Background: an optimization exercise with open tools, aiming at small area, a short achievable clock period and few clock cycles per item. Do not read the settings as production practice. Function was checked by simulation only, so behaviour that the tests miss may differ from the original. Not every run is shown, and edits may drop behaviour that the tests do not exercise.

==> run_1/port_trees.png <==
Scale bar: 100 um.
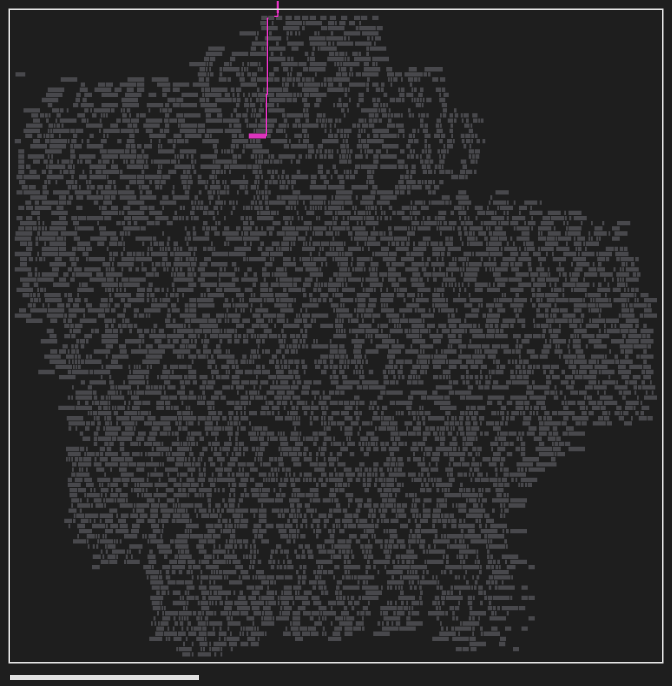
==> run_1/cts.png <==
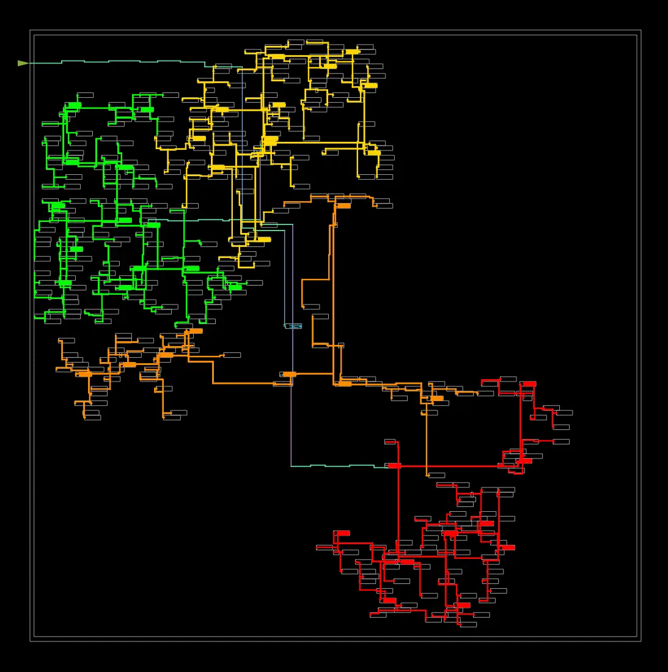
==> run_1/sizing.png <==
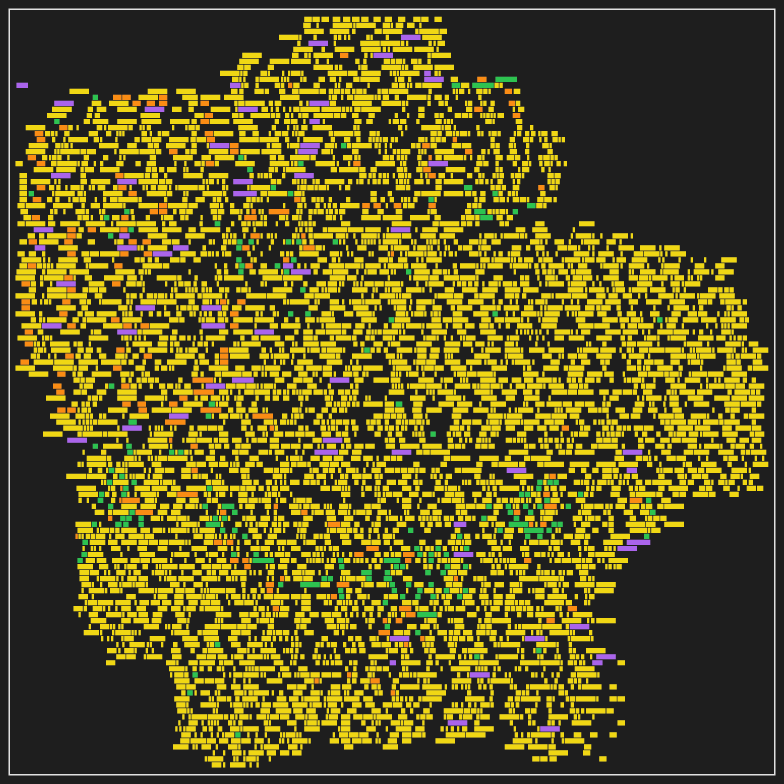
==> run_1/routed.png <==
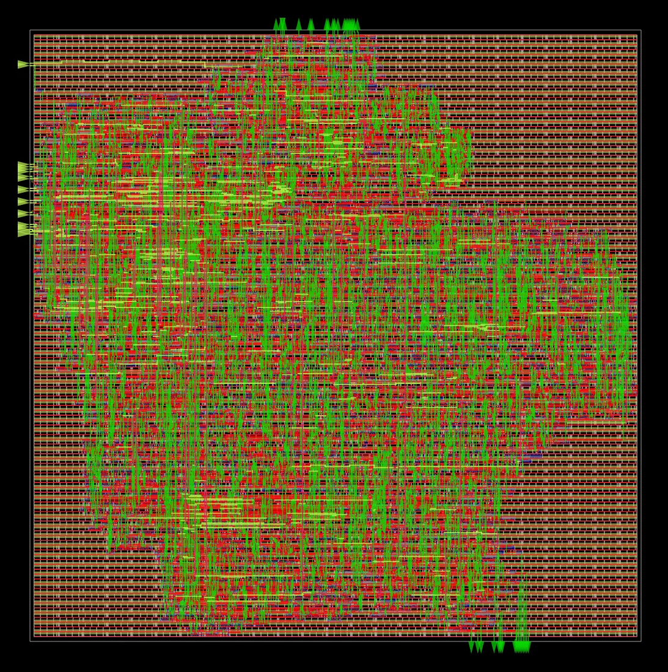
==> flow/design.v <==
typedef enum logic [2:0] {
	S_IDLE,
	S_ENABLE_UART_RX,
	S_WAIT_UART_RX,
	S_M1,
	S_M2,
	S_M3
}top_state_type;
typedef enum logic [5:0] {
	S_M1_IDLE,
	S_M1_Lead_in_0,
	S_M1_Lead_in_1,
	S_M1_Lead_in_2,
	S_M1_Lead_in_3,
	S_M1_Lead_in_4,
	S_M1_Lead_in_5,
	S_M1_Lead_in_6,
	S_M1_Lead_in_7,
	S_M1_Lead_in_8,
	S_M1_Loop_0,
	S_M1_Loop_1,
	S_M1_Loop_2,
	S_M1_Loop_3,
	S_M1_Loop_4,
	S_M1_Loop_5,
	S_M1_Loop_6,
	S_M1_Loop_7,
	S_M1_Loop_8,
	S_M1_Loop_9,
	S_M1_Loop_10,
	S_M1_Loop_11,
	S_M1_Loop_12,
	S_M1_Loop_13,
	S_M1_Loop_14,
	S_M1_Loop_15,
	S_M1_Lead_out_0,
	S_M1_Lead_out_1,
	S_M1_Lead_out_2,
	S_M1_Lead_out_3,
	S_M1_Lead_out_4,
	S_M1_Lead_out_5,
	S_M1_Lead_out_6,
	S_M1_Lead_out_7,
	S_M1_Lead_out_8,
	S_M1_Lead_out_9,
	S_M1_Lead_out_10,
	S_M1_Lead_out_11,
	S_M1_Lead_out_12,
	S_M1_Lead_out_13,
	S_M1_Lead_out_14,
	S_M1_Lead_out_15,
	S_M1_Lead_out_16,
	S_M1_Lead_out_17,
	S_M1_Lead_out_18,
	S_M1_Lead_out_19,
	S_M1_Lead_out_20,
	S_M1_Lead_out_21,
	S_M1_Lead_out_22,
	S_M1_Lead_out_23,
	S_M1_Lead_out_24,
	S_M1_Lead_out_25,
	S_M1_Lead_out_26,
	S_M1_Lead_out_27,
	S_M1_Lead_out_28,
	S_M1_Lead_out_29,
	S_M1_1,
	S_M1_DONE
}M1_state_type;
typedef enum logic [2:0] {
	S_M2_IDLE,
	S_M2_1,
	S_M2_DONE
}M2_state_type;
typedef enum logic [2:0] {
	S_M3_IDLE,
	S_M3_1,
	S_M3_DONE
}M3_state_type;
typedef enum logic [1:0] {
	S_RXC_IDLE,
	S_RXC_SYNC,
	S_RXC_ASSEMBLE_DATA,
	S_RXC_STOP_BIT
} RX_Controller_state_type;
typedef enum logic [2:0] {
	S_US_IDLE,
	S_US_STRIP_FILE_HEADER_1,
	S_US_STRIP_FILE_HEADER_2,
	S_US_START_FIRST_BYTE_RECEIVE,
	S_US_WRITE_FIRST_BYTE,
	S_US_START_SECOND_BYTE_RECEIVE,
	S_US_WRITE_SECOND_BYTE
} UART_SRAM_state_type;
typedef enum logic [3:0] {
	S_VS_WAIT_NEW_PIXEL_ROW,
	S_VS_NEW_PIXEL_ROW_DELAY_1,
	S_VS_NEW_PIXEL_ROW_DELAY_2,
	S_VS_NEW_PIXEL_ROW_DELAY_3,
	S_VS_NEW_PIXEL_ROW_DELAY_4,
	S_VS_NEW_PIXEL_ROW_DELAY_5,
	S_VS_FETCH_PIXEL_DATA_0,
	S_VS_FETCH_PIXEL_DATA_1,
	S_VS_FETCH_PIXEL_DATA_2,
	S_VS_FETCH_PIXEL_DATA_3
} VGA_SRAM_state_type;
`timescale 1ns/100ps
`default_nettype none
module M1 (
    input logic CLOCK_50_I,                    
    input logic resetn,                        
    input logic M1_start,
    output logic M1_done,
    input logic [15:0] M1_SRAM_read_data,
    output logic [15:0] M1_SRAM_write_data,
    output logic [17:0] M1_SRAM_address,
    output logic M1_SRAM_we_n,
    output logic [31:0] M1_mult_1_in1,
    output logic [31:0] M1_mult_1_in2,
    output logic [31:0] M1_mult_2_in1,
    output logic [31:0] M1_mult_2_in2,
    output logic [31:0] M1_mult_3_in1,
    output logic [31:0] M1_mult_3_in2,
    input logic [63:0] M1_mult_res_1,
    input logic [63:0] M1_mult_res_2,
    input logic [63:0] M1_mult_res_3
);
M1_state_type top_state;
parameter Y_base_address = 18'd0,
            U_base_address = 18'd38400,
             V_base_address = 18'd57600,
             RGB_base_address = 18'd146944,
        R_rem = 32'd14608704,
        G_rem = 32'd8879296,
        B_rem = 32'd18148672,
        Y_coe = 18'd76284,
        R_U_coe = 18'd0,
        R_V_coe = 18'd104595,
        G_U_coe = 18'd25624,
        G_V_coe = 18'd53281,
        B_U_coe = 18'd132251,
        B_V_coe = 18'd0,
        UV_5_coe = 18'd21,
        UV_3_coe = 18'd52,
        UV_1_coe = 18'd159,
        UV_rem = 18'd128;
logic [31:0] mult_op_1, mult_op_2, mult_op_3, mult_op_4, mult_op_5, mult_op_6;
logic [63:0] mult_res_1, mult_res_2, mult_res_3;
assign M1_mult_1_in1 = mult_op_1;
assign M1_mult_1_in2 = mult_op_2;
assign M1_mult_2_in1 = mult_op_3;
assign M1_mult_2_in2 = mult_op_4;
assign M1_mult_3_in1 = mult_op_5;
assign M1_mult_3_in2 = mult_op_6;
assign mult_res_1 = M1_mult_res_1;
assign mult_res_2 = M1_mult_res_2;
assign mult_res_3 = M1_mult_res_3;
logic [17:0] Y_counter;
logic [17:0] U_V_counter;
logic [17:0] RGB_counter;
logic [7:0] line_counter;
logic [15:0] Y_data;  
logic [7:0] U_prime_data;  
logic [7:0] U_buffer;  
logic [7:0] U_jplus5_data;
logic [7:0] U_jplus3_data;
logic [7:0] U_jplus1_data;
logic [7:0] U_jminus1_data;
logic [7:0] U_jminus3_data;
logic [7:0] U_jminus5_data;
logic [7:0] V_prime_data;  
logic [7:0] V_buffer;  
logic [7:0] V_jplus5_data;
logic [7:0] V_jplus3_data;
logic [7:0] V_jplus1_data;
logic [7:0] V_jminus1_data;
logic [7:0] V_jminus3_data;
logic [7:0] V_jminus5_data;
logic [63:0] R_data;  
logic [63:0] G_data;  
logic [63:0] B_data;  
logic start_buf;
always @(posedge CLOCK_50_I or negedge resetn) begin
    if (~resetn) begin
        top_state <= S_M1_IDLE;
        start_buf <= 1'b0;
        M1_done <= 1'b0;
        mult_op_1 <= 32'd0;
        mult_op_2 <= 32'd0;
        mult_op_3 <= 32'd0;
        mult_op_4 <= 32'd0;
        mult_op_5 <= 32'd0;
        mult_op_6 <= 32'd0;
        Y_counter <= 18'd0;
        U_V_counter <= 18'd0;
        RGB_counter <= 18'd0;
        Y_data <= 16'd0;
        U_prime_data <= 8'd0;
        U_buffer <= 8'd0;
        U_jplus5_data <= 8'd0;
        U_jplus3_data <= 8'd0;
        U_jplus1_data <= 8'd0;
        U_jminus1_data <= 8'd0;
        U_jminus3_data <= 8'd0;
        U_jminus5_data <= 8'd0;
        V_prime_data <= 8'd0;
        V_buffer <= 8'd0;
        V_jplus5_data <= 8'd0;
        V_jplus3_data <= 8'd0;
        V_jplus1_data <= 8'd0;
        V_jminus1_data <= 8'd0;
        V_jminus3_data <= 8'd0;
        V_jminus5_data <= 8'd0;
        R_data <= 8'd0;
        G_data <= 8'd0;
        B_data <= 8'd0;
        M1_SRAM_address <= 18'd0;
        M1_SRAM_write_data <= 16'd0;
        M1_SRAM_we_n <= 1'b1;
    end else begin
			start_buf <= M1_start;
        case (top_state)
        S_M1_IDLE: begin
            if(M1_start && ~start_buf) begin
              M1_SRAM_address <= Y_base_address + Y_counter;
                top_state <= S_M1_Lead_in_0;
            end
        end
        S_M1_Lead_in_0: begin
            M1_SRAM_address <= U_base_address + U_V_counter;
            M1_SRAM_we_n <= 1'b1;
            top_state <= S_M1_Lead_in_1;
        end
        S_M1_Lead_in_1: begin
            M1_SRAM_address <= V_base_address + U_V_counter;
            U_V_counter <= U_V_counter + 18'd1;
            top_state <= S_M1_Lead_in_2;
        end
        S_M1_Lead_in_2: begin
            M1_SRAM_address <= U_base_address + U_V_counter;
            Y_data <= M1_SRAM_read_data;  
            top_state <= S_M1_Lead_in_3;
        end
        S_M1_Lead_in_3: begin
            M1_SRAM_address <= V_base_address + U_V_counter;
            U_prime_data <= M1_SRAM_read_data[15:8];  
            U_jplus1_data <= M1_SRAM_read_data[7:0];  
            U_jminus1_data <= M1_SRAM_read_data[15:8];  
            U_jminus3_data <= M1_SRAM_read_data[15:8];  
            U_jminus5_data <= M1_SRAM_read_data[15:8];  
            top_state <= S_M1_Lead_in_4;
        end
        S_M1_Lead_in_4: begin
            V_prime_data <= M1_SRAM_read_data[15:8];  
            V_jplus1_data <= M1_SRAM_read_data[7:0];  
            V_jminus1_data <= M1_SRAM_read_data[15:8];  
            V_jminus3_data <= M1_SRAM_read_data[15:8];  
            V_jminus5_data <= M1_SRAM_read_data[15:8];  
            mult_op_1 <= Y_coe;
            mult_op_2 <= Y_data[15:8];
            mult_op_3 <= R_U_coe;
            mult_op_4 <= U_prime_data;
            mult_op_5 <= R_V_coe;
            mult_op_6 <= M1_SRAM_read_data[15:8];
            top_state <= S_M1_Lead_in_5;
        end
        S_M1_Lead_in_5: begin
            U_jplus5_data <= M1_SRAM_read_data[7:0];  
            U_jplus3_data <= M1_SRAM_read_data[15:8];  
            R_data <= (mult_res_1 + mult_res_3 - R_rem);
            mult_op_3 <= G_U_coe;
            mult_op_5 <= G_V_coe;
            top_state <= S_M1_Lead_in_6;
        end
        S_M1_Lead_in_6: begin
            V_jplus5_data <= M1_SRAM_read_data[7:0];  
            V_jplus3_data <= M1_SRAM_read_data[15:8];  
            G_data <= (mult_res_1 - mult_res_2 - mult_res_3 + G_rem);
            mult_op_3 <= B_U_coe;
            mult_op_5 <= B_V_coe;
        if (RGB_counter != 18'd0) RGB_counter <= RGB_counter + 18'd1;
            top_state <= S_M1_Lead_in_7;
        end
        S_M1_Lead_in_7: begin
            M1_SRAM_address <= RGB_base_address + RGB_counter;
            M1_SRAM_we_n <= 1'b0;
            M1_SRAM_write_data[15:8] <= (R_data[31] == 1'b1)?8'b0:((|R_data[30:24])?8'd255:R_data[23:16]);
            M1_SRAM_write_data[7:0] <= (G_data[31] == 1'b1)?8'b0:((|G_data[30:24])?8'd255:G_data[23:16]);;
            B_data <= (mult_res_1 + mult_res_2 - B_rem);
            mult_op_1 <= UV_5_coe;
            mult_op_2 <= U_jplus5_data + U_jminus5_data;
            mult_op_3 <= UV_3_coe;
            mult_op_4 <= U_jplus3_data + U_jminus3_data;
            mult_op_5 <= UV_1_coe;
            mult_op_6 <= U_jplus1_data + U_jminus1_data;
            Y_counter <= Y_counter + 18'd1;
            top_state <= S_M1_Lead_in_8;
        end
        S_M1_Lead_in_8: begin
            M1_SRAM_address <= Y_base_address + Y_counter;
            M1_SRAM_we_n <= 1'b1;
            U_prime_data <= (mult_res_1 - mult_res_2 + mult_res_3 + UV_rem) >> 8;
            mult_op_1 <= UV_5_coe;
            mult_op_2 <= V_jplus5_data + V_jminus5_data;
            mult_op_3 <= UV_3_coe;
            mult_op_4 <= V_jplus3_data + V_jminus3_data;
            mult_op_5 <= UV_1_coe;
            mult_op_6 <= V_jplus1_data + V_jminus1_data;
            U_V_counter <= U_V_counter + 18'd1;
            top_state <= S_M1_Loop_0;
        end
        S_M1_Loop_0: begin
            M1_SRAM_address <= U_base_address + U_V_counter;
            V_prime_data <= (mult_res_1 - mult_res_2 + mult_res_3 + UV_rem) >> 8;
            mult_op_1 <= Y_coe;
            mult_op_2 <= Y_data[7:0];
            mult_op_3 <= R_U_coe;
            mult_op_4 <= U_prime_data;
            mult_op_5 <= R_V_coe;
            mult_op_6 <= (mult_res_1 - mult_res_2 + mult_res_3 + UV_rem) >> 8;
            top_state <= S_M1_Loop_1;
        end
        S_M1_Loop_1: begin
            M1_SRAM_address <= V_base_address + U_V_counter;
            R_data <= (mult_res_1 + mult_res_3 - R_rem);
            mult_op_3 <= G_U_coe;
            mult_op_5 <= G_V_coe;
            RGB_counter <= RGB_counter + 18'd1;
            top_state <= S_M1_Loop_2;
        end
        S_M1_Loop_2: begin
            M1_SRAM_address <= RGB_base_address + RGB_counter;
            Y_data <= M1_SRAM_read_data;  
            M1_SRAM_we_n <= 1'b0;
            M1_SRAM_write_data[15:8] <= (B_data[31] == 1'b1)?8'b0:((|B_data[30:24])?8'd255:B_data[23:16]);;
            M1_SRAM_write_data[7:0] <= (R_data[31] == 1'b1)?8'b0:((|R_data[30:24])?8'd255:R_data[23:16]);;
            U_prime_data <= U_jplus1_data;
            G_data <= (mult_res_1 - mult_res_2 - mult_res_3 + G_rem);
            mult_op_3 <= B_U_coe;
            mult_op_5 <= B_V_coe;
            top_state <= S_M1_Loop_3;
        end
        S_M1_Loop_3: begin
            M1_SRAM_we_n <= 1'b1;
            U_buffer <= M1_SRAM_read_data[7:0];  
            U_jplus5_data <= M1_SRAM_read_data[15:8];  
            U_jplus3_data <= U_jplus5_data;  
            U_jplus1_data <= U_jplus3_data;  
            U_jminus1_data <= U_jplus1_data;  
            U_jminus3_data <= U_jminus1_data;
            U_jminus5_data <= U_jminus3_data;
            V_prime_data <= V_jplus1_data;
            B_data <= (mult_res_1 + mult_res_2 - B_rem);
            mult_op_1 <= Y_coe;
            mult_op_2 <= Y_data[15:8];
            mult_op_3 <= R_U_coe;
            mult_op_4 <= U_prime_data;
            mult_op_5 <= R_V_coe;
            mult_op_6 <= V_jplus1_data;
            RGB_counter <= RGB_counter + 18'd1;
            top_state <= S_M1_Loop_4;
        end
        S_M1_Loop_4: begin
            M1_SRAM_address <= RGB_base_address + RGB_counter;
            M1_SRAM_we_n <= 1'b0;
            M1_SRAM_write_data[15:8] <= (G_data[31] == 1'b1)?8'b0:((|G_data[30:24])?8'd255:G_data[23:16]);;
            M1_SRAM_write_data[7:0] <= (B_data[31] == 1'b1)?8'b0:((|B_data[30:24])?8'd255:B_data[23:16]);;
            V_buffer <= M1_SRAM_read_data[7:0];  
            V_jplus5_data <= M1_SRAM_read_data[15:8];  
            V_jplus3_data <= V_jplus5_data;  
            V_jplus1_data <= V_jplus3_data;  
            V_jminus1_data <= V_jplus1_data;  
            V_jminus3_data <= V_jminus1_data;
            V_jminus5_data <= V_jminus3_data;
            R_data <= (mult_res_1 + mult_res_3 - R_rem);
            mult_op_3 <= G_U_coe;
            mult_op_5 <= G_V_coe;
            top_state <= S_M1_Loop_5;
        end
        S_M1_Loop_5: begin
            M1_SRAM_we_n <= 1'b1;
            G_data <= (mult_res_1 - mult_res_2 - mult_res_3 + G_rem);
            mult_op_3 <= B_U_coe;
            mult_op_5 <= B_V_coe;
            RGB_counter <= RGB_counter + 18'd1;
            top_state <= S_M1_Loop_6;
        end
        S_M1_Loop_6: begin
            M1_SRAM_address <= RGB_base_address + RGB_counter;
            M1_SRAM_we_n <= 1'b0;
            M1_SRAM_write_data[15:8] <= (R_data[31] == 1'b1)?8'b0:((|R_data[30:24])?8'd255:R_data[23:16]);;
            M1_SRAM_write_data[7:0] <= (G_data[31] == 1'b1)?8'b0:((|G_data[30:24])?8'd255:G_data[23:16]);;
            B_data <= (mult_res_1 + mult_res_2 - B_rem);
            mult_op_1 <= UV_5_coe;
            mult_op_2 <= U_jplus5_data + U_jminus5_data;
            mult_op_3 <= UV_3_coe;
            mult_op_4 <= U_jplus3_data + U_jminus3_data;
            mult_op_5 <= UV_1_coe;
            mult_op_6 <= U_jplus1_data + U_jminus1_data;
            Y_counter <= Y_counter + 18'd1;
            top_state <= S_M1_Loop_7;
        end
        S_M1_Loop_7: begin
            M1_SRAM_address <= Y_base_address + Y_counter;
            M1_SRAM_we_n <= 1'b1;
            U_prime_data <= (mult_res_1 - mult_res_2 + mult_res_3 + UV_rem) >> 8;
            mult_op_2 <= V_jplus5_data + V_jminus5_data;
            mult_op_4 <= V_jplus3_data + V_jminus3_data;
            mult_op_6 <= V_jplus1_data + V_jminus1_data;
            top_state <= S_M1_Loop_8;
        end
        S_M1_Loop_8: begin
            V_prime_data <= (mult_res_1 - mult_res_2 + mult_res_3 + UV_rem) >> 8;
            mult_op_1 <= Y_coe;
            mult_op_2 <= Y_data[7:0];
            mult_op_3 <= R_U_coe;
            mult_op_4 <= U_prime_data;
            mult_op_5 <= R_V_coe;
            mult_op_6 <= (mult_res_1 - mult_res_2 + mult_res_3 + UV_rem) >> 8;
            top_state <= S_M1_Loop_9;
        end
        S_M1_Loop_9: begin
            R_data <= (mult_res_1 + mult_res_3 - R_rem);
            mult_op_3 <= G_U_coe;
            mult_op_5 <= G_V_coe;
            RGB_counter <= RGB_counter + 18'd1;
            top_state <= S_M1_Loop_10;
        end
        S_M1_Loop_10: begin
            M1_SRAM_address <= RGB_base_address + RGB_counter;
            Y_data <= M1_SRAM_read_data;  
            M1_SRAM_we_n <= 1'b0;
            M1_SRAM_write_data[15:8] <= (B_data[31] == 1'b1)?8'b0:((|B_data[30:24])?8'd255:B_data[23:16]);;
            M1_SRAM_write_data[7:0] <= (R_data[31] == 1'b1)?8'b0:((|R_data[30:24])?8'd255:R_data[23:16]);;
            U_prime_data <= U_jplus1_data;
            G_data <= (mult_res_1 - mult_res_2 - mult_res_3 + G_rem);
            mult_op_3 <= B_U_coe;
            mult_op_5 <= B_V_coe;
            top_state <= S_M1_Loop_11;
        end
        S_M1_Loop_11: begin
            M1_SRAM_we_n <= 1'b1;
            U_jplus5_data <= U_buffer;
            U_jplus3_data <= U_jplus5_data;  
            U_jplus1_data <= U_jplus3_data;  
            U_jminus1_data <= U_jplus1_data;  
            U_jminus3_data <= U_jminus1_data;
            U_jminus5_data <= U_jminus3_data;
            V_prime_data <= V_jplus1_data;
            B_data <= (mult_res_1 + mult_res_2 - B_rem);
            mult_op_1 <= Y_coe;
            mult_op_2 <= Y_data[15:8];
            mult_op_3 <= R_U_coe;
            mult_op_4 <= U_prime_data;
            mult_op_5 <= R_V_coe;
            mult_op_6 <= V_jplus1_data;
            RGB_counter <= RGB_counter + 18'd1;
            top_state <= S_M1_Loop_12;
        end
        S_M1_Loop_12: begin
            M1_SRAM_address <= RGB_base_address + RGB_counter;
            M1_SRAM_we_n <= 1'b0;
            M1_SRAM_write_data[15:8] <= (G_data[31] == 1'b1)?8'b0:((|G_data[30:24])?8'd255:G_data[23:16]);;
            M1_SRAM_write_data[7:0] <= (B_data[31] == 1'b1)?8'b0:((|B_data[30:24])?8'd255:B_data[23:16]);;
            V_jplus5_data <= V_buffer;
            V_jplus3_data <= V_jplus5_data;
            V_jplus1_data <= V_jplus3_data;
            V_jminus1_data <= V_jplus1_data;
            V_jminus3_data <= V_jminus1_data;
            V_jminus5_data <= V_jminus3_data;
            R_data <= (mult_res_1 + mult_res_3 - R_rem);
            mult_op_3 <= G_U_coe;
            mult_op_5 <= G_V_coe;
            top_state <= S_M1_Loop_13;
        end
        S_M1_Loop_13: begin
            M1_SRAM_we_n <= 1'b1;
            G_data <= (mult_res_1 - mult_res_2 - mult_res_3 + G_rem);
            mult_op_3 <= B_U_coe;
            mult_op_5 <= B_V_coe;
            RGB_counter <= RGB_counter + 18'd1;
            top_state <= S_M1_Loop_14;
        end
        S_M1_Loop_14: begin
            M1_SRAM_address <= RGB_base_address + RGB_counter;
            M1_SRAM_we_n <= 1'b0;
            M1_SRAM_write_data[15:8] <= (R_data[31] == 1'b1)?8'b0:((|R_data[30:24])?8'd255:R_data[23:16]);;
            M1_SRAM_write_data[7:0] <= (G_data[31] == 1'b1)?8'b0:((|G_data[30:24])?8'd255:G_data[23:16]);;
            B_data <= (mult_res_1 + mult_res_2 - B_rem);
            mult_op_1 <= UV_5_coe;
            mult_op_2 <= U_jplus5_data + U_jminus5_data;
            mult_op_3 <= UV_3_coe;
            mult_op_4 <= U_jplus3_data + U_jminus3_data;
            mult_op_5 <= UV_1_coe;
            mult_op_6 <= U_jplus1_data + U_jminus1_data;
            Y_counter <= Y_counter + 18'd1;
            top_state <= S_M1_Loop_15;
        end
        S_M1_Loop_15: begin
            M1_SRAM_address <= Y_base_address + Y_counter;
            M1_SRAM_we_n <= 1'b1;
            U_prime_data <= (mult_res_1 - mult_res_2 + mult_res_3 + UV_rem) >> 8;
            mult_op_2 <= V_jplus5_data + V_jminus5_data;
            mult_op_4 <= V_jplus3_data + V_jminus3_data;
            mult_op_6 <= V_jplus1_data + V_jminus1_data;
            if (U_V_counter % 18'd80 == 18'd79) begin
                top_state <= S_M1_Lead_out_0;
            end else begin
                U_V_counter <= U_V_counter + 18'd1;
                top_state <= S_M1_Loop_0;
        end
        end
        S_M1_Lead_out_0: begin
                        V_prime_data <= (mult_res_1 - mult_res_2 + mult_res_3 + UV_rem) >> 8;
                        mult_op_1 <= Y_coe;
                        mult_op_2 <= Y_data[7:0];
                        mult_op_3 <= R_U_coe;
                        mult_op_4 <= U_prime_data;
                        mult_op_5 <= R_V_coe;
                        mult_op_6 <= ((mult_res_1 - mult_res_2 + mult_res_3 + UV_rem) >> 8);
            top_state <= S_M1_Lead_out_1;
        end
        S_M1_Lead_out_1: begin
                        R_data <= (mult_res_1 + mult_res_3 - R_rem);
                        mult_op_3 <= G_U_coe;
                        mult_op_5 <= G_V_coe;
                        RGB_counter <= RGB_counter + 18'd1;
            top_state <= S_M1_Lead_out_2;
        end
        S_M1_Lead_out_2: begin
                        M1_SRAM_address <= RGB_base_address + RGB_counter;
                        Y_data <= M1_SRAM_read_data;
                        M1_SRAM_we_n <= 1'b0;
                        M1_SRAM_write_data[15:8] <= (B_data[31] == 1'b1)?8'b0:((|B_data[30:24])?8'd255:B_data[23:16]);;
                        M1_SRAM_write_data[7:0] <= (R_data[31] == 1'b1)?8'b0:((|R_data[30:24])?8'd255:R_data[23:16]);;
                        U_prime_data <= U_jplus1_data;
                        G_data <= (mult_res_1 - mult_res_2 - mult_res_3 + G_rem);
                        mult_op_3 <= B_U_coe;
                        mult_op_5 <= B_V_coe;
            top_state <= S_M1_Lead_out_3;
        end
        S_M1_Lead_out_3: begin
                        M1_SRAM_we_n <= 1'b1;
                        U_jplus3_data <= U_jplus5_data;
                        U_jplus1_data <= U_jplus3_data;
                        U_jminus1_data <= U_jplus1_data;
                        U_jminus3_data <= U_jminus1_data;
                        U_jminus5_data <= U_jminus3_data;
                        V_prime_data <= V_jplus1_data;
                        B_data <= (mult_res_1 + mult_res_2 - B_rem);
                        mult_op_1 <= Y_coe;
                        mult_op_2 <= Y_data[15:8];
                        mult_op_3 <= R_U_coe;
                        mult_op_4 <= U_prime_data;
                        mult_op_5 <= R_V_coe;
                        mult_op_6 <= V_jplus1_data;
                        RGB_counter <= RGB_counter + 18'd1;
            top_state <= S_M1_Lead_out_4;
        end
        S_M1_Lead_out_4: begin
                        M1_SRAM_address <= RGB_base_address + RGB_counter;
                        M1_SRAM_we_n <= 1'b0;
                        M1_SRAM_write_data[15:8] <= (G_data[31] == 1'b1)?8'b0:((|G_data[30:24])?8'd255:G_data[23:16]);;
                        M1_SRAM_write_data[7:0] <= (B_data[31] == 1'b1)?8'b0:((|B_data[30:24])?8'd255:B_data[23:16]);;
                        V_jplus3_data <= V_jplus5_data;
                        V_jplus1_data <= V_jplus3_data;
                        V_jminus1_data <= V_jplus1_data;
                        V_jminus3_data <= V_jminus1_data;
                        V_jminus5_data <= V_jminus3_data;
                        R_data <= (mult_res_1 + mult_res_3 - R_rem);
                        mult_op_3 <= G_U_coe;
                        mult_op_5 <= G_V_coe;
            top_state <= S_M1_Lead_out_5;
        end
        S_M1_Lead_out_5: begin
                        M1_SRAM_we_n <= 1'b1;
                        G_data <= (mult_res_1 - mult_res_2 - mult_res_3 + G_rem);
                        mult_op_3 <= B_U_coe;
                        mult_op_5 <= B_V_coe;
                        RGB_counter <= RGB_counter + 18'd1;
            top_state <= S_M1_Lead_out_6;
        end
        S_M1_Lead_out_6: begin
                        M1_SRAM_address <= RGB_base_address + RGB_counter;
                        M1_SRAM_we_n <= 1'b0;
                        M1_SRAM_write_data[15:8] <= (R_data[31] == 1'b1)?8'b0:((|R_data[30:24])?8'd255:R_data[23:16]);;
                        M1_SRAM_write_data[7:0] <= (G_data[31] == 1'b1)?8'b0:((|G_data[30:24])?8'd255:G_data[23:16]);;
                        B_data <= (mult_res_1 + mult_res_2 - B_rem);
                        mult_op_1 <= UV_5_coe;
                        mult_op_2 <= U_jplus5_data + U_jminus5_data;
                        mult_op_3 <= UV_3_coe;
                        mult_op_4 <= U_jplus3_data + U_jminus3_data;
                        mult_op_5 <= UV_1_coe;
                        mult_op_6 <= U_jplus1_data + U_jminus1_data;
                        Y_counter <= Y_counter + 18'd1;
            top_state <= S_M1_Lead_out_7;
        end
        S_M1_Lead_out_7: begin
                        M1_SRAM_address <= Y_base_address + Y_counter;
                        M1_SRAM_we_n <= 1'b1;
                        U_prime_data <= (mult_res_1 - mult_res_2 + mult_res_3 + UV_rem) >> 8;
                        mult_op_2 <= V_jplus5_data + V_jminus5_data;
                        mult_op_4 <= V_jplus3_data + V_jminus3_data;
                        mult_op_6 <= V_jplus1_data + V_jminus1_data;
            top_state <= S_M1_Lead_out_8;
        end
        S_M1_Lead_out_8: begin
                        V_prime_data <= (mult_res_1 - mult_res_2 + mult_res_3 + UV_rem) >> 8;
                        mult_op_1 <= Y_coe;
                        mult_op_2 <= Y_data[7:0];
                        mult_op_3 <= R_U_coe;
                        mult_op_4 <= U_prime_data;
                        mult_op_5 <= R_V_coe;
                        mult_op_6 <= ((mult_res_1 - mult_res_2 + mult_res_3 + UV_rem) >> 8);
            top_state <= S_M1_Lead_out_9;
        end
        S_M1_Lead_out_9: begin
                        R_data <= (mult_res_1 + mult_res_3 - R_rem);
                        mult_op_3 <= G_U_coe;
                        mult_op_5 <= G_V_coe;
                        RGB_counter <= RGB_counter + 18'd1;
            top_state <= S_M1_Lead_out_10;
        end
        S_M1_Lead_out_10: begin
                        M1_SRAM_address <= RGB_base_address + RGB_counter;
                        Y_data <= M1_SRAM_read_data;
                        M1_SRAM_we_n <= 1'b0;
                        M1_SRAM_write_data[15:8] <= (B_data[31] == 1'b1)?8'b0:((|B_data[30:24])?8'd255:B_data[23:16]);;
                        M1_SRAM_write_data[7:0] <= (R_data[31] == 1'b1)?8'b0:((|R_data[30:24])?8'd255:R_data[23:16]);;
                        U_prime_data <= U_jplus1_data;
                        G_data <= (mult_res_1 - mult_res_2 - mult_res_3 + G_rem);
                        mult_op_3 <= B_U_coe;
                        mult_op_5 <= B_V_coe;
            top_state <= S_M1_Lead_out_11;
        end
        S_M1_Lead_out_11: begin
                        M1_SRAM_we_n <= 1'b1;
                        U_jplus1_data <= U_jplus3_data;
                        U_jminus1_data <= U_jplus1_data;
                        U_jminus3_data <= U_jminus1_data;
                        U_jminus5_data <= U_jminus3_data;
                        V_prime_data <= V_jplus1_data;
                        B_data <= (mult_res_1 + mult_res_2 - B_rem);
                        mult_op_1 <= Y_coe;
                        mult_op_2 <= Y_data[15:8];
                        mult_op_3 <= R_U_coe;
                        mult_op_4 <= U_prime_data;
                        mult_op_5 <= R_V_coe;
                        mult_op_6 <= V_jplus1_data;
                        RGB_counter <= RGB_counter + 18'd1;
            top_state <= S_M1_Lead_out_12;
        end
        S_M1_Lead_out_12: begin
                        M1_SRAM_address <= RGB_base_address + RGB_counter;
                        M1_SRAM_we_n <= 1'b0;
                        M1_SRAM_write_data[15:8] <= (G_data[31] == 1'b1)?8'b0:((|G_data[30:24])?8'd255:G_data[23:16]);;
                        M1_SRAM_write_data[7:0] <= (B_data[31] == 1'b1)?8'b0:((|B_data[30:24])?8'd255:B_data[23:16]);;
                        V_jplus1_data <= V_jplus3_data;
                        V_jminus1_data <= V_jplus1_data;
                        V_jminus3_data <= V_jminus1_data;
                        V_jminus5_data <= V_jminus3_data;
                        R_data <= (mult_res_1 + mult_res_3 - R_rem);
                        mult_op_3 <= G_U_coe;
                        mult_op_5 <= G_V_coe;
            top_state <= S_M1_Lead_out_13;
        end
        S_M1_Lead_out_13: begin
                        M1_SRAM_we_n <= 1'b1;
                        G_data <= (mult_res_1 - mult_res_2 - mult_res_3 + G_rem);
                        mult_op_3 <= B_U_coe;
                        mult_op_5 <= B_V_coe;
                        RGB_counter <= RGB_counter + 18'd1;
            top_state <= S_M1_Lead_out_14;
        end
        S_M1_Lead_out_14: begin
                        M1_SRAM_address <= RGB_base_address + RGB_counter;
                        M1_SRAM_we_n <= 1'b0;
                        M1_SRAM_write_data[15:8] <= (R_data[31] == 1'b1)?8'b0:((|R_data[30:24])?8'd255:R_data[23:16]);;
                        M1_SRAM_write_data[7:0] <= (G_data[31] == 1'b1)?8'b0:((|G_data[30:24])?8'd255:G_data[23:16]);;
                        B_data <= (mult_res_1 + mult_res_2 - B_rem);
                        mult_op_1 <= UV_5_coe;
                        mult_op_2 <= U_jplus5_data + U_jminus5_data;
                        mult_op_3 <= UV_3_coe;
                        mult_op_4 <= U_jplus3_data + U_jminus3_data;
                        mult_op_5 <= UV_1_coe;
                        mult_op_6 <= U_jplus1_data + U_jminus1_data;
                        Y_counter <= Y_counter + 18'd1;
            top_state <= S_M1_Lead_out_15;
        end
        S_M1_Lead_out_15: begin
                        M1_SRAM_address <= Y_base_address + Y_counter;
                        M1_SRAM_we_n <= 1'b1;
                        U_prime_data <= (mult_res_1 - mult_res_2 + mult_res_3 + UV_rem) >> 8;
                        mult_op_2 <= V_jplus5_data + V_jminus5_data;
                        mult_op_4 <= V_jplus3_data + V_jminus3_data;
                        mult_op_6 <= V_jplus1_data + V_jminus1_data;
            top_state <= S_M1_Lead_out_16;
        end
        S_M1_Lead_out_16: begin
                        V_prime_data <= (mult_res_1 - mult_res_2 + mult_res_3 + UV_rem) >> 8;
                        mult_op_1 <= Y_coe;
                        mult_op_2 <= Y_data[7:0];
                        mult_op_3 <= R_U_coe;
                        mult_op_4 <= U_prime_data;
                        mult_op_5 <= R_V_coe;
                        mult_op_6 <= ((mult_res_1 - mult_res_2 + mult_res_3 + UV_rem) >> 8);
            top_state <= S_M1_Lead_out_17;
        end
        S_M1_Lead_out_17: begin
                        R_data <= (mult_res_1 + mult_res_3 - R_rem);
                        mult_op_3 <= G_U_coe;
                        mult_op_5 <= G_V_coe;
                        RGB_counter <= RGB_counter + 18'd1;
            top_state <= S_M1_Lead_out_18;
        end
        S_M1_Lead_out_18: begin
                        M1_SRAM_address <= RGB_base_address + RGB_counter;
                        Y_data <= M1_SRAM_read_data;
                        M1_SRAM_we_n <= 1'b0;
                        M1_SRAM_write_data[15:8] <= (B_data[31] == 1'b1)?8'b0:((|B_data[30:24])?8'd255:B_data[23:16]);;
                        M1_SRAM_write_data[7:0] <= (R_data[31] == 1'b1)?8'b0:((|R_data[30:24])?8'd255:R_data[23:16]);;
                        U_prime_data <= U_jplus1_data;
                        G_data <= (mult_res_1 - mult_res_2 - mult_res_3 + G_rem);
                        mult_op_3 <= B_U_coe;
                        mult_op_5 <= B_V_coe;
            top_state <= S_M1_Lead_out_19;
        end
        S_M1_Lead_out_19: begin
                        M1_SRAM_we_n <= 1'b1;
                        U_jminus1_data <= U_jplus1_data;
                        U_jminus3_data <= U_jminus1_data;
                        U_jminus5_data <= U_jminus3_data;
                        V_prime_data <= V_jplus1_data;
                        B_data <= (mult_res_1 + mult_res_2 - B_rem);
                        mult_op_1 <= Y_coe;
                        mult_op_2 <= Y_data[15:8];
                        mult_op_3 <= R_U_coe;
                        mult_op_4 <= U_prime_data;
                        mult_op_5 <= R_V_coe;
                        mult_op_6 <= V_jplus1_data;
                        RGB_counter <= RGB_counter + 18'd1;
            top_state <= S_M1_Lead_out_20;
        end
        S_M1_Lead_out_20: begin
                        M1_SRAM_address <= RGB_base_address + RGB_counter;
                        M1_SRAM_we_n <= 1'b0;
                        M1_SRAM_write_data[15:8] <= (G_data[31] == 1'b1)?8'b0:((|G_data[30:24])?8'd255:G_data[23:16]);;
                        M1_SRAM_write_data[7:0] <= (B_data[31] == 1'b1)?8'b0:((|B_data[30:24])?8'd255:B_data[23:16]);;
                        V_jminus1_data <= V_jplus1_data;
                        V_jminus3_data <= V_jminus1_data;
                        V_jminus5_data <= V_jminus3_data;
                        R_data <= (mult_res_1 + mult_res_3 - R_rem);
                        mult_op_3 <= G_U_coe;
                        mult_op_5 <= G_V_coe;
            top_state <= S_M1_Lead_out_21;
        end
        S_M1_Lead_out_21: begin
                        M1_SRAM_we_n <= 1'b1;
                        G_data <= (mult_res_1 - mult_res_2 - mult_res_3 + G_rem);
                        mult_op_3 <= B_U_coe;
                        mult_op_5 <= B_V_coe;
                        RGB_counter <= RGB_counter + 18'd1;
            top_state <= S_M1_Lead_out_22;
        end
        S_M1_Lead_out_22: begin
                        M1_SRAM_address <= RGB_base_address + RGB_counter;
                        M1_SRAM_we_n <= 1'b0;
                        M1_SRAM_write_data[15:8] <= (R_data[31] == 1'b1)?8'b0:((|R_data[30:24])?8'd255:R_data[23:16]);;
                        M1_SRAM_write_data[7:0] <= (G_data[31] == 1'b1)?8'b0:((|G_data[30:24])?8'd255:G_data[23:16]);;
                        B_data <= (mult_res_1 + mult_res_2 - B_rem);
                        mult_op_1 <= UV_5_coe;
                        mult_op_2 <= U_jplus5_data + U_jminus5_data;
                        mult_op_3 <= UV_3_coe;
                        mult_op_4 <= U_jplus3_data + U_jminus3_data;
                        mult_op_5 <= UV_1_coe;
                        mult_op_6 <= U_jplus1_data + U_jminus1_data;
            top_state <= S_M1_Lead_out_23;
        end
        S_M1_Lead_out_23: begin
                        M1_SRAM_we_n <= 1'b1;
                        U_prime_data <= (mult_res_1 - mult_res_2 + mult_res_3 + UV_rem) >> 8;
                        mult_op_2 <= V_jplus5_data + V_jminus5_data;
                        mult_op_4 <= V_jplus3_data + V_jminus3_data;
                        mult_op_6 <= V_jplus1_data + V_jminus1_data;
            top_state <= S_M1_Lead_out_24;
        end
        S_M1_Lead_out_24: begin
                        V_prime_data <= (mult_res_1 - mult_res_2 + mult_res_3 + UV_rem) >> 8;
                        mult_op_1 <= Y_coe;
                        mult_op_2 <= Y_data[7:0];
                        mult_op_3 <= R_U_coe;
                        mult_op_4 <= U_prime_data;
                        mult_op_5 <= R_V_coe;
                        mult_op_6 <= ((mult_res_1 - mult_res_2 + mult_res_3 + UV_rem) >> 8);
            top_state <= S_M1_Lead_out_25;
        end
        S_M1_Lead_out_25: begin
                        R_data <= (mult_res_1 + mult_res_3 - R_rem);
                        mult_op_3 <= G_U_coe;
                        mult_op_5 <= G_V_coe;
                        RGB_counter <= RGB_counter + 18'd1;
            top_state <= S_M1_Lead_out_26;
        end
        S_M1_Lead_out_26: begin
                        M1_SRAM_address <= RGB_base_address + RGB_counter;
                        M1_SRAM_we_n <= 1'b0;
                        M1_SRAM_write_data[15:8] <= (B_data[31] == 1'b1)?8'b0:((|B_data[30:24])?8'd255:B_data[23:16]);;
                        M1_SRAM_write_data[7:0] <= (R_data[31] == 1'b1)?8'b0:((|R_data[30:24])?8'd255:R_data[23:16]);;
                        G_data <= (mult_res_1 - mult_res_2 - mult_res_3 + G_rem);
                        mult_op_3 <= B_U_coe;
                        mult_op_5 <= B_V_coe;
            top_state <= S_M1_Lead_out_27;
        end
        S_M1_Lead_out_27: begin
                        M1_SRAM_we_n <= 1'b1;
                        B_data <= (mult_res_1 + M1_mult_res_2 - B_rem);
                        RGB_counter <= RGB_counter + 18'd1;
            top_state <= S_M1_Lead_out_28;
        end
        S_M1_Lead_out_28: begin
                        M1_SRAM_address <= RGB_base_address + RGB_counter;
                        M1_SRAM_we_n <= 1'b0;
                        M1_SRAM_write_data[15:8] <= (G_data[31] == 1'b1)?8'b0:((|G_data[30:24])?8'd255:G_data[23:16]);;
                        M1_SRAM_write_data[7:0] <= (B_data[31] == 1'b1)?8'b0:((|B_data[30:24])?8'd255:B_data[23:16]);;
            Y_counter <= Y_counter + 18'd1;
            top_state <= S_M1_Lead_out_29;
        end
        S_M1_Lead_out_29: begin
            M1_SRAM_we_n <= 1'b1;
            M1_SRAM_address <= Y_base_address + Y_counter;
            if (Y_counter >= 18'd38399) begin
                top_state <= S_M1_1;
            end else begin
                U_V_counter <= U_V_counter + 18'd1;
                top_state <= S_M1_Lead_in_0;
            end
        end
        S_M1_1: begin
            top_state <= S_M1_DONE;
        end
        S_M1_DONE: begin
            M1_done <= 1'b1;
        end
        default: top_state <= S_M1_IDLE;
        endcase
    end
end
endmodule
`timescale 1ns/100ps
`default_nettype none
module upsample_csc (
    input  logic        clk,
    input  logic        resetn,
    input  logic        start,
    output logic        done,
    input  logic [15:0] sram_read_data,
    output logic [15:0] sram_write_data,
    output logic [17:0] sram_address,
    output logic        sram_we_n
);
logic [31:0] mult_1_in1, mult_1_in2;
logic [31:0] mult_2_in1, mult_2_in2;
logic [31:0] mult_3_in1, mult_3_in2;
logic [63:0] mult_1_res, mult_2_res, mult_3_res;
assign mult_1_res = mult_1_in1 * mult_1_in2;
assign mult_2_res = mult_2_in1 * mult_2_in2;
assign mult_3_res = mult_3_in1 * mult_3_in2;
M1 M1_unit (
    .CLOCK_50_I(clk),
    .resetn(resetn),
    .M1_start(start),
    .M1_done(done),
    .M1_SRAM_read_data(sram_read_data),
    .M1_SRAM_write_data(sram_write_data),
    .M1_SRAM_address(sram_address),
    .M1_SRAM_we_n(sram_we_n),
    .M1_mult_1_in1(mult_1_in1),
    .M1_mult_1_in2(mult_1_in2),
    .M1_mult_2_in1(mult_2_in1),
    .M1_mult_2_in2(mult_2_in2),
    .M1_mult_3_in1(mult_3_in1),
    .M1_mult_3_in2(mult_3_in2),
    .M1_mult_res_1(mult_1_res),
    .M1_mult_res_2(mult_2_res),
    .M1_mult_res_3(mult_3_res)
);
endmodule
==> flow/run.sh <==
#!/bin/bash
# synth_recipe.tcl (not shown) runs the flow's synth.tcl, then flattens the netlist and writes it again
# the make line also repeats each setting of config.mk as NAME=value (left out here)
make -C /OpenROAD-flow-scripts/flow DESIGN_CONFIG=/design/flow/config.mk WORK_HOME=/design/flow/orfs CLKGATE_MAP_FILE= SYNTH_SCRIPT=/design/flow/synth_recipe.tcl finish
==> flow/config.mk <==
export PLATFORM = sky130hd
export DESIGN_NAME = upsample_csc
export DESIGN_NICKNAME = upsample_csc
export VERILOG_FILES = /design/flow/design.v
export SDC_FILE = /design/flow/constraint.sdc
export NUM_CORES = 4
export LEC_CHECK = 0
export CAP_MARGIN = 20
export CORE_MARGIN = 2
export CORE_UTILIZATION = 40
export PLACE_DENSITY = 0.6
export SLEW_MARGIN = 20
==> flow/constraint.sdc <==
create_clock -name core_clock -period 11.0 [get_ports {clk}]
set_input_delay 2.2000 -clock core_clock [delete_from_list [all_inputs] [get_ports {clk}]]
set_output_delay 2.2000 -clock core_clock [all_outputs]
set_load 0.01 [all_outputs]
==> run summary, run 1 <==
- Counting cells, the worst reg-to-reg path comes to 52.
- The fraction of area in multi-input gates is 0.668.
- The placeable core area is 116000 um2.
- Of the total synthesized cell area, the portion taken by AND, OR, NAND and NOR gates is 0.126.
- The cell taking the most area after synthesis is sky130_fd_sc_hd__ha_1.
- The clock-cell share of area is 0.0283.
- For hold timing, the worst endpoint is M1_unit.G_data[28].
- After detailed routing, the number of remaining DRC violations is 0.
- The number of unique standard cell types used by synthesis is 92.
- The cell with the largest stage delay on the worst path is sky130_fd_sc_hd__fa_1.
- At the worst endpoint, the required time is 11480 ps.
- Hold is met by 471 ps.
- The post-synthesis instance total is 5174.
- The clock tree synthesis step divided the H-tree into 2 levels.
- The buffering stage count on the worst path with inverters included is 9.
- In this run the most critical hold path is launched from M1_unit.G_data[28].
- The total setup buffers inserted after CTS is 1.
- In the final layout, the share of cells above drive strength 1 is 0.0746.
- The count of endpoints failing hold in the final timing report is 0.
- The placed wire-length estimate is 102 mm.
- In the global route stage, overall resource usage came out at 0.210.
- Leaving out fill and tap cells, the most frequent cell in the layout is sky130_fd_sc_hd__inv_1.
- The final layout contains routed wiring with a total length of 125 mm.
- At the end of routability-driven placement, the weighted congestion stood at 0.929.
- The cell sitting at the root of the clock tree is a sky130_fd_sc_hd__clkbuf_16.
- The count of nets left with antenna violations once routing finished came out at 0.
- After routing, the total negative slack on setup checks comes to 0 ps.
- The number of stages on the worst setup path is 52.
- For this block, the initial DRC count from the detailed router was 2378.
- The number of flip-flops under the largest register name is 32.
- After clock tree synthesis, the clock-pin slew on the worst setup and hold paths is 60 ps.
- The capture point of the worst reg-to-reg path is M1_unit.mult_op_6[31].
- The met1 capacity usage during global routing is 0.286.
- Leaving out fill and tap cells, the most frequent cells in the layout are 910 x sky130_fd_sc_hd__inv_1, 871 x sky130_fd_sc_hd__ha_1, 371 x sky130_fd_sc_hd__fa_1, 336 x sky130_fd_sc_hd__dfrtp_1, 326 x sky130_fd_sc_hd__nand2_1.
- Setup slack closes at between 500 and 600 ps.
- For this run, the number of Yosys warnings is 1.
- TritonCTS built the clock tree.
- The die is approximately 350 um tall.
- The cell count after placement is 6732.
- The cell type with the highest occurrence count on the critical path is sky130_fd_sc_hd__ha_1.
- For this run, asynchronously set or reset flops after synthesis account for 1.00.
- The flow inserted 1524 tap cells.
- In this run the critical register-to-register path is launched from M1_unit.mult_op_1[4].
- The multiplexer area fraction after synthesis is 0.0105.
- After synthesis, the largest family of logic cells by area is adder cells.
- The worst hold path passes through 2 cells.
- The post-placement worst setup slack is -364 ps.
- The maximum number of pins on one net before global-route repair is 134.
- The fraction of the mapped netlist area in adder cells is 0.395.
- The kind of cell with the highest combined delay along the critical path is adder cells.
- The number of nets at the end of the flow is 6535.
- Yosys mapped a number of flops with a built-in enable equal to 0.
- The final-layout fill cell count is 11400.
- The time the final worst path needs with I/O delays and setup is 10470 ps.
- The count of multi-input combinational gates is 3761.
- The classification of the worst-slack hold path is flop to flop.
- The layer with the highest usage after global routing is met2.
- By area, the class that comes first in the final layout consists of multi-input combinational cells.
- The worst clock skew is 19.8 ps.
- The final instance area is 51400 um2.
- The sequential cells in the finished layout cover a total of around 8600 um2.
- The number of standard-cell rows in the floorplan is 125.
- For met2 alone, demand over resource in global routing was 0.353.
- For this run, the share of the core covered by cells in the final layout is 0.444.
- The run finished with no timing, DRC or antenna violations.
- After synthesis, the cell types taking the most area are sky130_fd_sc_hd__ha_1 23%, sky130_fd_sc_hd__dfrtp_1 18%, sky130_fd_sc_hd__fa_1 16%, sky130_fd_sc_hd__inv_1 7.3%, sky130_fd_sc_hd__xnor2_1 3.7%.
- The commonest cells after synthesis are 913 x sky130_fd_sc_hd__inv_1, 876 x sky130_fd_sc_hd__ha_1, 373 x sky130_fd_sc_hd__fa_1.
- The minimum setup slack among reg-to-reg paths is 530 ps.
- Of the total standard cell area in the layout, the sequential portion is 0.167.
Testbench counts for the RTL of run 1, summed over its fixed seeds: cycles 1,544,415, pixels 384,000.
About port_trees.png:
| color | port | bits | direction | end cells | buffers | wire |
|---|---|---|---|---|---|---|
| magenta | done | 1 | output | 1 | 1 | 68.7 um |
count of input and output buffers: 54
num ports: 55

About cts.png:
clock tree sinks: 343
Num CTS Buffers: 44

About sizing.png:
| color | size | cells |
|---|---|---|
| purple | x6 and larger | 62 |
| yellow | x1 and smaller | 4901 |
| green | x3 and x4 | 165 |
| orange | x2 | 168 |

About routed.png:
detail-routed net length per standard cell: 18.3 um
wire length on met1: 56.5 mm
Routed met2 length: 59.1 mm
DR top layer: met4

--- run 2 (changed files replaced; the others as in run 1) ---
==> flow/design.v <==
`timescale 1ns/100ps
`default_nettype none
module filt_core(input wire [8:0] a, input wire [8:0] b, input wire [8:0] c, output wire [9:0] q);
  wire f_0 = a[7] ^ a[5];
  wire f_1 = a[7] & a[5];
  wire f_2 = a[8] ^ a[6];
  wire f_3 = a[8] & a[6];
  wire f_4 = a[5] ^ a[3];
  wire f_5 = a[5] & a[3];
  wire f_6 = a[6] ^ a[4] ^ a[2];
  wire f_7 = (a[6] & a[4]) | (a[6] & a[2]) | (a[4] & a[2]);
  wire f_8 = ~b[4] ^ b[2] ^ ~b[0];
  wire f_9 = (~b[4] & b[2]) | (~b[4] & ~b[0]) | (b[2] & ~b[0]);
  wire f_10 = f_0 ^ a[3] ^ ~b[5];
  wire f_11 = (f_0 & a[3]) | (f_0 & ~b[5]) | (a[3] & ~b[5]);
  wire f_12 = b[3] ^ ~b[1] ^ ~c[7];
  wire f_13 = (b[3] & ~b[1]) | (b[3] & ~c[7]) | (~b[1] & ~c[7]);
  wire f_14 = c[2] ^ c[0];
  wire f_15 = c[2] & c[0];
  wire f_16 = f_2 ^ a[4] ^ ~b[6];
  wire f_17 = (f_2 & a[4]) | (f_2 & ~b[6]) | (a[4] & ~b[6]);
  wire f_18 = b[4] ^ ~b[2] ^ ~c[8];
  wire f_19 = (b[4] & ~b[2]) | (b[4] & ~c[8]) | (~b[2] & ~c[8]);
  wire f_20 = c[3] ^ c[1] ^ f_1;
  wire f_21 = (c[3] & c[1]) | (c[3] & f_1) | (c[1] & f_1);
  wire f_22 = a[7] ^ a[5] ^ ~b[7];
  wire f_23 = (a[7] & a[5]) | (a[7] & ~b[7]) | (a[5] & ~b[7]);
  wire f_24 = b[5] ^ ~b[3] ^ c[4];
  wire f_25 = (b[5] & ~b[3]) | (b[5] & c[4]) | (~b[3] & c[4]);
  wire f_26 = ~(c[2] ^ f_3);
  wire f_27 = c[2] | f_3;
  wire f_28 = a[8] ^ a[6] ^ ~b[8];
  wire f_29 = (a[8] & a[6]) | (a[8] & ~b[8]) | (a[6] & ~b[8]);
  wire f_30 = b[6] ^ ~b[4] ^ c[5];
  wire f_31 = (b[6] & ~b[4]) | (b[6] & c[5]) | (~b[4] & c[5]);
  wire f_32 = ~c[3];
  wire f_33 = a[7] ^ b[7] ^ ~b[5];
  wire f_34 = (a[7] & b[7]) | (a[7] & ~b[5]) | (b[7] & ~b[5]);
  wire f_35 = a[8] ^ b[8];
  wire f_36 = a[8] & b[8];
  wire f_37 = a[2] ^ a[0];
  wire f_38 = a[2] & a[0];
  wire f_39 = a[3] ^ a[1];
  wire f_40 = a[3] & a[1];
  wire f_41 = a[4] ^ a[2] ^ a[0];
  wire f_42 = (a[4] & a[2]) | (a[4] & a[0]) | (a[2] & a[0]);
  wire f_43 = ~b[2] ^ b[0];
  wire f_44 = ~b[2] & b[0];
  wire f_45 = f_4 ^ a[1] ^ ~b[3];
  wire f_46 = (f_4 & a[1]) | (f_4 & ~b[3]) | (a[1] & ~b[3]);
  wire f_47 = b[1] ^ ~c[5] ^ c[0];
  wire f_48 = (b[1] & ~c[5]) | (b[1] & c[0]) | (~c[5] & c[0]);
  wire f_49 = f_6 ^ f_8 ^ ~c[6];
  wire f_50 = (f_6 & f_8) | (f_6 & ~c[6]) | (f_8 & ~c[6]);
  wire f_51 = ~(c[1] ^ f_5);
  wire f_52 = c[1] | f_5;
  wire f_53 = f_10 ^ f_12 ^ f_14;
  wire f_54 = (f_10 & f_12) | (f_10 & f_14) | (f_12 & f_14);
  wire f_55 = ~(f_7 ^ f_9);
  wire f_56 = f_7 | f_9;
  wire f_57 = f_16 ^ f_18 ^ f_20;
  wire f_58 = (f_16 & f_18) | (f_16 & f_20) | (f_18 & f_20);
  wire f_59 = f_11 ^ f_13 ^ f_15;
  wire f_60 = (f_11 & f_13) | (f_11 & f_15) | (f_13 & f_15);
  wire f_61 = f_22 ^ f_24 ^ f_26;
  wire f_62 = (f_22 & f_24) | (f_22 & f_26) | (f_24 & f_26);
  wire f_63 = f_17 ^ f_19 ^ f_21;
  wire f_64 = (f_17 & f_19) | (f_17 & f_21) | (f_19 & f_21);
  wire f_65 = f_28 ^ f_30 ^ f_32;
  wire f_66 = (f_28 & f_30) | (f_28 & f_32) | (f_30 & f_32);
  wire f_67 = f_23 ^ f_25 ^ f_27;
  wire f_68 = (f_23 & f_25) | (f_23 & f_27) | (f_25 & f_27);
  wire f_69 = f_33 ^ c[6] ^ c[4];
  wire f_70 = (f_33 & c[6]) | (f_33 & c[4]) | (c[6] & c[4]);
  wire f_71 = f_29 ^ f_31 ^ c[3];
  wire f_72 = (f_29 & f_31) | (f_29 & c[3]) | (f_31 & c[3]);
  wire f_73 = f_35 ^ ~b[6] ^ c[7];
  wire f_74 = (f_35 & ~b[6]) | (f_35 & c[7]) | (~b[6] & c[7]);
  wire f_75 = ~(c[5] ^ f_34);
  wire f_76 = c[5] | f_34;
  wire f_77 = ~b[7] ^ c[8] ^ c[6];
  wire f_78 = (~b[7] & c[8]) | (~b[7] & c[6]) | (c[8] & c[6]);
  wire f_79 = ~f_36;
  wire f_80 = ~b[8] ^ c[7];
  wire f_81 = ~b[8] & c[7];
  wire f_82 = f_37 ^ ~b[0];
  wire f_83 = f_37 & ~b[0];
  wire f_84 = f_39 ^ ~b[1] ^ ~c[3];
  wire f_85 = (f_39 & ~b[1]) | (f_39 & ~c[3]) | (~b[1] & ~c[3]);
  wire f_86 = f_41 ^ f_43 ^ ~c[4];
  wire f_87 = (f_41 & f_43) | (f_41 & ~c[4]) | (f_43 & ~c[4]);
  wire f_88 = f_45 ^ f_47 ^ f_42;
  wire f_89 = (f_45 & f_47) | (f_45 & f_42) | (f_47 & f_42);
  wire f_90 = f_49 ^ f_51 ^ f_46;
  wire f_91 = (f_49 & f_51) | (f_49 & f_46) | (f_51 & f_46);
  wire f_92 = f_53 ^ f_55 ^ f_50;
  wire f_93 = (f_53 & f_55) | (f_53 & f_50) | (f_55 & f_50);
  wire f_94 = f_57 ^ f_59 ^ f_54;
  wire f_95 = (f_57 & f_59) | (f_57 & f_54) | (f_59 & f_54);
  wire f_96 = f_61 ^ f_63 ^ f_58;
  wire f_97 = (f_61 & f_63) | (f_61 & f_58) | (f_63 & f_58);
  wire f_98 = f_65 ^ f_67 ^ f_62;
  wire f_99 = (f_65 & f_67) | (f_65 & f_62) | (f_67 & f_62);
  wire f_100 = f_69 ^ f_71 ^ f_66;
  wire f_101 = (f_69 & f_71) | (f_69 & f_66) | (f_71 & f_66);
  wire f_102 = f_73 ^ f_75 ^ f_70;
  wire f_103 = (f_73 & f_75) | (f_73 & f_70) | (f_75 & f_70);
  wire f_104 = f_77 ^ f_79 ^ f_74;
  wire f_105 = (f_77 & f_79) | (f_77 & f_74) | (f_79 & f_74);
  wire f_106 = ~(f_80 ^ f_78);
  wire f_107 = f_80 | f_78;
  wire f_108 = a[0] ^ ~c[0];
  wire f_109 = a[0] & ~c[0];
  wire f_110 = a[1] ^ ~c[1];
  wire f_111 = a[1] & ~c[1];
  wire f_112 = ~(f_82 ^ ~c[2]);
  wire f_113 = f_82 | ~c[2];
  wire f_114 = f_84 ^ f_38 ^ f_83;
  wire f_115 = (f_84 & f_38) | (f_84 & f_83) | (f_38 & f_83);
  wire f_116 = f_86 ^ f_40 ^ f_85;
  wire f_117 = (f_86 & f_40) | (f_86 & f_85) | (f_40 & f_85);
  wire f_118 = f_88 ^ f_44 ^ f_87;
  wire f_119 = (f_88 & f_44) | (f_88 & f_87) | (f_44 & f_87);
  wire f_120 = f_90 ^ f_48 ^ f_89;
  wire f_121 = (f_90 & f_48) | (f_90 & f_89) | (f_48 & f_89);
  wire f_122 = f_92 ^ f_52 ^ f_91;
  wire f_123 = (f_92 & f_52) | (f_92 & f_91) | (f_52 & f_91);
  wire f_124 = f_94 ^ f_56 ^ f_93;
  wire f_125 = (f_94 & f_56) | (f_94 & f_93) | (f_56 & f_93);
  wire f_126 = f_96 ^ f_60 ^ f_95;
  wire f_127 = (f_96 & f_60) | (f_96 & f_95) | (f_60 & f_95);
  wire f_128 = f_98 ^ f_64 ^ f_97;
  wire f_129 = (f_98 & f_64) | (f_98 & f_97) | (f_64 & f_97);
  wire f_130 = f_100 ^ f_68 ^ f_99;
  wire f_131 = (f_100 & f_68) | (f_100 & f_99) | (f_68 & f_99);
  wire f_132 = f_102 ^ f_72 ^ f_101;
  wire f_133 = (f_102 & f_72) | (f_102 & f_101) | (f_72 & f_101);
  wire f_134 = f_104 ^ f_76 ^ f_103;
  wire f_135 = (f_104 & f_76) | (f_104 & f_103) | (f_76 & f_103);
  wire f_136 = f_106 ^ f_36 ^ f_105;
  wire f_137 = (f_106 & f_36) | (f_106 & f_105) | (f_36 & f_105);
  wire f_138 = c[8] ^ f_81 ^ f_107;
  wire f_139 = (c[8] & f_81) | (c[8] & f_107) | (f_81 & f_107);
  wire f_140 = ~f_108;
  wire f_141 = f_110 & f_109;
  wire f_142 = f_110 ^ f_109;
  wire f_143 = f_112 & f_111;
  wire f_144 = f_112 ^ f_111;
  wire f_145 = f_114 & f_113;
  wire f_146 = f_114 ^ f_113;
  wire f_147 = f_116 & f_115;
  wire f_148 = f_116 ^ f_115;
  wire f_149 = f_118 & f_117;
  wire f_150 = f_118 ^ f_117;
  wire f_151 = f_120 & f_119;
  wire f_152 = f_120 ^ f_119;
  wire f_153 = f_122 & f_121;
  wire f_154 = f_122 ^ f_121;
  wire f_155 = f_124 & f_123;
  wire f_156 = f_124 ^ f_123;
  wire f_157 = f_126 & f_125;
  wire f_158 = f_126 ^ f_125;
  wire f_159 = f_128 & f_127;
  wire f_160 = f_128 ^ f_127;
  wire f_161 = f_130 & f_129;
  wire f_162 = f_130 ^ f_129;
  wire f_163 = f_132 & f_131;
  wire f_164 = f_132 ^ f_131;
  wire f_165 = f_134 & f_133;
  wire f_166 = f_134 ^ f_133;
  wire f_167 = f_136 & f_135;
  wire f_168 = f_136 ^ f_135;
  wire f_169 = f_138 & f_137;
  wire f_170 = f_138 ^ f_137;
  wire f_171 = ~f_139;
  wire f_172 = f_141 | (f_142 & f_108);
  wire f_173 = f_145 | (f_146 & f_143);
  wire f_174 = f_146 & f_144;
  wire f_175 = f_149 | (f_150 & f_147);
  wire f_176 = f_150 & f_148;
  wire f_177 = f_153 | (f_154 & f_151);
  wire f_178 = f_154 & f_152;
  wire f_179 = f_157 | (f_158 & f_155);
  wire f_180 = f_158 & f_156;
  wire f_181 = f_161 | (f_162 & f_159);
  wire f_182 = f_162 & f_160;
  wire f_183 = f_165 | (f_166 & f_163);
  wire f_184 = f_166 & f_164;
  wire f_185 = f_169 | (f_170 & f_167);
  wire f_186 = f_170 & f_168;
  wire f_187 = f_143 | (f_144 & f_172);
  wire f_188 = f_144 & f_142;
  wire f_189 = f_173 | (f_174 & f_172);
  wire f_190 = f_174 & f_142;
  wire f_191 = f_151 | (f_152 & f_175);
  wire f_192 = f_152 & f_176;
  wire f_193 = f_177 | (f_178 & f_175);
  wire f_194 = f_178 & f_176;
  wire f_195 = f_159 | (f_160 & f_179);
  wire f_196 = f_160 & f_180;
  wire f_197 = f_181 | (f_182 & f_179);
  wire f_198 = f_182 & f_180;
  wire f_199 = f_167 | (f_168 & f_183);
  wire f_200 = f_168 & f_184;
  wire f_201 = f_185 | (f_186 & f_183);
  wire f_202 = f_186 & f_184;
  wire f_203 = f_147 | (f_148 & f_189);
  wire f_204 = f_148 & f_190;
  wire f_205 = f_175 | (f_176 & f_189);
  wire f_206 = f_176 & f_190;
  wire f_207 = f_191 | (f_192 & f_189);
  wire f_208 = f_192 & f_190;
  wire f_209 = f_193 | (f_194 & f_189);
  wire f_210 = f_194 & f_190;
  wire f_211 = f_163 | (f_164 & f_197);
  wire f_212 = f_164 & f_198;
  wire f_213 = f_183 | (f_184 & f_197);
  wire f_214 = f_184 & f_198;
  wire f_215 = f_199 | (f_200 & f_197);
  wire f_216 = f_200 & f_198;
  wire f_217 = f_201 | (f_202 & f_197);
  wire f_218 = f_202 & f_198;
  wire f_219 = f_155 | (f_156 & f_209);
  wire f_220 = f_156 & f_210;
  wire f_221 = f_179 | (f_180 & f_209);
  wire f_222 = f_180 & f_210;
  wire f_223 = f_195 | (f_196 & f_209);
  wire f_224 = f_196 & f_210;
  wire f_225 = f_197 | (f_198 & f_209);
  wire f_226 = f_198 & f_210;
  wire f_227 = f_211 | (f_212 & f_209);
  wire f_228 = f_212 & f_210;
  wire f_229 = f_213 | (f_214 & f_209);
  wire f_230 = f_214 & f_210;
  wire f_231 = f_215 | (f_216 & f_209);
  wire f_232 = f_216 & f_210;
  wire f_233 = f_217 | (f_218 & f_209);
  wire f_234 = f_218 & f_210;
  wire f_235 = f_139 | (1'b1 & f_233);
  wire f_236 = f_139 | (1'b1 & f_233);
  wire f_237 = f_156 ^ f_209;
  wire f_238 = f_158 ^ f_219;
  wire f_239 = f_160 ^ f_221;
  wire f_240 = f_162 ^ f_223;
  wire f_241 = f_164 ^ f_225;
  wire f_242 = f_166 ^ f_227;
  wire f_243 = f_168 ^ f_229;
  wire f_244 = f_170 ^ f_231;
  wire f_245 = f_171 ^ f_233;
  wire f_246 = 1'b1 ^ f_235;
  assign q = {f_246, f_245, f_244, f_243, f_242, f_241, f_240, f_239, f_238, f_237};
endmodule
module csc_pix(input wire [7:0] y, input wire [7:0] u, input wire [9:0] v, output wire [7:0] r, output wire [7:0] gg, output wire [7:0] b);
  wire q_0 = y[4] ^ y[2] ^ y[0];
  wire q_1 = (y[4] & y[2]) | (y[4] & y[0]) | (y[2] & y[0]);
  wire q_2 = y[5] ^ y[3] ^ y[1];
  wire q_3 = (y[5] & y[3]) | (y[5] & y[1]) | (y[3] & y[1]);
  wire q_4 = y[6] ^ y[4] ^ y[2];
  wire q_5 = (y[6] & y[4]) | (y[6] & y[2]) | (y[4] & y[2]);
  wire q_6 = y[7] ^ y[5] ^ y[3];
  wire q_7 = (y[7] & y[5]) | (y[7] & y[3]) | (y[5] & y[3]);
  wire q_8 = y[0] ^ ~v[9];
  wire q_9 = y[0] & ~v[9];
  wire q_10 = y[6] ^ y[4] ^ y[1];
  wire q_11 = (y[6] & y[4]) | (y[6] & y[1]) | (y[4] & y[1]);
  wire q_12 = ~v[6] ^ v[4];
  wire q_13 = ~v[6] & v[4];
  wire q_14 = y[7] ^ y[5] ^ y[2];
  wire q_15 = (y[7] & y[5]) | (y[7] & y[2]) | (y[5] & y[2]);
  wire q_16 = ~v[7] ^ v[5];
  wire q_17 = ~v[7] & v[5];
  wire q_18 = y[6] ^ y[3] ^ ~v[8];
  wire q_19 = (y[6] & y[3]) | (y[6] & ~v[8]) | (y[3] & ~v[8]);
  wire q_20 = y[7] ^ y[4] ^ v[9];
  wire q_21 = (y[7] & y[4]) | (y[7] & v[9]) | (y[4] & v[9]);
  wire q_22 = ~y[4] ^ ~v[6];
  wire q_23 = ~y[4] & ~v[6];
  wire q_24 = ~y[5] ^ ~v[7] ^ v[5];
  wire q_25 = (~y[5] & ~v[7]) | (~y[5] & v[5]) | (~v[7] & v[5]);
  wire q_26 = v[3] ^ v[0];
  wire q_27 = v[3] & v[0];
  wire q_28 = ~y[6] ^ ~v[8] ^ v[6];
  wire q_29 = (~y[6] & ~v[8]) | (~y[6] & v[6]) | (~v[8] & v[6]);
  wire q_30 = v[4] ^ v[1];
  wire q_31 = v[4] & v[1];
  wire q_32 = ~y[7] ^ y[0] ^ v[9];
  wire q_33 = (~y[7] & y[0]) | (~y[7] & v[9]) | (y[0] & v[9]);
  wire q_34 = v[7] ^ v[5] ^ v[2];
  wire q_35 = (v[7] & v[5]) | (v[7] & v[2]) | (v[5] & v[2]);
  wire q_36 = y[1] ^ v[8] ^ v[6];
  wire q_37 = (y[1] & v[8]) | (y[1] & v[6]) | (v[8] & v[6]);
  wire q_38 = y[2] ^ y[0] ^ ~v[9];
  wire q_39 = (y[2] & y[0]) | (y[2] & ~v[9]) | (y[0] & ~v[9]);
  wire q_40 = v[7] ^ v[4];
  wire q_41 = v[7] & v[4];
  wire q_42 = y[3] ^ y[1] ^ v[8];
  wire q_43 = (y[3] & y[1]) | (y[3] & v[8]) | (y[1] & v[8]);
  wire q_44 = ~(v[5] ^ ~v[1]);
  wire q_45 = v[5] | ~v[1];
  wire q_46 = q_0 ^ ~v[9] ^ v[6];
  wire q_47 = (q_0 & ~v[9]) | (q_0 & v[6]) | (~v[9] & v[6]);
  wire q_48 = ~(~v[2] ^ v[0]);
  wire q_49 = ~v[2] | v[0];
  wire q_50 = q_2 ^ v[7] ^ ~v[3];
  wire q_51 = (q_2 & v[7]) | (q_2 & ~v[3]) | (v[7] & ~v[3]);
  wire q_52 = ~(v[1] ^ q_1);
  wire q_53 = v[1] | q_1;
  wire q_54 = q_4 ^ v[8] ^ ~v[4];
  wire q_55 = (q_4 & v[8]) | (q_4 & ~v[4]) | (v[8] & ~v[4]);
  wire q_56 = v[2] ^ ~v[0] ^ q_3;
  wire q_57 = (v[2] & ~v[0]) | (v[2] & q_3) | (~v[0] & q_3);
  wire q_58 = q_6 ^ q_8 ^ ~v[5];
  wire q_59 = (q_6 & q_8) | (q_6 & ~v[5]) | (q_8 & ~v[5]);
  wire q_60 = v[3] ^ ~v[1] ^ q_5;
  wire q_61 = (v[3] & ~v[1]) | (v[3] & q_5) | (~v[1] & q_5);
  wire q_62 = q_10 ^ q_12 ^ ~v[2];
  wire q_63 = (q_10 & q_12) | (q_10 & ~v[2]) | (q_12 & ~v[2]);
  wire q_64 = v[0] ^ q_7 ^ q_9;
  wire q_65 = (v[0] & q_7) | (v[0] & q_9) | (q_7 & q_9);
  wire q_66 = q_14 ^ q_16 ^ ~v[3];
  wire q_67 = (q_14 & q_16) | (q_14 & ~v[3]) | (q_16 & ~v[3]);
  wire q_68 = v[1] ^ q_11 ^ q_13;
  wire q_69 = (v[1] & q_11) | (v[1] & q_13) | (q_11 & q_13);
  wire q_70 = q_18 ^ v[6] ^ ~v[4];
  wire q_71 = (q_18 & v[6]) | (q_18 & ~v[4]) | (v[6] & ~v[4]);
  wire q_72 = v[2] ^ q_15 ^ q_17;
  wire q_73 = (v[2] & q_15) | (v[2] & q_17) | (q_15 & q_17);
  wire q_74 = q_20 ^ v[7] ^ ~v[5];
  wire q_75 = (q_20 & v[7]) | (q_20 & ~v[5]) | (v[7] & ~v[5]);
  wire q_76 = ~(v[3] ^ q_19);
  wire q_77 = v[3] | q_19;
  wire q_78 = y[5] ^ v[8] ^ ~v[6];
  wire q_79 = (y[5] & v[8]) | (y[5] & ~v[6]) | (v[8] & ~v[6]);
  wire q_80 = v[4] ^ q_21;
  wire q_81 = v[4] & q_21;
  wire q_82 = y[6] ^ ~v[9] ^ ~v[7];
  wire q_83 = (y[6] & ~v[9]) | (y[6] & ~v[7]) | (~v[9] & ~v[7]);
  wire q_84 = ~v[5];
  wire q_85 = y[7] ^ ~v[8] ^ v[6];
  wire q_86 = (y[7] & ~v[8]) | (y[7] & v[6]) | (~v[8] & v[6]);
  wire q_87 = ~y[0] ^ ~v[2];
  wire q_88 = ~y[0] & ~v[2];
  wire q_89 = ~y[1] ^ ~v[3];
  wire q_90 = ~y[1] & ~v[3];
  wire q_91 = ~y[2] ^ ~v[4] ^ v[2];
  wire q_92 = (~y[2] & ~v[4]) | (~y[2] & v[2]) | (~v[4] & v[2]);
  wire q_93 = ~y[3] ^ ~v[5] ^ v[3];
  wire q_94 = (~y[3] & ~v[5]) | (~y[3] & v[3]) | (~v[5] & v[3]);
  wire q_95 = q_22 ^ v[4] ^ v[2];
  wire q_96 = (q_22 & v[4]) | (q_22 & v[2]) | (v[4] & v[2]);
  wire q_97 = ~(q_24 ^ q_26);
  wire q_98 = q_24 | q_26;
  wire q_99 = q_28 ^ q_30 ^ q_25;
  wire q_100 = (q_28 & q_30) | (q_28 & q_25) | (q_30 & q_25);
  wire q_101 = q_32 ^ q_34 ^ q_29;
  wire q_102 = (q_32 & q_34) | (q_32 & q_29) | (q_34 & q_29);
  wire q_103 = q_36 ^ v[3] ^ q_33;
  wire q_104 = (q_36 & v[3]) | (q_36 & q_33) | (v[3] & q_33);
  wire q_105 = q_38 ^ q_40 ^ ~v[0];
  wire q_106 = (q_38 & q_40) | (q_38 & ~v[0]) | (q_40 & ~v[0]);
  wire q_107 = q_42 ^ q_44 ^ q_39;
  wire q_108 = (q_42 & q_44) | (q_42 & q_39) | (q_44 & q_39);
  wire q_109 = q_46 ^ q_48 ^ q_43;
  wire q_110 = (q_46 & q_48) | (q_46 & q_43) | (q_48 & q_43);
  wire q_111 = q_50 ^ q_52 ^ q_47;
  wire q_112 = (q_50 & q_52) | (q_50 & q_47) | (q_52 & q_47);
  wire q_113 = q_54 ^ q_56 ^ q_51;
  wire q_114 = (q_54 & q_56) | (q_54 & q_51) | (q_56 & q_51);
  wire q_115 = q_58 ^ q_60 ^ q_55;
  wire q_116 = (q_58 & q_60) | (q_58 & q_55) | (q_60 & q_55);
  wire q_117 = q_62 ^ q_64 ^ q_59;
  wire q_118 = (q_62 & q_64) | (q_62 & q_59) | (q_64 & q_59);
  wire q_119 = q_66 ^ q_68 ^ q_63;
  wire q_120 = (q_66 & q_68) | (q_66 & q_63) | (q_68 & q_63);
  wire q_121 = q_70 ^ q_72 ^ q_67;
  wire q_122 = (q_70 & q_72) | (q_70 & q_67) | (q_72 & q_67);
  wire q_123 = q_74 ^ q_76 ^ q_71;
  wire q_124 = (q_74 & q_76) | (q_74 & q_71) | (q_76 & q_71);
  wire q_125 = q_78 ^ q_80 ^ q_75;
  wire q_126 = (q_78 & q_80) | (q_78 & q_75) | (q_80 & q_75);
  wire q_127 = q_82 ^ q_84 ^ q_79;
  wire q_128 = (q_82 & q_84) | (q_82 & q_79) | (q_84 & q_79);
  wire q_129 = ~(q_85 ^ q_83);
  wire q_130 = q_85 | q_83;
  wire q_131 = ~(v[9] ^ v[7]);
  wire q_132 = v[9] | v[7];
  wire q_133 = q_87 ^ v[0];
  wire q_134 = q_87 & v[0];
  wire q_135 = q_89 ^ v[1] ^ q_88;
  wire q_136 = (q_89 & v[1]) | (q_89 & q_88) | (v[1] & q_88);
  wire q_137 = q_91 ^ v[0] ^ q_90;
  wire q_138 = (q_91 & v[0]) | (q_91 & q_90) | (v[0] & q_90);
  wire q_139 = q_93 ^ v[1] ^ q_92;
  wire q_140 = (q_93 & v[1]) | (q_93 & q_92) | (v[1] & q_92);
  wire q_141 = ~(q_95 ^ q_94);
  wire q_142 = q_95 | q_94;
  wire q_143 = q_97 ^ q_23 ^ q_96;
  wire q_144 = (q_97 & q_23) | (q_97 & q_96) | (q_23 & q_96);
  wire q_145 = q_99 ^ q_27 ^ q_98;
  wire q_146 = (q_99 & q_27) | (q_99 & q_98) | (q_27 & q_98);
  wire q_147 = q_101 ^ q_31 ^ q_100;
  wire q_148 = (q_101 & q_31) | (q_101 & q_100) | (q_31 & q_100);
  wire q_149 = q_103 ^ q_35 ^ q_102;
  wire q_150 = (q_103 & q_35) | (q_103 & q_102) | (q_35 & q_102);
  wire q_151 = q_105 ^ q_37 ^ q_104;
  wire q_152 = (q_105 & q_37) | (q_105 & q_104) | (q_37 & q_104);
  wire q_153 = q_107 ^ q_41 ^ q_106;
  wire q_154 = (q_107 & q_41) | (q_107 & q_106) | (q_41 & q_106);
  wire q_155 = q_109 ^ q_45 ^ q_108;
  wire q_156 = (q_109 & q_45) | (q_109 & q_108) | (q_45 & q_108);
  wire q_157 = q_111 ^ q_49 ^ q_110;
  wire q_158 = (q_111 & q_49) | (q_111 & q_110) | (q_49 & q_110);
  wire q_159 = q_113 ^ q_53 ^ q_112;
  wire q_160 = (q_113 & q_53) | (q_113 & q_112) | (q_53 & q_112);
  wire q_161 = q_115 ^ q_57 ^ q_114;
  wire q_162 = (q_115 & q_57) | (q_115 & q_114) | (q_57 & q_114);
  wire q_163 = q_117 ^ q_61 ^ q_116;
  wire q_164 = (q_117 & q_61) | (q_117 & q_116) | (q_61 & q_116);
  wire q_165 = q_119 ^ q_65 ^ q_118;
  wire q_166 = (q_119 & q_65) | (q_119 & q_118) | (q_65 & q_118);
  wire q_167 = q_121 ^ q_69 ^ q_120;
  wire q_168 = (q_121 & q_69) | (q_121 & q_120) | (q_69 & q_120);
  wire q_169 = q_123 ^ q_73 ^ q_122;
  wire q_170 = (q_123 & q_73) | (q_123 & q_122) | (q_73 & q_122);
  wire q_171 = q_125 ^ q_77 ^ q_124;
  wire q_172 = (q_125 & q_77) | (q_125 & q_124) | (q_77 & q_124);
  wire q_173 = q_127 ^ q_81 ^ q_126;
  wire q_174 = (q_127 & q_81) | (q_127 & q_126) | (q_81 & q_126);
  wire q_175 = q_129 ^ v[5] ^ q_128;
  wire q_176 = (q_129 & v[5]) | (q_129 & q_128) | (v[5] & q_128);
  wire q_177 = q_131 ^ q_86 ^ q_130;
  wire q_178 = (q_131 & q_86) | (q_131 & q_130) | (q_86 & q_130);
  wire q_179 = v[8] ^ q_132;
  wire q_180 = v[8] & q_132;
  wire q_181 = ~q_133;
  wire q_182 = q_135 & q_134;
  wire q_183 = q_135 ^ q_134;
  wire q_184 = q_137 & q_136;
  wire q_185 = q_137 ^ q_136;
  wire q_186 = q_139 & q_138;
  wire q_187 = q_139 ^ q_138;
  wire q_188 = q_141 & q_140;
  wire q_189 = q_141 ^ q_140;
  wire q_190 = q_143 & q_142;
  wire q_191 = q_143 ^ q_142;
  wire q_192 = q_145 & q_144;
  wire q_193 = q_145 ^ q_144;
  wire q_194 = q_147 & q_146;
  wire q_195 = q_147 ^ q_146;
  wire q_196 = q_149 & q_148;
  wire q_197 = q_149 ^ q_148;
  wire q_198 = q_151 & q_150;
  wire q_199 = q_151 ^ q_150;
  wire q_200 = q_153 & q_152;
  wire q_201 = q_153 ^ q_152;
  wire q_202 = q_155 & q_154;
  wire q_203 = q_155 ^ q_154;
  wire q_204 = q_157 & q_156;
  wire q_205 = q_157 ^ q_156;
  wire q_206 = q_159 & q_158;
  wire q_207 = q_159 ^ q_158;
  wire q_208 = q_161 & q_160;
  wire q_209 = q_161 ^ q_160;
  wire q_210 = q_163 & q_162;
  wire q_211 = q_163 ^ q_162;
  wire q_212 = q_165 & q_164;
  wire q_213 = q_165 ^ q_164;
  wire q_214 = q_167 & q_166;
  wire q_215 = q_167 ^ q_166;
  wire q_216 = q_169 & q_168;
  wire q_217 = q_169 ^ q_168;
  wire q_218 = q_171 & q_170;
  wire q_219 = q_171 ^ q_170;
  wire q_220 = q_173 & q_172;
  wire q_221 = q_173 ^ q_172;
  wire q_222 = q_175 & q_174;
  wire q_223 = q_175 ^ q_174;
  wire q_224 = q_177 & q_176;
  wire q_225 = q_177 ^ q_176;
  wire q_226 = q_179 & q_178;
  wire q_227 = q_179 ^ q_178;
  wire q_228 = ~v[9] & q_180;
  wire q_229 = ~v[9] ^ q_180;
  wire q_230 = ~v[1] & ~v[0];
  wire q_231 = q_182 | (q_183 & q_133);
  wire q_232 = q_186 | (q_187 & q_184);
  wire q_233 = q_187 & q_185;
  wire q_234 = q_190 | (q_191 & q_188);
  wire q_235 = q_191 & q_189;
  wire q_236 = q_194 | (q_195 & q_192);
  wire q_237 = q_195 & q_193;
  wire q_238 = q_198 | (q_199 & q_196);
  wire q_239 = q_199 & q_197;
  wire q_240 = q_202 | (q_203 & q_200);
  wire q_241 = q_203 & q_201;
  wire q_242 = q_206 | (q_207 & q_204);
  wire q_243 = q_207 & q_205;
  wire q_244 = q_210 | (q_211 & q_208);
  wire q_245 = q_211 & q_209;
  wire q_246 = q_214 | (q_215 & q_212);
  wire q_247 = q_215 & q_213;
  wire q_248 = q_218 | (q_219 & q_216);
  wire q_249 = q_219 & q_217;
  wire q_250 = q_222 | (q_223 & q_220);
  wire q_251 = q_223 & q_221;
  wire q_252 = q_226 | (q_227 & q_224);
  wire q_253 = q_227 & q_225;
  wire q_254 = q_133 | (1'b1 & q_230);
  wire q_255 = q_231 | (q_183 & q_230);
  wire q_256 = q_183 & ~v[1];
  wire q_257 = q_188 | (q_189 & q_232);
  wire q_258 = q_189 & q_233;
  wire q_259 = q_234 | (q_235 & q_232);
  wire q_260 = q_235 & q_233;
  wire q_261 = q_196 | (q_197 & q_236);
  wire q_262 = q_197 & q_237;
  wire q_263 = q_238 | (q_239 & q_236);
  wire q_264 = q_239 & q_237;
  wire q_265 = q_204 | (q_205 & q_240);
  wire q_266 = q_205 & q_241;
  wire q_267 = q_242 | (q_243 & q_240);
  wire q_268 = q_243 & q_241;
  wire q_269 = q_212 | (q_213 & q_244);
  wire q_270 = q_213 & q_245;
  wire q_271 = q_246 | (q_247 & q_244);
  wire q_272 = q_247 & q_245;
  wire q_273 = q_220 | (q_221 & q_248);
  wire q_274 = q_221 & q_249;
  wire q_275 = q_250 | (q_251 & q_248);
  wire q_276 = q_251 & q_249;
  wire q_277 = q_228 | (q_229 & q_252);
  wire q_278 = q_229 & q_253;
  wire q_279 = q_184 | (q_185 & q_255);
  wire q_280 = q_185 & q_256;
  wire q_281 = q_232 | (q_233 & q_255);
  wire q_282 = q_233 & q_256;
  wire q_283 = q_257 | (q_258 & q_255);
  wire q_284 = q_258 & q_256;
  wire q_285 = q_259 | (q_260 & q_255);
  wire q_286 = q_260 & q_256;
  wire q_287 = q_200 | (q_201 & q_263);
  wire q_288 = q_201 & q_264;
  wire q_289 = q_240 | (q_241 & q_263);
  wire q_290 = q_241 & q_264;
  wire q_291 = q_265 | (q_266 & q_263);
  wire q_292 = q_266 & q_264;
  wire q_293 = q_267 | (q_268 & q_263);
  wire q_294 = q_268 & q_264;
  wire q_295 = q_216 | (q_217 & q_271);
  wire q_296 = q_217 & q_272;
  wire q_297 = q_248 | (q_249 & q_271);
  wire q_298 = q_249 & q_272;
  wire q_299 = q_273 | (q_274 & q_271);
  wire q_300 = q_274 & q_272;
  wire q_301 = q_275 | (q_276 & q_271);
  wire q_302 = q_276 & q_272;
  wire q_303 = q_192 | (q_193 & q_285);
  wire q_304 = q_193 & q_286;
  wire q_305 = q_236 | (q_237 & q_285);
  wire q_306 = q_237 & q_286;
  wire q_307 = q_261 | (q_262 & q_285);
  wire q_308 = q_262 & q_286;
  wire q_309 = q_263 | (q_264 & q_285);
  wire q_310 = q_264 & q_286;
  wire q_311 = q_287 | (q_288 & q_285);
  wire q_312 = q_288 & q_286;
  wire q_313 = q_289 | (q_290 & q_285);
  wire q_314 = q_290 & q_286;
  wire q_315 = q_291 | (q_292 & q_285);
  wire q_316 = q_292 & q_286;
  wire q_317 = q_293 | (q_294 & q_285);
  wire q_318 = q_294 & q_286;
  wire q_319 = q_224 | (q_225 & q_301);
  wire q_320 = q_225 & q_302;
  wire q_321 = q_252 | (q_253 & q_301);
  wire q_322 = q_253 & q_302;
  wire q_323 = q_277 | (q_278 & q_301);
  wire q_324 = q_278 & q_302;
  wire q_325 = q_208 | (q_209 & q_317);
  wire q_326 = q_209 & q_318;
  wire q_327 = q_244 | (q_245 & q_317);
  wire q_328 = q_245 & q_318;
  wire q_329 = q_269 | (q_270 & q_317);
  wire q_330 = q_270 & q_318;
  wire q_331 = q_271 | (q_272 & q_317);
  wire q_332 = q_272 & q_318;
  wire q_333 = q_295 | (q_296 & q_317);
  wire q_334 = q_296 & q_318;
  wire q_335 = q_297 | (q_298 & q_317);
  wire q_336 = q_298 & q_318;
  wire q_337 = q_299 | (q_300 & q_317);
  wire q_338 = q_300 & q_318;
  wire q_339 = q_301 | (q_302 & q_317);
  wire q_340 = q_302 & q_318;
  wire q_341 = q_319 | (q_320 & q_317);
  wire q_342 = q_320 & q_318;
  wire q_343 = q_321 | (q_322 & q_317);
  wire q_344 = q_322 & q_318;
  wire q_345 = q_323 | (q_324 & q_317);
  wire q_346 = q_324 & q_318;
  wire q_347 = q_209 ^ q_317;
  wire q_348 = q_211 ^ q_325;
  wire q_349 = q_213 ^ q_327;
  wire q_350 = q_215 ^ q_329;
  wire q_351 = q_217 ^ q_331;
  wire q_352 = q_219 ^ q_333;
  wire q_353 = q_221 ^ q_335;
  wire q_354 = q_223 ^ q_337;
  wire q_355 = q_225 ^ q_339;
  wire q_356 = q_227 ^ q_341;
  wire q_357 = q_229 ^ q_343;
  wire q_358 = q_355 | q_356;
  wire q_359 = ~q_357 & (q_358 | q_347);
  wire q_360 = ~q_357 & (q_358 | q_348);
  wire q_361 = ~q_357 & (q_358 | q_349);
  wire q_362 = ~q_357 & (q_358 | q_350);
  wire q_363 = ~q_357 & (q_358 | q_351);
  wire q_364 = ~q_357 & (q_358 | q_352);
  wire q_365 = ~q_357 & (q_358 | q_353);
  wire q_366 = ~q_357 & (q_358 | q_354);
  wire q_367 = y[7] ^ y[5];
  wire q_368 = y[7] & y[5];
  wire q_369 = y[6] ^ y[4];
  wire q_370 = y[6] & y[4];
  wire q_371 = y[7] ^ y[5];
  wire q_372 = y[7] & y[5];
  wire q_373 = ~y[7] ^ y[0];
  wire q_374 = ~y[7] & y[0];
  wire q_375 = y[4] ^ y[2] ^ y[0];
  wire q_376 = (y[4] & y[2]) | (y[4] & y[0]) | (y[2] & y[0]);
  wire q_377 = y[5] ^ y[3] ^ y[1];
  wire q_378 = (y[5] & y[3]) | (y[5] & y[1]) | (y[3] & y[1]);
  wire q_379 = ~u[4] ^ u[1];
  wire q_380 = ~u[4] & u[1];
  wire q_381 = y[6] ^ y[4] ^ y[2];
  wire q_382 = (y[6] & y[4]) | (y[6] & y[2]) | (y[4] & y[2]);
  wire q_383 = ~u[5] ^ u[2] ^ ~u[0];
  wire q_384 = (~u[5] & u[2]) | (~u[5] & ~u[0]) | (u[2] & ~u[0]);
  wire q_385 = ~v[3] ^ v[1];
  wire q_386 = ~v[3] & v[1];
  wire q_387 = q_367 ^ y[3] ^ y[0];
  wire q_388 = (q_367 & y[3]) | (q_367 & y[0]) | (y[3] & y[0]);
  wire q_389 = ~u[6] ^ u[3] ^ ~u[1];
  wire q_390 = (~u[6] & u[3]) | (~u[6] & ~u[1]) | (u[3] & ~u[1]);
  wire q_391 = ~v[4] ^ v[2] ^ ~v[0];
  wire q_392 = (~v[4] & v[2]) | (~v[4] & ~v[0]) | (v[2] & ~v[0]);
  wire q_393 = q_369 ^ y[1] ^ ~u[7];
  wire q_394 = (q_369 & y[1]) | (q_369 & ~u[7]) | (y[1] & ~u[7]);
  wire q_395 = u[4] ^ ~u[2] ^ ~v[5];
  wire q_396 = (u[4] & ~u[2]) | (u[4] & ~v[5]) | (~u[2] & ~v[5]);
  wire q_397 = v[3] ^ ~v[1] ^ q_368;
  wire q_398 = (v[3] & ~v[1]) | (v[3] & q_368) | (~v[1] & q_368);
  wire q_399 = q_371 ^ y[2] ^ u[5];
  wire q_400 = (q_371 & y[2]) | (q_371 & u[5]) | (y[2] & u[5]);
  wire q_401 = ~u[3] ^ ~v[6] ^ v[4];
  wire q_402 = (~u[3] & ~v[6]) | (~u[3] & v[4]) | (~v[6] & v[4]);
  wire q_403 = ~(~v[2] ^ q_370);
  wire q_404 = ~v[2] | q_370;
  wire q_405 = y[6] ^ y[3] ^ u[6];
  wire q_406 = (y[6] & y[3]) | (y[6] & u[6]) | (y[3] & u[6]);
  wire q_407 = ~u[4] ^ ~v[7] ^ v[5];
  wire q_408 = (~u[4] & ~v[7]) | (~u[4] & v[5]) | (~v[7] & v[5]);
  wire q_409 = ~v[3] ^ q_372;
  wire q_410 = ~v[3] & q_372;
  wire q_411 = y[7] ^ y[4] ^ u[7];
  wire q_412 = (y[7] & y[4]) | (y[7] & u[7]) | (y[4] & u[7]);
  wire q_413 = ~u[5] ^ ~v[8] ^ v[6];
  wire q_414 = (~u[5] & ~v[8]) | (~u[5] & v[6]) | (~v[8] & v[6]);
  wire q_415 = y[5] ^ ~u[6] ^ v[9];
  wire q_416 = (y[5] & ~u[6]) | (y[5] & v[9]) | (~u[6] & v[9]);
  wire q_417 = ~y[3] ^ u[2];
  wire q_418 = ~y[3] & u[2];
  wire q_419 = ~y[4] ^ u[3] ^ ~u[1];
  wire q_420 = (~y[4] & u[3]) | (~y[4] & ~u[1]) | (u[3] & ~u[1]);
  wire q_421 = ~y[5] ^ u[4] ^ ~u[2];
  wire q_422 = (~y[5] & u[4]) | (~y[5] & ~u[2]) | (u[4] & ~u[2]);
  wire q_423 = ~y[6] ^ u[5] ^ ~u[3];
  wire q_424 = (~y[6] & u[5]) | (~y[6] & ~u[3]) | (u[5] & ~u[3]);
  wire q_425 = ~v[8] ^ ~v[3];
  wire q_426 = ~v[8] & ~v[3];
  wire q_427 = q_373 ^ u[6] ^ ~u[4];
  wire q_428 = (q_373 & u[6]) | (q_373 & ~u[4]) | (u[6] & ~u[4]);
  wire q_429 = ~(v[9] ^ ~v[4]);
  wire q_430 = v[9] | ~v[4];
  wire q_431 = y[1] ^ u[7] ^ ~u[5];
  wire q_432 = (y[1] & u[7]) | (y[1] & ~u[5]) | (u[7] & ~u[5]);
  wire q_433 = ~u[0] ^ ~v[5] ^ q_374;
  wire q_434 = (~u[0] & ~v[5]) | (~u[0] & q_374) | (~v[5] & q_374);
  wire q_435 = y[2] ^ y[0] ^ ~u[6];
  wire q_436 = (y[2] & y[0]) | (y[2] & ~u[6]) | (y[0] & ~u[6]);
  wire q_437 = ~(~u[1] ^ ~v[6]);
  wire q_438 = ~u[1] | ~v[6];
  wire q_439 = y[3] ^ y[1] ^ ~u[7];
  wire q_440 = (y[3] & y[1]) | (y[3] & ~u[7]) | (y[1] & ~u[7]);
  wire q_441 = ~u[2] ^ ~v[7] ^ ~v[0];
  wire q_442 = (~u[2] & ~v[7]) | (~u[2] & ~v[0]) | (~v[7] & ~v[0]);
  wire q_443 = q_375 ^ ~u[3] ^ u[0];
  wire q_444 = (q_375 & ~u[3]) | (q_375 & u[0]) | (~u[3] & u[0]);
  wire q_445 = ~(~v[8] ^ ~v[1]);
  wire q_446 = ~v[8] | ~v[1];
  wire q_447 = q_377 ^ q_379 ^ v[9];
  wire q_448 = (q_377 & q_379) | (q_377 & v[9]) | (q_379 & v[9]);
  wire q_449 = ~v[2] ^ v[0] ^ q_376;
  wire q_450 = (~v[2] & v[0]) | (~v[2] & q_376) | (v[0] & q_376);
  wire q_451 = q_381 ^ q_383 ^ q_385;
  wire q_452 = (q_381 & q_383) | (q_381 & q_385) | (q_383 & q_385);
  wire q_453 = ~(q_378 ^ q_380);
  wire q_454 = q_378 | q_380;
  wire q_455 = q_387 ^ q_389 ^ q_391;
  wire q_456 = (q_387 & q_389) | (q_387 & q_391) | (q_389 & q_391);
  wire q_457 = q_382 ^ q_384 ^ q_386;
  wire q_458 = (q_382 & q_384) | (q_382 & q_386) | (q_384 & q_386);
  wire q_459 = q_393 ^ q_395 ^ q_397;
  wire q_460 = (q_393 & q_395) | (q_393 & q_397) | (q_395 & q_397);
  wire q_461 = q_388 ^ q_390 ^ q_392;
  wire q_462 = (q_388 & q_390) | (q_388 & q_392) | (q_390 & q_392);
  wire q_463 = q_399 ^ q_401 ^ q_403;
  wire q_464 = (q_399 & q_401) | (q_399 & q_403) | (q_401 & q_403);
  wire q_465 = q_394 ^ q_396 ^ q_398;
  wire q_466 = (q_394 & q_396) | (q_394 & q_398) | (q_396 & q_398);
  wire q_467 = q_405 ^ q_407 ^ q_409;
  wire q_468 = (q_405 & q_407) | (q_405 & q_409) | (q_407 & q_409);
  wire q_469 = q_400 ^ q_402 ^ q_404;
  wire q_470 = (q_400 & q_402) | (q_400 & q_404) | (q_402 & q_404);
  wire q_471 = q_411 ^ q_413 ^ ~v[4];
  wire q_472 = (q_411 & q_413) | (q_411 & ~v[4]) | (q_413 & ~v[4]);
  wire q_473 = q_406 ^ q_408 ^ q_410;
  wire q_474 = (q_406 & q_408) | (q_406 & q_410) | (q_408 & q_410);
  wire q_475 = q_415 ^ v[7] ^ ~v[5];
  wire q_476 = (q_415 & v[7]) | (q_415 & ~v[5]) | (v[7] & ~v[5]);
  wire q_477 = ~(q_412 ^ q_414);
  wire q_478 = q_412 | q_414;
  wire q_479 = y[6] ^ ~u[7] ^ v[8];
  wire q_480 = (y[6] & ~u[7]) | (y[6] & v[8]) | (~u[7] & v[8]);
  wire q_481 = ~(~v[6] ^ q_416);
  wire q_482 = ~v[6] | q_416;
  wire q_483 = y[7] ^ ~v[9];
  wire q_484 = y[7] & ~v[9];
  wire q_485 = q_417 ^ ~u[0];
  wire q_486 = q_417 & ~u[0];
  wire q_487 = q_419 ^ ~v[6] ^ ~v[1];
  wire q_488 = (q_419 & ~v[6]) | (q_419 & ~v[1]) | (~v[6] & ~v[1]);
  wire q_489 = q_421 ^ ~v[7] ^ ~v[2];
  wire q_490 = (q_421 & ~v[7]) | (q_421 & ~v[2]) | (~v[7] & ~v[2]);
  wire q_491 = ~(q_423 ^ q_425);
  wire q_492 = q_423 | q_425;
  wire q_493 = q_427 ^ q_429 ^ q_424;
  wire q_494 = (q_427 & q_429) | (q_427 & q_424) | (q_429 & q_424);
  wire q_495 = q_431 ^ q_433 ^ q_428;
  wire q_496 = (q_431 & q_433) | (q_431 & q_428) | (q_433 & q_428);
  wire q_497 = q_435 ^ q_437 ^ q_432;
  wire q_498 = (q_435 & q_437) | (q_435 & q_432) | (q_437 & q_432);
  wire q_499 = q_439 ^ q_441 ^ q_436;
  wire q_500 = (q_439 & q_441) | (q_439 & q_436) | (q_441 & q_436);
  wire q_501 = q_443 ^ q_445 ^ q_440;
  wire q_502 = (q_443 & q_445) | (q_443 & q_440) | (q_445 & q_440);
  wire q_503 = q_447 ^ q_449 ^ q_444;
  wire q_504 = (q_447 & q_449) | (q_447 & q_444) | (q_449 & q_444);
  wire q_505 = q_451 ^ q_453 ^ q_448;
  wire q_506 = (q_451 & q_453) | (q_451 & q_448) | (q_453 & q_448);
  wire q_507 = q_455 ^ q_457 ^ q_452;
  wire q_508 = (q_455 & q_457) | (q_455 & q_452) | (q_457 & q_452);
  wire q_509 = q_459 ^ q_461 ^ q_456;
  wire q_510 = (q_459 & q_461) | (q_459 & q_456) | (q_461 & q_456);
  wire q_511 = q_463 ^ q_465 ^ q_460;
  wire q_512 = (q_463 & q_465) | (q_463 & q_460) | (q_465 & q_460);
  wire q_513 = q_467 ^ q_469 ^ q_464;
  wire q_514 = (q_467 & q_469) | (q_467 & q_464) | (q_469 & q_464);
  wire q_515 = q_471 ^ q_473 ^ q_468;
  wire q_516 = (q_471 & q_473) | (q_471 & q_468) | (q_473 & q_468);
  wire q_517 = q_475 ^ q_477 ^ q_472;
  wire q_518 = (q_475 & q_477) | (q_475 & q_472) | (q_477 & q_472);
  wire q_519 = q_479 ^ q_481 ^ q_476;
  wire q_520 = (q_479 & q_481) | (q_479 & q_476) | (q_481 & q_476);
  wire q_521 = q_483 ^ ~v[7] ^ q_480;
  wire q_522 = (q_483 & ~v[7]) | (q_483 & q_480) | (~v[7] & q_480);
  wire q_523 = ~y[0] ^ ~v[2];
  wire q_524 = ~y[0] & ~v[2];
  wire q_525 = ~y[1] ^ u[0] ^ ~v[3];
  wire q_526 = (~y[1] & u[0]) | (~y[1] & ~v[3]) | (u[0] & ~v[3]);
  wire q_527 = ~y[2] ^ u[1] ^ ~v[4];
  wire q_528 = (~y[2] & u[1]) | (~y[2] & ~v[4]) | (u[1] & ~v[4]);
  wire q_529 = q_485 ^ ~v[5] ^ ~v[0];
  wire q_530 = (q_485 & ~v[5]) | (q_485 & ~v[0]) | (~v[5] & ~v[0]);
  wire q_531 = q_487 ^ q_418 ^ q_486;
  wire q_532 = (q_487 & q_418) | (q_487 & q_486) | (q_418 & q_486);
  wire q_533 = q_489 ^ q_420 ^ q_488;
  wire q_534 = (q_489 & q_420) | (q_489 & q_488) | (q_420 & q_488);
  wire q_535 = q_491 ^ q_422 ^ q_490;
  wire q_536 = (q_491 & q_422) | (q_491 & q_490) | (q_422 & q_490);
  wire q_537 = q_493 ^ q_426 ^ q_492;
  wire q_538 = (q_493 & q_426) | (q_493 & q_492) | (q_426 & q_492);
  wire q_539 = q_495 ^ q_430 ^ q_494;
  wire q_540 = (q_495 & q_430) | (q_495 & q_494) | (q_430 & q_494);
  wire q_541 = q_497 ^ q_434 ^ q_496;
  wire q_542 = (q_497 & q_434) | (q_497 & q_496) | (q_434 & q_496);
  wire q_543 = q_499 ^ q_438 ^ q_498;
  wire q_544 = (q_499 & q_438) | (q_499 & q_498) | (q_438 & q_498);
  wire q_545 = q_501 ^ q_442 ^ q_500;
  wire q_546 = (q_501 & q_442) | (q_501 & q_500) | (q_442 & q_500);
  wire q_547 = q_503 ^ q_446 ^ q_502;
  wire q_548 = (q_503 & q_446) | (q_503 & q_502) | (q_446 & q_502);
  wire q_549 = q_505 ^ q_450 ^ q_504;
  wire q_550 = (q_505 & q_450) | (q_505 & q_504) | (q_450 & q_504);
  wire q_551 = q_507 ^ q_454 ^ q_506;
  wire q_552 = (q_507 & q_454) | (q_507 & q_506) | (q_454 & q_506);
  wire q_553 = q_509 ^ q_458 ^ q_508;
  wire q_554 = (q_509 & q_458) | (q_509 & q_508) | (q_458 & q_508);
  wire q_555 = q_511 ^ q_462 ^ q_510;
  wire q_556 = (q_511 & q_462) | (q_511 & q_510) | (q_462 & q_510);
  wire q_557 = q_513 ^ q_466 ^ q_512;
  wire q_558 = (q_513 & q_466) | (q_513 & q_512) | (q_466 & q_512);
  wire q_559 = q_515 ^ q_470 ^ q_514;
  wire q_560 = (q_515 & q_470) | (q_515 & q_514) | (q_470 & q_514);
  wire q_561 = q_517 ^ q_474 ^ q_516;
  wire q_562 = (q_517 & q_474) | (q_517 & q_516) | (q_474 & q_516);
  wire q_563 = q_519 ^ q_478 ^ q_518;
  wire q_564 = (q_519 & q_478) | (q_519 & q_518) | (q_478 & q_518);
  wire q_565 = q_521 ^ q_482 ^ q_520;
  wire q_566 = (q_521 & q_482) | (q_521 & q_520) | (q_482 & q_520);
  wire q_567 = v[8] ^ q_484 ^ q_522;
  wire q_568 = (v[8] & q_484) | (v[8] & q_522) | (q_484 & q_522);
  wire q_569 = v[9] ^ ~v[8];
  wire q_570 = v[9] & ~v[8];
  wire q_571 = ~q_523;
  wire q_572 = q_525 & q_524;
  wire q_573 = q_525 ^ q_524;
  wire q_574 = q_527 & q_526;
  wire q_575 = q_527 ^ q_526;
  wire q_576 = q_529 & q_528;
  wire q_577 = q_529 ^ q_528;
  wire q_578 = q_531 & q_530;
  wire q_579 = q_531 ^ q_530;
  wire q_580 = q_533 & q_532;
  wire q_581 = q_533 ^ q_532;
  wire q_582 = q_535 & q_534;
  wire q_583 = q_535 ^ q_534;
  wire q_584 = q_537 & q_536;
  wire q_585 = q_537 ^ q_536;
  wire q_586 = q_539 & q_538;
  wire q_587 = q_539 ^ q_538;
  wire q_588 = q_541 & q_540;
  wire q_589 = q_541 ^ q_540;
  wire q_590 = q_543 & q_542;
  wire q_591 = q_543 ^ q_542;
  wire q_592 = q_545 & q_544;
  wire q_593 = q_545 ^ q_544;
  wire q_594 = q_547 & q_546;
  wire q_595 = q_547 ^ q_546;
  wire q_596 = q_549 & q_548;
  wire q_597 = q_549 ^ q_548;
  wire q_598 = q_551 & q_550;
  wire q_599 = q_551 ^ q_550;
  wire q_600 = q_553 & q_552;
  wire q_601 = q_553 ^ q_552;
  wire q_602 = q_555 & q_554;
  wire q_603 = q_555 ^ q_554;
  wire q_604 = q_557 & q_556;
  wire q_605 = q_557 ^ q_556;
  wire q_606 = q_559 & q_558;
  wire q_607 = q_559 ^ q_558;
  wire q_608 = q_561 & q_560;
  wire q_609 = q_561 ^ q_560;
  wire q_610 = q_563 & q_562;
  wire q_611 = q_563 ^ q_562;
  wire q_612 = q_565 & q_564;
  wire q_613 = q_565 ^ q_564;
  wire q_614 = q_567 & q_566;
  wire q_615 = q_567 ^ q_566;
  wire q_616 = q_569 & q_568;
  wire q_617 = q_569 ^ q_568;
  wire q_618 = ~q_570;
  wire q_619 = ~v[1] & ~v[0];
  wire q_620 = q_572 | (q_573 & q_523);
  wire q_621 = q_576 | (q_577 & q_574);
  wire q_622 = q_577 & q_575;
  wire q_623 = q_580 | (q_581 & q_578);
  wire q_624 = q_581 & q_579;
  wire q_625 = q_584 | (q_585 & q_582);
  wire q_626 = q_585 & q_583;
  wire q_627 = q_588 | (q_589 & q_586);
  wire q_628 = q_589 & q_587;
  wire q_629 = q_592 | (q_593 & q_590);
  wire q_630 = q_593 & q_591;
  wire q_631 = q_596 | (q_597 & q_594);
  wire q_632 = q_597 & q_595;
  wire q_633 = q_600 | (q_601 & q_598);
  wire q_634 = q_601 & q_599;
  wire q_635 = q_604 | (q_605 & q_602);
  wire q_636 = q_605 & q_603;
  wire q_637 = q_608 | (q_609 & q_606);
  wire q_638 = q_609 & q_607;
  wire q_639 = q_612 | (q_613 & q_610);
  wire q_640 = q_613 & q_611;
  wire q_641 = q_616 | (q_617 & q_614);
  wire q_642 = q_617 & q_615;
  wire q_643 = q_523 | (1'b1 & q_619);
  wire q_644 = q_620 | (q_573 & q_619);
  wire q_645 = q_573 & ~v[1];
  wire q_646 = q_578 | (q_579 & q_621);
  wire q_647 = q_579 & q_622;
  wire q_648 = q_623 | (q_624 & q_621);
  wire q_649 = q_624 & q_622;
  wire q_650 = q_586 | (q_587 & q_625);
  wire q_651 = q_587 & q_626;
  wire q_652 = q_627 | (q_628 & q_625);
  wire q_653 = q_628 & q_626;
  wire q_654 = q_594 | (q_595 & q_629);
  wire q_655 = q_595 & q_630;
  wire q_656 = q_631 | (q_632 & q_629);
  wire q_657 = q_632 & q_630;
  wire q_658 = q_602 | (q_603 & q_633);
  wire q_659 = q_603 & q_634;
  wire q_660 = q_635 | (q_636 & q_633);
  wire q_661 = q_636 & q_634;
  wire q_662 = q_610 | (q_611 & q_637);
  wire q_663 = q_611 & q_638;
  wire q_664 = q_639 | (q_640 & q_637);
  wire q_665 = q_640 & q_638;
  wire q_666 = q_570 | (1'b1 & q_641);
  wire q_667 = q_574 | (q_575 & q_644);
  wire q_668 = q_575 & q_645;
  wire q_669 = q_621 | (q_622 & q_644);
  wire q_670 = q_622 & q_645;
  wire q_671 = q_646 | (q_647 & q_644);
  wire q_672 = q_647 & q_645;
  wire q_673 = q_648 | (q_649 & q_644);
  wire q_674 = q_649 & q_645;
  wire q_675 = q_590 | (q_591 & q_652);
  wire q_676 = q_591 & q_653;
  wire q_677 = q_629 | (q_630 & q_652);
  wire q_678 = q_630 & q_653;
  wire q_679 = q_654 | (q_655 & q_652);
  wire q_680 = q_655 & q_653;
  wire q_681 = q_656 | (q_657 & q_652);
  wire q_682 = q_657 & q_653;
  wire q_683 = q_606 | (q_607 & q_660);
  wire q_684 = q_607 & q_661;
  wire q_685 = q_637 | (q_638 & q_660);
  wire q_686 = q_638 & q_661;
  wire q_687 = q_662 | (q_663 & q_660);
  wire q_688 = q_663 & q_661;
  wire q_689 = q_664 | (q_665 & q_660);
  wire q_690 = q_665 & q_661;
  wire q_691 = q_582 | (q_583 & q_673);
  wire q_692 = q_583 & q_674;
  wire q_693 = q_625 | (q_626 & q_673);
  wire q_694 = q_626 & q_674;
  wire q_695 = q_650 | (q_651 & q_673);
  wire q_696 = q_651 & q_674;
  wire q_697 = q_652 | (q_653 & q_673);
  wire q_698 = q_653 & q_674;
  wire q_699 = q_675 | (q_676 & q_673);
  wire q_700 = q_676 & q_674;
  wire q_701 = q_677 | (q_678 & q_673);
  wire q_702 = q_678 & q_674;
  wire q_703 = q_679 | (q_680 & q_673);
  wire q_704 = q_680 & q_674;
  wire q_705 = q_681 | (q_682 & q_673);
  wire q_706 = q_682 & q_674;
  wire q_707 = q_614 | (q_615 & q_689);
  wire q_708 = q_615 & q_690;
  wire q_709 = q_641 | (q_642 & q_689);
  wire q_710 = q_642 & q_690;
  wire q_711 = q_666 | (q_642 & q_689);
  wire q_712 = q_642 & q_690;
  wire q_713 = q_598 | (q_599 & q_705);
  wire q_714 = q_599 & q_706;
  wire q_715 = q_633 | (q_634 & q_705);
  wire q_716 = q_634 & q_706;
  wire q_717 = q_658 | (q_659 & q_705);
  wire q_718 = q_659 & q_706;
  wire q_719 = q_660 | (q_661 & q_705);
  wire q_720 = q_661 & q_706;
  wire q_721 = q_683 | (q_684 & q_705);
  wire q_722 = q_684 & q_706;
  wire q_723 = q_685 | (q_686 & q_705);
  wire q_724 = q_686 & q_706;
  wire q_725 = q_687 | (q_688 & q_705);
  wire q_726 = q_688 & q_706;
  wire q_727 = q_689 | (q_690 & q_705);
  wire q_728 = q_690 & q_706;
  wire q_729 = q_707 | (q_708 & q_705);
  wire q_730 = q_708 & q_706;
  wire q_731 = q_709 | (q_710 & q_705);
  wire q_732 = q_710 & q_706;
  wire q_733 = q_711 | (q_712 & q_705);
  wire q_734 = q_712 & q_706;
  wire q_735 = q_599 ^ q_705;
  wire q_736 = q_601 ^ q_713;
  wire q_737 = q_603 ^ q_715;
  wire q_738 = q_605 ^ q_717;
  wire q_739 = q_607 ^ q_719;
  wire q_740 = q_609 ^ q_721;
  wire q_741 = q_611 ^ q_723;
  wire q_742 = q_613 ^ q_725;
  wire q_743 = q_615 ^ q_727;
  wire q_744 = q_617 ^ q_729;
  wire q_745 = q_618 ^ q_731;
  wire q_746 = q_743 | q_744;
  wire q_747 = ~q_745 & (q_746 | q_735);
  wire q_748 = ~q_745 & (q_746 | q_736);
  wire q_749 = ~q_745 & (q_746 | q_737);
  wire q_750 = ~q_745 & (q_746 | q_738);
  wire q_751 = ~q_745 & (q_746 | q_739);
  wire q_752 = ~q_745 & (q_746 | q_740);
  wire q_753 = ~q_745 & (q_746 | q_741);
  wire q_754 = ~q_745 & (q_746 | q_742);
  wire q_755 = ~y[4] ^ ~u[6];
  wire q_756 = ~y[4] & ~u[6];
  wire q_757 = ~y[5] ^ ~u[7] ^ ~u[5];
  wire q_758 = (~y[5] & ~u[7]) | (~y[5] & ~u[5]) | (~u[7] & ~u[5]);
  wire q_759 = u[2] ^ u[0];
  wire q_760 = u[2] & u[0];
  wire q_761 = ~y[6] ^ ~u[6] ^ u[3];
  wire q_762 = (~y[6] & ~u[6]) | (~y[6] & u[3]) | (~u[6] & u[3]);
  wire q_763 = ~u[1];
  wire q_764 = ~y[7] ^ y[0] ^ ~u[7];
  wire q_765 = (~y[7] & y[0]) | (~y[7] & ~u[7]) | (y[0] & ~u[7]);
  wire q_766 = u[4] ^ u[2];
  wire q_767 = u[4] & u[2];
  wire q_768 = y[1] ^ u[5] ^ u[3];
  wire q_769 = (y[1] & u[5]) | (y[1] & u[3]) | (u[5] & u[3]);
  wire q_770 = y[2] ^ y[0] ^ u[6];
  wire q_771 = (y[2] & y[0]) | (y[2] & u[6]) | (y[0] & u[6]);
  wire q_772 = u[4] ^ u[1];
  wire q_773 = u[4] & u[1];
  wire q_774 = y[3] ^ y[1] ^ u[7];
  wire q_775 = (y[3] & y[1]) | (y[3] & u[7]) | (y[1] & u[7]);
  wire q_776 = u[5] ^ u[2];
  wire q_777 = u[5] & u[2];
  wire q_778 = y[4] ^ y[2] ^ y[0];
  wire q_779 = (y[4] & y[2]) | (y[4] & y[0]) | (y[2] & y[0]);
  wire q_780 = u[6] ^ u[3];
  wire q_781 = u[6] & u[3];
  wire q_782 = y[5] ^ y[3] ^ y[1];
  wire q_783 = (y[5] & y[3]) | (y[5] & y[1]) | (y[3] & y[1]);
  wire q_784 = u[7] ^ u[4];
  wire q_785 = u[7] & u[4];
  wire q_786 = y[6] ^ y[4] ^ y[2];
  wire q_787 = (y[6] & y[4]) | (y[6] & y[2]) | (y[4] & y[2]);
  wire q_788 = y[7] ^ y[5] ^ y[3];
  wire q_789 = (y[7] & y[5]) | (y[7] & y[3]) | (y[5] & y[3]);
  wire q_790 = y[0] ^ u[6];
  wire q_791 = y[0] & u[6];
  wire q_792 = y[6] ^ y[4] ^ y[1];
  wire q_793 = (y[6] & y[4]) | (y[6] & y[1]) | (y[4] & y[1]);
  wire q_794 = ~(u[7] ^ u[0]);
  wire q_795 = u[7] | u[0];
  wire q_796 = y[7] ^ y[5] ^ y[2];
  wire q_797 = (y[7] & y[5]) | (y[7] & y[2]) | (y[5] & y[2]);
  wire q_798 = y[6] ^ y[3];
  wire q_799 = y[6] & y[3];
  wire q_800 = ~y[1] ^ ~u[3];
  wire q_801 = ~y[1] & ~u[3];
  wire q_802 = ~y[2] ^ ~u[4];
  wire q_803 = ~y[2] & ~u[4];
  wire q_804 = ~y[3] ^ ~u[5] ^ ~u[3];
  wire q_805 = (~y[3] & ~u[5]) | (~y[3] & ~u[3]) | (~u[5] & ~u[3]);
  wire q_806 = q_755 ^ ~u[4] ^ u[1];
  wire q_807 = (q_755 & ~u[4]) | (q_755 & u[1]) | (~u[4] & u[1]);
  wire q_808 = ~(q_757 ^ q_759);
  wire q_809 = q_757 | q_759;
  wire q_810 = q_761 ^ q_763 ^ q_758;
  wire q_811 = (q_761 & q_763) | (q_761 & q_758) | (q_763 & q_758);
  wire q_812 = q_764 ^ q_766 ^ q_762;
  wire q_813 = (q_764 & q_766) | (q_764 & q_762) | (q_766 & q_762);
  wire q_814 = q_768 ^ u[0] ^ q_765;
  wire q_815 = (q_768 & u[0]) | (q_768 & q_765) | (u[0] & q_765);
  wire q_816 = ~(q_770 ^ q_772);
  wire q_817 = q_770 | q_772;
  wire q_818 = q_774 ^ q_776 ^ q_771;
  wire q_819 = (q_774 & q_776) | (q_774 & q_771) | (q_776 & q_771);
  wire q_820 = q_778 ^ q_780 ^ q_775;
  wire q_821 = (q_778 & q_780) | (q_778 & q_775) | (q_780 & q_775);
  wire q_822 = q_782 ^ q_784 ^ q_779;
  wire q_823 = (q_782 & q_784) | (q_782 & q_779) | (q_784 & q_779);
  wire q_824 = q_786 ^ u[5] ^ q_783;
  wire q_825 = (q_786 & u[5]) | (q_786 & q_783) | (u[5] & q_783);
  wire q_826 = ~(q_788 ^ q_790);
  wire q_827 = q_788 | q_790;
  wire q_828 = q_792 ^ q_794 ^ q_789;
  wire q_829 = (q_792 & q_794) | (q_792 & q_789) | (q_794 & q_789);
  wire q_830 = q_796 ^ u[1] ^ q_793;
  wire q_831 = (q_796 & u[1]) | (q_796 & q_793) | (u[1] & q_793);
  wire q_832 = ~(q_798 ^ u[2]);
  wire q_833 = q_798 | u[2];
  wire q_834 = y[7] ^ y[4] ^ u[3];
  wire q_835 = (y[7] & y[4]) | (y[7] & u[3]) | (y[4] & u[3]);
  wire q_836 = y[5] ^ u[4];
  wire q_837 = y[5] & u[4];
  wire q_838 = y[6] ^ u[5];
  wire q_839 = y[6] & u[5];
  wire q_840 = y[7] ^ u[6];
  wire q_841 = y[7] & u[6];
  wire q_842 = ~y[0] ^ ~u[2];
  wire q_843 = ~y[0] & ~u[2];
  wire q_844 = ~(q_800 ^ ~u[1]);
  wire q_845 = q_800 | ~u[1];
  wire q_846 = q_802 ^ ~u[2] ^ q_801;
  wire q_847 = (q_802 & ~u[2]) | (q_802 & q_801) | (~u[2] & q_801);
  wire q_848 = q_804 ^ u[0] ^ q_803;
  wire q_849 = (q_804 & u[0]) | (q_804 & q_803) | (u[0] & q_803);
  wire q_850 = ~(q_806 ^ q_805);
  wire q_851 = q_806 | q_805;
  wire q_852 = q_808 ^ q_756 ^ q_807;
  wire q_853 = (q_808 & q_756) | (q_808 & q_807) | (q_756 & q_807);
  wire q_854 = q_810 ^ q_760 ^ q_809;
  wire q_855 = (q_810 & q_760) | (q_810 & q_809) | (q_760 & q_809);
  wire q_856 = q_812 ^ u[1] ^ q_811;
  wire q_857 = (q_812 & u[1]) | (q_812 & q_811) | (u[1] & q_811);
  wire q_858 = q_814 ^ q_767 ^ q_813;
  wire q_859 = (q_814 & q_767) | (q_814 & q_813) | (q_767 & q_813);
  wire q_860 = q_816 ^ q_769 ^ q_815;
  wire q_861 = (q_816 & q_769) | (q_816 & q_815) | (q_769 & q_815);
  wire q_862 = q_818 ^ q_773 ^ q_817;
  wire q_863 = (q_818 & q_773) | (q_818 & q_817) | (q_773 & q_817);
  wire q_864 = q_820 ^ q_777 ^ q_819;
  wire q_865 = (q_820 & q_777) | (q_820 & q_819) | (q_777 & q_819);
  wire q_866 = q_822 ^ q_781 ^ q_821;
  wire q_867 = (q_822 & q_781) | (q_822 & q_821) | (q_781 & q_821);
  wire q_868 = q_824 ^ q_785 ^ q_823;
  wire q_869 = (q_824 & q_785) | (q_824 & q_823) | (q_785 & q_823);
  wire q_870 = q_826 ^ q_787 ^ q_825;
  wire q_871 = (q_826 & q_787) | (q_826 & q_825) | (q_787 & q_825);
  wire q_872 = q_828 ^ q_791 ^ q_827;
  wire q_873 = (q_828 & q_791) | (q_828 & q_827) | (q_791 & q_827);
  wire q_874 = q_830 ^ q_795 ^ q_829;
  wire q_875 = (q_830 & q_795) | (q_830 & q_829) | (q_795 & q_829);
  wire q_876 = q_832 ^ q_797 ^ q_831;
  wire q_877 = (q_832 & q_797) | (q_832 & q_831) | (q_797 & q_831);
  wire q_878 = q_834 ^ q_799 ^ q_833;
  wire q_879 = (q_834 & q_799) | (q_834 & q_833) | (q_799 & q_833);
  wire q_880 = ~(q_836 ^ q_835);
  wire q_881 = q_836 | q_835;
  wire q_882 = ~(q_838 ^ q_837);
  wire q_883 = q_838 | q_837;
  wire q_884 = ~(q_840 ^ q_839);
  wire q_885 = q_840 | q_839;
  wire q_886 = u[7] ^ q_841;
  wire q_887 = u[7] & q_841;
  wire q_888 = q_842 & ~u[0];
  wire q_889 = q_842 ^ ~u[0];
  wire q_890 = q_844 & q_843;
  wire q_891 = q_844 ^ q_843;
  wire q_892 = q_846 & q_845;
  wire q_893 = q_846 ^ q_845;
  wire q_894 = q_848 & q_847;
  wire q_895 = q_848 ^ q_847;
  wire q_896 = q_850 & q_849;
  wire q_897 = q_850 ^ q_849;
  wire q_898 = q_852 & q_851;
  wire q_899 = q_852 ^ q_851;
  wire q_900 = q_854 & q_853;
  wire q_901 = q_854 ^ q_853;
  wire q_902 = q_856 & q_855;
  wire q_903 = q_856 ^ q_855;
  wire q_904 = q_858 & q_857;
  wire q_905 = q_858 ^ q_857;
  wire q_906 = q_860 & q_859;
  wire q_907 = q_860 ^ q_859;
  wire q_908 = q_862 & q_861;
  wire q_909 = q_862 ^ q_861;
  wire q_910 = q_864 & q_863;
  wire q_911 = q_864 ^ q_863;
  wire q_912 = q_866 & q_865;
  wire q_913 = q_866 ^ q_865;
  wire q_914 = q_868 & q_867;
  wire q_915 = q_868 ^ q_867;
  wire q_916 = q_870 & q_869;
  wire q_917 = q_870 ^ q_869;
  wire q_918 = q_872 & q_871;
  wire q_919 = q_872 ^ q_871;
  wire q_920 = q_874 & q_873;
  wire q_921 = q_874 ^ q_873;
  wire q_922 = q_876 & q_875;
  wire q_923 = q_876 ^ q_875;
  wire q_924 = q_878 & q_877;
  wire q_925 = q_878 ^ q_877;
  wire q_926 = q_880 & q_879;
  wire q_927 = q_880 ^ q_879;
  wire q_928 = q_882 & q_881;
  wire q_929 = q_882 ^ q_881;
  wire q_930 = q_884 & q_883;
  wire q_931 = q_884 ^ q_883;
  wire q_932 = q_886 & q_885;
  wire q_933 = q_886 ^ q_885;
  wire q_934 = ~q_887;
  wire q_935 = ~u[1] & ~u[0];
  wire q_936 = q_890 | (q_891 & q_888);
  wire q_937 = q_891 & q_889;
  wire q_938 = q_894 | (q_895 & q_892);
  wire q_939 = q_895 & q_893;
  wire q_940 = q_898 | (q_899 & q_896);
  wire q_941 = q_899 & q_897;
  wire q_942 = q_902 | (q_903 & q_900);
  wire q_943 = q_903 & q_901;
  wire q_944 = q_906 | (q_907 & q_904);
  wire q_945 = q_907 & q_905;
  wire q_946 = q_910 | (q_911 & q_908);
  wire q_947 = q_911 & q_909;
  wire q_948 = q_914 | (q_915 & q_912);
  wire q_949 = q_915 & q_913;
  wire q_950 = q_918 | (q_919 & q_916);
  wire q_951 = q_919 & q_917;
  wire q_952 = q_922 | (q_923 & q_920);
  wire q_953 = q_923 & q_921;
  wire q_954 = q_926 | (q_927 & q_924);
  wire q_955 = q_927 & q_925;
  wire q_956 = q_930 | (q_931 & q_928);
  wire q_957 = q_931 & q_929;
  wire q_958 = q_887 | (1'b1 & q_932);
  wire q_959 = q_888 | (q_889 & q_935);
  wire q_960 = q_889 & ~u[1];
  wire q_961 = q_936 | (q_937 & q_935);
  wire q_962 = q_937 & ~u[1];
  wire q_963 = q_896 | (q_897 & q_938);
  wire q_964 = q_897 & q_939;
  wire q_965 = q_940 | (q_941 & q_938);
  wire q_966 = q_941 & q_939;
  wire q_967 = q_904 | (q_905 & q_942);
  wire q_968 = q_905 & q_943;
  wire q_969 = q_944 | (q_945 & q_942);
  wire q_970 = q_945 & q_943;
  wire q_971 = q_912 | (q_913 & q_946);
  wire q_972 = q_913 & q_947;
  wire q_973 = q_948 | (q_949 & q_946);
  wire q_974 = q_949 & q_947;
  wire q_975 = q_920 | (q_921 & q_950);
  wire q_976 = q_921 & q_951;
  wire q_977 = q_952 | (q_953 & q_950);
  wire q_978 = q_953 & q_951;
  wire q_979 = q_928 | (q_929 & q_954);
  wire q_980 = q_929 & q_955;
  wire q_981 = q_956 | (q_957 & q_954);
  wire q_982 = q_957 & q_955;
  wire q_983 = q_892 | (q_893 & q_961);
  wire q_984 = q_893 & q_962;
  wire q_985 = q_938 | (q_939 & q_961);
  wire q_986 = q_939 & q_962;
  wire q_987 = q_963 | (q_964 & q_961);
  wire q_988 = q_964 & q_962;
  wire q_989 = q_965 | (q_966 & q_961);
  wire q_990 = q_966 & q_962;
  wire q_991 = q_908 | (q_909 & q_969);
  wire q_992 = q_909 & q_970;
  wire q_993 = q_946 | (q_947 & q_969);
  wire q_994 = q_947 & q_970;
  wire q_995 = q_971 | (q_972 & q_969);
  wire q_996 = q_972 & q_970;
  wire q_997 = q_973 | (q_974 & q_969);
  wire q_998 = q_974 & q_970;
  wire q_999 = q_924 | (q_925 & q_977);
  wire q_1000 = q_925 & q_978;
  wire q_1001 = q_954 | (q_955 & q_977);
  wire q_1002 = q_955 & q_978;
  wire q_1003 = q_979 | (q_980 & q_977);
  wire q_1004 = q_980 & q_978;
  wire q_1005 = q_981 | (q_982 & q_977);
  wire q_1006 = q_982 & q_978;
  wire q_1007 = q_900 | (q_901 & q_989);
  wire q_1008 = q_901 & q_990;
  wire q_1009 = q_942 | (q_943 & q_989);
  wire q_1010 = q_943 & q_990;
  wire q_1011 = q_967 | (q_968 & q_989);
  wire q_1012 = q_968 & q_990;
  wire q_1013 = q_969 | (q_970 & q_989);
  wire q_1014 = q_970 & q_990;
  wire q_1015 = q_991 | (q_992 & q_989);
  wire q_1016 = q_992 & q_990;
  wire q_1017 = q_993 | (q_994 & q_989);
  wire q_1018 = q_994 & q_990;
  wire q_1019 = q_995 | (q_996 & q_989);
  wire q_1020 = q_996 & q_990;
  wire q_1021 = q_997 | (q_998 & q_989);
  wire q_1022 = q_998 & q_990;
  wire q_1023 = q_932 | (q_933 & q_1005);
  wire q_1024 = q_933 & q_1006;
  wire q_1025 = q_958 | (q_933 & q_1005);
  wire q_1026 = q_933 & q_1006;
  wire q_1027 = q_958 | (q_933 & q_1005);
  wire q_1028 = q_933 & q_1006;
  wire q_1029 = q_916 | (q_917 & q_1021);
  wire q_1030 = q_917 & q_1022;
  wire q_1031 = q_950 | (q_951 & q_1021);
  wire q_1032 = q_951 & q_1022;
  wire q_1033 = q_975 | (q_976 & q_1021);
  wire q_1034 = q_976 & q_1022;
  wire q_1035 = q_977 | (q_978 & q_1021);
  wire q_1036 = q_978 & q_1022;
  wire q_1037 = q_999 | (q_1000 & q_1021);
  wire q_1038 = q_1000 & q_1022;
  wire q_1039 = q_1001 | (q_1002 & q_1021);
  wire q_1040 = q_1002 & q_1022;
  wire q_1041 = q_1003 | (q_1004 & q_1021);
  wire q_1042 = q_1004 & q_1022;
  wire q_1043 = q_1005 | (q_1006 & q_1021);
  wire q_1044 = q_1006 & q_1022;
  wire q_1045 = q_1023 | (q_1024 & q_1021);
  wire q_1046 = q_1024 & q_1022;
  wire q_1047 = q_1025 | (q_1026 & q_1021);
  wire q_1048 = q_1026 & q_1022;
  wire q_1049 = q_1027 | (q_1028 & q_1021);
  wire q_1050 = q_1028 & q_1022;
  wire q_1051 = q_917 ^ q_1021;
  wire q_1052 = q_919 ^ q_1029;
  wire q_1053 = q_921 ^ q_1031;
  wire q_1054 = q_923 ^ q_1033;
  wire q_1055 = q_925 ^ q_1035;
  wire q_1056 = q_927 ^ q_1037;
  wire q_1057 = q_929 ^ q_1039;
  wire q_1058 = q_931 ^ q_1041;
  wire q_1059 = q_933 ^ q_1043;
  wire q_1060 = q_934 ^ q_1045;
  wire q_1061 = 1'b1 ^ q_1047;
  wire q_1062 = q_1059 | q_1060;
  wire q_1063 = ~q_1061 & (q_1062 | q_1051);
  wire q_1064 = ~q_1061 & (q_1062 | q_1052);
  wire q_1065 = ~q_1061 & (q_1062 | q_1053);
  wire q_1066 = ~q_1061 & (q_1062 | q_1054);
  wire q_1067 = ~q_1061 & (q_1062 | q_1055);
  wire q_1068 = ~q_1061 & (q_1062 | q_1056);
  wire q_1069 = ~q_1061 & (q_1062 | q_1057);
  wire q_1070 = ~q_1061 & (q_1062 | q_1058);
  assign r = {q_366, q_365, q_364, q_363, q_362, q_361, q_360, q_359};
  assign gg = {q_754, q_753, q_752, q_751, q_750, q_749, q_748, q_747};
  assign b = {q_1070, q_1069, q_1068, q_1067, q_1066, q_1065, q_1064, q_1063};
endmodule
`default_nettype wire
`timescale 1ns/100ps
`default_nettype none
module upsample_csc (
    input  logic        clk,
    input  logic        resetn,
    input  logic        start,
    output logic        done,
    input  logic [15:0] sram_read_data,
    output logic [15:0] sram_write_data,
    output logic [17:0] sram_address,
    output logic        sram_we_n
);
logic        run;
logic        start_d;
logic [3:0]  k;           
logic [1:0]  lead;        
logic [6:0]  col;         
logic [15:0] yc;          
logic [15:0] ua;          
logic [17:0] ra;          
wire go = ~run & ~done & start & ~start_d;
wire k9 = (k == 4'd9);
always_ff @(posedge clk or negedge resetn) begin
    if (~resetn) begin
        run       <= 1'b0;
        start_d   <= 1'b0;
        done      <= 1'b0;
        sram_we_n <= 1'b1;
        k         <= 4'd0;
        lead      <= 2'd3;
    end else begin
        start_d <= start;
        if (go) begin
            run  <= 1'b1;
            k    <= 4'd0;
            lead <= 2'd3;
        end else if (run) begin
            k <= k9 ? 4'd0 : k + 4'd1;
            if (k9 && lead != 2'd0) lead <= lead - 2'd1;
        end
        if (~sram_we_n && (&sram_address)) begin
            done <= 1'b1;
            run  <= 1'b0;
        end
        sram_we_n <= ~(run && !(~sram_we_n && (&sram_address)) && lead == 2'd0 &&
                       (k >= 4'd3) && (k <= 4'd8));
    end
end
always_ff @(posedge clk) begin
    if (go) begin
        sram_address <= 18'd65530;           
        yc  <= 16'd65531;
        ua  <= 16'd38400;                    
        ra  <= 18'd146926;                   
        col <= 7'd77;
    end else begin
        case (k)
            4'd9, 4'd2: begin                
                sram_address <= {2'b00, yc};
                yc <= yc + 16'd1;
            end
            4'd0: sram_address <= {2'b00, ua} + 18'd19199;    
            4'd1: begin                                       
                sram_address <= {2'b00, ua};
                ua <= ua + 16'd1;
            end
            default: begin                   
                sram_address <= ra;
                ra <= ra + 18'd1;
            end
        endcase
        if (k9) col <= (col == 7'd79) ? 7'd0 : col + 7'd1;
    end
end
logic [95:0] ch;      
logic [15:0] uw;     
logic [7:0]  vlo;    
wire shift = (k == 4'd1) || (k == 4'd2) || (k == 4'd4) || (k == 4'd5);
wire [7:0] c11_in = (k == 4'd1) ? uw[15:8] :
                    (k == 4'd4) ? uw[7:0]  :
                    (k == 4'd5) ? vlo      : sram_read_data[15:8];
always_ff @(posedge clk) begin
    if (shift) ch[87:0] <= ch[95:8];
    if (shift || k == 4'd3) ch[95:88] <= c11_in;
    if (k == 4'd4) uw <= sram_read_data;
    if (k == 4'd3) vlo <= sram_read_data[7:0];
end
wire pair_b = (k >= 4'd3);              
wire j0   = ~pair_b & (col == 7'd0);
wire j1   =  pair_b & (col == 7'd0);
wire j157 =  pair_b & (col == 7'd78);
wire j158 = ~pair_b & (col == 7'd79);
wire j159 =  pair_b & (col == 7'd79);
wire [7:0] t0 = ch[7:0], t1 = ch[23:16], t2 = ch[39:32], t3 = ch[55:48], t4 = ch[71:64], t5 = ch[87:80];
wire [7:0] la = j0 ? t2 : j1 ? t1 : t0;
wire [7:0] lb = j0 ? t2 : t1;
wire [7:0] ra_ = j159 ? t2 : j158 ? t3 : j157 ? t4 : t5;
wire [7:0] rb = j159 ? t2 : j158 ? t3 : t4;
wire [7:0] rc = j159 ? t2 : t3;
logic [8:0] fa, fb, fc;
always_ff @(posedge clk) begin
    fa <= {1'b0, la} + {1'b0, ra_};
    fb <= {1'b0, lb} + {1'b0, rb};
    fc <= {1'b0, t2} + {1'b0, rc};
end
wire [9:0] fq;      
filt_core u_filt (.a(fa), .b(fb), .c(fc), .q(fq));
logic [7:0] fru;    
always_ff @(posedge clk) fru <= fq[7:0];
wire odd = (k == 4'd3) || (k == 4'd6);
logic [7:0] ylo, py, pu;
logic [9:0] pv;
always_ff @(posedge clk) begin
    ylo <= sram_read_data[7:0];
    py  <= odd ? ylo : sram_read_data[15:8];
    pu  <= odd ? fru : ch[31:24];
    pv  <= odd ? fq  : {2'b00, ch[39:32]};
end
wire [7:0] pr, pg, pb;
csc_pix u_pix (.y(py), .u(pu), .v(pv), .r(pr), .gg(pg), .b(pb));
logic [7:0] gd, bd;
always_ff @(posedge clk) begin
    gd <= pg;
    bd <= pb;
    case (k)
        4'd3, 4'd6: sram_write_data <= {pr, pg};
        4'd4, 4'd7: sram_write_data <= {bd, pr};
        default:    sram_write_data <= {gd, bd};
    endcase
end
endmodule
`default_nettype wire
==> flow/config.mk <==
export PLATFORM = sky130hd
export DESIGN_NAME = upsample_csc
export DESIGN_NICKNAME = upsample_csc
export VERILOG_FILES = /design/flow/design.v
export SDC_FILE = /design/flow/constraint.sdc
export NUM_CORES = 4
export LEC_CHECK = 0
export CAP_MARGIN = 20
export CORE_MARGIN = 2
export CORE_UTILIZATION = 60
export PLACE_DENSITY = 0.75
export SLEW_MARGIN = 20
==> run_2/port_trees.png <==
Scale bar: 50 um.
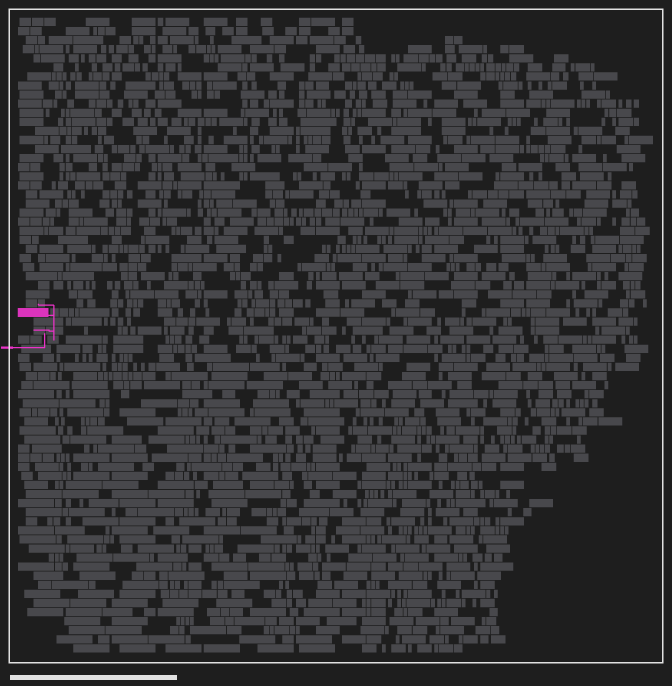
| color | port | bits | direction | end cells | buffers | wire |
|---|---|---|---|---|---|---|
| magenta | done | 1 | output | 1 | 1 | 37.8 um |

==> run_2/closeup.png <==
Window x 36 to 61, y 134 to 159 um. Cells in gray, sequential cells in the stronger gray; small squares are vias.
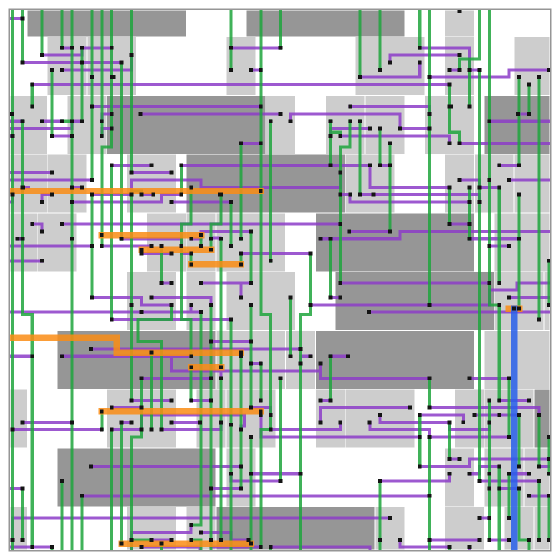
| color | layer |
|---|---|
| blue | M4 |
| green | M2 |
| purple | M1 |
| orange | M3 |
netlist names of flops here include: ra (5), yc (3)
cells with their middle in the window: 52
sequential cells in the window: 8
most frequent: nand2_1 (9), dfxtp_1 (8), nor2_1 (6)

==> run summary, run 2 <==
- The final instance area is 24000 um2 (-53%).
- For the pin with the worst max-slew slack, the measured transition is 1080 ps.
- The remaining antenna violation count is 0 (unchanged).
- The number of nets at the end of the flow is 2624 (-60%).
- The final-layout fill cell count is 2686 (-76%).
- The flow ran to the end and the layout has no timing, DRC or antenna violations.
- From synthesis to final layout, the design area changed by 9.03%.
- The minimum setup slack among reg-to-reg paths is 5160 ps (+4630 ps).
- The first-pass detailed-route iteration total is 5.
- Of all nets on the critical path, the largest fanout is 8.
- The number of failing setup endpoints in the final timing report is 0.
- Summing all multi-input logic gate instances after layout gives 13000 um2.
- The register ranked first by flip-flop count is ch.
- In the detailed route, the total length drawn on met3 is 2.64 mm.
- The maximum frequency from static timing analysis is 0.171 GHz.
- The clock transition at the registers of the reported paths is 70 ps (about the same).
- The longest clock path from root to sink contains 3 buffers.
- The clock-cell share of area is 0.0398 (+0.0115).
- The final routed DRC violation total is 0 (unchanged).
- The largest registers in the layout are ch: 96 flops, ra: 18 flops, sram_address: 18 flops.
- For this run, global-route usage on met3 was measured as 0.0261.
- The post-detailed-routing wire length is 50.3 mm (-60%).
- The critical path start-end classification is flop to flop.
- The average wire per standard cell came to 19.0 um (+3.9%).
- The startpoint of the worst-slack reg-to-reg timing path is py[1].
- STA classifies the critical path startpoint as a flop.
- For this run, the register share of the synthesized area comes to 0.336.
- On the critical path, the stage with the largest delay is an instance of sky130_fd_sc_hd__dfxtp_1.
- Summed over all layers, the global routing overflow is 0.
- The number of stages on the worst setup path came to 17 (-67%).
- The worst path setup slack after routing is 5160 ps (+4630 ps).
- The commonest cells after synthesis are 378 x sky130_fd_sc_hd__inv_1, 236 x sky130_fd_sc_hd__fa_1, 215 x sky130_fd_sc_hd__ha_1.
- The critical path starts at py[1].
- The number of input and output port buffers inserted is 54 (unchanged).
- The number of instances on the worst hold path is 2 (unchanged).
- Among all cell types in the netlist, the one instantiated most often is sky130_fd_sc_hd__inv_1.
- The via count of the first global-routing pass is 15900.
- The simple-gate area share of the yosys netlist came to 0.0935 (-0.0322).
- The most frequent standard cell in the layout excluding fill and tap cells is sky130_fd_sc_hd__inv_1.
- Each instance of the synthesized netlist takes up on average 10.4 um2.
- The count of endpoints failing hold in the final timing report is 0 (unchanged).
- The post-synthesis instance total came to 2105 (-59%).
- The worst clock skew is 58.3 ps (+38.5 ps).
- The first global-routing pass estimated between 80 and 90 mm of wire.
- The placed wire-length estimate is 39.7 mm (-61%).
- The maximum number of pins on one net before global-route repair is 90 (-33%).
- In the layout the commonest cells are 378 x sky130_fd_sc_hd__inv_1, 236 x sky130_fd_sc_hd__fa_1, 215 x sky130_fd_sc_hd__ha_1, 184 x sky130_fd_sc_hd__nand2_1, 176 x sky130_fd_sc_hd__dfxtp_1.
- The total setup buffers inserted after CTS came to 0 (-1).
- The routability congestion estimate from global placement is 0.993 (+6.9%).
- The share of flip-flops with an asynchronous set or reset after synthesis is 0.0327 (-0.967).
- The deepest level of the CTS H-tree is 1 (-1).
- The number of well-tap cells placed is 468 (-69%).
- After clock tree synthesis, the flow added hold-fix buffers numbering 0.
- The setup TNS is 0 ps (unchanged).
- Of the available clock period, the critical path in the final layout requires 0.531.
- The sequential cell area in the final layout was 7380 um2 (-14%).
- The met2 capacity usage during global routing came to 0.466 (+0.112).
- The area of the die is 38200 um2.
- The share of the core filled with cells is 0.659 (+0.215).
- The post-placement worst setup slack came to 5250 ps (+5620 ps).
- The fraction of the mapped netlist area in adder cells is 0.338 (-0.0574).
- The number of warnings reported in the yosys synthesis log is 1 (unchanged).
- The signal on the critical path passes through inv_1 > fa_1 > inv_1 > fa_1 > fa_1 > inv_1 > fa_1 > inv_1 > ha_1 > nand4_1 > a211oi_1 > o211ai_1 > nand3_1 > o2111ai_1 > a31oi_1 > mux2i_1 > o21ai_0.
- The fraction of layout cells with a size suffix above 1 is 0.0432 (-0.0314).
- The met2 layer wire length in the routed design is 24.1 mm (-59%).
- The worst hold-check slack was 412 ps (-59.2 ps).
- Summing all placed instances gives a cell area of 23000 um2.
- The fraction of area in multi-input gates is 0.543 (-0.125).
- Dividing the detail-routed via count by the number of cells gives 5.64.
- The CTS tree is built.
- The clock latency on the worst-skew pair is 600 ps.
- When the netlist entered floorplanning its net count stood at 2575.
- The depth of the worst register-to-register path is 17 (-67%).
- The placeable core area is 36300 um2 (-69%).
- The clock buffer count is 34.
- The time the final worst path needs with I/O delays and setup is 5840 ps (-4630 ps).
- The arrival time of the worst setup path is 6240 ps.
- The largest cell class by area is multi-input combinational cells.
- The capture point of the worst reg-to-reg path is sram_write_data[13].
- After synthesis, the largest family of logic cells by area is adder cells.
- The total inserted antenna cells is 1.
- The number of unique standard cell types used by synthesis was 68 (-26%).
- The largest single stage delay on the critical path is 640 ps.
- The number of flip-flops under the largest register name came to 96 (+200%).
- The CTS buffer count is 30 (-32%).
- The count of multi-input combinational gates is 1375 (-63%).
- Leaving out the clock tree, the finished layout contains a buffer count of 62.
- The non-filler instance count after layout is 2646.
- The fraction of area in registers is 0.308 (+0.141).
- The synthesized cell area is ~22000 um2.
- The path class of the tightest hold or removal check is flop to flop.
- The root buffer cell chosen for the clock tree is sky130_fd_sc_hd__clkbuf_16.
- The number of sinks handled by clock tree synthesis is 306 (-11%).
- Of the total synthesized cell area, the portion taken by XOR and XNOR cells is 0.0407.
- The met1 capacity usage during global routing is 0.382 (+0.0968).
- The normalized max-slew margin is 0.278.
- The inverter count of the layout excluding clock inverters is 379.
- The boundary pin count is 55 (unchanged).
- The overall die height is 195 um (-43%).
- Sorting the synthesized cells by area gives the leading types as sky130_fd_sc_hd__fa_1 22%, sky130_fd_sc_hd__edfxtp_1 16%, sky130_fd_sc_hd__dfxtp_1 16%, sky130_fd_sc_hd__ha_1 12%, sky130_fd_sc_hd__inv_1 6.5%.
- The number of standard-cell rows in the floorplan was 70 (-44%).
- The max-slew violation count is 0.
- For this run, the leading register cell type out of synthesis is sky130_fd_sc_hd__dfxtp_1.
- Setup repair after global routing left no endpoint under its margin.
- For this configuration, the core starts out at a cell density of 0.604.
- The width of the die is a little under 200 um.
- The data required time of the critical path is 11400 ps (-80 ps).
- The multiplexer area fraction after synthesis came to 0.0223 (+0.0118).
- The buffering stage count on the worst path with inverters included is 4 (-5).
- The layer flagged by global routing as most heavily used is met2.
- The cell count after placement is 2590 (-62%).
- The number of synthesized flops with an enable pin is 120 (+120).
- The number of violations of the max-capacitance limit is 0.
- The portion of synthesized cell area occupied by the leading cell type is 0.215.
- Sequential cells placed in the final layout were counted as approximately 310.
- The highest layer used for signal routing is met4.
- The end point of the worst hold path is pu[6].
- The buffer share of cell area is 0.0252.
- The post-synthesis register bit count is 306.
- After clock tree synthesis, the repair step resized 0 gates.
- The initial antenna violation count was 1.
- The routed layout has between 10000 and 15000 vias.
- The cell type group with the largest total delay on the critical path is adder cells.
- The worst setup path is captured at a flop.
- The cell taking the most area after synthesis is sky130_fd_sc_hd__fa_1.
- The critical path ends at sram_write_data[13].
- The synthesized-area fraction occupied by ao, oa, aoi and oai cells is 0.0975.
- The hold path startpoint is fru[6].
- The count of routing violations after the opening detailed-route iteration is 933 (-61%).
Testbench counts for the RTL of run 2, summed over its fixed seeds: cycles 960,155, pixels 384,000.
==> run_2/routed.png <==
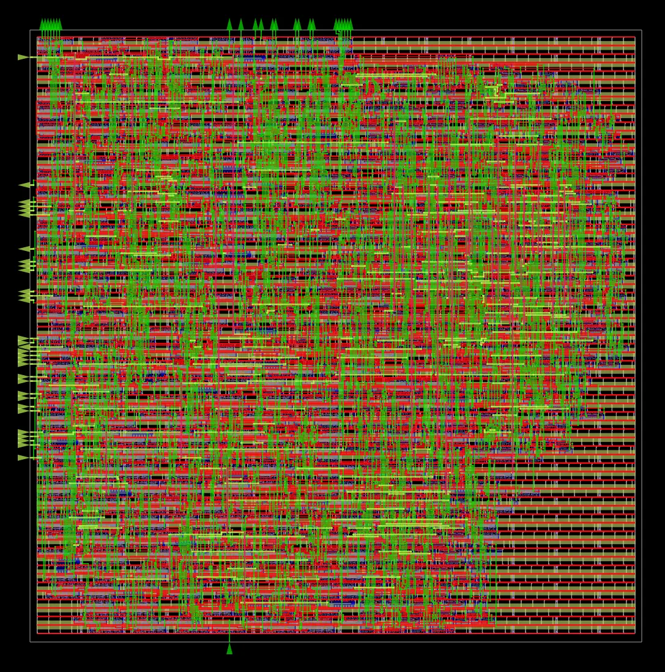
wire length on met1: 22.1 mm
GRT Resource Usage Total: 0.277

==> run_2/pinout.png <==
Pins as bars across the die edge, other pins in gray.
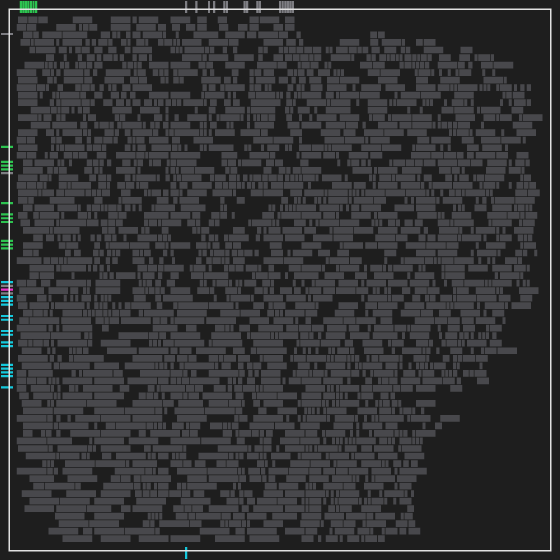
| color | port | pins | direction | edge |
|---|---|---|---|---|
| green | sram_address | 18 | output | 11 left, 7 top |
| magenta | done | 1 | output | left |
| cyan | sram_read_data | 16 | input | 15 left, 1 bottom |

==> run 3, diff against run 2 <==
--- a/flow/config.mk
+++ b/flow/config.mk
@@ -5,8 +5,9 @@
 export SDC_FILE = /design/flow/constraint.sdc
 export NUM_CORES = 4
 export LEC_CHECK = 0
+export ABC_AREA = 1
 export CAP_MARGIN = 20
 export CORE_MARGIN = 2
-export CORE_UTILIZATION = 60
-export PLACE_DENSITY = 0.75
+export CORE_UTILIZATION = 40
+export PLACE_DENSITY = 0.6
 export SLEW_MARGIN = 20
==> run_3/cts.png <==
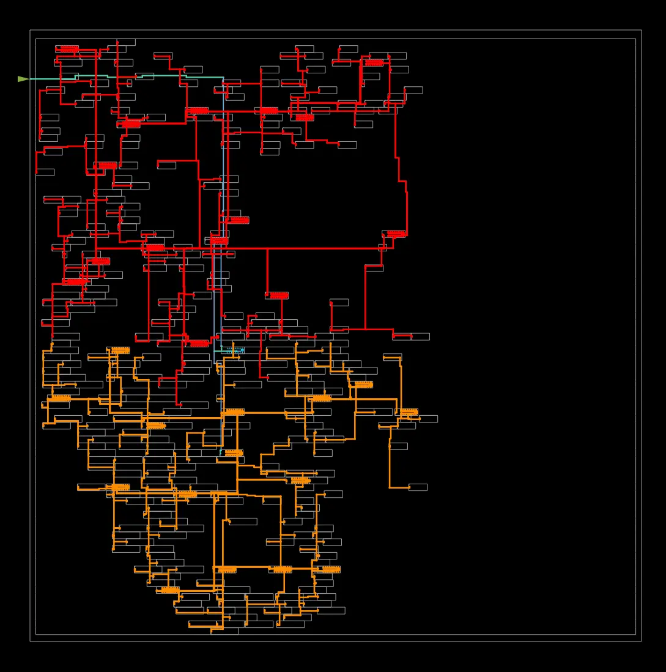
number of H-tree levels: 1
Num CTS Buffers: 31
master cell of the clock root buffer: sky130_fd_sc_hd__clkbuf_16
clock tree sinks: 306
num sequential: 306

==> run_3/closeup.png <==
Window x 48 to 73, y 170 to 195 um. Cells in gray, sequential cells in the stronger gray; small squares are vias.
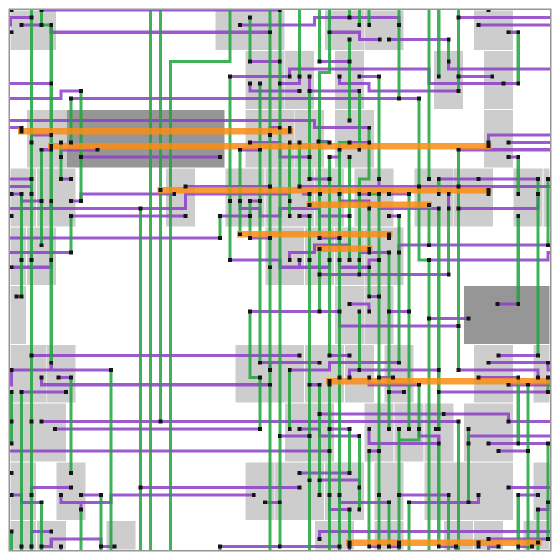
| color | layer |
|---|---|
| purple | M1 |
| green | M2 |
| orange | M3 |
cells with their middle in the window: 65
most frequent: nand2_1 (13), nor2_1 (11), inv_1 (10)
sequential cells in the window: 2
netlist names of flops here include: ua (1), yc (1)

==> run summary, run 3 <==
- The share of the core filled with cells came to 0.450 (-0.209).
- The number of failing setup endpoints in the final timing report is 0 (unchanged).
- The portion of synthesized cell area occupied by the leading cell type is 0.207 (-0.00805).
- On the critical path, the stage with the largest delay is an instance of sky130_fd_sc_hd__dfxtp_1.
- Ranked by flip-flop count, first place goes to ch.
- The minimum setup slack among reg-to-reg paths came to 5730 ps (+570 ps).
- The average wire per standard cell came to 16.6 um (-13%).
- The clock-cell share of area was 0.0445 (+0.00473).
- The post-synth net total was 3009 (+17%).
- The non-filler instance count after layout is 3379 (+28%).
- The count of routing violations after the opening detailed-route iteration is 1022 (+9.5%).
- The cell with the most instances after synthesis is sky130_fd_sc_hd__inv_1.
- The sequential cell area in the final layout was 7380 um2 (unchanged).
- The inverter count of the layout excluding clock inverters is 556 (+47%).
- The routed length on met3 is 2.36 mm (-11%).
- The end point of the worst hold path is ch[35].
- The clock buffer count is 37 (+8.8%).
- Among all flip-flop cells after synthesis, the most frequent one is sky130_fd_sc_hd__dfxtp_1.
- The fraction of area in registers is 0.291 (-0.0172).
- The xor and xnor fraction of the mapped netlist area came to 0.0161 (-0.0245).
- sky130_fd_sc_hd__fa_1 takes more of the synthesized area than any other cell.
- The remaining antenna violation count is 0 (unchanged).
- Setup repair after global routing left no endpoint under its margin.
- The total setup buffers inserted after CTS is 0 (unchanged).
- The via count of the first global-routing pass is 17400 (+9.3%).
- The synthesized cell area is 22800 um2 (+3.9%).
- By area, multi-input combinational cells come first.
- The worst setup path is captured at a flop.
- The number of nets at the end of the flow is 3069 (+17%).
- The worst hold path begins at ch[43].
- The area of the die is 59000 um2 (+55%).
- The final instance area was 25400 um2 (+5.9%).
- The first-pass detailed-route iteration total is 5 (unchanged).
- The ratio of final minimum period to clock period is 0.479 (-0.0522).
- The post-placement worst setup slack came to 5750 ps (+496 ps).
- The peak fanout along the critical path is 9 (+1).
- The max-slew violation count is 0 (unchanged).
- The met1 routed wirelength after detailed routing is 25.2 mm (+14%).
- The met2 capacity usage during global routing is 0.339 (-0.127).
- The beginning of the critical path is py[1].
- The worst hold-check slack is 414 ps (+2.74 ps).
- The number of well-tap cells placed is 756 (+62%).
- Leaving out fill and tap cells, the most frequent cell in the layout is sky130_fd_sc_hd__inv_1.
- The multi-input logic area is 13200 um2 (+1.6%).
- The simple-gate area share of the yosys netlist came to 0.169 (+0.0752).
- The time the final worst path needs with I/O delays and setup is 5270 ps (-574 ps).
- From synthesis to final layout, the design area changed by 11.2%.
- The boundary pin count is 55 (unchanged).
- After synthesis, the cell types taking the most area are sky130_fd_sc_hd__fa_1 21%, sky130_fd_sc_hd__edfxtp_1 16%, sky130_fd_sc_hd__dfxtp_1 15%, sky130_fd_sc_hd__ha_1 12%, sky130_fd_sc_hd__inv_1 9.0%.
- The synthesized-area fraction occupied by ao, oa, aoi and oai cells was 0.0684 (-0.0291).
- The cell count after placement is 3322 (+28%).
- The maximum frequency from static timing analysis came to 0.190 GHz (+11%).
- The worst path setup slack after routing is 5730 ps (+574 ps).
- The number of input and output port buffers inserted is 54 (unchanged).
- The run finished with no timing, DRC or antenna violations.
- The setup TNS was 0 ps (unchanged).
- The depth of the worst register-to-register path was 22 (+5).
- The library cells used most frequently in the layout, excluding fill and tap cells, are 548 x sky130_fd_sc_hd__inv_1, 495 x sky130_fd_sc_hd__nand2_1, 236 x sky130_fd_sc_hd__fa_1, 215 x sky130_fd_sc_hd__ha_1, 176 x sky130_fd_sc_hd__dfxtp_1.
- The final routed DRC violation total is 0 (unchanged).
- The maximum number of pins on one net before global-route repair is 89 (-1.1%).
- The buffer share of cell area is 0.0241 (-0.00112).
- The via count of the routed design came to 16600 (+11%).
- The share of the yosys chip area belonging to registers is 0.323 (-0.0126).
- The normalized max-slew margin is 0.319 (+0.0412).
- The fraction of area in multi-input gates is 0.521 (-0.0220).
- The global routing usage summed across all routing layers is 0.194 (-0.0833).
- The clock transition at the registers of the reported paths is 70 ps (about the same).
- The routability congestion estimate from global placement is 0.947 (-4.6%).
- The starting density of the core was 0.405 (-0.200).
- Sorting the synthesized cells by how often they occur yields 548 x sky130_fd_sc_hd__inv_1, 496 x sky130_fd_sc_hd__nand2_1, 236 x sky130_fd_sc_hd__fa_1.
- The longest individual stage delay on the worst path is 670 ps (+30 ps).
- The placed wire-length estimate is 44.4 mm (+12%).
- The detailed-route vias per instance is 4.92 (-13%).
- The maximum clock path buffer count is 3 (unchanged).
- The post-cts sizing count came to 0 (unchanged).
- The critical path is of the flop to flop type.
- The placeable core area is 56400 um2 (+55%).
- The capture point of the worst reg-to-reg path is sram_write_data[10].
- The total placed instance area came to 24200 um2 (+5.4%).
- The clock latency on the worst-skew pair was 580 ps (-20 ps).
- The number of standard-cell rows in the floorplan is 87 (+24%).
- The fraction of the mapped netlist area in adder cells is 0.325 (-0.0126).
- The number of violations of the max-capacitance limit is 0 (unchanged).
- The number of buffers other than clock buffers in the final layout was 63 (+1.6%).
==> run_3/sizing.png <==
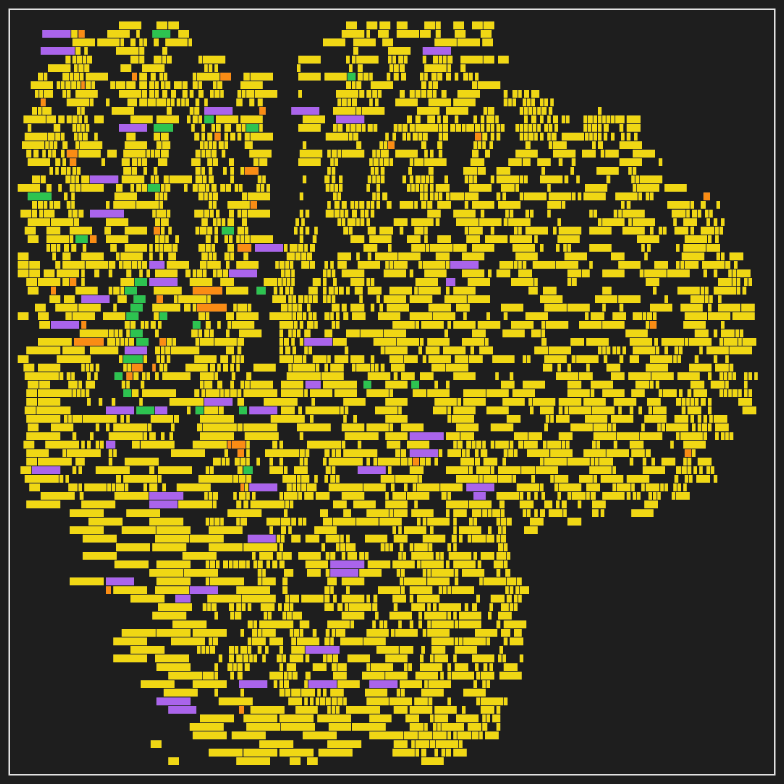
| color | size | cells |
|---|---|---|
| green | x3 and x4 | 28 |
| orange | x2 | 37 |
| purple | x6 and larger | 46 |
| yellow | x1 and smaller | 2512 |

==> run_3/port_trees.png <==
Scale bar: 50 um.
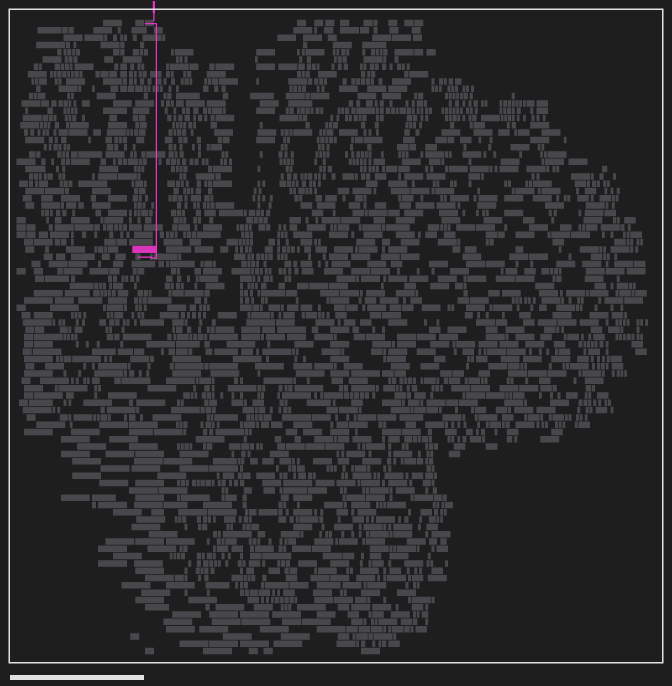
| color | port | bits | direction | end cells | buffers | wire |
|---|---|---|---|---|---|---|
| magenta | done | 1 | output | 1 | 1 | 102 um |

==> run 4, diff against run 3 <==
--- a/flow/config.mk
+++ b/flow/config.mk
@@ -5,7 +5,6 @@
 export SDC_FILE = /design/flow/constraint.sdc
 export NUM_CORES = 4
 export LEC_CHECK = 0
-export ABC_AREA = 1
 export CAP_MARGIN = 20
 export CORE_MARGIN = 2
 export CORE_UTILIZATION = 40
==> run_4/closeup.png <==
Window x 47 to 72, y 166 to 191 um. Cells in gray, sequential cells in the stronger gray; small squares are vias.
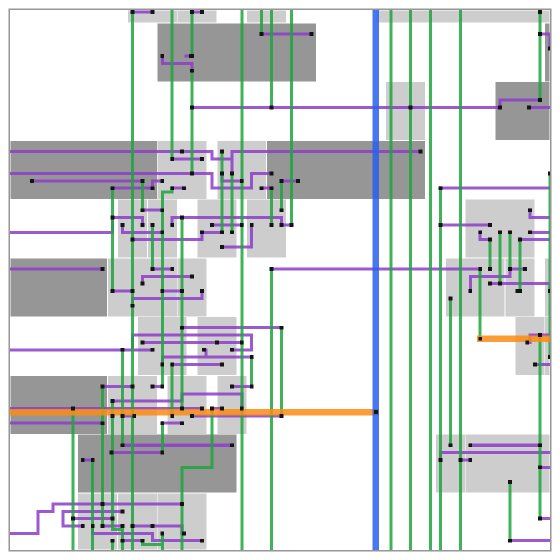
| color | layer |
|---|---|
| orange | M3 |
| blue | M4 |
| green | M2 |
| purple | M1 |
netlist names of flops here include: yc (4), ra (2)
most frequent: dfxtp_1 (6), nand2_1 (5)
cells with their middle in the window: 29
sequential cells in the window: 6

==> run_4/cts.png <==
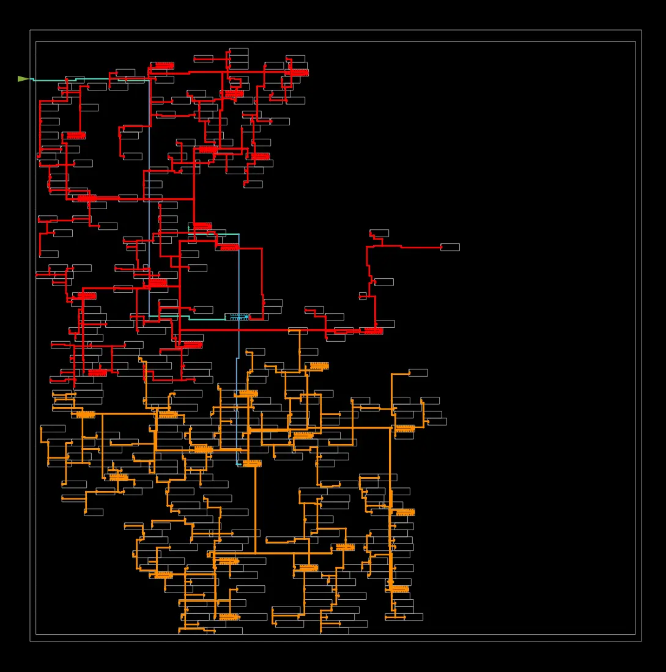

==> run summary, run 4 <==
- The worst path setup slack after routing came to 5130 ps (-599 ps).
- The number of buffers other than clock buffers in the final layout is 64 (+1.6%).
- The routed length on met3 was 2.24 mm (-5.3%).
- The clock-cell share of area came to 0.0435 (-0.00107).
- The final routed DRC violation total is 0 (unchanged).
- The deepest level of the CTS H-tree is 1 (unchanged).
- The run finished with no timing, DRC or antenna violations.
- The number of standard-cell rows in the floorplan is 85 (-2.3%).
- The cell with the largest stage delay on the worst path is sky130_fd_sc_hd__dfxtp_1.
- The ratio of final minimum period to clock period is 0.533 (+0.0544).
- The fraction of area in registers came to 0.303 (+0.0121).
- The time the final worst path needs with I/O delays and setup is 5870 ps (+599 ps).
- The post-placement worst setup slack was 5170 ps (-580 ps).
- The post-cts sizing count came to 0 (unchanged).
- The post-detailed-routing wire length is 53.5 mm.
- The area of the die is 56800 um2 (-3.7%).
- The via count of the first global-routing pass is 15500 (-11%).
- The multi-input logic area is 13000 um2 (-1.6%).
- The longest individual stage delay on the worst path came to 660 ps (about the same).
- The max-slew violation count is 0 (unchanged).
- The remaining antenna violation count is 0 (unchanged).
- The critical path is of the flop to flop type.
- The synthesized-area fraction occupied by ao, oa, aoi and oai cells is 0.0975 (+0.0291).
- In this run the most critical hold path is launched from ch[59].
- The maximum number of pins on one net before global-route repair was 90 (+1.1%).
- The simple-gate area share of the yosys netlist is 0.0935 (-0.0752).
- The minimum setup slack among reg-to-reg paths is 5130 ps (-600 ps).
- The starting density of the core is 0.407 (+0.00186).
- The non-filler instance count after layout is 2877 (-15%).
- The largest cell class by area is multi-input combinational cells.
- The synthesized cell area is 22000 um2 (-3.7%).
- The met1 routed wirelength after detailed routing was 24.4 mm (-3.0%).
- In the layout the commonest cells are 378 x sky130_fd_sc_hd__inv_1, 236 x sky130_fd_sc_hd__fa_1, 215 x sky130_fd_sc_hd__ha_1, 184 x sky130_fd_sc_hd__nand2_1, 176 x sky130_fd_sc_hd__dfxtp_1.
- The worst setup path is captured at a flop.
- The number of violations of the max-capacitance limit is 0 (unchanged).
- The normalized max-slew margin is 0.373 (+0.0537).
- The total of hold buffers inserted after clock tree synthesis is 0.
- For hold timing, the worst endpoint is ch[51].
- The routability congestion estimate from global placement came to 0.933 (-1.4%).
- In this run the critical register-to-register path is captured at sram_write_data[13].
- The placed wire-length estimate came to 42.4 mm (-4.6%).
- The boundary pin count is 55 (unchanged).
- The via count of the routed design is 14700 (-11%).
- The total placed instance area was 23300 um2 (-3.9%).
- sky130_fd_sc_hd__inv_1 is the most common cell in the netlist.
- For this run, the leading register cell type out of synthesis is sky130_fd_sc_hd__dfxtp_1.
- The maximum frequency from static timing analysis came to 0.170 GHz (-10%).
- The number of sinks handled by clock tree synthesis came to 306 (unchanged).
- The buffer share of cell area is 0.0254 (+0.00132).
- The clock buffer count is 45 (+22%).
- In the global route stage, met3 resource usage came out at 0.0241.
- The tree is rooted in a sky130_fd_sc_hd__clkbuf_16.
- The inverter count of the layout excluding clock inverters is 379 (-32%).
- More flip-flops sit in one register than any other, and that register is ch.
- The first-pass detailed-route iteration total is 7 (+2).
- The beginning of the critical path is py[1].
- The number of nets at the end of the flow came to 2627 (-14%).
- The placeable core area is 54000 um2 (-4.2%).
- The count of routing violations after the opening detailed-route iteration is 936 (-8.4%).
- Counting instances in the post-synthesis netlist gives the leading cell types as 378 x sky130_fd_sc_hd__inv_1, 236 x sky130_fd_sc_hd__fa_1, 215 x sky130_fd_sc_hd__ha_1.
- The peak fanout along the critical path was 8 (-1).
- The global routing usage summed across all routing layers came to 0.195 (+0.000989).
- The average wire per standard cell is 18.6 um (+12%).
- Relative to the synthesized area, the layout overhead comes to 10.9%.
- The cell count after placement is 2820 (-15%).
- The xor and xnor fraction of the mapped netlist area is 0.0407 (+0.0245).
- The detailed-route vias per instance was 5.12 (+4.1%).
- The maximum clock path buffer count came to 3 (unchanged).
- sky130_fd_sc_hd__fa_1 takes more of the synthesized area than any other cell.
- The share of the core filled with cells came to 0.451 (+0.000827).
- The fraction of area in multi-input gates was 0.534 (+0.0130).
- The depth of the worst register-to-register path was 17 (-23%).
- In the synthesized netlist the async set-or-reset flop fraction comes to 0.0327.
- The number of well-tap cells placed is 696 (-7.9%).
- The portion of synthesized cell area occupied by the leading cell type came to 0.215 (+0.00805).
- The highest layer used for signal routing is met4.
- The number of failing setup endpoints in the final timing report is 0 (unchanged).
- At the worst endpoint, the arrival time is 6290 ps.
==> run_4/pinout.png <==
Pins as bars across the die edge, other pins in gray.
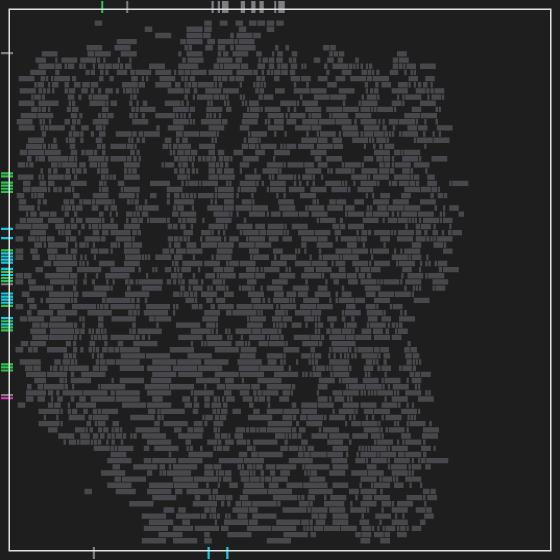
| color | port | pins | direction | edge |
|---|---|---|---|---|
| green | sram_address | 18 | output | 17 left, 1 top |
| magenta | done | 1 | output | left |
| cyan | sram_read_data | 16 | input | 14 left, 2 bottom |
all pins by edge: 35 left, 17 top, 3 bottom
height of the chip: 238 um
Horiz. Die Dim: 238 um

==> run_4/sizing.png <==
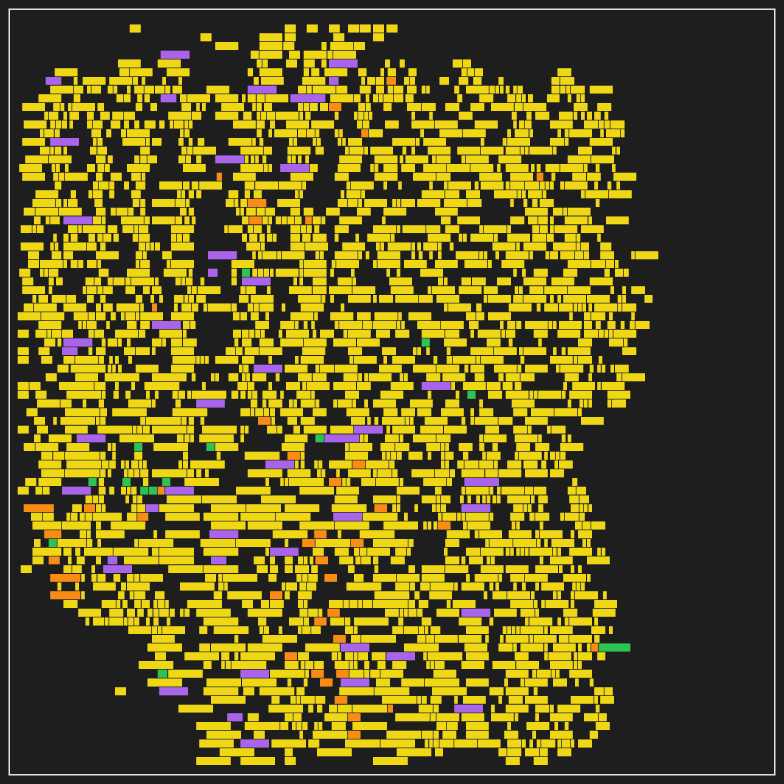
| color | size | cells |
|---|---|---|
| green | x3 and x4 | 14 |
| purple | x6 and larger | 44 |
| orange | x2 | 41 |
| yellow | x1 and smaller | 2082 |

==> run 5, diff against run 4 <==
==> flow/flow/run.sh (new file) <==
#!/bin/bash
# Own layout flow: the standard synthesis unchanged, then the standard ORFS steps with
# stronger timing repair (a larger setup margin, all endpoints) and faster port buffers.
# Each step's full output goes to a log file in the work folder.
set -euo pipefail
bash standard.sh synth > synth.log 2>&1
bash standard.sh SETUP_SLACK_MARGIN=${MARGIN:-7} TNS_END_PERCENT=100 \
     BUFFER_PORTS_ARGS="-buffer_cell sky130_fd_sc_hd__buf_4" finish > layout.log 2>&1
==> flow/standard.sh (new file) <==
#!/bin/bash
# synth_recipe.tcl (not shown) runs the flow's synth.tcl, then flattens the netlist and writes it again
# the make line also repeats each setting of config.mk as NAME=value (left out here)
make -C /OpenROAD-flow-scripts/flow DESIGN_CONFIG=/design/flow/config.mk WORK_HOME=/design/flow/orfs CLKGATE_MAP_FILE= SYNTH_SCRIPT=/design/flow/synth_recipe.tcl "${@:-finish}"
--- a/flow/config.mk
+++ b/flow/config.mk
@@ -5,6 +5,7 @@
 export SDC_FILE = /design/flow/constraint.sdc
 export NUM_CORES = 4
 export LEC_CHECK = 0
+export ABC_AREA = 1
 export CAP_MARGIN = 20
 export CORE_MARGIN = 2
 export CORE_UTILIZATION = 40
removed: flow/run.sh
==> run_5/pinout.png <==
Pins as bars across the die edge, other pins in gray.
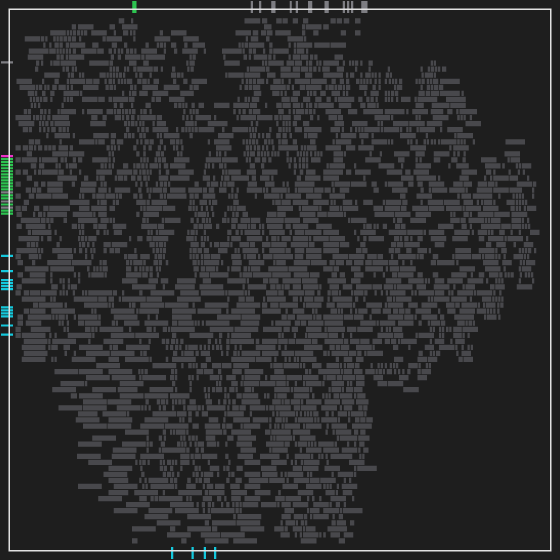
| color | port | pins | direction | edge |
|---|---|---|---|---|
| cyan | sram_read_data | 16 | input | 12 left, 4 bottom |
| magenta | done | 1 | output | left |
| green | sram_address | 18 | output | 16 left, 2 top |

==> run_5/closeup.png <==
Window x 48 to 73, y 170 to 195 um. Cells in gray, sequential cells in the stronger gray; small squares are vias.
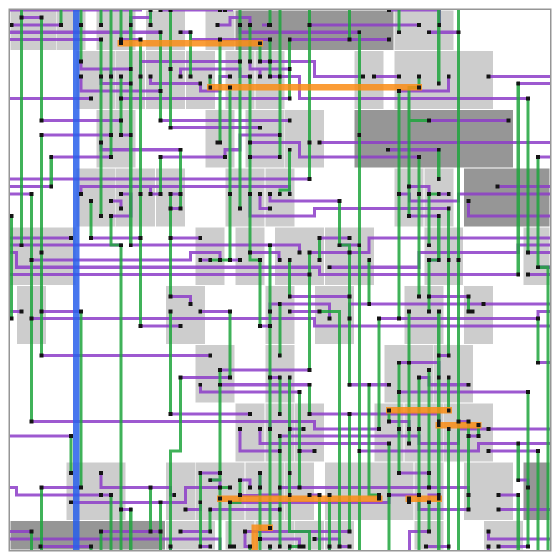
| color | layer |
|---|---|
| orange | M3 |
| green | M2 |
| purple | M1 |
| blue | M4 |
cells with their middle in the window: 66
netlist names of flops here include: ua (2), yc (2)
sequential cells in the window: 4
most frequent: nand2_1 (11), inv_1 (9), nor2_1 (9)

==> run summary, run 5 <==
- The overall die height is 243 um (+1.9%).
- The number of well-tap cells placed came to 756 (+8.6%).
- The number of failing setup endpoints in the final timing report is 0 (unchanged).
- The deepest level of the CTS H-tree is 1 (unchanged).
- The routability congestion estimate from global placement is 0.917 (-1.8%).
- The fraction of area in multi-input gates is 0.530 (-0.00369).
- The first-pass detailed-route iteration total is 6 (-1).
- The fraction of area in registers was 0.276 (-0.0267).
- The inverter count of the layout excluding clock inverters is 556 (+47%).
- The normalized max-slew margin came to 0.296 (-0.0771).
- The longest individual stage delay on the worst path was 580 ps (-80 ps).
- The worst setup path is captured at a flop.
- The share of flip-flops with an asynchronous set or reset after synthesis is 0.0327 (unchanged).
- By area, the class that comes first in the final layout consists of multi-input combinational cells.
- The post-cts sizing count came to 190 (+190).
- The maximum frequency from static timing analysis is 0.219 GHz (+29%).
- The average wire per standard cell was 17.0 um (-8.6%).
- The share of the core filled with cells was 0.480 (+0.0296).
- The count of routing violations after the opening detailed-route iteration came to 984 (+5.1%).
- The placeable core area was 56400 um2 (+4.4%).
- The synthesized cell area is 22800 um2 (+3.9%).
- The cell with the most instances after synthesis is sky130_fd_sc_hd__inv_1.
- Ranked by flip-flop count, first place goes to ch.
- The maximum clock path buffer count came to 3 (unchanged).
- The slowest stage of the critical path belongs to the cell sky130_fd_sc_hd__fa_1.
- The number of nets at the end of the flow is 3150 (+20%).
- The startpoint identified for the worst register-to-register timing path is py[4].
- The non-filler instance count after layout is 3460 (+20%).
- The width of the die came to 243 um (+1.9%).
- The detailed-route vias per instance is 4.95 (-3.3%).
- The simple-gate area share of the yosys netlist came to 0.169 (+0.0752).
- The multiplexer area fraction after synthesis is 0.000439.
- The hold path startpoint is ch[76].
- The max-slew violation count was 0 (unchanged).
- The largest registers in the layout are ch: 96 flops, ra: 18 flops, sram_address: 18 flops.
- The beginning of the critical path is py[4].
- The number of buffers other than clock buffers in the final layout is 143 (+120%).
- The minimum setup slack among reg-to-reg paths came to 6440 ps (+1310 ps).
- The placed wire-length estimate is 43.9 mm (+3.6%).
- The maximum number of pins on one net before global-route repair is 89 (-1.1%).
- The number of standard-cell rows in the floorplan is 87 (+2.4%).
- The clock buffer count was 43 (-4.4%).
- The leading register cell type out of synthesis is sky130_fd_sc_hd__dfxtp_1.
- The ratio of final minimum period to clock period was 0.414 (-0.119).
- The post-detailed-routing wire length is 58.8 mm (+9.9%).
- The multi-input logic area is 14400 um2 (+10%).
- The total placed instance area was 24200 um2 (+4.1%).
- The initial antenna violation count was 1.
- The number of violations of the max-capacitance limit is 0 (unchanged).
- The depth of the worst register-to-register path is 18 (+1).
- The via count of the routed design is 17100 (+16%).
- The root cell of the clock tree is sky130_fd_sc_hd__clkbuf_16.
- The synthesized-area fraction occupied by ao, oa, aoi and oai cells is 0.0684 (-0.0291).
- The routed length on met3 is 3.06 mm (+37%).
- The post-placement worst setup slack is 6010 ps (+846 ps).
- The final-layout fill cell count is approximately 5300.
- The worst path setup slack after routing is 6440 ps (+1310 ps).
- The peak fanout along the critical path is 6 (-2).
- The xor and xnor fraction of the mapped netlist area is 0.0161 (-0.0245).
- The clock-cell share of area is 0.0360 (-0.00748).
- The starting density of the core is 0.405 (-0.00186).
- The time the final worst path needs with I/O delays and setup came to 4560 ps (-1310 ps).
- In the layout the commonest cells are 509 x sky130_fd_sc_hd__inv_1, 438 x sky130_fd_sc_hd__nand2_1, 222 x sky130_fd_sc_hd__fa_1, 190 x sky130_fd_sc_hd__ha_1, 142 x sky130_fd_sc_hd__dfxtp_1.
- The highest metal layer carrying signal wires in the routed design is met4.
- The met3 routing resource usage after global routing is 0.0223 (-0.00173).
- The flow ran to the end and the layout has no timing, DRC or antenna violations.
- The portion of synthesized cell area occupied by the leading cell type was 0.207 (-0.00805).
- The worst register-to-register path ends at sram_write_data[8].
- The global routing usage summed across all routing layers is 0.200 (+0.00523).
- The boundary pin count is 55 (unchanged).
- The path with the worst hold slack has its endpoint at ch[68].
- The critical path start-end classification is flop to flop.
- The remaining antenna violation count is 0 (unchanged).
- The buffer share of cell area is 0.0424 (+0.0170).
- The arrival time of the worst setup path was 5010 ps (-1280 ps).
- The via count of the first global-routing pass was 17600 (+14%).
- The number of sinks handled by clock tree synthesis is 306 (unchanged).
- The final routed DRC violation total is 0 (unchanged).
- The register with the most flip-flops in the layout has 96 of them.
- The area growth from synthesis to layout is 18.7%.
- The cell count after placement is 3319 (+18%).
==> run_5/routed.png <==
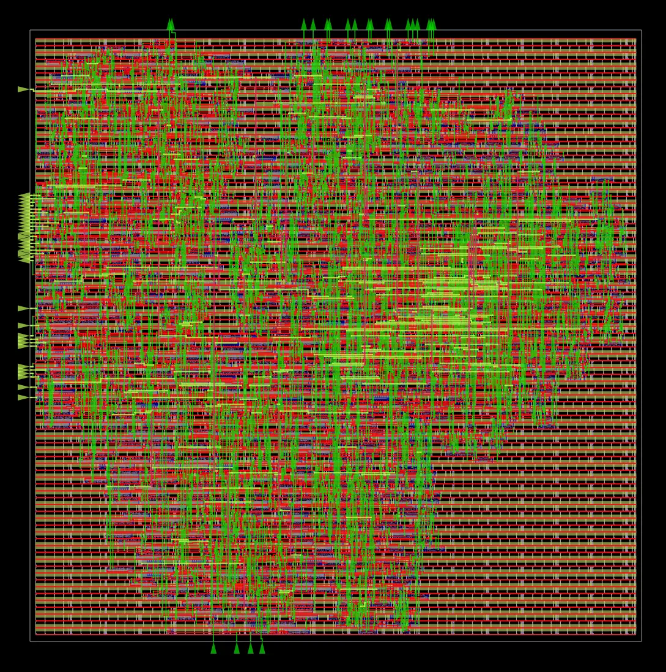
Routed met2 length: 28.7 mm
wire length on met1: 26.0 mm

==> run_5/port_trees.png <==
Scale bar: 50 um.
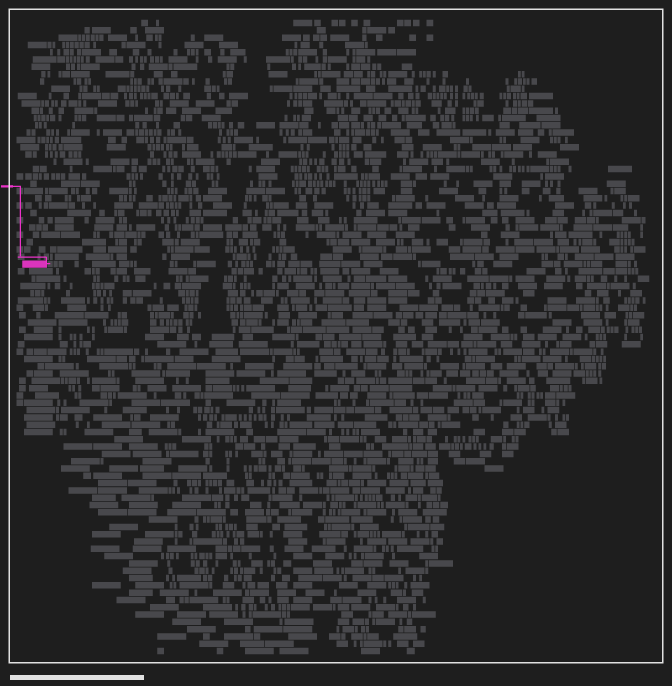
| color | port | bits | direction | end cells | buffers | wire |
|---|---|---|---|---|---|---|
| magenta | done | 1 | output | 1 | 1 | 43.8 um |

==> run 6, diff against run 5 <==
--- a/flow/design.v
+++ b/flow/design.v
@@ -1376,7 +1376,7 @@
     end
 end
 always_ff @(posedge clk) begin
-    if (go) begin
+    if (~run) begin                          
         sram_address <= 18'd65530;           
         yc  <= 16'd65531;
         ua  <= 16'd38400;                    
--- a/flow/flow/run.sh
+++ b/flow/flow/run.sh
@@ -4,5 +4,5 @@
 # Each step's full output goes to a log file in the work folder.
 set -euo pipefail
 bash standard.sh synth > synth.log 2>&1
-bash standard.sh SETUP_SLACK_MARGIN=${MARGIN:-7} TNS_END_PERCENT=100 \
+bash standard.sh SETUP_SLACK_MARGIN=9 TNS_END_PERCENT=100 \
      BUFFER_PORTS_ARGS="-buffer_cell sky130_fd_sc_hd__buf_4" finish > layout.log 2>&1
==> run_6/routed.png <==
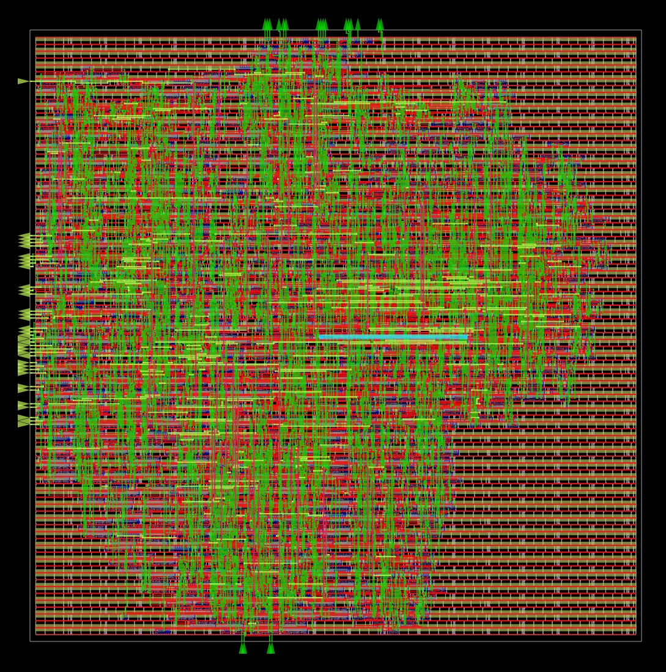
wire length on met1: 26.9 mm
GRT Resource Usage Total: 0.210
Via Count: 18100
DR top layer: met5
detail-routed net length per standard cell: 18.1 um

==> run_6/cts.png <==
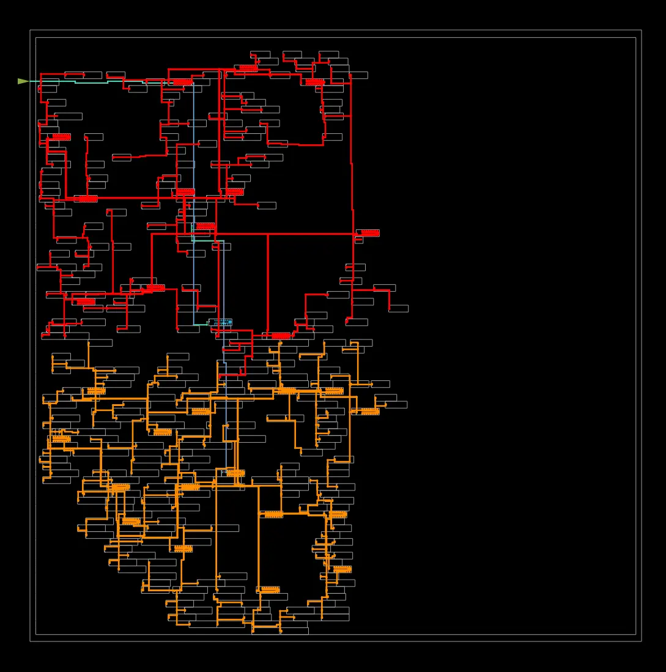
Num CTS Buffers: 29

==> run summary, run 6 <==
- The synthesized-area fraction occupied by ao, oa, aoi and oai cells was 0.0740 (+0.00558).
- The data required time of the critical path is between 10000 and 15000 ps.
- For met2 alone, demand over resource in global routing was 0.371.
- The end point of the worst hold path is ch[34].
- The via count of the first global-routing pass is 18500 (+5.1%).
- After synthesis, the largest family of logic cells by area is adder cells.
- The non-filler instance count after layout was 3589 (+3.7%).
- The fraction of area in multi-input gates is 0.510 (-0.0199).
- The multi-input logic area is 15400 um2 (+7.3%).
- The number of nets at the end of the flow is 3280 (+4.1%).
- The routed length on met3 came to 3.27 mm (+7.0%).
- The minimum setup slack among reg-to-reg paths came to 6530 ps (+90 ps).
- The maximum number of pins on one net before global-route repair is 64 (-28%).
- The cell count after placement came to 3287 (-0.96%).
- The buffer share of cell area came to 0.0998 (+0.0574).
- The overall die height came to 242 um (-0.21%).
- The die covers between 50000 and 60000 um2.
- The count of routing violations after the opening detailed-route iteration is 1238 (+26%).
- The largest registers in the layout are ch: 96 flops, ra: 18 flops, sram_address: 18 flops.
- In this run the number of cells on the critical path is 18.
- The global routing stage identified its most utilized layer as met2.
- The initial antenna violation count came to 0 (-1).
- The share of the yosys chip area belonging to registers is 0.325.
- The time the final worst path needs with I/O delays and setup is 4470 ps (-89.0 ps).
- The placed wire-length estimate is 43.7 mm (-0.41%).
- Synthesis inferred 306 register bits.
- Compared with the post-synthesis result, the final layout area differs by 32.8%.
- Of the cells placed in the final design, the portion with a size suffix greater than 1 is 0.309.
- The width of the die is 242 um (-0.21%).
- The multiplexer area fraction after synthesis is 0 (-0.000439).
- The starting density of the core is 0.404 (-0.000951).
- The total placed instance area is 24500 um2 (+0.86%).
- The maximum clock path buffer count is 3 (unchanged).
- The startpoint of the worst-slack reg-to-reg timing path is py[4].
- The number of synthesized flops with an enable pin is 120.
- The max-slew violation count is 0 (unchanged).
- The longest individual stage delay on the worst path is 550 ps (-30 ps).
- The share of the core filled with cells is 0.536 (+0.0560).
- The synthesized cell area was 22700 um2 (-0.43%).
- The run finished with no timing, DRC or antenna violations.
- The endpoint identified for the worst register-to-register timing path is sram_write_data[9].
- The final-layout fill cell count is 4746 (-11%).
- The inverter count of the layout excluding clock inverters is 562 (+1.1%).
- The worst hold path begins at ch[42].
- The simple-gate area share of the yosys netlist was 0.159 (-0.00935).
- The number of standard-cell rows in the floorplan is 87 (unchanged).
- For the pin with the worst max-slew slack, the measured transition is 1080 ps.
- The number of buffers other than clock buffers in the final layout is 301 (+110%).
- The normalized max-slew margin is 0.280 (-0.0159).
- In this run the worst setup path begins at py[4].
- The largest cell class by area is multi-input combinational cells.
- The placeable core area is 56300 um2 (-0.19%).
- The first-pass detailed-route iteration total came to 5 (-1).
- The sequential cell count of the final layout is 306.
- The remaining antenna violation count was 0 (unchanged).
- The clock buffer count is 40 (-7.0%).
- The met3 routing resource usage after global routing is 0.0306 (+0.00824).
- The portion of synthesized cell area occupied by the leading cell type was 0.208 (+0.000889).
- The depth of the worst register-to-register path is 18 (unchanged).
- After synthesis, the mean cell area works out to 9.06 um2.
- The most critical setup path has its endpoint at sram_write_data[9].
- STA classifies the critical path startpoint as a flop.
- The post-synthesis instance total is 2507.
- The count of multi-input combinational gates is 1610.
- The leading register cell type out of synthesis is sky130_fd_sc_hd__dfxtp_1.
- The kind of end point of the critical path is a flop.
- Setup repair after global routing could not meet its margin everywhere.
- The xor and xnor fraction of the mapped netlist area is 0.0170 (+0.000840).
- In this run the tool buffered the top-level ports with 54 buffer cells.
- The worst path setup slack after routing is 6530 ps (+89.0 ps).
- Among all cell types in the netlist, the one instantiated most often is sky130_fd_sc_hd__inv_1.
- The final instance area is 30200 um2.
- The clock transition at the registers of the reported paths is around 70 ps.
- The cell type group with the largest total delay on the critical path is adder cells.
- The arrival time of the worst setup path is 4930 ps (-80 ps).
- TritonCTS built the clock tree.
- Counting instances in the post-synthesis netlist gives the leading cell types as 552 x sky130_fd_sc_hd__inv_1, 452 x sky130_fd_sc_hd__nand2_1, 236 x sky130_fd_sc_hd__fa_1.
- The final routed DRC violation total was 0 (unchanged).
- The cell with the largest stage delay on the worst path is sky130_fd_sc_hd__fa_2.
- The share of flip-flops with an asynchronous set or reset after synthesis is 0.0327 (unchanged).
- Traced cell by cell, the critical path runs through fa_2 > buf_6 > fa_1 > inv_2 > fa_1 > inv_2 > fa_2 > ha_4 > nand2_2 > nor2_4 > buf_4 > a21oi_4 > nand2_4 > fa_2 > xnor2_2 > nand3_1 > nand3_1 > nand3_1.
- In the layout the commonest cells are 495 x sky130_fd_sc_hd__inv_1, 362 x sky130_fd_sc_hd__nand2_1, 217 x sky130_fd_sc_hd__fa_1, 174 x sky130_fd_sc_hd__ha_1, 154 x sky130_fd_sc_hd__buf_4.
- Of the total synthesized cell area, the portion taken by full adders, half adders and majority gates is 0.326.
- The number of well-tap cells placed is 756 (unchanged).
- For this run, the number of Yosys warnings is 1.
- Yosys attributes the largest share of cell area to sky130_fd_sc_hd__fa_1 21%, sky130_fd_sc_hd__edfxtp_1 16%, sky130_fd_sc_hd__dfxtp_1 16%, sky130_fd_sc_hd__ha_1 12%, sky130_fd_sc_hd__inv_1 9.1%.
- The register with the most flip-flops in the final layout is ch.
- 0 antenna diodes ended up in the layout.
- The number of flip-flops under the largest register name is 96 (unchanged).
- The critical path start-end classification is flop to flop.
- The ratio of final minimum period to clock period is 0.406 (-0.00809).
- The worst hold-check slack is roughly 420 ps.
- The clock-cell share of area came to 0.0339 (-0.00212).
- The post-placement worst setup slack was 5990 ps (-18.9 ps).
- The post-detailed-routing wire length came to 64.8 mm (+10%).
- The post-cts sizing count is 453 (+140%).
- The fraction of area in registers is 0.250 (-0.0264).
- In the final timing run, aggregate negative setup slack is 0 ps.
- The peak fanout along the critical path is 6 (unchanged).
- The root cell of the clock tree is sky130_fd_sc_hd__clkbuf_16.
- The number of sinks handled by clock tree synthesis is 306 (unchanged).
- The buffering stage count on the worst path with inverters included is 4.
- The boundary pin count is 55 (unchanged).
- The number of failing setup endpoints in the final timing report is 0 (unchanged).
- The detailed-route vias per instance came to 5.05 (+2.0%).
- The deepest level of the CTS H-tree is 1 (unchanged).
- The number of violations of the max-capacitance limit came to 0 (unchanged).
- The number of hold buffers added after CTS was 0.
- The routability congestion estimate from global placement is 0.911 (-0.63%).
- The maximum frequency from static timing analysis came to 0.224 GHz (+2.0%).
- The count of endpoints failing hold in the final timing report is 0.
- The total congestion overflow is 0.
- The met2 layer wire length in the routed design is 32.7 mm (+14%).
Testbench counts for the RTL of run 6, summed over its fixed seeds: cycles 960,155, pixels 384,000.
==> run_6/closeup.png <==
Window x 48 to 73, y 169 to 194 um. Cells in gray, sequential cells in the stronger gray; small squares are vias.
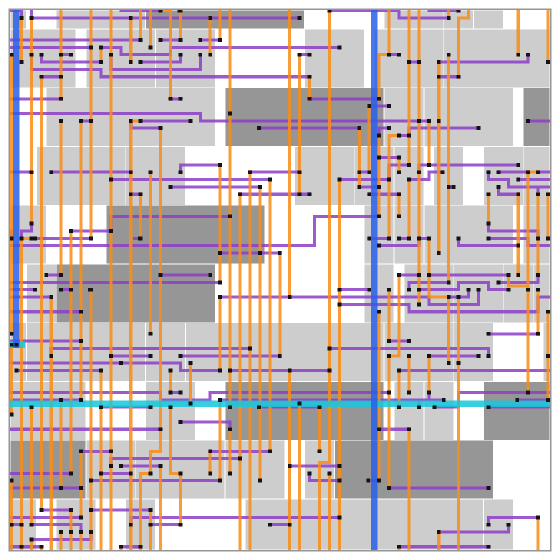
| color | layer |
|---|---|
| purple | M1 |
| blue | M4 |
| orange | M2 |
| cyan | M3 |
netlist names of flops here include: yc (3), ua (2)
sequential cells in the window: 5
cells with their middle in the window: 50
most frequent: nand2_1 (6), dfxtp_1 (5), inv_1 (4)

==> run_6/pinout.png <==
Pins as bars across the die edge, other pins in gray.
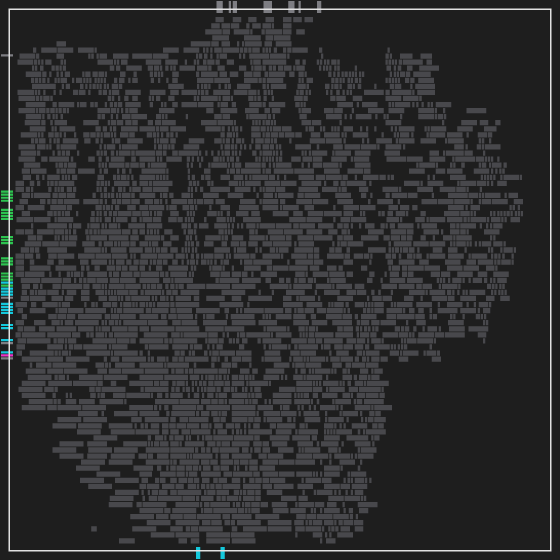
| color | port | pins | direction | edge |
|---|---|---|---|---|
| cyan | sram_read_data | 16 | input | 12 left, 4 bottom |
| magenta | done | 1 | output | left |
| green | sram_address | 18 | output | left |
all pins by edge: 35 left, 16 top, 4 bottom

==> run 7, diff against run 6 <==
--- a/flow/flow/run.sh
+++ b/flow/flow/run.sh
@@ -4,5 +4,5 @@
 # Each step's full output goes to a log file in the work folder.
 set -euo pipefail
 bash standard.sh synth > synth.log 2>&1
-bash standard.sh SETUP_SLACK_MARGIN=9 TNS_END_PERCENT=100 \
+bash standard.sh SETUP_SLACK_MARGIN=8 TNS_END_PERCENT=100 \
      BUFFER_PORTS_ARGS="-buffer_cell sky130_fd_sc_hd__buf_4" finish > layout.log 2>&1
==> run_7/closeup.png <==
Window x 48 to 73, y 169 to 194 um. Cells in gray, sequential cells in the stronger gray; small squares are vias.
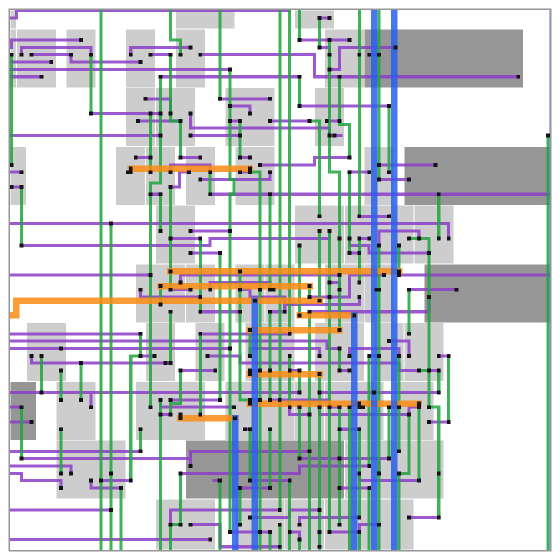
| color | layer |
|---|---|
| green | M2 |
| purple | M1 |
| orange | M3 |
| blue | M4 |
cells with their middle in the window: 50
most frequent: inv_1 (9), nor2_1 (7), o21ai_0 (6)
sequential cells in the window: 4
netlist names of flops here include: ua (4)

==> run_7/cts.png <==
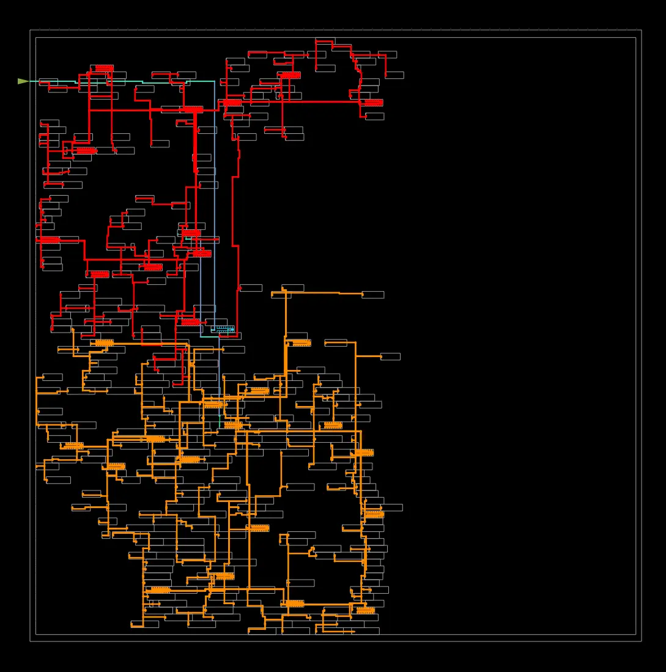
Num CTS Buffers: 30

==> run summary, run 7 <==
- The max-slew violation count is 0 (unchanged).
- The buffer share of cell area came to 0.0558 (-0.0440).
- The routed length on met3 is 2.68 mm (-18%).
- The worst hold path begins at ch[72].
- The maximum frequency from static timing analysis came to 0.220 GHz (-1.4%).
- The flow ran to the end and the layout has no timing, DRC or antenna violations.
- The cell type group with the largest total delay on the critical path is adder cells.
- The end point of the worst hold path is ch[64].
- In the layout the commonest cells are 505 x sky130_fd_sc_hd__inv_1, 391 x sky130_fd_sc_hd__nand2_1, 217 x sky130_fd_sc_hd__fa_1, 181 x sky130_fd_sc_hd__ha_1, 121 x sky130_fd_sc_hd__buf_4.
- The maximum number of pins on one net before global-route repair is 89 (+39%).
- The post-placement worst setup slack is 6010 ps (+15.1 ps).
- The post-cts sizing count was 291 (-36%).
- The fraction of area in registers is 0.270 (+0.0197).
- The share of the yosys chip area belonging to registers is 0.325 (unchanged).
- The width of the die was 242 um (unchanged).
- For this design, the slowest cell found on the critical path is sky130_fd_sc_hd__fa_2.
- The met2 capacity usage during global routing is 0.346 (-0.0254).
- The starting density of the core came to 0.404 (unchanged).
- The total of hold buffers inserted after clock tree synthesis is 0 (unchanged).
- The post-synthesis to final-layout area growth is 23.0%.
- The post-synthesis instance total is 2507 (unchanged).
- The startpoint class of the critical path is a flop.
- The normalized max-slew margin is 0.274 (-0.00631).
- The combinational family with the most area after synthesis is adder cells.
- The average size of a mapped cell is 9.06 um2 (unchanged).
- The cell with the most instances after synthesis is sky130_fd_sc_hd__inv_1.
- The minimum setup slack among reg-to-reg paths is 6460 ps (-60 ps).
- The detailed-route vias per instance was 4.96 (-1.7%).
- The critical path is of the flop to flop type.
- The number of input and output port buffers inserted came to 54 (unchanged).
- The number of nets at the end of the flow came to 3154 (-3.8%).
- The tree is rooted in a sky130_fd_sc_hd__clkbuf_16.
- The clock-cell share of area came to 0.0377 (+0.00382).
- The via count of the first global-routing pass was 17500 (-5.5%).
- The placed wire-length estimate is 44.1 mm (+0.90%).
- The number of stages on the worst setup path is 22 (+4).
- The total congestion overflow is 0 (unchanged).
- The total placed instance area is 24200 um2 (-1.2%).
- The simple-gate area share of the yosys netlist is 0.159 (unchanged).
- The final routed DRC violation total came to 0 (unchanged).
- In the final layout, the registers with the most flip-flops are ch: 96 flops, ra: 18 flops, sram_address: 18 flops.
- The setup TNS is 0 ps (unchanged).
- The initial antenna violation count came to 0 (unchanged).
- The peak fanout along the critical path is 8 (+2).
- The remaining antenna violation count is 0 (unchanged).
- The number of sinks handled by clock tree synthesis is 306 (unchanged).
- ch holds more flip-flops than any other register.
- The worst hold-check slack is 417 ps (+1.43 ps).
- The number of standard-cell rows in the floorplan is 87 (unchanged).
- The met3 routing resource usage after global routing is 0.0191 (-0.0115).
- The inverter count of the layout excluding clock inverters is 561 (-0.18%).
- The critical path goes through clkinvlp_4 > fa_2 > inv_2 > fa_1 > fa_1 > inv_2 > fa_1 > inv_2 > ha_4 > nand2_4 > nor2_4 > nand2_1 > nor2_1 > nand2_1 > nand2_4 > buf_6 > nand4_1 > nand2_1 > nand2_2 > nand2_4 > nand3_1 > nand3_1.
- The clock transition at the registers of the reported paths is 70 ps (about the same).
- The post-synthesis register bit count came to 306 (unchanged).
- The average wire per standard cell is 17.3 um (-4.3%).
- The count of multi-input combinational gates is 1608 (-0.12%).
- The boundary pin count came to 55 (unchanged).
- The number of synthesized flops with an enable pin was 120 (unchanged).
- The count of endpoints failing hold in the final timing report was 0 (unchanged).
- The overall die height is 242 um (unchanged).
- The fraction of layout cells with a size suffix above 1 is 0.233 (-0.0762).
- The largest cell class by area is multi-input combinational cells.
- The met1 routed wirelength after detailed routing came to 26.7 mm (-0.87%).
- The multi-input logic area is 14700 um2 (-4.7%).
- The data required time of the critical path is 11500 ps (+40 ps).
- The worst path setup slack after routing is 6460 ps (-64.9 ps).
==> run_7/pinout.png <==
Pins as bars across the die edge, other pins in gray.
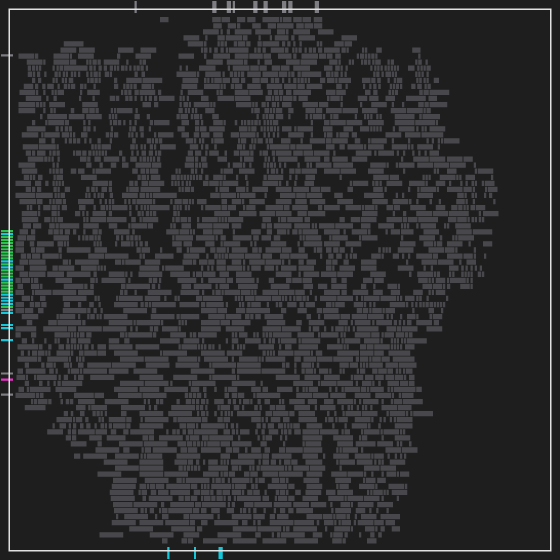
| color | port | pins | direction | edge |
|---|---|---|---|---|
| magenta | done | 1 | output | left |
| cyan | sram_read_data | 16 | input | 12 left, 4 bottom |
| green | sram_address | 18 | output | left |
all pins by edge: 35 left, 16 top, 4 bottom

==> run_7/routed.png <==
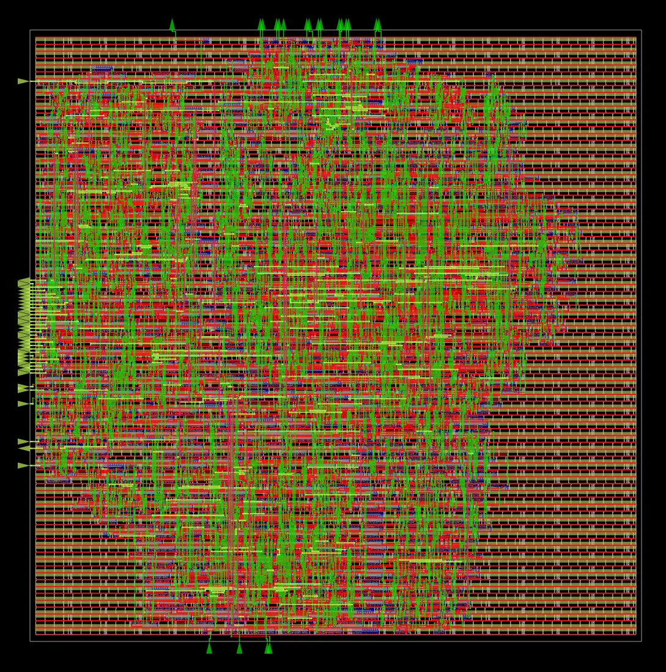
Routed met2 length: 28.9 mm
DRT Wirelength: 59.9 mm
DR top layer: met4
GRT Resource Usage Total: 0.201
Via Count: 17200

==> run 8, diff against run 7 <==
--- a/flow/flow/run.sh
+++ b/flow/flow/run.sh
@@ -4,5 +4,5 @@
 # Each step's full output goes to a log file in the work folder.
 set -euo pipefail
 bash standard.sh synth > synth.log 2>&1
-bash standard.sh SETUP_SLACK_MARGIN=8 TNS_END_PERCENT=100 \
+bash standard.sh SETUP_SLACK_MARGIN=6.4 TNS_END_PERCENT=100 \
      BUFFER_PORTS_ARGS="-buffer_cell sky130_fd_sc_hd__buf_4" finish > layout.log 2>&1
==> run_8/sizing.png <==
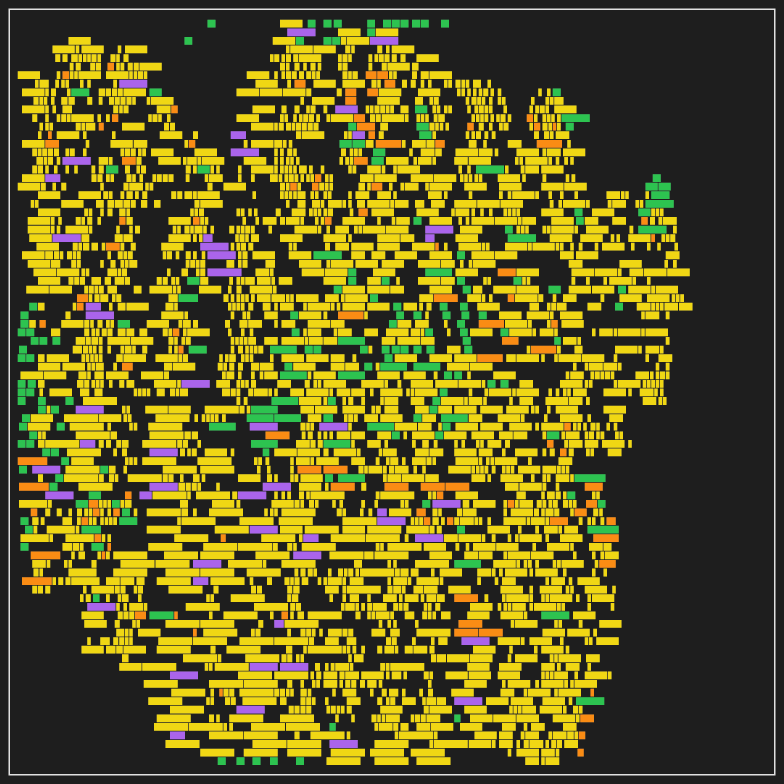
| color | size | cells |
|---|---|---|
| yellow | x1 and smaller | 2304 |
| purple | x6 and larger | 49 |
| green | x3 and x4 | 184 |
| orange | x2 | 103 |

==> run_8/pinout.png <==
Pins as bars across the die edge, other pins in gray.
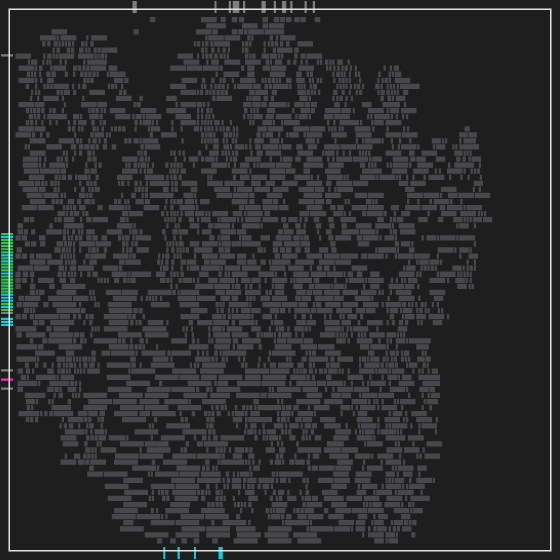
| color | port | pins | direction | edge |
|---|---|---|---|---|
| green | sram_address | 18 | output | left |
| magenta | done | 1 | output | left |
| cyan | sram_read_data | 16 | input | 11 left, 5 bottom |
all pins by edge: 34 left, 16 top, 5 bottom

==> run summary, run 8 <==
- The routed length on met3 is 2.74 mm (+2.2%).
- TritonCTS built the clock tree.
- The largest registers in the layout are ch: 96 flops, ra: 18 flops, sram_address: 18 flops.
- The final routed DRC violation total is 0 (unchanged).
- The cell type group with the largest total delay on the critical path is adder cells.
- The total congestion overflow was 0 (unchanged).
- The most common cell in the synthesized netlist is sky130_fd_sc_hd__inv_1.
- The minimum setup slack among reg-to-reg paths is 6450 ps (about the same).
- Of the total synthesized cell area, the portion taken by XOR and XNOR cells is 0.0170.
- The CTS buffer count came to 30 (unchanged).
- The beginning of the critical path is py[5].
- The post-synthesis instance total is 2507 (unchanged).
- The non-filler instance count after layout is 3396.
- The number of failing setup endpoints in the final timing report is 0.
- The arrival time of the worst setup path is ~5000 ps.
- The maximum number of pins on one net before global-route repair is 89 (unchanged).
- The starting density of the core is 0.404 (unchanged).
- The detailed router finished its first iteration with 1116 violations.
- The via count of the routed design is 16600 (-3.5%).
- The number of buffers and inverters on the critical path is 5.
- The max-slew violation count is 0 (unchanged).
- The clock buffer count is 43.
- The critical path start-end classification is flop to flop.
- The number of synthesized flops with an enable pin is 120 (unchanged).
- The overall die height was 242 um (unchanged).
- In this run the most used layer during global routing was met2.
- The fraction of area in registers is 0.287 (+0.0172).
- The via count of the first global-routing pass came to 16500 (-5.5%).
- The post-synthesis to final-layout area growth is 14.5%.
- The total setup buffers inserted after CTS is 28.
- The leading register cell type out of synthesis is sky130_fd_sc_hd__dfxtp_1.
- The inverter count of the layout excluding clock inverters is 561 (unchanged).
- Of the post-synthesis cell area, the dominant cell type holds 0.208.
- The share of the yosys chip area belonging to registers is 0.325 (unchanged).
- The width of the die is 242 um (unchanged).
- The post-cts sizing count is 76 (-74%).
- The met2 layer wire length in the routed design is 27.6 mm (-4.5%).
- The number of input and output port buffers inserted is 54 (unchanged).
- The startpoint of the worst-slack reg-to-reg timing path is py[5].
- For this run, the detailed router's first-pass iteration total came to 5.
- The fraction of area in multi-input gates is 0.521.
- The clock latency on the worst-skew pair is 590 ps.
- The total of hold buffers inserted after clock tree synthesis was 0 (unchanged).
- There are 306 flip-flops and latches.
- The detailed-route vias per instance came to 4.89 (-1.5%).
- The end point of the worst hold path is ch[7].
- The clock-cell share of area is 0.0409 (+0.00318).
- The number of unique standard cell types used by synthesis is 56.
- The run finished with no timing, DRC or antenna violations.
- The worst hold path was traced through 0 stages.
- Of the post-synthesis cell area, the part taken by muxes is 0.
- The total inserted antenna cells is 0.
- The floorplan step defined a die boundary enclosing 58700 um2.
- For the pin with the worst max-slew slack, the measured transition is 1100 ps.
- The global routing usage summed across all routing layers is 0.193 (-0.00854).
- The number of nets at the end of the flow is 3087 (-2.1%).
- The time the final worst path needs with I/O delays and setup is 4550 ps.
- The number of stages on the worst setup path came to 21 (-4.5%).
- The slowest stage of the critical path belongs to the cell sky130_fd_sc_hd__fa_2.
- Counting flops per register, the top entry is ch.
- For this run, the number of Yosys warnings is 1.
- The initial antenna violation count was 0 (unchanged).
- The normalized max-slew margin was 0.265 (-0.00827).
- In this design, the stage delay of the slowest critical-path cell is just over 600 ps.
- The met1 capacity usage during global routing is 0.265.
- Setup repair after global routing could not meet its margin everywhere.
- The first global-routing pass estimated between 80 and 90 mm of wire.
- The placeable core area is 56300 um2.
- The layout has approximately 5300 filler cells.
- Summing all non-filler instances in the final layout gives an area of between 20000 and 30000 um2.
- Summing every instance area after synthesis gives 22700 um2.
- The synthesized-area fraction occupied by ao, oa, aoi and oai cells was 0.0740.
- The routability congestion estimate from global placement is roughly 0.94.
- The most critical setup path has its endpoint at sram_write_data[10].
- The number of standard-cell rows in the floorplan is 87 (unchanged).
- Ranked by instance count, the synthesized netlist is headed by 552 x sky130_fd_sc_hd__inv_1, 452 x sky130_fd_sc_hd__nand2_1, 236 x sky130_fd_sc_hd__fa_1.
- The classification of the worst-slack hold path is flop to flop.
- The average size of a mapped cell is 9.06 um2 (unchanged).
- The boundary pin count is 55 (unchanged).
- The worst hold-check slack is 415 ps (-1.81 ps).
- The average wire per standard cell is 16.8 um (-2.7%).
- The worst path setup slack after routing is 6450 ps (-11.7 ps).
- The simple-gate area share of the yosys netlist came to 0.159 (unchanged).
- The post-detailed-routing wire length is 57.1 mm (-4.6%).
- Clock skew on the completed layout was measured at 14.2 ps.
- By area the synthesized netlist is led by sky130_fd_sc_hd__fa_1 21%, sky130_fd_sc_hd__edfxtp_1 16%, sky130_fd_sc_hd__dfxtp_1 16%, sky130_fd_sc_hd__ha_1 12%, sky130_fd_sc_hd__inv_1 9.1%.
- The count of endpoints failing hold in the final timing report came to 0 (unchanged).
- The buffer share of cell area is 0.0323 (-0.0235).
- The worst hold path begins at ch[15].
- Traced cell by cell, the critical path runs through clkinvlp_4 > fa_2 > inv_4 > fa_1 > fa_1 > inv_1 > fa_1 > inv_2 > ha_4 > nand2_4 > nor2_4 > nand2_1 > nor2_1 > nand2_1 > nand2_4 > buf_4 > nand4_1 > nand3_2 > nand2_4 > nand3_1 > nand3_1.
- The setup TNS is 0 ps (unchanged).
- In the synthesized netlist the async set-or-reset flop fraction comes to 0.0327.
- STA classifies the critical path endpoint as a flop.
- The total placed instance area came to 24000 um2 (-0.67%).
- The sequential cells in the finished layout cover a total of 7460 um2.
- The startpoint class of the critical path is a flop.
- The ratio of final minimum period to clock period is 0.413.
- The met1 routed wirelength after detailed routing is 25.6 mm (-3.9%).
- The met3 routing resource usage after global routing is 0.0203 (+0.00122).
- The multi-input logic area was 13500 um2 (-7.7%).
- The number of flip-flops under the largest register name is 96.
- The fraction of the mapped netlist area in adder cells is 0.326.
- The library cells used most frequently in the layout, excluding fill and tap cells, are 533 x sky130_fd_sc_hd__inv_1, 431 x sky130_fd_sc_hd__nand2_1, 229 x sky130_fd_sc_hd__fa_1, 205 x sky130_fd_sc_hd__ha_1, 146 x sky130_fd_sc_hd__dfxtp_1.
- The count of multi-input combinational gates is 1607 (-0.062%).
- Counting every net in the synthesized netlist gives 2977.
- No sink is reached through more buffers than the 3 on the longest clock path.
- The clock transition at the registers of the reported paths is 70 ps (about the same).
- Measured in cells, the most critical reg-to-reg path has a length of 21.
- The most frequent standard cell in the layout excluding fill and tap cells is sky130_fd_sc_hd__inv_1.
- The largest cell class by area is multi-input combinational cells.
- The maximum frequency from static timing analysis is 0.220 GHz (-0.26%).
- After synthesis, the largest family of logic cells by area is adder cells.
- The post-synthesis register bit count is 306 (unchanged).
- The placed wire-length estimate is 44.5 mm (+0.95%).
- The number of sinks handled by clock tree synthesis was 306 (unchanged).
- The number of placed instances, taps included, is 3290.
- Across the placement rows, the number of tap cells is 756.
- Measured on the finished design, the core utilization comes to 0.462.
- The cell taking the most area after synthesis is sky130_fd_sc_hd__fa_1.
- The remaining antenna violation count is 0 (unchanged).
- The deepest level of the CTS H-tree is 1.
- The peak fanout along the critical path came to 8 (unchanged).
- The post-placement worst setup slack is 5520 ps (-494 ps).
- The met2 capacity usage during global routing is 0.331 (-0.0147).
- The fraction of layout cells with a size suffix above 1 came to 0.127 (-0.105).
- The highest layer used for signal routing is met4.
- The number of violations of the max-capacitance limit is 0.
- The capture point of the worst reg-to-reg path is sram_write_data[10].
- The number of buffers other than clock buffers in the final layout is between 100 and 150.
- The data required time of the critical path was 11460 ps (-40 ps).
- The tree is rooted in a sky130_fd_sc_hd__clkbuf_16.
==> run_8/cts.png <==
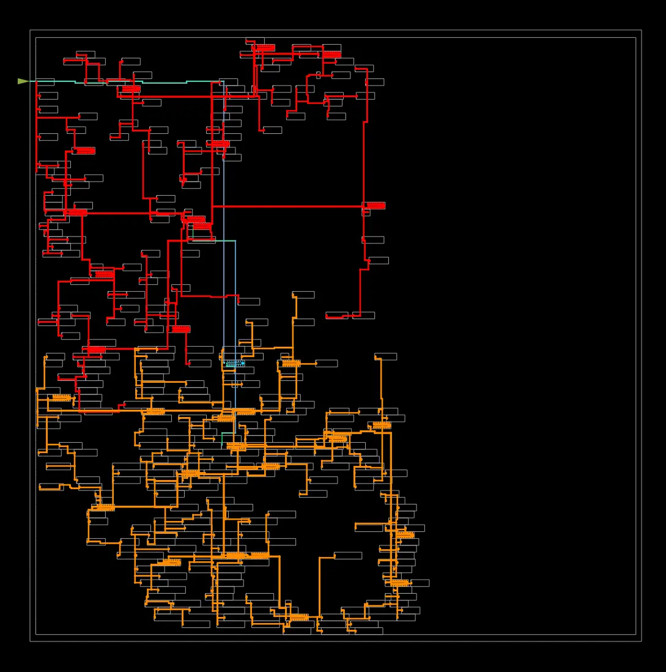

==> run_8/port_trees.png <==
Scale bar: 50 um.
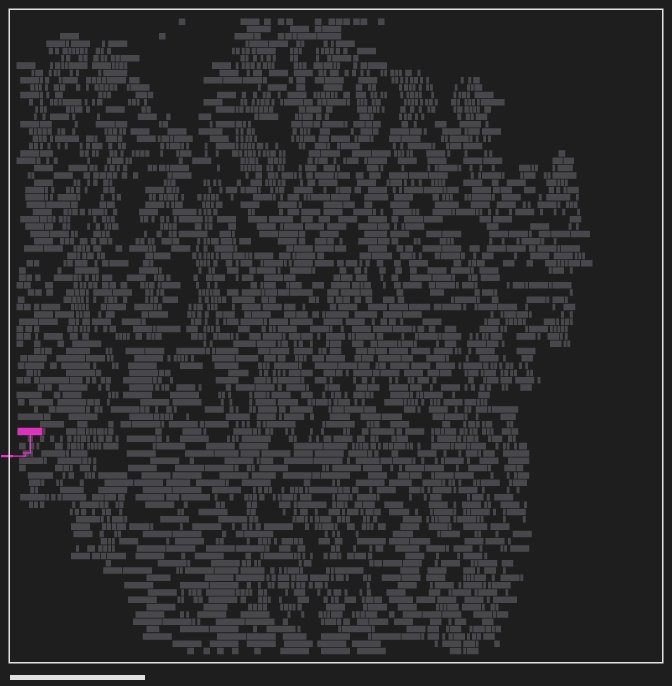
| color | port | bits | direction | end cells | buffers | wire |
|---|---|---|---|---|---|---|
| magenta | done | 1 | output | 1 | 1 | 20.4 um |

==> run 9, diff against run 8 <==
--- a/flow/flow/run.sh
+++ b/flow/flow/run.sh
@@ -4,5 +4,5 @@
 # Each step's full output goes to a log file in the work folder.
 set -euo pipefail
 bash standard.sh synth > synth.log 2>&1
-bash standard.sh SETUP_SLACK_MARGIN=6.4 TNS_END_PERCENT=100 \
+bash standard.sh SETUP_SLACK_MARGIN=7 TNS_END_PERCENT=100 \
      BUFFER_PORTS_ARGS="-buffer_cell sky130_fd_sc_hd__buf_4" finish > layout.log 2>&1
==> run_9/pinout.png <==
Pins as bars across the die edge, other pins in gray.
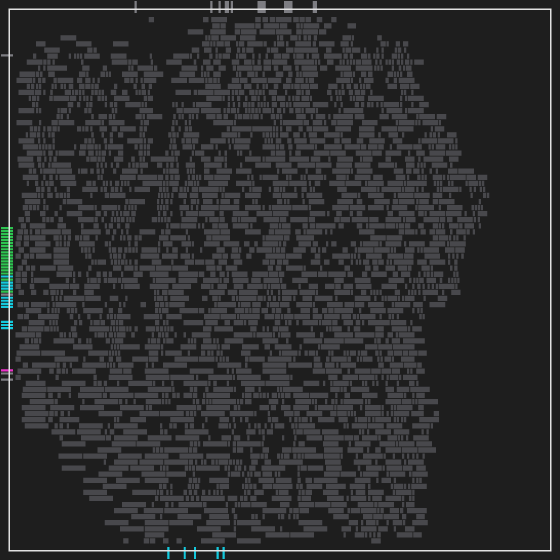
| color | port | pins | direction | edge |
|---|---|---|---|---|
| cyan | sram_read_data | 16 | input | 11 left, 5 bottom |
| magenta | done | 1 | output | left |
| green | sram_address | 18 | output | left |
all pins by edge: 34 left, 16 top, 5 bottom

==> run_9/cts.png <==
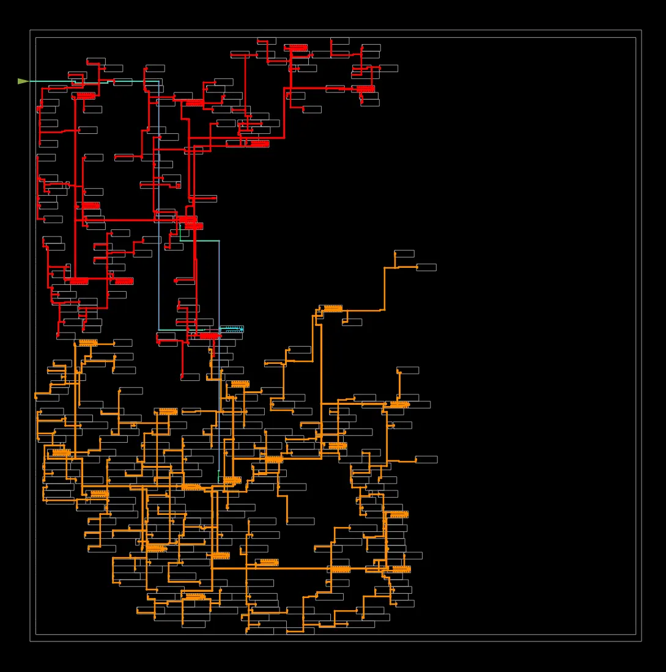

==> run summary, run 9 <==
- The synthesized-area fraction occupied by ao, oa, aoi and oai cells is 0.0740 (unchanged).
- The overall die height was 242 um (unchanged).
- The depth of the worst register-to-register path is 21 (unchanged).
- The normalized max-slew margin is 0.181 (-0.0839).
- Setup repair after global routing could not meet its margin everywhere.
- The sequential cell area in the final layout is 7480 um2 (+0.22%).
- The data required time of the critical path came to 11450 ps (about the same).
- The CTS buffer count was 30 (unchanged).
- The deepest level of the CTS H-tree came to 1 (unchanged).
- The highest layer used for signal routing is met4.
- The number of input and output port buffers inserted was 54 (unchanged).
- The share of the core filled with cells is 0.487 (+0.0251).
- The count of multi-input combinational gates is 1608 (+0.062%).
- The final instance area was 27400 um2 (+5.4%).
- The synthesized cell area is 22700 um2 (unchanged).
- The post-synth net total came to 2977 (unchanged).
- The largest cell class by area is multi-input combinational cells.
- By instance count, the leading cell after synthesis is sky130_fd_sc_hd__inv_1.
- The starting density of the core was 0.404 (unchanged).
- The first-pass detailed-route iteration total is 5 (unchanged).
- The number of failing setup endpoints in the final timing report is 0 (unchanged).
- The number of violations of the max-capacitance limit is 0 (unchanged).
- The fraction of area in multi-input gates is 0.523 (+0.00248).
- The arrival time of the worst setup path is 4930 ps (-80 ps).
- The width of the die is 242 um (unchanged).
- The beginning of the critical path is py[4].
- In the final layout, the registers with the most flip-flops are ch: 96 flops, ra: 18 flops, sram_address: 18 flops.
- The fraction of the mapped netlist area in adder cells is 0.326 (unchanged).
- The detailed-route vias per instance is 4.94 (+1.2%).
- The post-synthesis to final-layout area growth is 20.7%.
- The transition time at the pin with the least slew margin came to 1230 ps (+126 ps).
- The classification of the worst-slack hold path is flop to flop.
- The hold path startpoint is ch[56].
- The inverter count of the layout excluding clock inverters is 561 (unchanged).
- The flow ran to the end and the layout has no timing, DRC or antenna violations.
- The count of routing violations after the opening detailed-route iteration was 1021 (-8.5%).
- The buffer share of cell area came to 0.0530 (+0.0206).
- The number of flip-flops under the largest register name was 96 (unchanged).
- The met2 layer wire length in the routed design is 28.8 mm (+4.3%).
- The placeable core area is 56300 um2 (unchanged).
- The number of sinks handled by clock tree synthesis was 306 (unchanged).
- The non-filler instance count after layout came to 3465 (+2.0%).
- The cell type group with the largest total delay on the critical path is adder cells.
- The fraction of area in registers is 0.273 (-0.0142).
- The layer with the highest usage after global routing is met2.
- The maximum number of pins on one net before global-route repair is 89 (unchanged).
- The buffering stage count on the worst path with inverters included was 3 (-2).
- The simple-gate area share of the yosys netlist is 0.159 (unchanged).
- The number of warnings reported in the yosys synthesis log is 1 (unchanged).
- The clock-cell share of area came to 0.0370 (-0.00384).
- The worst clock skew is 52.9 ps (+38.8 ps).
- The setup TNS is 0 ps (unchanged).
- The post-cts sizing count is 193 (+150%).
- The multi-input logic area is 14300 um2 (+5.9%).
- The routability congestion estimate from global placement came to 0.892 (-5.5%).
- The worst path setup slack after routing is 6520 ps (+64.3 ps).
- The share of flip-flops with an asynchronous set or reset after synthesis was 0.0327 (unchanged).
- The number of buffers other than clock buffers in the final layout came to 178 (+60%).
- The slowest stage of the critical path belongs to the cell sky130_fd_sc_hd__fa_1.
- The xor and xnor fraction of the mapped netlist area is 0.0170 (unchanged).
- The post-synthesis instance total is 2507 (unchanged).
- The total of hold buffers inserted after clock tree synthesis is 0 (unchanged).
- By area the synthesized netlist is led by sky130_fd_sc_hd__fa_1 21%, sky130_fd_sc_hd__edfxtp_1 16%, sky130_fd_sc_hd__dfxtp_1 16%, sky130_fd_sc_hd__ha_1 12%, sky130_fd_sc_hd__inv_1 9.1%.
- The total inserted antenna cells came to 0 (unchanged).
- The minimum setup slack among reg-to-reg paths is 6520 ps (+60 ps).
- The clock buffer count came to 45 (+4.7%).
- After synthesis, the most frequently instantiated cells are 552 x sky130_fd_sc_hd__inv_1, 452 x sky130_fd_sc_hd__nand2_1, 236 x sky130_fd_sc_hd__fa_1.
- The leading register cell type out of synthesis is sky130_fd_sc_hd__dfxtp_1.
- The portion of synthesized cell area occupied by the leading cell type came to 0.208 (unchanged).
- The number of stages on the worst setup path is 21 (unchanged).
- The initial antenna violation count is 0 (unchanged).
- The final-layout fill cell count is 5269 (-1.0%).
- The share of the yosys chip area belonging to registers is 0.325 (unchanged).
- The cell taking the most area after synthesis is sky130_fd_sc_hd__fa_1.
- The met3 routing resource usage after global routing was 0.0212 (+0.000886).
- The total congestion overflow is 0 (unchanged).
- The setup path with the least slack is of type flop to flop.
- The worst setup path is launched from a flop.
- The clock transition at the registers of the reported paths is 60 ps (about the same).
- The global-route wire length before repair is 94.0 mm (+4.4%).
==> run_9/closeup.png <==
Window x 48 to 73, y 169 to 194 um. Cells in gray, sequential cells in the stronger gray; small squares are vias.
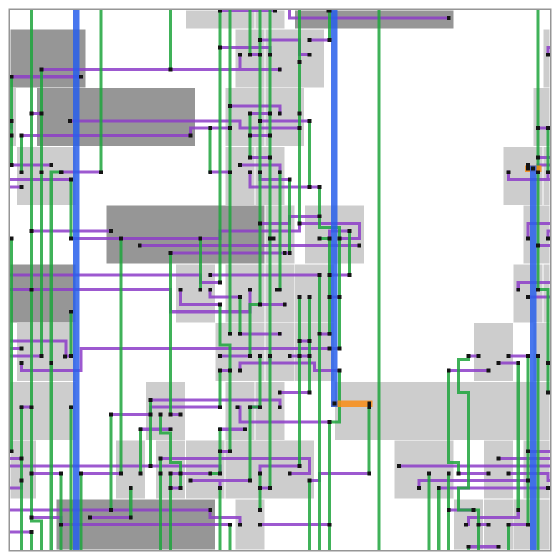
| color | layer |
|---|---|
| purple | M1 |
| green | M2 |
| orange | M3 |
| blue | M4 |
netlist names of flops here include: yc (3)
cells with their middle in the window: 41
sequential cells in the window: 3
most frequent: nand2_1 (11), nand3_1 (5), inv_1 (4)

==> run_9/routed.png <==
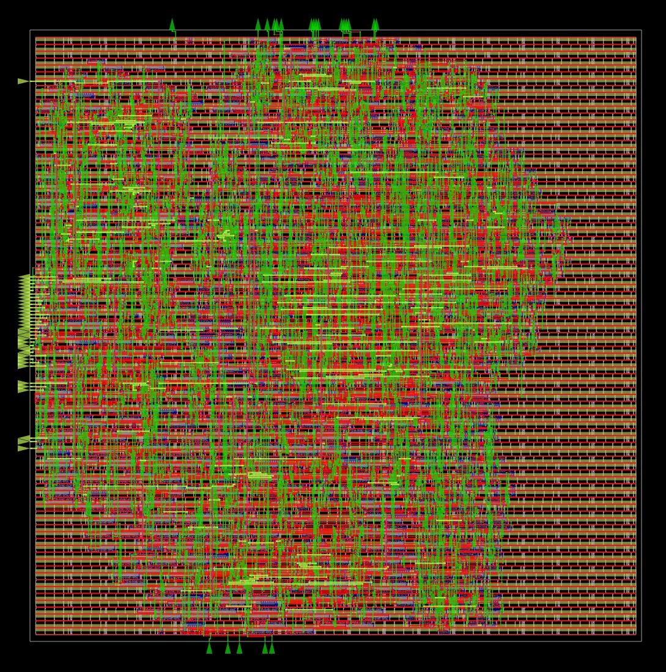
DRT Wirelength: 59.1 mm
Via Count: 17100
wire length on met1: 26.5 mm

==> run 10: too many edits to list; what changed since run 9 <==
flow/design.v: 1461 -> 1428 lines; modules unchanged: 0
  csa_fa: new, 4 lines
  csa_ha: new, 4 lines
  filt_s1: new, 181 lines
  filt_s2: new, 64 lines
  pix_s1: new, 653 lines
  pix_s2: new, 368 lines
  upsample_csc: edited, 129 -> 148 lines
  removed: filt_core, csc_pix
==> module upsample_csc as of run 10 <==
module upsample_csc (
    input  logic        clk,
    input  logic        resetn,
    input  logic        start,
    output logic        done,
    input  logic [15:0] sram_read_data,
    output logic [15:0] sram_write_data,
    output logic [17:0] sram_address,
    output logic        sram_we_n
);
logic        run;
logic        start_d;
logic [2:0]  k;           
logic        fpar;        
logic [2:0]  lead;        
logic [7:0]  jc;          
logic [15:0] yc;          
logic [15:0] ua;          
logic [17:0] ra;          
wire go   = ~run & ~done & start & ~start_d;
wire k4   = (k == 3'd4);
wire last = ~sram_we_n & (&sram_address);    
always_ff @(posedge clk or negedge resetn) begin
    if (~resetn) begin
        run       <= 1'b0;
        start_d   <= 1'b0;
        done      <= 1'b0;
        sram_we_n <= 1'b1;
        k         <= 3'd0;
        fpar      <= 1'b0;
        lead      <= 3'd7;
    end else begin
        start_d <= start;
        if (go) begin
            run  <= 1'b1;
            k    <= 3'd0;
            fpar <= 1'b0;
            lead <= 3'd7;
        end else if (run) begin
            k <= k4 ? 3'd0 : k + 3'd1;
            if (k4) begin
                fpar <= ~fpar;
                if (lead != 3'd0) lead <= lead - 3'd1;
            end
        end
        if (last) begin
            done <= 1'b1;
            run  <= 1'b0;
        end
        sram_we_n <= ~(run & ~last & (lead == 3'd0) & (k <= 3'd2));
    end
end
always_ff @(posedge clk) begin
    if (~run) begin                          
        sram_address <= 18'd65530;           
        yc  <= 16'd65531;
        ua  <= 16'd38400;                    
        ra  <= 18'd146923;                   
        jc  <= 8'd154;                       
    end else begin
        case (k)
            3'd4: begin                      
                sram_address <= {2'b00, yc};
                yc <= yc + 16'd1;
            end
            3'd3: begin                      
                if (fpar) begin
                    sram_address <= {2'b00, ua} + 18'd19200;
                    ua <= ua + 16'd1;
                end else begin
                    sram_address <= {2'b00, ua};
                end
            end
            default: begin                   
                sram_address <= ra;
                ra <= ra + 18'd1;
            end
        endcase
        if (k4) jc <= (jc == 8'd159) ? 8'd0 : jc + 8'd1;
    end
end
logic [95:0] ch;      
logic [15:0] uw;      
logic [15:0] vw;      
wire shift = (k == 3'd1) || (k == 3'd2);
wire [7:0] c11_in = (k == 3'd1) ? (fpar ? uw[7:0] : uw[15:8]) :
                                  (fpar ? vw[7:0] : vw[15:8]);
always_ff @(posedge clk) begin
    if (shift) ch <= {c11_in, ch[95:8]};
    if (k == 3'd1 &&  fpar) uw <= sram_read_data;
    if (k == 3'd1 && ~fpar) vw <= sram_read_data;
end
wire j0   = (jc == 8'd0);
wire j1   = (jc == 8'd1);
wire j157 = (jc == 8'd157);
wire j158 = (jc == 8'd158);
wire j159 = (jc == 8'd159);
wire [7:0] t0 = ch[7:0], t1 = ch[23:16], t2 = ch[39:32], t3 = ch[55:48], t4 = ch[71:64], t5 = ch[87:80];
wire [7:0] la  = j0 ? t2 : j1 ? t1 : t0;
wire [7:0] lb  = j0 ? t2 : t1;
wire [7:0] rta = j159 ? t2 : j158 ? t3 : j157 ? t4 : t5;
wire [7:0] rtb = j159 ? t2 : j158 ? t3 : t4;
wire [7:0] rtc = j159 ? t2 : t3;
logic [8:0] fa, fb, fc;
always_ff @(posedge clk) begin
    fa <= {1'b0, la} + {1'b0, rta};
    fb <= {1'b0, lb} + {1'b0, rtb};
    fc <= {1'b0, t2} + {1'b0, rtc};
end
wire [20:0] fm_d;
logic [20:0] fm;
filt_s1 u_f1 (.a(fa), .b(fb), .c(fc), .m(fm_d));
always_ff @(posedge clk) fm <= fm_d;
wire [9:0] fq;      
filt_s2 u_f2 (.m(fm), .q(fq));
logic [7:0] fru;    
always_ff @(posedge clk) fru <= fq[7:0];
logic [15:0] yr;
logic [7:0]  yrl, py, pu;
logic [9:0]  pv;
always_ff @(posedge clk) begin
    yr  <= sram_read_data;
    yrl <= yr[7:0];
    py  <= k4 ? yrl : yr[15:8];
    pu  <= k4 ? fru : ch[23:16];
    pv  <= k4 ? fq  : {2'b00, ch[31:24]};
end
wire [34:0] mr_d, mg_d, mb_d;
logic [34:0] mr, mg, mb;
pix_s1 u_p1 (.y(py), .u(pu), .v(pv), .mr(mr_d), .mgg(mg_d), .mb(mb_d));
always_ff @(posedge clk) begin
    mr <= mr_d;
    mg <= mg_d;
    mb <= mb_d;
end
wire [7:0] pr, pg, pb;
pix_s2 u_p2 (.mr(mr), .mgg(mg), .mb(mb), .r(pr), .gg(pg), .b(pb));
logic [7:0] gd, bd;
always_ff @(posedge clk) begin
    gd <= pg;
    bd <= pb;
    case (k)
        3'd0:    sram_write_data <= {pr, pg};
        3'd1:    sram_write_data <= {bd, pr};
        default: sram_write_data <= {gd, bd};
    endcase
end
endmodule
==> module filt_s2 as of run 10 <==
module filt_s2(input wire [20:0] m, output wire [9:0] q);
  wire f2_0, f2_1;
  csa_ha f2_i0 (.a(m[0]), .b(m[10]), .s(f2_0), .co(f2_1));
  wire f2_2, f2_3;
  csa_ha f2_i2 (.a(m[1]), .b(m[11]), .s(f2_2), .co(f2_3));
  wire f2_4, f2_5;
  csa_ha f2_i4 (.a(m[2]), .b(m[12]), .s(f2_4), .co(f2_5));
  wire f2_6, f2_7;
  csa_ha f2_i6 (.a(m[3]), .b(m[13]), .s(f2_6), .co(f2_7));
  wire f2_8, f2_9;
  csa_ha f2_i8 (.a(m[4]), .b(m[14]), .s(f2_8), .co(f2_9));
  wire f2_10, f2_11;
  csa_ha f2_i10 (.a(m[5]), .b(m[15]), .s(f2_10), .co(f2_11));
  wire f2_12, f2_13;
  csa_ha f2_i12 (.a(m[6]), .b(m[16]), .s(f2_12), .co(f2_13));
  wire f2_14, f2_15;
  csa_ha f2_i14 (.a(m[7]), .b(m[17]), .s(f2_14), .co(f2_15));
  wire f2_16, f2_17;
  csa_ha f2_i16 (.a(m[8]), .b(m[18]), .s(f2_16), .co(f2_17));
  wire f2_18, f2_19;
  csa_ha f2_i18 (.a(m[9]), .b(m[19]), .s(f2_18), .co(f2_19));
  wire f2_20 = f2_1 | (f2_0 & m[20]);
  wire f2_21 = f2_3 | (f2_2 & f2_20);
  wire f2_22 = f2_2 & f2_0;
  wire f2_23 = f2_7 | (f2_6 & f2_5);
  wire f2_24 = f2_6 & f2_4;
  wire f2_25 = f2_11 | (f2_10 & f2_9);
  wire f2_26 = f2_10 & f2_8;
  wire f2_27 = f2_15 | (f2_14 & f2_13);
  wire f2_28 = f2_14 & f2_12;
  wire f2_29 = f2_19 | (f2_18 & f2_17);
  wire f2_30 = f2_18 & f2_16;
  wire f2_31 = f2_5 | (f2_4 & f2_21);
  wire f2_32 = f2_4 & f2_22;
  wire f2_33 = f2_23 | (f2_24 & f2_21);
  wire f2_34 = f2_24 & f2_22;
  wire f2_35 = f2_13 | (f2_12 & f2_25);
  wire f2_36 = f2_12 & f2_26;
  wire f2_37 = f2_27 | (f2_28 & f2_25);
  wire f2_38 = f2_28 & f2_26;
  wire f2_39 = f2_9 | (f2_8 & f2_33);
  wire f2_40 = f2_8 & f2_34;
  wire f2_41 = f2_25 | (f2_26 & f2_33);
  wire f2_42 = f2_26 & f2_34;
  wire f2_43 = f2_35 | (f2_36 & f2_33);
  wire f2_44 = f2_36 & f2_34;
  wire f2_45 = f2_37 | (f2_38 & f2_33);
  wire f2_46 = f2_38 & f2_34;
  wire f2_47 = f2_17 | (f2_16 & f2_45);
  wire f2_48 = f2_16 & f2_46;
  wire f2_49 = f2_29 | (f2_30 & f2_45);
  wire f2_50 = f2_30 & f2_46;
  wire f2_51 = f2_0 ^ m[20];
  wire f2_52 = f2_2 ^ f2_20;
  wire f2_53 = f2_4 ^ f2_21;
  wire f2_54 = f2_6 ^ f2_31;
  wire f2_55 = f2_8 ^ f2_33;
  wire f2_56 = f2_10 ^ f2_39;
  wire f2_57 = f2_12 ^ f2_41;
  wire f2_58 = f2_14 ^ f2_43;
  wire f2_59 = f2_16 ^ f2_45;
  wire f2_60 = f2_18 ^ f2_47;
  assign q = {f2_60, f2_59, f2_58, f2_57, f2_56, f2_55, f2_54, f2_53, f2_52, f2_51};
endmodule
==> module csa_ha as of run 10 <==
module csa_ha(input wire a, input wire b, output wire s, output wire co);
  assign s = a ^ b;
  assign co = a & b;
endmodule
==> module csa_fa as of run 10 <==
module csa_fa(input wire a, input wire b, input wire c, output wire s, output wire co);
  assign s = a ^ b ^ c;
  assign co = (a & b) | (a & c) | (b & c);
endmodule
--- a/flow/flow/run.sh
+++ b/flow/flow/run.sh
@@ -5,4 +5,4 @@
 set -euo pipefail
 bash standard.sh synth > synth.log 2>&1
-bash standard.sh SETUP_SLACK_MARGIN=7 TNS_END_PERCENT=100 \
+bash standard.sh SETUP_SLACK_MARGIN=7.5 TNS_END_PERCENT=100 \
      BUFFER_PORTS_ARGS="-buffer_cell sky130_fd_sc_hd__buf_4" finish > layout.log 2>&1
==> run_10/sizing.png <==
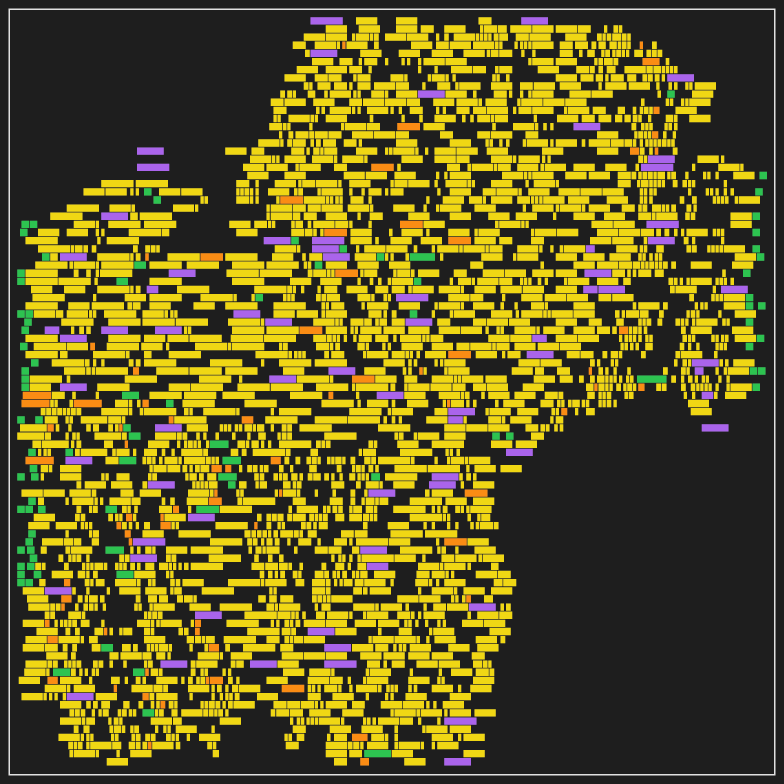
| color | size | cells |
|---|---|---|
| purple | x6 and larger | 68 |
| yellow | x1 and smaller | 2383 |
| orange | x2 | 76 |
| green | x3 and x4 | 88 |

==> run_10/routed.png <==
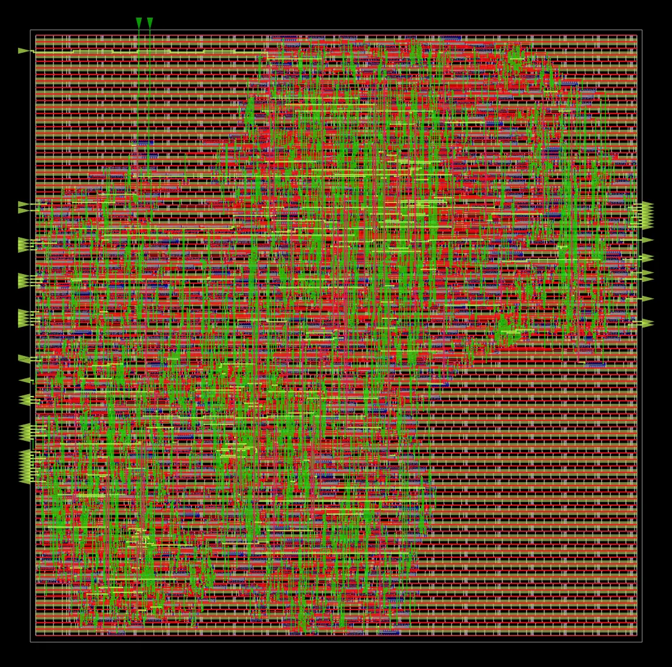
wire length on met1: 25.4 mm
GRT Resource Usage Total: 0.184

==> run summary, run 10 <==
- The via count of the routed design came to 16500 (-3.9%).
- The maximum number of pins on one net before global-route repair is 90 (+1.1%).
- The arrival time of the worst setup path is 3950 ps (-980 ps).
- The number of standard-cell rows in the floorplan is 92.
- The clock buffer count is 66 (+47%).
- The final-layout fill cell count is 5843 (+11%).
- The flow ran to the end and the layout has no timing, DRC or antenna violations.
- The layer with the highest usage after global routing is met2.
- The routed length on met3 is 2.67 mm.
- The inverter count of the layout excluding clock inverters is 526 (-6.2%).
- The post-cts sizing count is 6 (-97%).
- The placed wire-length estimate is roughly 45 mm.
- The average wire per standard cell is 16.7 um.
- The setup TNS came to 0 ps (unchanged).
- The width of the die was 255 um (+5.3%).
- The number of failing setup endpoints in the final timing report is 0 (unchanged).
- The remaining antenna violation count is 0.
- The met3 routing resource usage after global routing came to 0.0322 (+0.0111).
- The buffering stage count on the worst path with inverters included was 2 (-1).
- The global-route wire length before repair was 92.7 mm (-1.4%).
- The area growth from synthesis to layout is 12.9%.
- The root cell of the clock tree is sky130_fd_sc_hd__clkbuf_16.
- Setup repair after global routing could not meet its margin everywhere.
- The starting density of the core was 0.402 (-0.00142).
- Summing all placed instances gives a cell area of 26600 um2.
- The post-synth net total was 2974 (-0.10%).
- The simple-gate area share of the yosys netlist is 0.116 (-0.0433).
- In the final layout, the share of cells above drive strength 1 is 0.0887.
- The number of flip-flops under the largest register name is 96 (unchanged).
- The leading register cell type out of synthesis is sky130_fd_sc_hd__dfxtp_1.
- In the finished design, the share of the clock period the worst path needs comes to 0.313.
- The cell type group with the largest total delay on the critical path is adder cells.
- The area of the die is 65100 um2.
- The xor and xnor fraction of the mapped netlist area is 0.0191 (+0.00212).
- The total inserted antenna cells is 0 (unchanged).
- The first-pass detailed-route iteration total is 5 (unchanged).
- The routability congestion estimate from global placement was 0.943 (+5.7%).
- The maximum clock path buffer count is 3.
- Leaving out fill and tap cells, the most frequent cell in the layout is sky130_fd_sc_hd__inv_1.
- After synthesis, the most frequently instantiated cells are 500 x sky130_fd_sc_hd__inv_1, 385 x sky130_fd_sc_hd__nand2_1, 312 x sky130_fd_sc_hd__dfxtp_1.
- The via count of the first global-routing pass came to 17200.
- The buffer share of cell area is 0.0172 (-0.0357).
- The critical path start-end classification is flop to flop.
- Traced cell by cell, the critical path runs through ha_1 > fa_1 > inv_1 > fa_1 > fa_1 > inv_1 > fa_1 > ha_4 > nand4_1 > o221ai_2.
- The clock-cell share of area was 0.0613 (+0.0243).
- Post-CTS timing repair inserted 0 buffers for setup.
- The share of the core filled with cells is 0.454 (-0.0330).
- The peak fanout along the critical path is 3.
- The worst path setup slack after routing is 7560 ps (+1040 ps).
- The cell count after placement is around 3400.
- The worst clock skew is 15.3 ps (-37.6 ps).
- The clock transition at the registers of the reported paths is 50 ps (about the same).
- Summed over all instances, the cell type with the most area after synthesis is sky130_fd_sc_hd__dfxtp_1.
- The placeable core area came to 62700 um2 (+11%).
- The fraction of area in multi-input gates came to 0.450 (-0.0726).
- The initial antenna violation count was 0 (unchanged).
- The worst setup path is launched from a flop.
- The min-delay analysis places its worst path in the category flop to flop.
- The data required time of the critical path was 11510 ps (+60 ps).
- The cell with the most instances after synthesis is sky130_fd_sc_hd__inv_1.
- The netlist uses 63 different library cells.
- The largest registers in the layout are ch: 96 flops, mr: 35 flops, mg: 34 flops.
- In the routed design, unresolved DRC markers number 0.
- The met1 capacity usage during global routing is 0.235.
- The detailed-route vias per instance is 4.76 (-3.7%).
- The cell type with the highest occurrence count on the critical path is sky130_fd_sc_hd__fa_1.
- By area the synthesized netlist is led by sky130_fd_sc_hd__dfxtp_1 25%, sky130_fd_sc_hd__fa_1 19%, sky130_fd_sc_hd__edfxtp_1 15%, sky130_fd_sc_hd__ha_1 11%, sky130_fd_sc_hd__inv_1 7.4%.
- For this run, the post-layout net count is 3053.
- The worst hold-check slack is between 300 and 400 ps.
- For this run, the slowest stage of the critical path takes approximately 550 ps.
- The depth of the worst register-to-register path came to 10 (-52%).
- The number of instances on the worst hold path is 0.
- The post-synthesis register bit count is 451.
- The number of violations of the max-capacitance limit is 0 (unchanged).
- The normalized max-slew margin is 0.250 (+0.0682).
- The cell with the largest stage delay on the worst path is sky130_fd_sc_hd__fa_1.
- The count of routing violations after the opening detailed-route iteration was 905 (-11%).
- For the finished layout, the period the worst path requires is between 3000 and 4000 ps.
- The sequential cell area in the final layout is 10400 um2 (+39%).
- The total congestion overflow is 0 (unchanged).
- The total of hold buffers inserted after clock tree synthesis is 0 (unchanged).
- The kind of end point of the critical path is a flop.
- The count of multi-input combinational gates is 1480 (-8.0%).
- The met2 capacity usage during global routing is 0.310.
- The startpoint of the worst-slack reg-to-reg timing path is fa[5].
- The multi-input logic area is 12800 um2 (-11%).
- The number of well-tap cells placed is around 850.
- The post-synthesis instance total is 2495 (-0.48%).
- The synthesized-area fraction occupied by ao, oa, aoi and oai cells is 0.0683 (-0.00565).
- The post-detailed-routing wire length was 57.8 mm (-2.3%).
- The minimum setup slack among reg-to-reg paths came to 7560 ps (+1040 ps).
- Static timing analysis puts the maximum clock frequency at ~0.29 GHz.
- The multiplexer area fraction after synthesis is 0.000446.
- Tracing the worst setup path back leads to its startpoint at fa[5].
- The highest layer used for signal routing is met4.
- The number of warnings reported in the yosys synthesis log is 1 (unchanged).
- After synthesis, the largest family of logic cells by area is adder cells.
- The overall die height is 255 um (+5.3%).
- The number of buffers other than clock buffers in the final layout is 65 (-63%).
- TritonCTS built the clock tree.
- The transition time at the pin with the least slew margin is 1120 ps (-104 ps).
- The capture point of the worst reg-to-reg path is fm[20].
- The number of sinks handled by clock tree synthesis is 451 (+47%).
- Dividing the synthesized area by the synthesized cell count gives 10.1 um2.
- Leaving out fill and tap cells, the most frequent cells in the layout are 499 x sky130_fd_sc_hd__inv_1, 384 x sky130_fd_sc_hd__nand2_1, 297 x sky130_fd_sc_hd__dfxtp_1, 243 x sky130_fd_sc_hd__fa_1, 216 x sky130_fd_sc_hd__ha_1.
- The share of flip-flops with an asynchronous set or reset after synthesis is 0.0244 (-0.00829).
- The portion of synthesized cell area occupied by the leading cell type is 0.247 (+0.0395).
- The non-filler instance count after layout is 3461 (-0.12%).
- In this run, synthesis inferred 128 flip-flops with an integrated enable.
- The worst hold path terminates at yrl[5].
- Timing analysis after detailed placement gives a worst setup slack of 7300 ps.
- The number of stages on the worst setup path is 10 (-52%).
- The number of input and output port buffers inserted is 54 (unchanged).
- Counting flops per register, the top entry is ch.
- The final instance area is 28500 um2 (+3.9%).
- In this run the most critical hold path is launched from yr[5].
- The max-slew violation count is 0.
- The largest cell class by area is multi-input combinational cells.
- Following the worst setup path forward leads to its endpoint at fm[20].
- The count of endpoints failing hold in the final timing report was 0.
- The clock latency on the worst-skew pair is ~600 ps.
- The fraction of the mapped netlist area in adder cells is 0.300 (-0.0260).
- The fraction of area in registers is 0.364 (+0.0918).
- The met2 layer wire length in the routed design is 27.3 mm (-5.0%).
- The boundary pin count is 55.
- The synthesized cell area is 25200 um2 (+11%).
- The share of the yosys chip area belonging to registers is 0.411 (+0.0860).
Testbench counts for the RTL of run 10, summed over its fixed seeds: cycles 960,175, pixels 384,000.
==> run_10/closeup.png <==
Window x 51 to 76, y 179 to 204 um. Cells in gray, sequential cells in the stronger gray; small squares are vias.
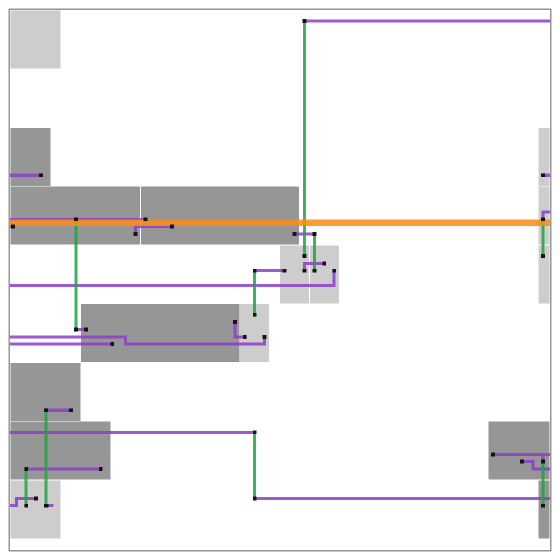
| color | layer |
|---|---|
| orange | M3 |
| green | M2 |
| purple | M1 |
most frequent: nand2_1 (3), dfxtp_1 (3), a22oi_1 (1)
netlist names of flops here include: yr (2), yrl (1)
sequential cells in the window: 3
cells with their middle in the window: 7

==> run_10/cts.png <==
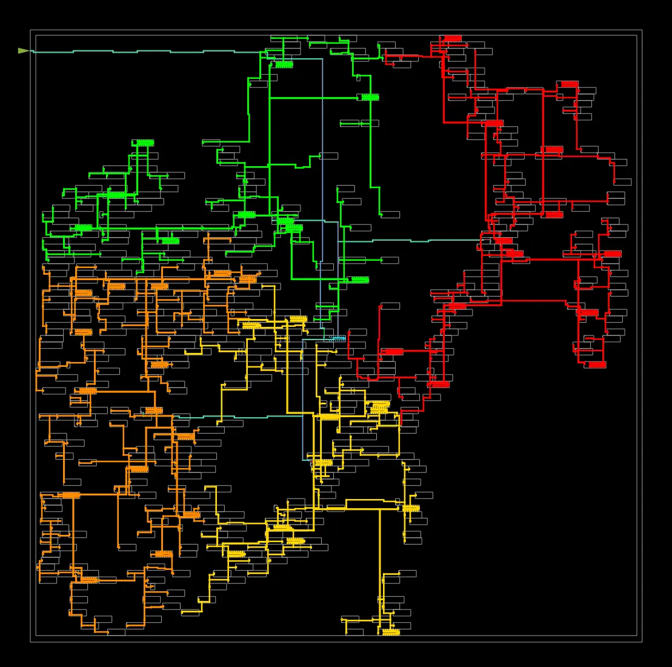
num sequential: 451
Num CTS Buffers: 50
number of H-tree levels: 2

==> run 11, diff against run 10 <==
--- a/flow/config.mk
+++ b/flow/config.mk
@@ -5,7 +5,7 @@
 export SDC_FILE = /design/flow/constraint.sdc
 export NUM_CORES = 4
 export LEC_CHECK = 0
-export ABC_AREA = 1
+export ABC_AREA = 0
 export CAP_MARGIN = 20
 export CORE_MARGIN = 2
 export CORE_UTILIZATION = 40
==> run_11/sizing.png <==
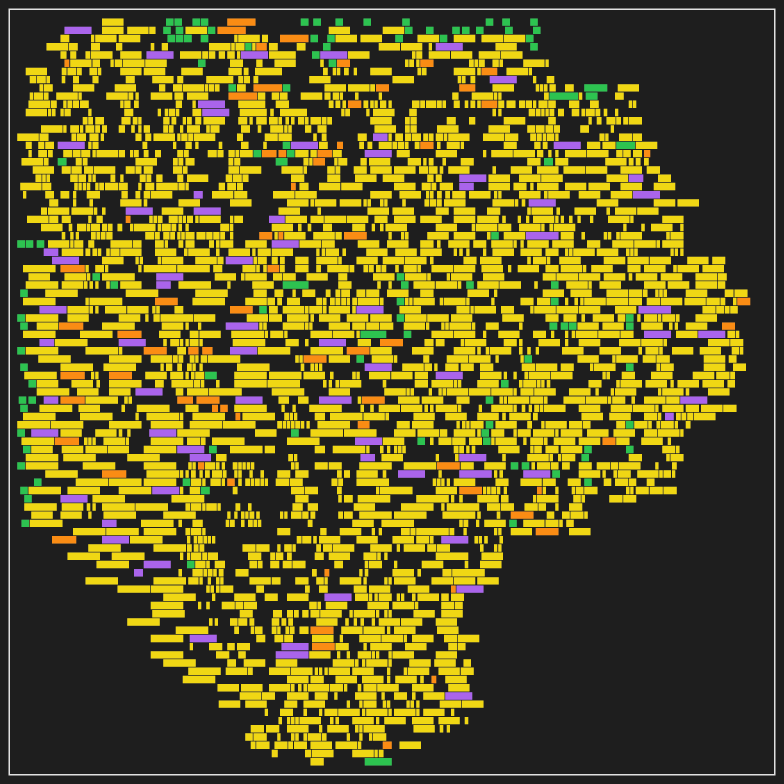
| color | size | cells |
|---|---|---|
| green | x3 and x4 | 112 |
| purple | x6 and larger | 70 |
| yellow | x1 and smaller | 2088 |
| orange | x2 | 67 |
final worst setup slack: 7560 ps
P&R area growth vs syn: 13.5%

==> run_11/closeup.png <==
Window x 51 to 76, y 177 to 202 um. Cells in gray, sequential cells in the stronger gray; small squares are vias.
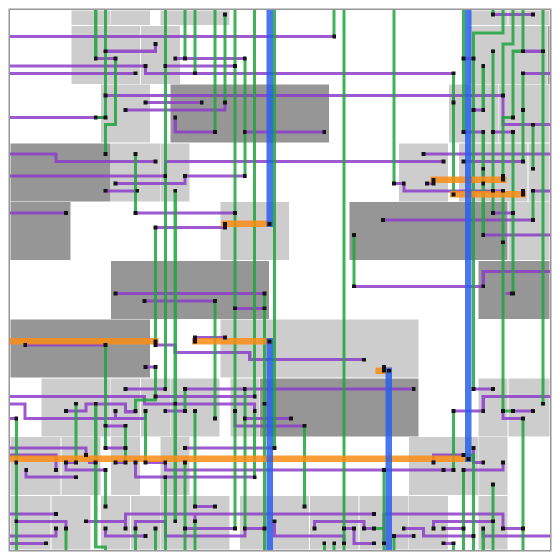
| color | layer |
|---|---|
| purple | M1 |
| orange | M3 |
| blue | M4 |
| green | M2 |
netlist names of flops here include: ua (4), yc (2)
most frequent: nand2_1 (10), dfxtp_1 (6), xnor2_1 (5)
cells with their middle in the window: 41
sequential cells in the window: 6

==> run summary, run 11 <==
- The number of failing setup endpoints in the final timing report came to 0 (unchanged).
- The path with the worst hold slack has its endpoint at yrl[2].
- The portion of synthesized cell area occupied by the leading cell type is 0.252 (+0.00463).
- In the synthesized netlist, the cells that appear most often are 364 x sky130_fd_sc_hd__inv_1, 312 x sky130_fd_sc_hd__dfxtp_1, 245 x sky130_fd_sc_hd__nand2_1.
- The critical path ends at sram_we_n.
- The startpoint of the worst-slack reg-to-reg timing path is pv[4].
- The average size of a mapped cell is 11.3 um2 (+11%).
- The largest cell class by area is multi-input combinational cells.
- The arrival time of the worst setup path came to 1240 ps (-2710 ps).
- The hold path startpoint is yr[2].
- The largest registers in the layout are ch: 96 flops, mr: 35 flops, mg: 34 flops.
- STA classifies the critical path endpoint as an output port.
- The maximum frequency from static timing analysis is 0.291 GHz (about the same).
- The post-synthesis instance total was 2198 (-12%).
- The number of warnings reported in the yosys synthesis log is 1 (unchanged).
- The clock latency on the worst-skew pair was 610 ps (about the same).
- The placed wire-length estimate is 41.9 mm (-6.5%).
- The share of flip-flops with an asynchronous set or reset after synthesis is 0.0244 (unchanged).
- The fraction of layout cells with a size suffix above 1 came to 0.107 (+0.0178).
- The non-filler instance count after layout is 3127 (-9.7%).
- The fraction of area in multi-input gates is 0.460 (+0.0100).
- The count of multi-input combinational gates is 1340 (-9.5%).
- The number of well-tap cells placed came to 790 (-6.6%).
- The global-route wire length before repair is 87.7 mm (-5.3%).
- The average wire per standard cell is 17.5 um (+4.5%).
- The synthesized cell area is 24800 um2 (-1.8%).
- The setup path with the least slack is of type flop to output port.
- The fraction of area in registers is 0.370 (+0.00539).
- The total inserted antenna cells is 0 (unchanged).
- The multiplexer area fraction after synthesis is 0.0170 (+0.0165).
- The time the final worst path needs with I/O delays and setup was 3440 ps (-2.70 ps).
- The clock transition at the registers of the reported paths is 60 ps (about the same).
- The leading register cell type out of synthesis is sky130_fd_sc_hd__dfxtp_1.
- The setup TNS is 0 ps (unchanged).
- The post-placement worst setup slack is 6900 ps (-400 ps).
- The count of routing violations after the opening detailed-route iteration was 737 (-19%).
- The combinational family with the most area after synthesis is adder cells.
- The depth of the worst register-to-register path is 11 (+1).
- The cell type group with the largest total delay on the critical path is flip-flops.
- The total congestion overflow came to 0 (unchanged).
- The number of instances on the worst hold path is 0 (unchanged).
- In this run the most used layer during global routing was met2.
- In the layout the commonest cells are 357 x sky130_fd_sc_hd__inv_1, 294 x sky130_fd_sc_hd__dfxtp_1, 243 x sky130_fd_sc_hd__nand2_1, 243 x sky130_fd_sc_hd__fa_1, 215 x sky130_fd_sc_hd__ha_1.
- The run finished with no timing, DRC or antenna violations.
- The worst hold-check slack was 328 ps (+3.44 ps).
- The final instance area is 28100 um2 (-1.4%).
- The deepest level of the CTS H-tree is 2 (unchanged).
- The clock buffer count is 65 (-1.5%).
- The final routed DRC violation total was 0 (unchanged).
- The met2 capacity usage during global routing is 0.299 (-0.0113).
- The number of input and output port buffers inserted is 54 (unchanged).
- The remaining antenna violation count came to 0 (unchanged).
- The routability congestion estimate from global placement was 0.904 (-4.1%).
- The share of the yosys chip area belonging to registers is 0.418 (+0.00770).
- The post-cts sizing count was 18 (+12).
- The first-pass detailed-route iteration total came to 5 (unchanged).
- The ratio of final minimum period to clock period is 0.313 (about the same).
- The buffer share of cell area was 0.0248 (+0.00759).
- The share of the core filled with cells is 0.457 (+0.00282).
- Setup repair after global routing could not meet its margin everywhere.
- The worst clock skew was 38.8 ps (+23.5 ps).
- The number of synthesized flops with an enable pin is 128 (unchanged).
- The normalized max-slew margin is 0.376 (+0.126).
- The met1 capacity usage during global routing is 0.227 (-0.00873).
- The placeable core area was 61500 um2 (-2.0%).
- Leaving out fill and tap cells, the most frequent cell in the layout is sky130_fd_sc_hd__inv_1.
- Walking the worst path, the cells encountered are buf_4.
- The total setup buffers inserted after CTS is 11 (+11).
- The overall die height was 253 um (-0.91%).
- The detailed-route vias per instance is 4.89 (+2.7%).
- The final-layout fill cell count is 5631 (-3.6%).
- The data required time of the critical path is 8800 ps (-2710 ps).
- The sequential cell area in the final layout is 10400 um2 (about the same).
- The number of stages on the worst setup path is 1 (-9).
- The post-synth net total was 2677 (-10%).
- The maximum number of pins on one net before global-route repair was 88 (-2.2%).
- The root cell of the clock tree is sky130_fd_sc_hd__clkbuf_16.
- The capture point of the worst reg-to-reg path is mr[34].
- The count of endpoints failing hold in the final timing report is 0 (unchanged).
- STA classifies the critical path startpoint as a flop.
- The width of the die was 253 um (-0.91%).
- The area of the die came to 64000 um2 (-1.8%).
- The cell count after placement is 3009 (-11%).
- The total of hold buffers inserted after clock tree synthesis is 0 (unchanged).
- The number of nets at the end of the flow is 2776 (-9.1%).
- The beginning of the critical path is sram_we_n.
- The longest individual stage delay on the worst path is 530 ps (-20 ps).
- The initial antenna violation count is 1 (+1).
- The total placed instance area is 26100 um2 (-1.9%).
- By area the synthesized netlist is led by sky130_fd_sc_hd__dfxtp_1 25%, sky130_fd_sc_hd__fa_1 20%, sky130_fd_sc_hd__edfxtp_1 16%, sky130_fd_sc_hd__ha_1 11%, sky130_fd_sc_hd__inv_1 5.5%.
- The simple-gate area share of the yosys netlist is 0.0903 (-0.0257).
- The met3 routing resource usage after global routing is 0.0380 (+0.00580).
- The synthesized design spends more area on one cell type than any other, namely sky130_fd_sc_hd__dfxtp_1.
- The peak fanout along the critical path was 2 (-1).
- The number of violations of the max-capacitance limit came to 0 (unchanged).
- The number of unique standard cell types used by synthesis is 71 (+13%).
- The cell with the largest stage delay on the worst path is sky130_fd_sc_hd__dfstp_2.
- The max-slew violation count is 0 (unchanged).
- The inverter count of the layout excluding clock inverters came to 364 (-31%).
- The number of flip-flops under the largest register name is 96 (unchanged).
- The boundary pin count was 55 (unchanged).
- The via count of the first global-routing pass came to 16200 (-5.6%).
- The transition time at the pin with the least slew margin is 933 ps (-191 ps).
- The sequential cell count of the final layout is 451 (unchanged).
- The synthesized-area fraction occupied by ao, oa, aoi and oai cells is 0.0691 (+0.000775).
- The classification of the worst-slack hold path is flop to flop.
==> run_11/routed.png <==
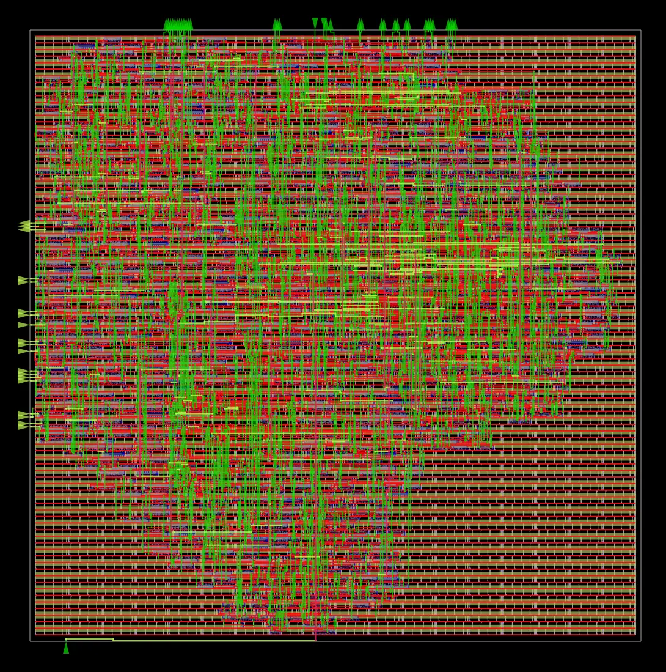
DRT Wirelength: 54.6 mm
Routed met2 length: 26.4 mm
wire length on met1: 23.8 mm
met3 routed wirelength: 2.77 mm
Via Count: 15300

==> run_11/cts.png <==
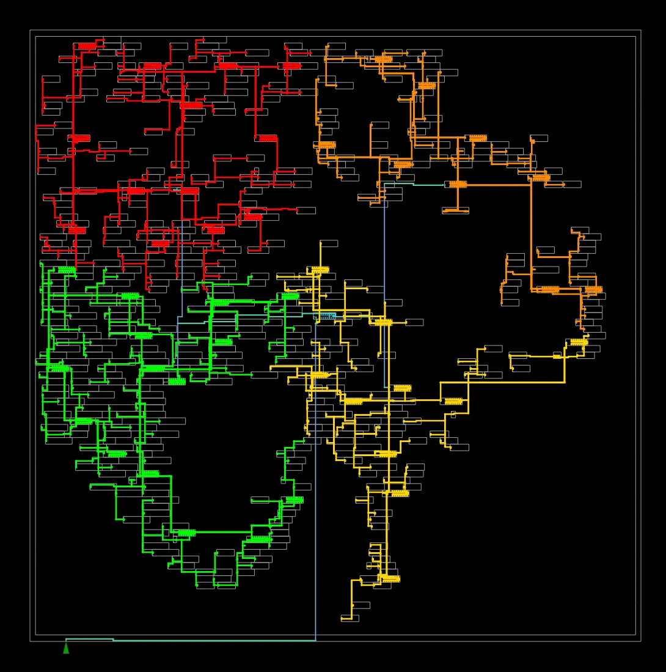
Num CTS Buffers: 48
clock tree sinks: 451

==> run 12, diff against run 11 <==
--- a/flow/config.mk
+++ b/flow/config.mk
@@ -9,5 +9,6 @@
 export CAP_MARGIN = 20
 export CORE_MARGIN = 2
 export CORE_UTILIZATION = 40
+export CTS_BUF_LIST = sky130_fd_sc_hd__clkbuf_4 sky130_fd_sc_hd__clkbuf_8
 export PLACE_DENSITY = 0.6
 export SLEW_MARGIN = 20
==> run_12/sizing.png <==
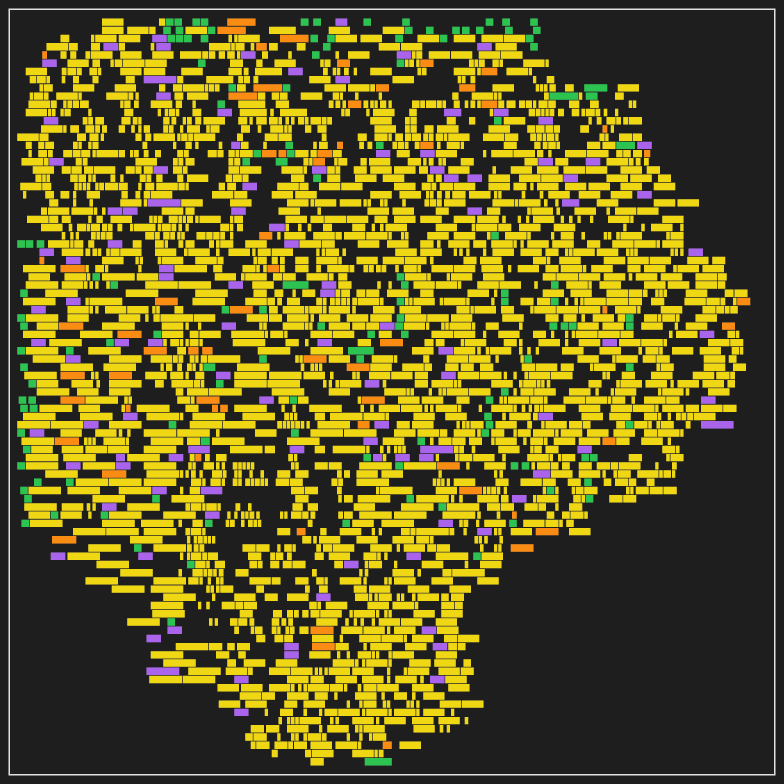
| color | size | cells |
|---|---|---|
| purple | x6 and larger | 107 |
| yellow | x1 and smaller | 2084 |
| green | x3 and x4 | 137 |
| orange | x2 | 62 |

==> run_12/closeup.png <==
Window x 51 to 76, y 177 to 202 um. Cells in gray, sequential cells in the stronger gray; small squares are vias.
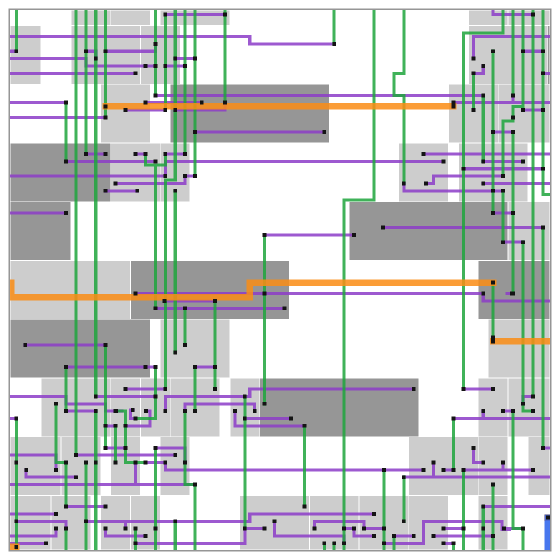
| color | layer |
|---|---|
| green | M2 |
| blue | M4 |
| purple | M1 |
| orange | M3 |
netlist names of flops here include: ua (4), yc (2)
most frequent: nand2_1 (10), dfxtp_1 (6), xnor2_1 (5)
cells with their middle in the window: 41
sequential cells in the window: 6

==> run summary, run 12 <==
- The number of synthesized flops with an enable pin is 128 (unchanged).
- The number of nets at the end of the flow was 2805 (+1.0%).
- The transition time at the pin with the least slew margin is 891 ps (-41.8 ps).
- The kind of end point of the critical path is an output port.
- The layer with the highest usage after global routing is met2.
- The number of violations of the max-capacitance limit came to 0 (unchanged).
- The number of failing setup endpoints in the final timing report is 0 (unchanged).
- The overall die height is 253 um (unchanged).
- The non-filler instance count after layout is 3181 (+1.7%).
- The cell count after placement is 3009 (unchanged).
- The maximum number of pins on one net before global-route repair is 88 (unchanged).
- The width of the die is 253 um (unchanged).
- The post-synthesis to final-layout area growth is 13.8%.
- The clock transition at the registers of the reported paths came to 60 ps (about the same).
- The met2 layer wire length in the routed design is 26.5 mm (+0.40%).
- By count the netlist is led by 364 x sky130_fd_sc_hd__inv_1, 312 x sky130_fd_sc_hd__dfxtp_1, 245 x sky130_fd_sc_hd__nand2_1.
- The sequential cell area in the final layout is 10400 um2 (about the same).
- The synthesized-area fraction occupied by ao, oa, aoi and oai cells is 0.0691 (unchanged).
- The flow ran to the end and the layout has no timing, DRC or antenna violations.
- Setup repair after global routing could not meet its margin everywhere.
- The placed wire-length estimate is 41.9 mm (unchanged).
- The synthesized cell area is 24800 um2 (unchanged).
- The first-pass detailed-route iteration total was 6 (+1).
- The boundary pin count is 55 (unchanged).
- The peak fanout along the critical path is 2 (unchanged).
- The count of routing violations after the opening detailed-route iteration was 708 (-3.9%).
- The clock buffer count is 121 (+86%).
- The remaining antenna violation count is 0 (unchanged).
- The share of the core filled with cells is 0.459 (+0.00144).
- The longest individual stage delay on the worst path is 540 ps (about the same).
- The met3 routing resource usage after global routing is 0.0404 (+0.00236).
- The post-cts sizing count is 18 (unchanged).
- The cell taking the most area after synthesis is sky130_fd_sc_hd__dfxtp_1.
- In this run the critical register-to-register path is launched from pv[4].
- The simple-gate area share of the yosys netlist is 0.0903 (unchanged).
- The final routed DRC violation total came to 0 (unchanged).
- The post-synth net total is 2677 (unchanged).
- The depth of the worst register-to-register path came to 8 (-3).
- The worst path setup slack after routing is 7530 ps (-31.5 ps).
- The fraction of area in multi-input gates is 0.459 (-0.00167).
- The count of multi-input combinational gates is 1339 (-0.075%).
- The number of well-tap cells placed is 790 (unchanged).
- The average wire per standard cell was 17.3 um (-1.1%).
- The post-synthesis instance total is 2198 (unchanged).
- The met1 capacity usage during global routing is 0.230 (+0.00381).
- The total inserted antenna cells is 1 (+1).
- The number of input and output port buffers inserted was 54 (unchanged).
- The most critical setup path has its endpoint at sram_we_n.
- The setup TNS is 0 ps (unchanged).
- The total congestion overflow is 0 (unchanged).
==> run_12/cts.png <==
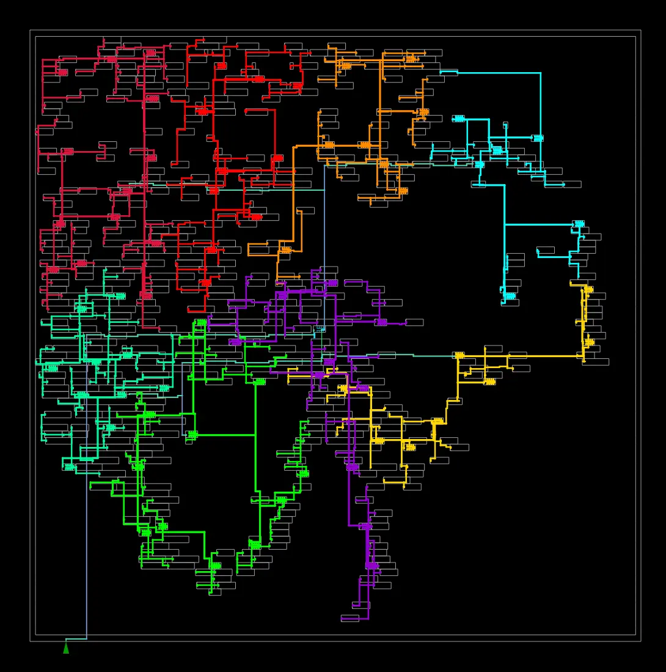
master cell of the clock root buffer: sky130_fd_sc_hd__clkbuf_8
Num CTS Buffers: 77
number of H-tree levels: 3

==> run_12/pinout.png <==
Pins as bars across the die edge, other pins in gray.
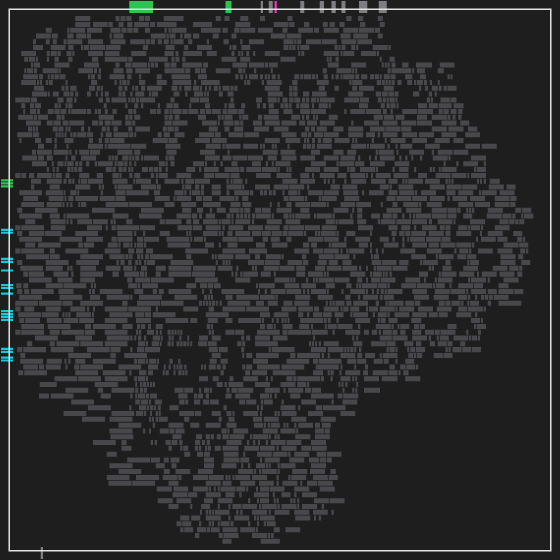
| color | port | pins | direction | edge |
|---|---|---|---|---|
| green | sram_address | 18 | output | 15 top, 3 left |
| magenta | done | 1 | output | top |
| cyan | sram_read_data | 16 | input | left |
all pins by edge: 35 top, 19 left, 1 bottom

-- static timing again, ports no longer ideal --
In the flow no input, the clock included, has a driving cell. The finished layouts below were timed again as built, in two steps. Step 1 assumes that a clkbuf_16 drives the clock port and a buf_2 every other input. Step 2 also shifts input and output timing later by t, the mid clock arrival at the registers, as if the neighbouring blocks saw the same clock. Slacks: ideal / step 1 / step 2; pairs: ideal / step 1.
run	t (ns)	setup slack, ns	worst data-port slew with drivers (ns)
run 1	0.662	0.529 / 0.529 / 0.529	0.05
run 2	0.620	5.159 / 5.159 / 5.159	0.06
run 3	0.619	5.733 / 5.733 / 5.733	0.05
run 4	0.617	5.135 / 5.135 / 5.135	0.04
run 5	0.619	6.441 / 6.441 / 6.441	0.04
run 6	0.629	6.530 / 6.530 / 6.530	0.09
run 7	0.625	6.465 / 6.465 / 6.465	0.04
run 8	0.636	6.453 / 6.453 / 6.453	0.04
run 9	0.636	6.517 / 6.517 / 6.517	0.05
run 10	0.655	7.557 / 7.499 / 7.557	0.06
run 11	0.647	7.560 / 7.502 / 7.601	0.04
run 12	0.698	7.529 / 7.474 / 7.620	0.04
After both steps every run listed still meets setup and hold.
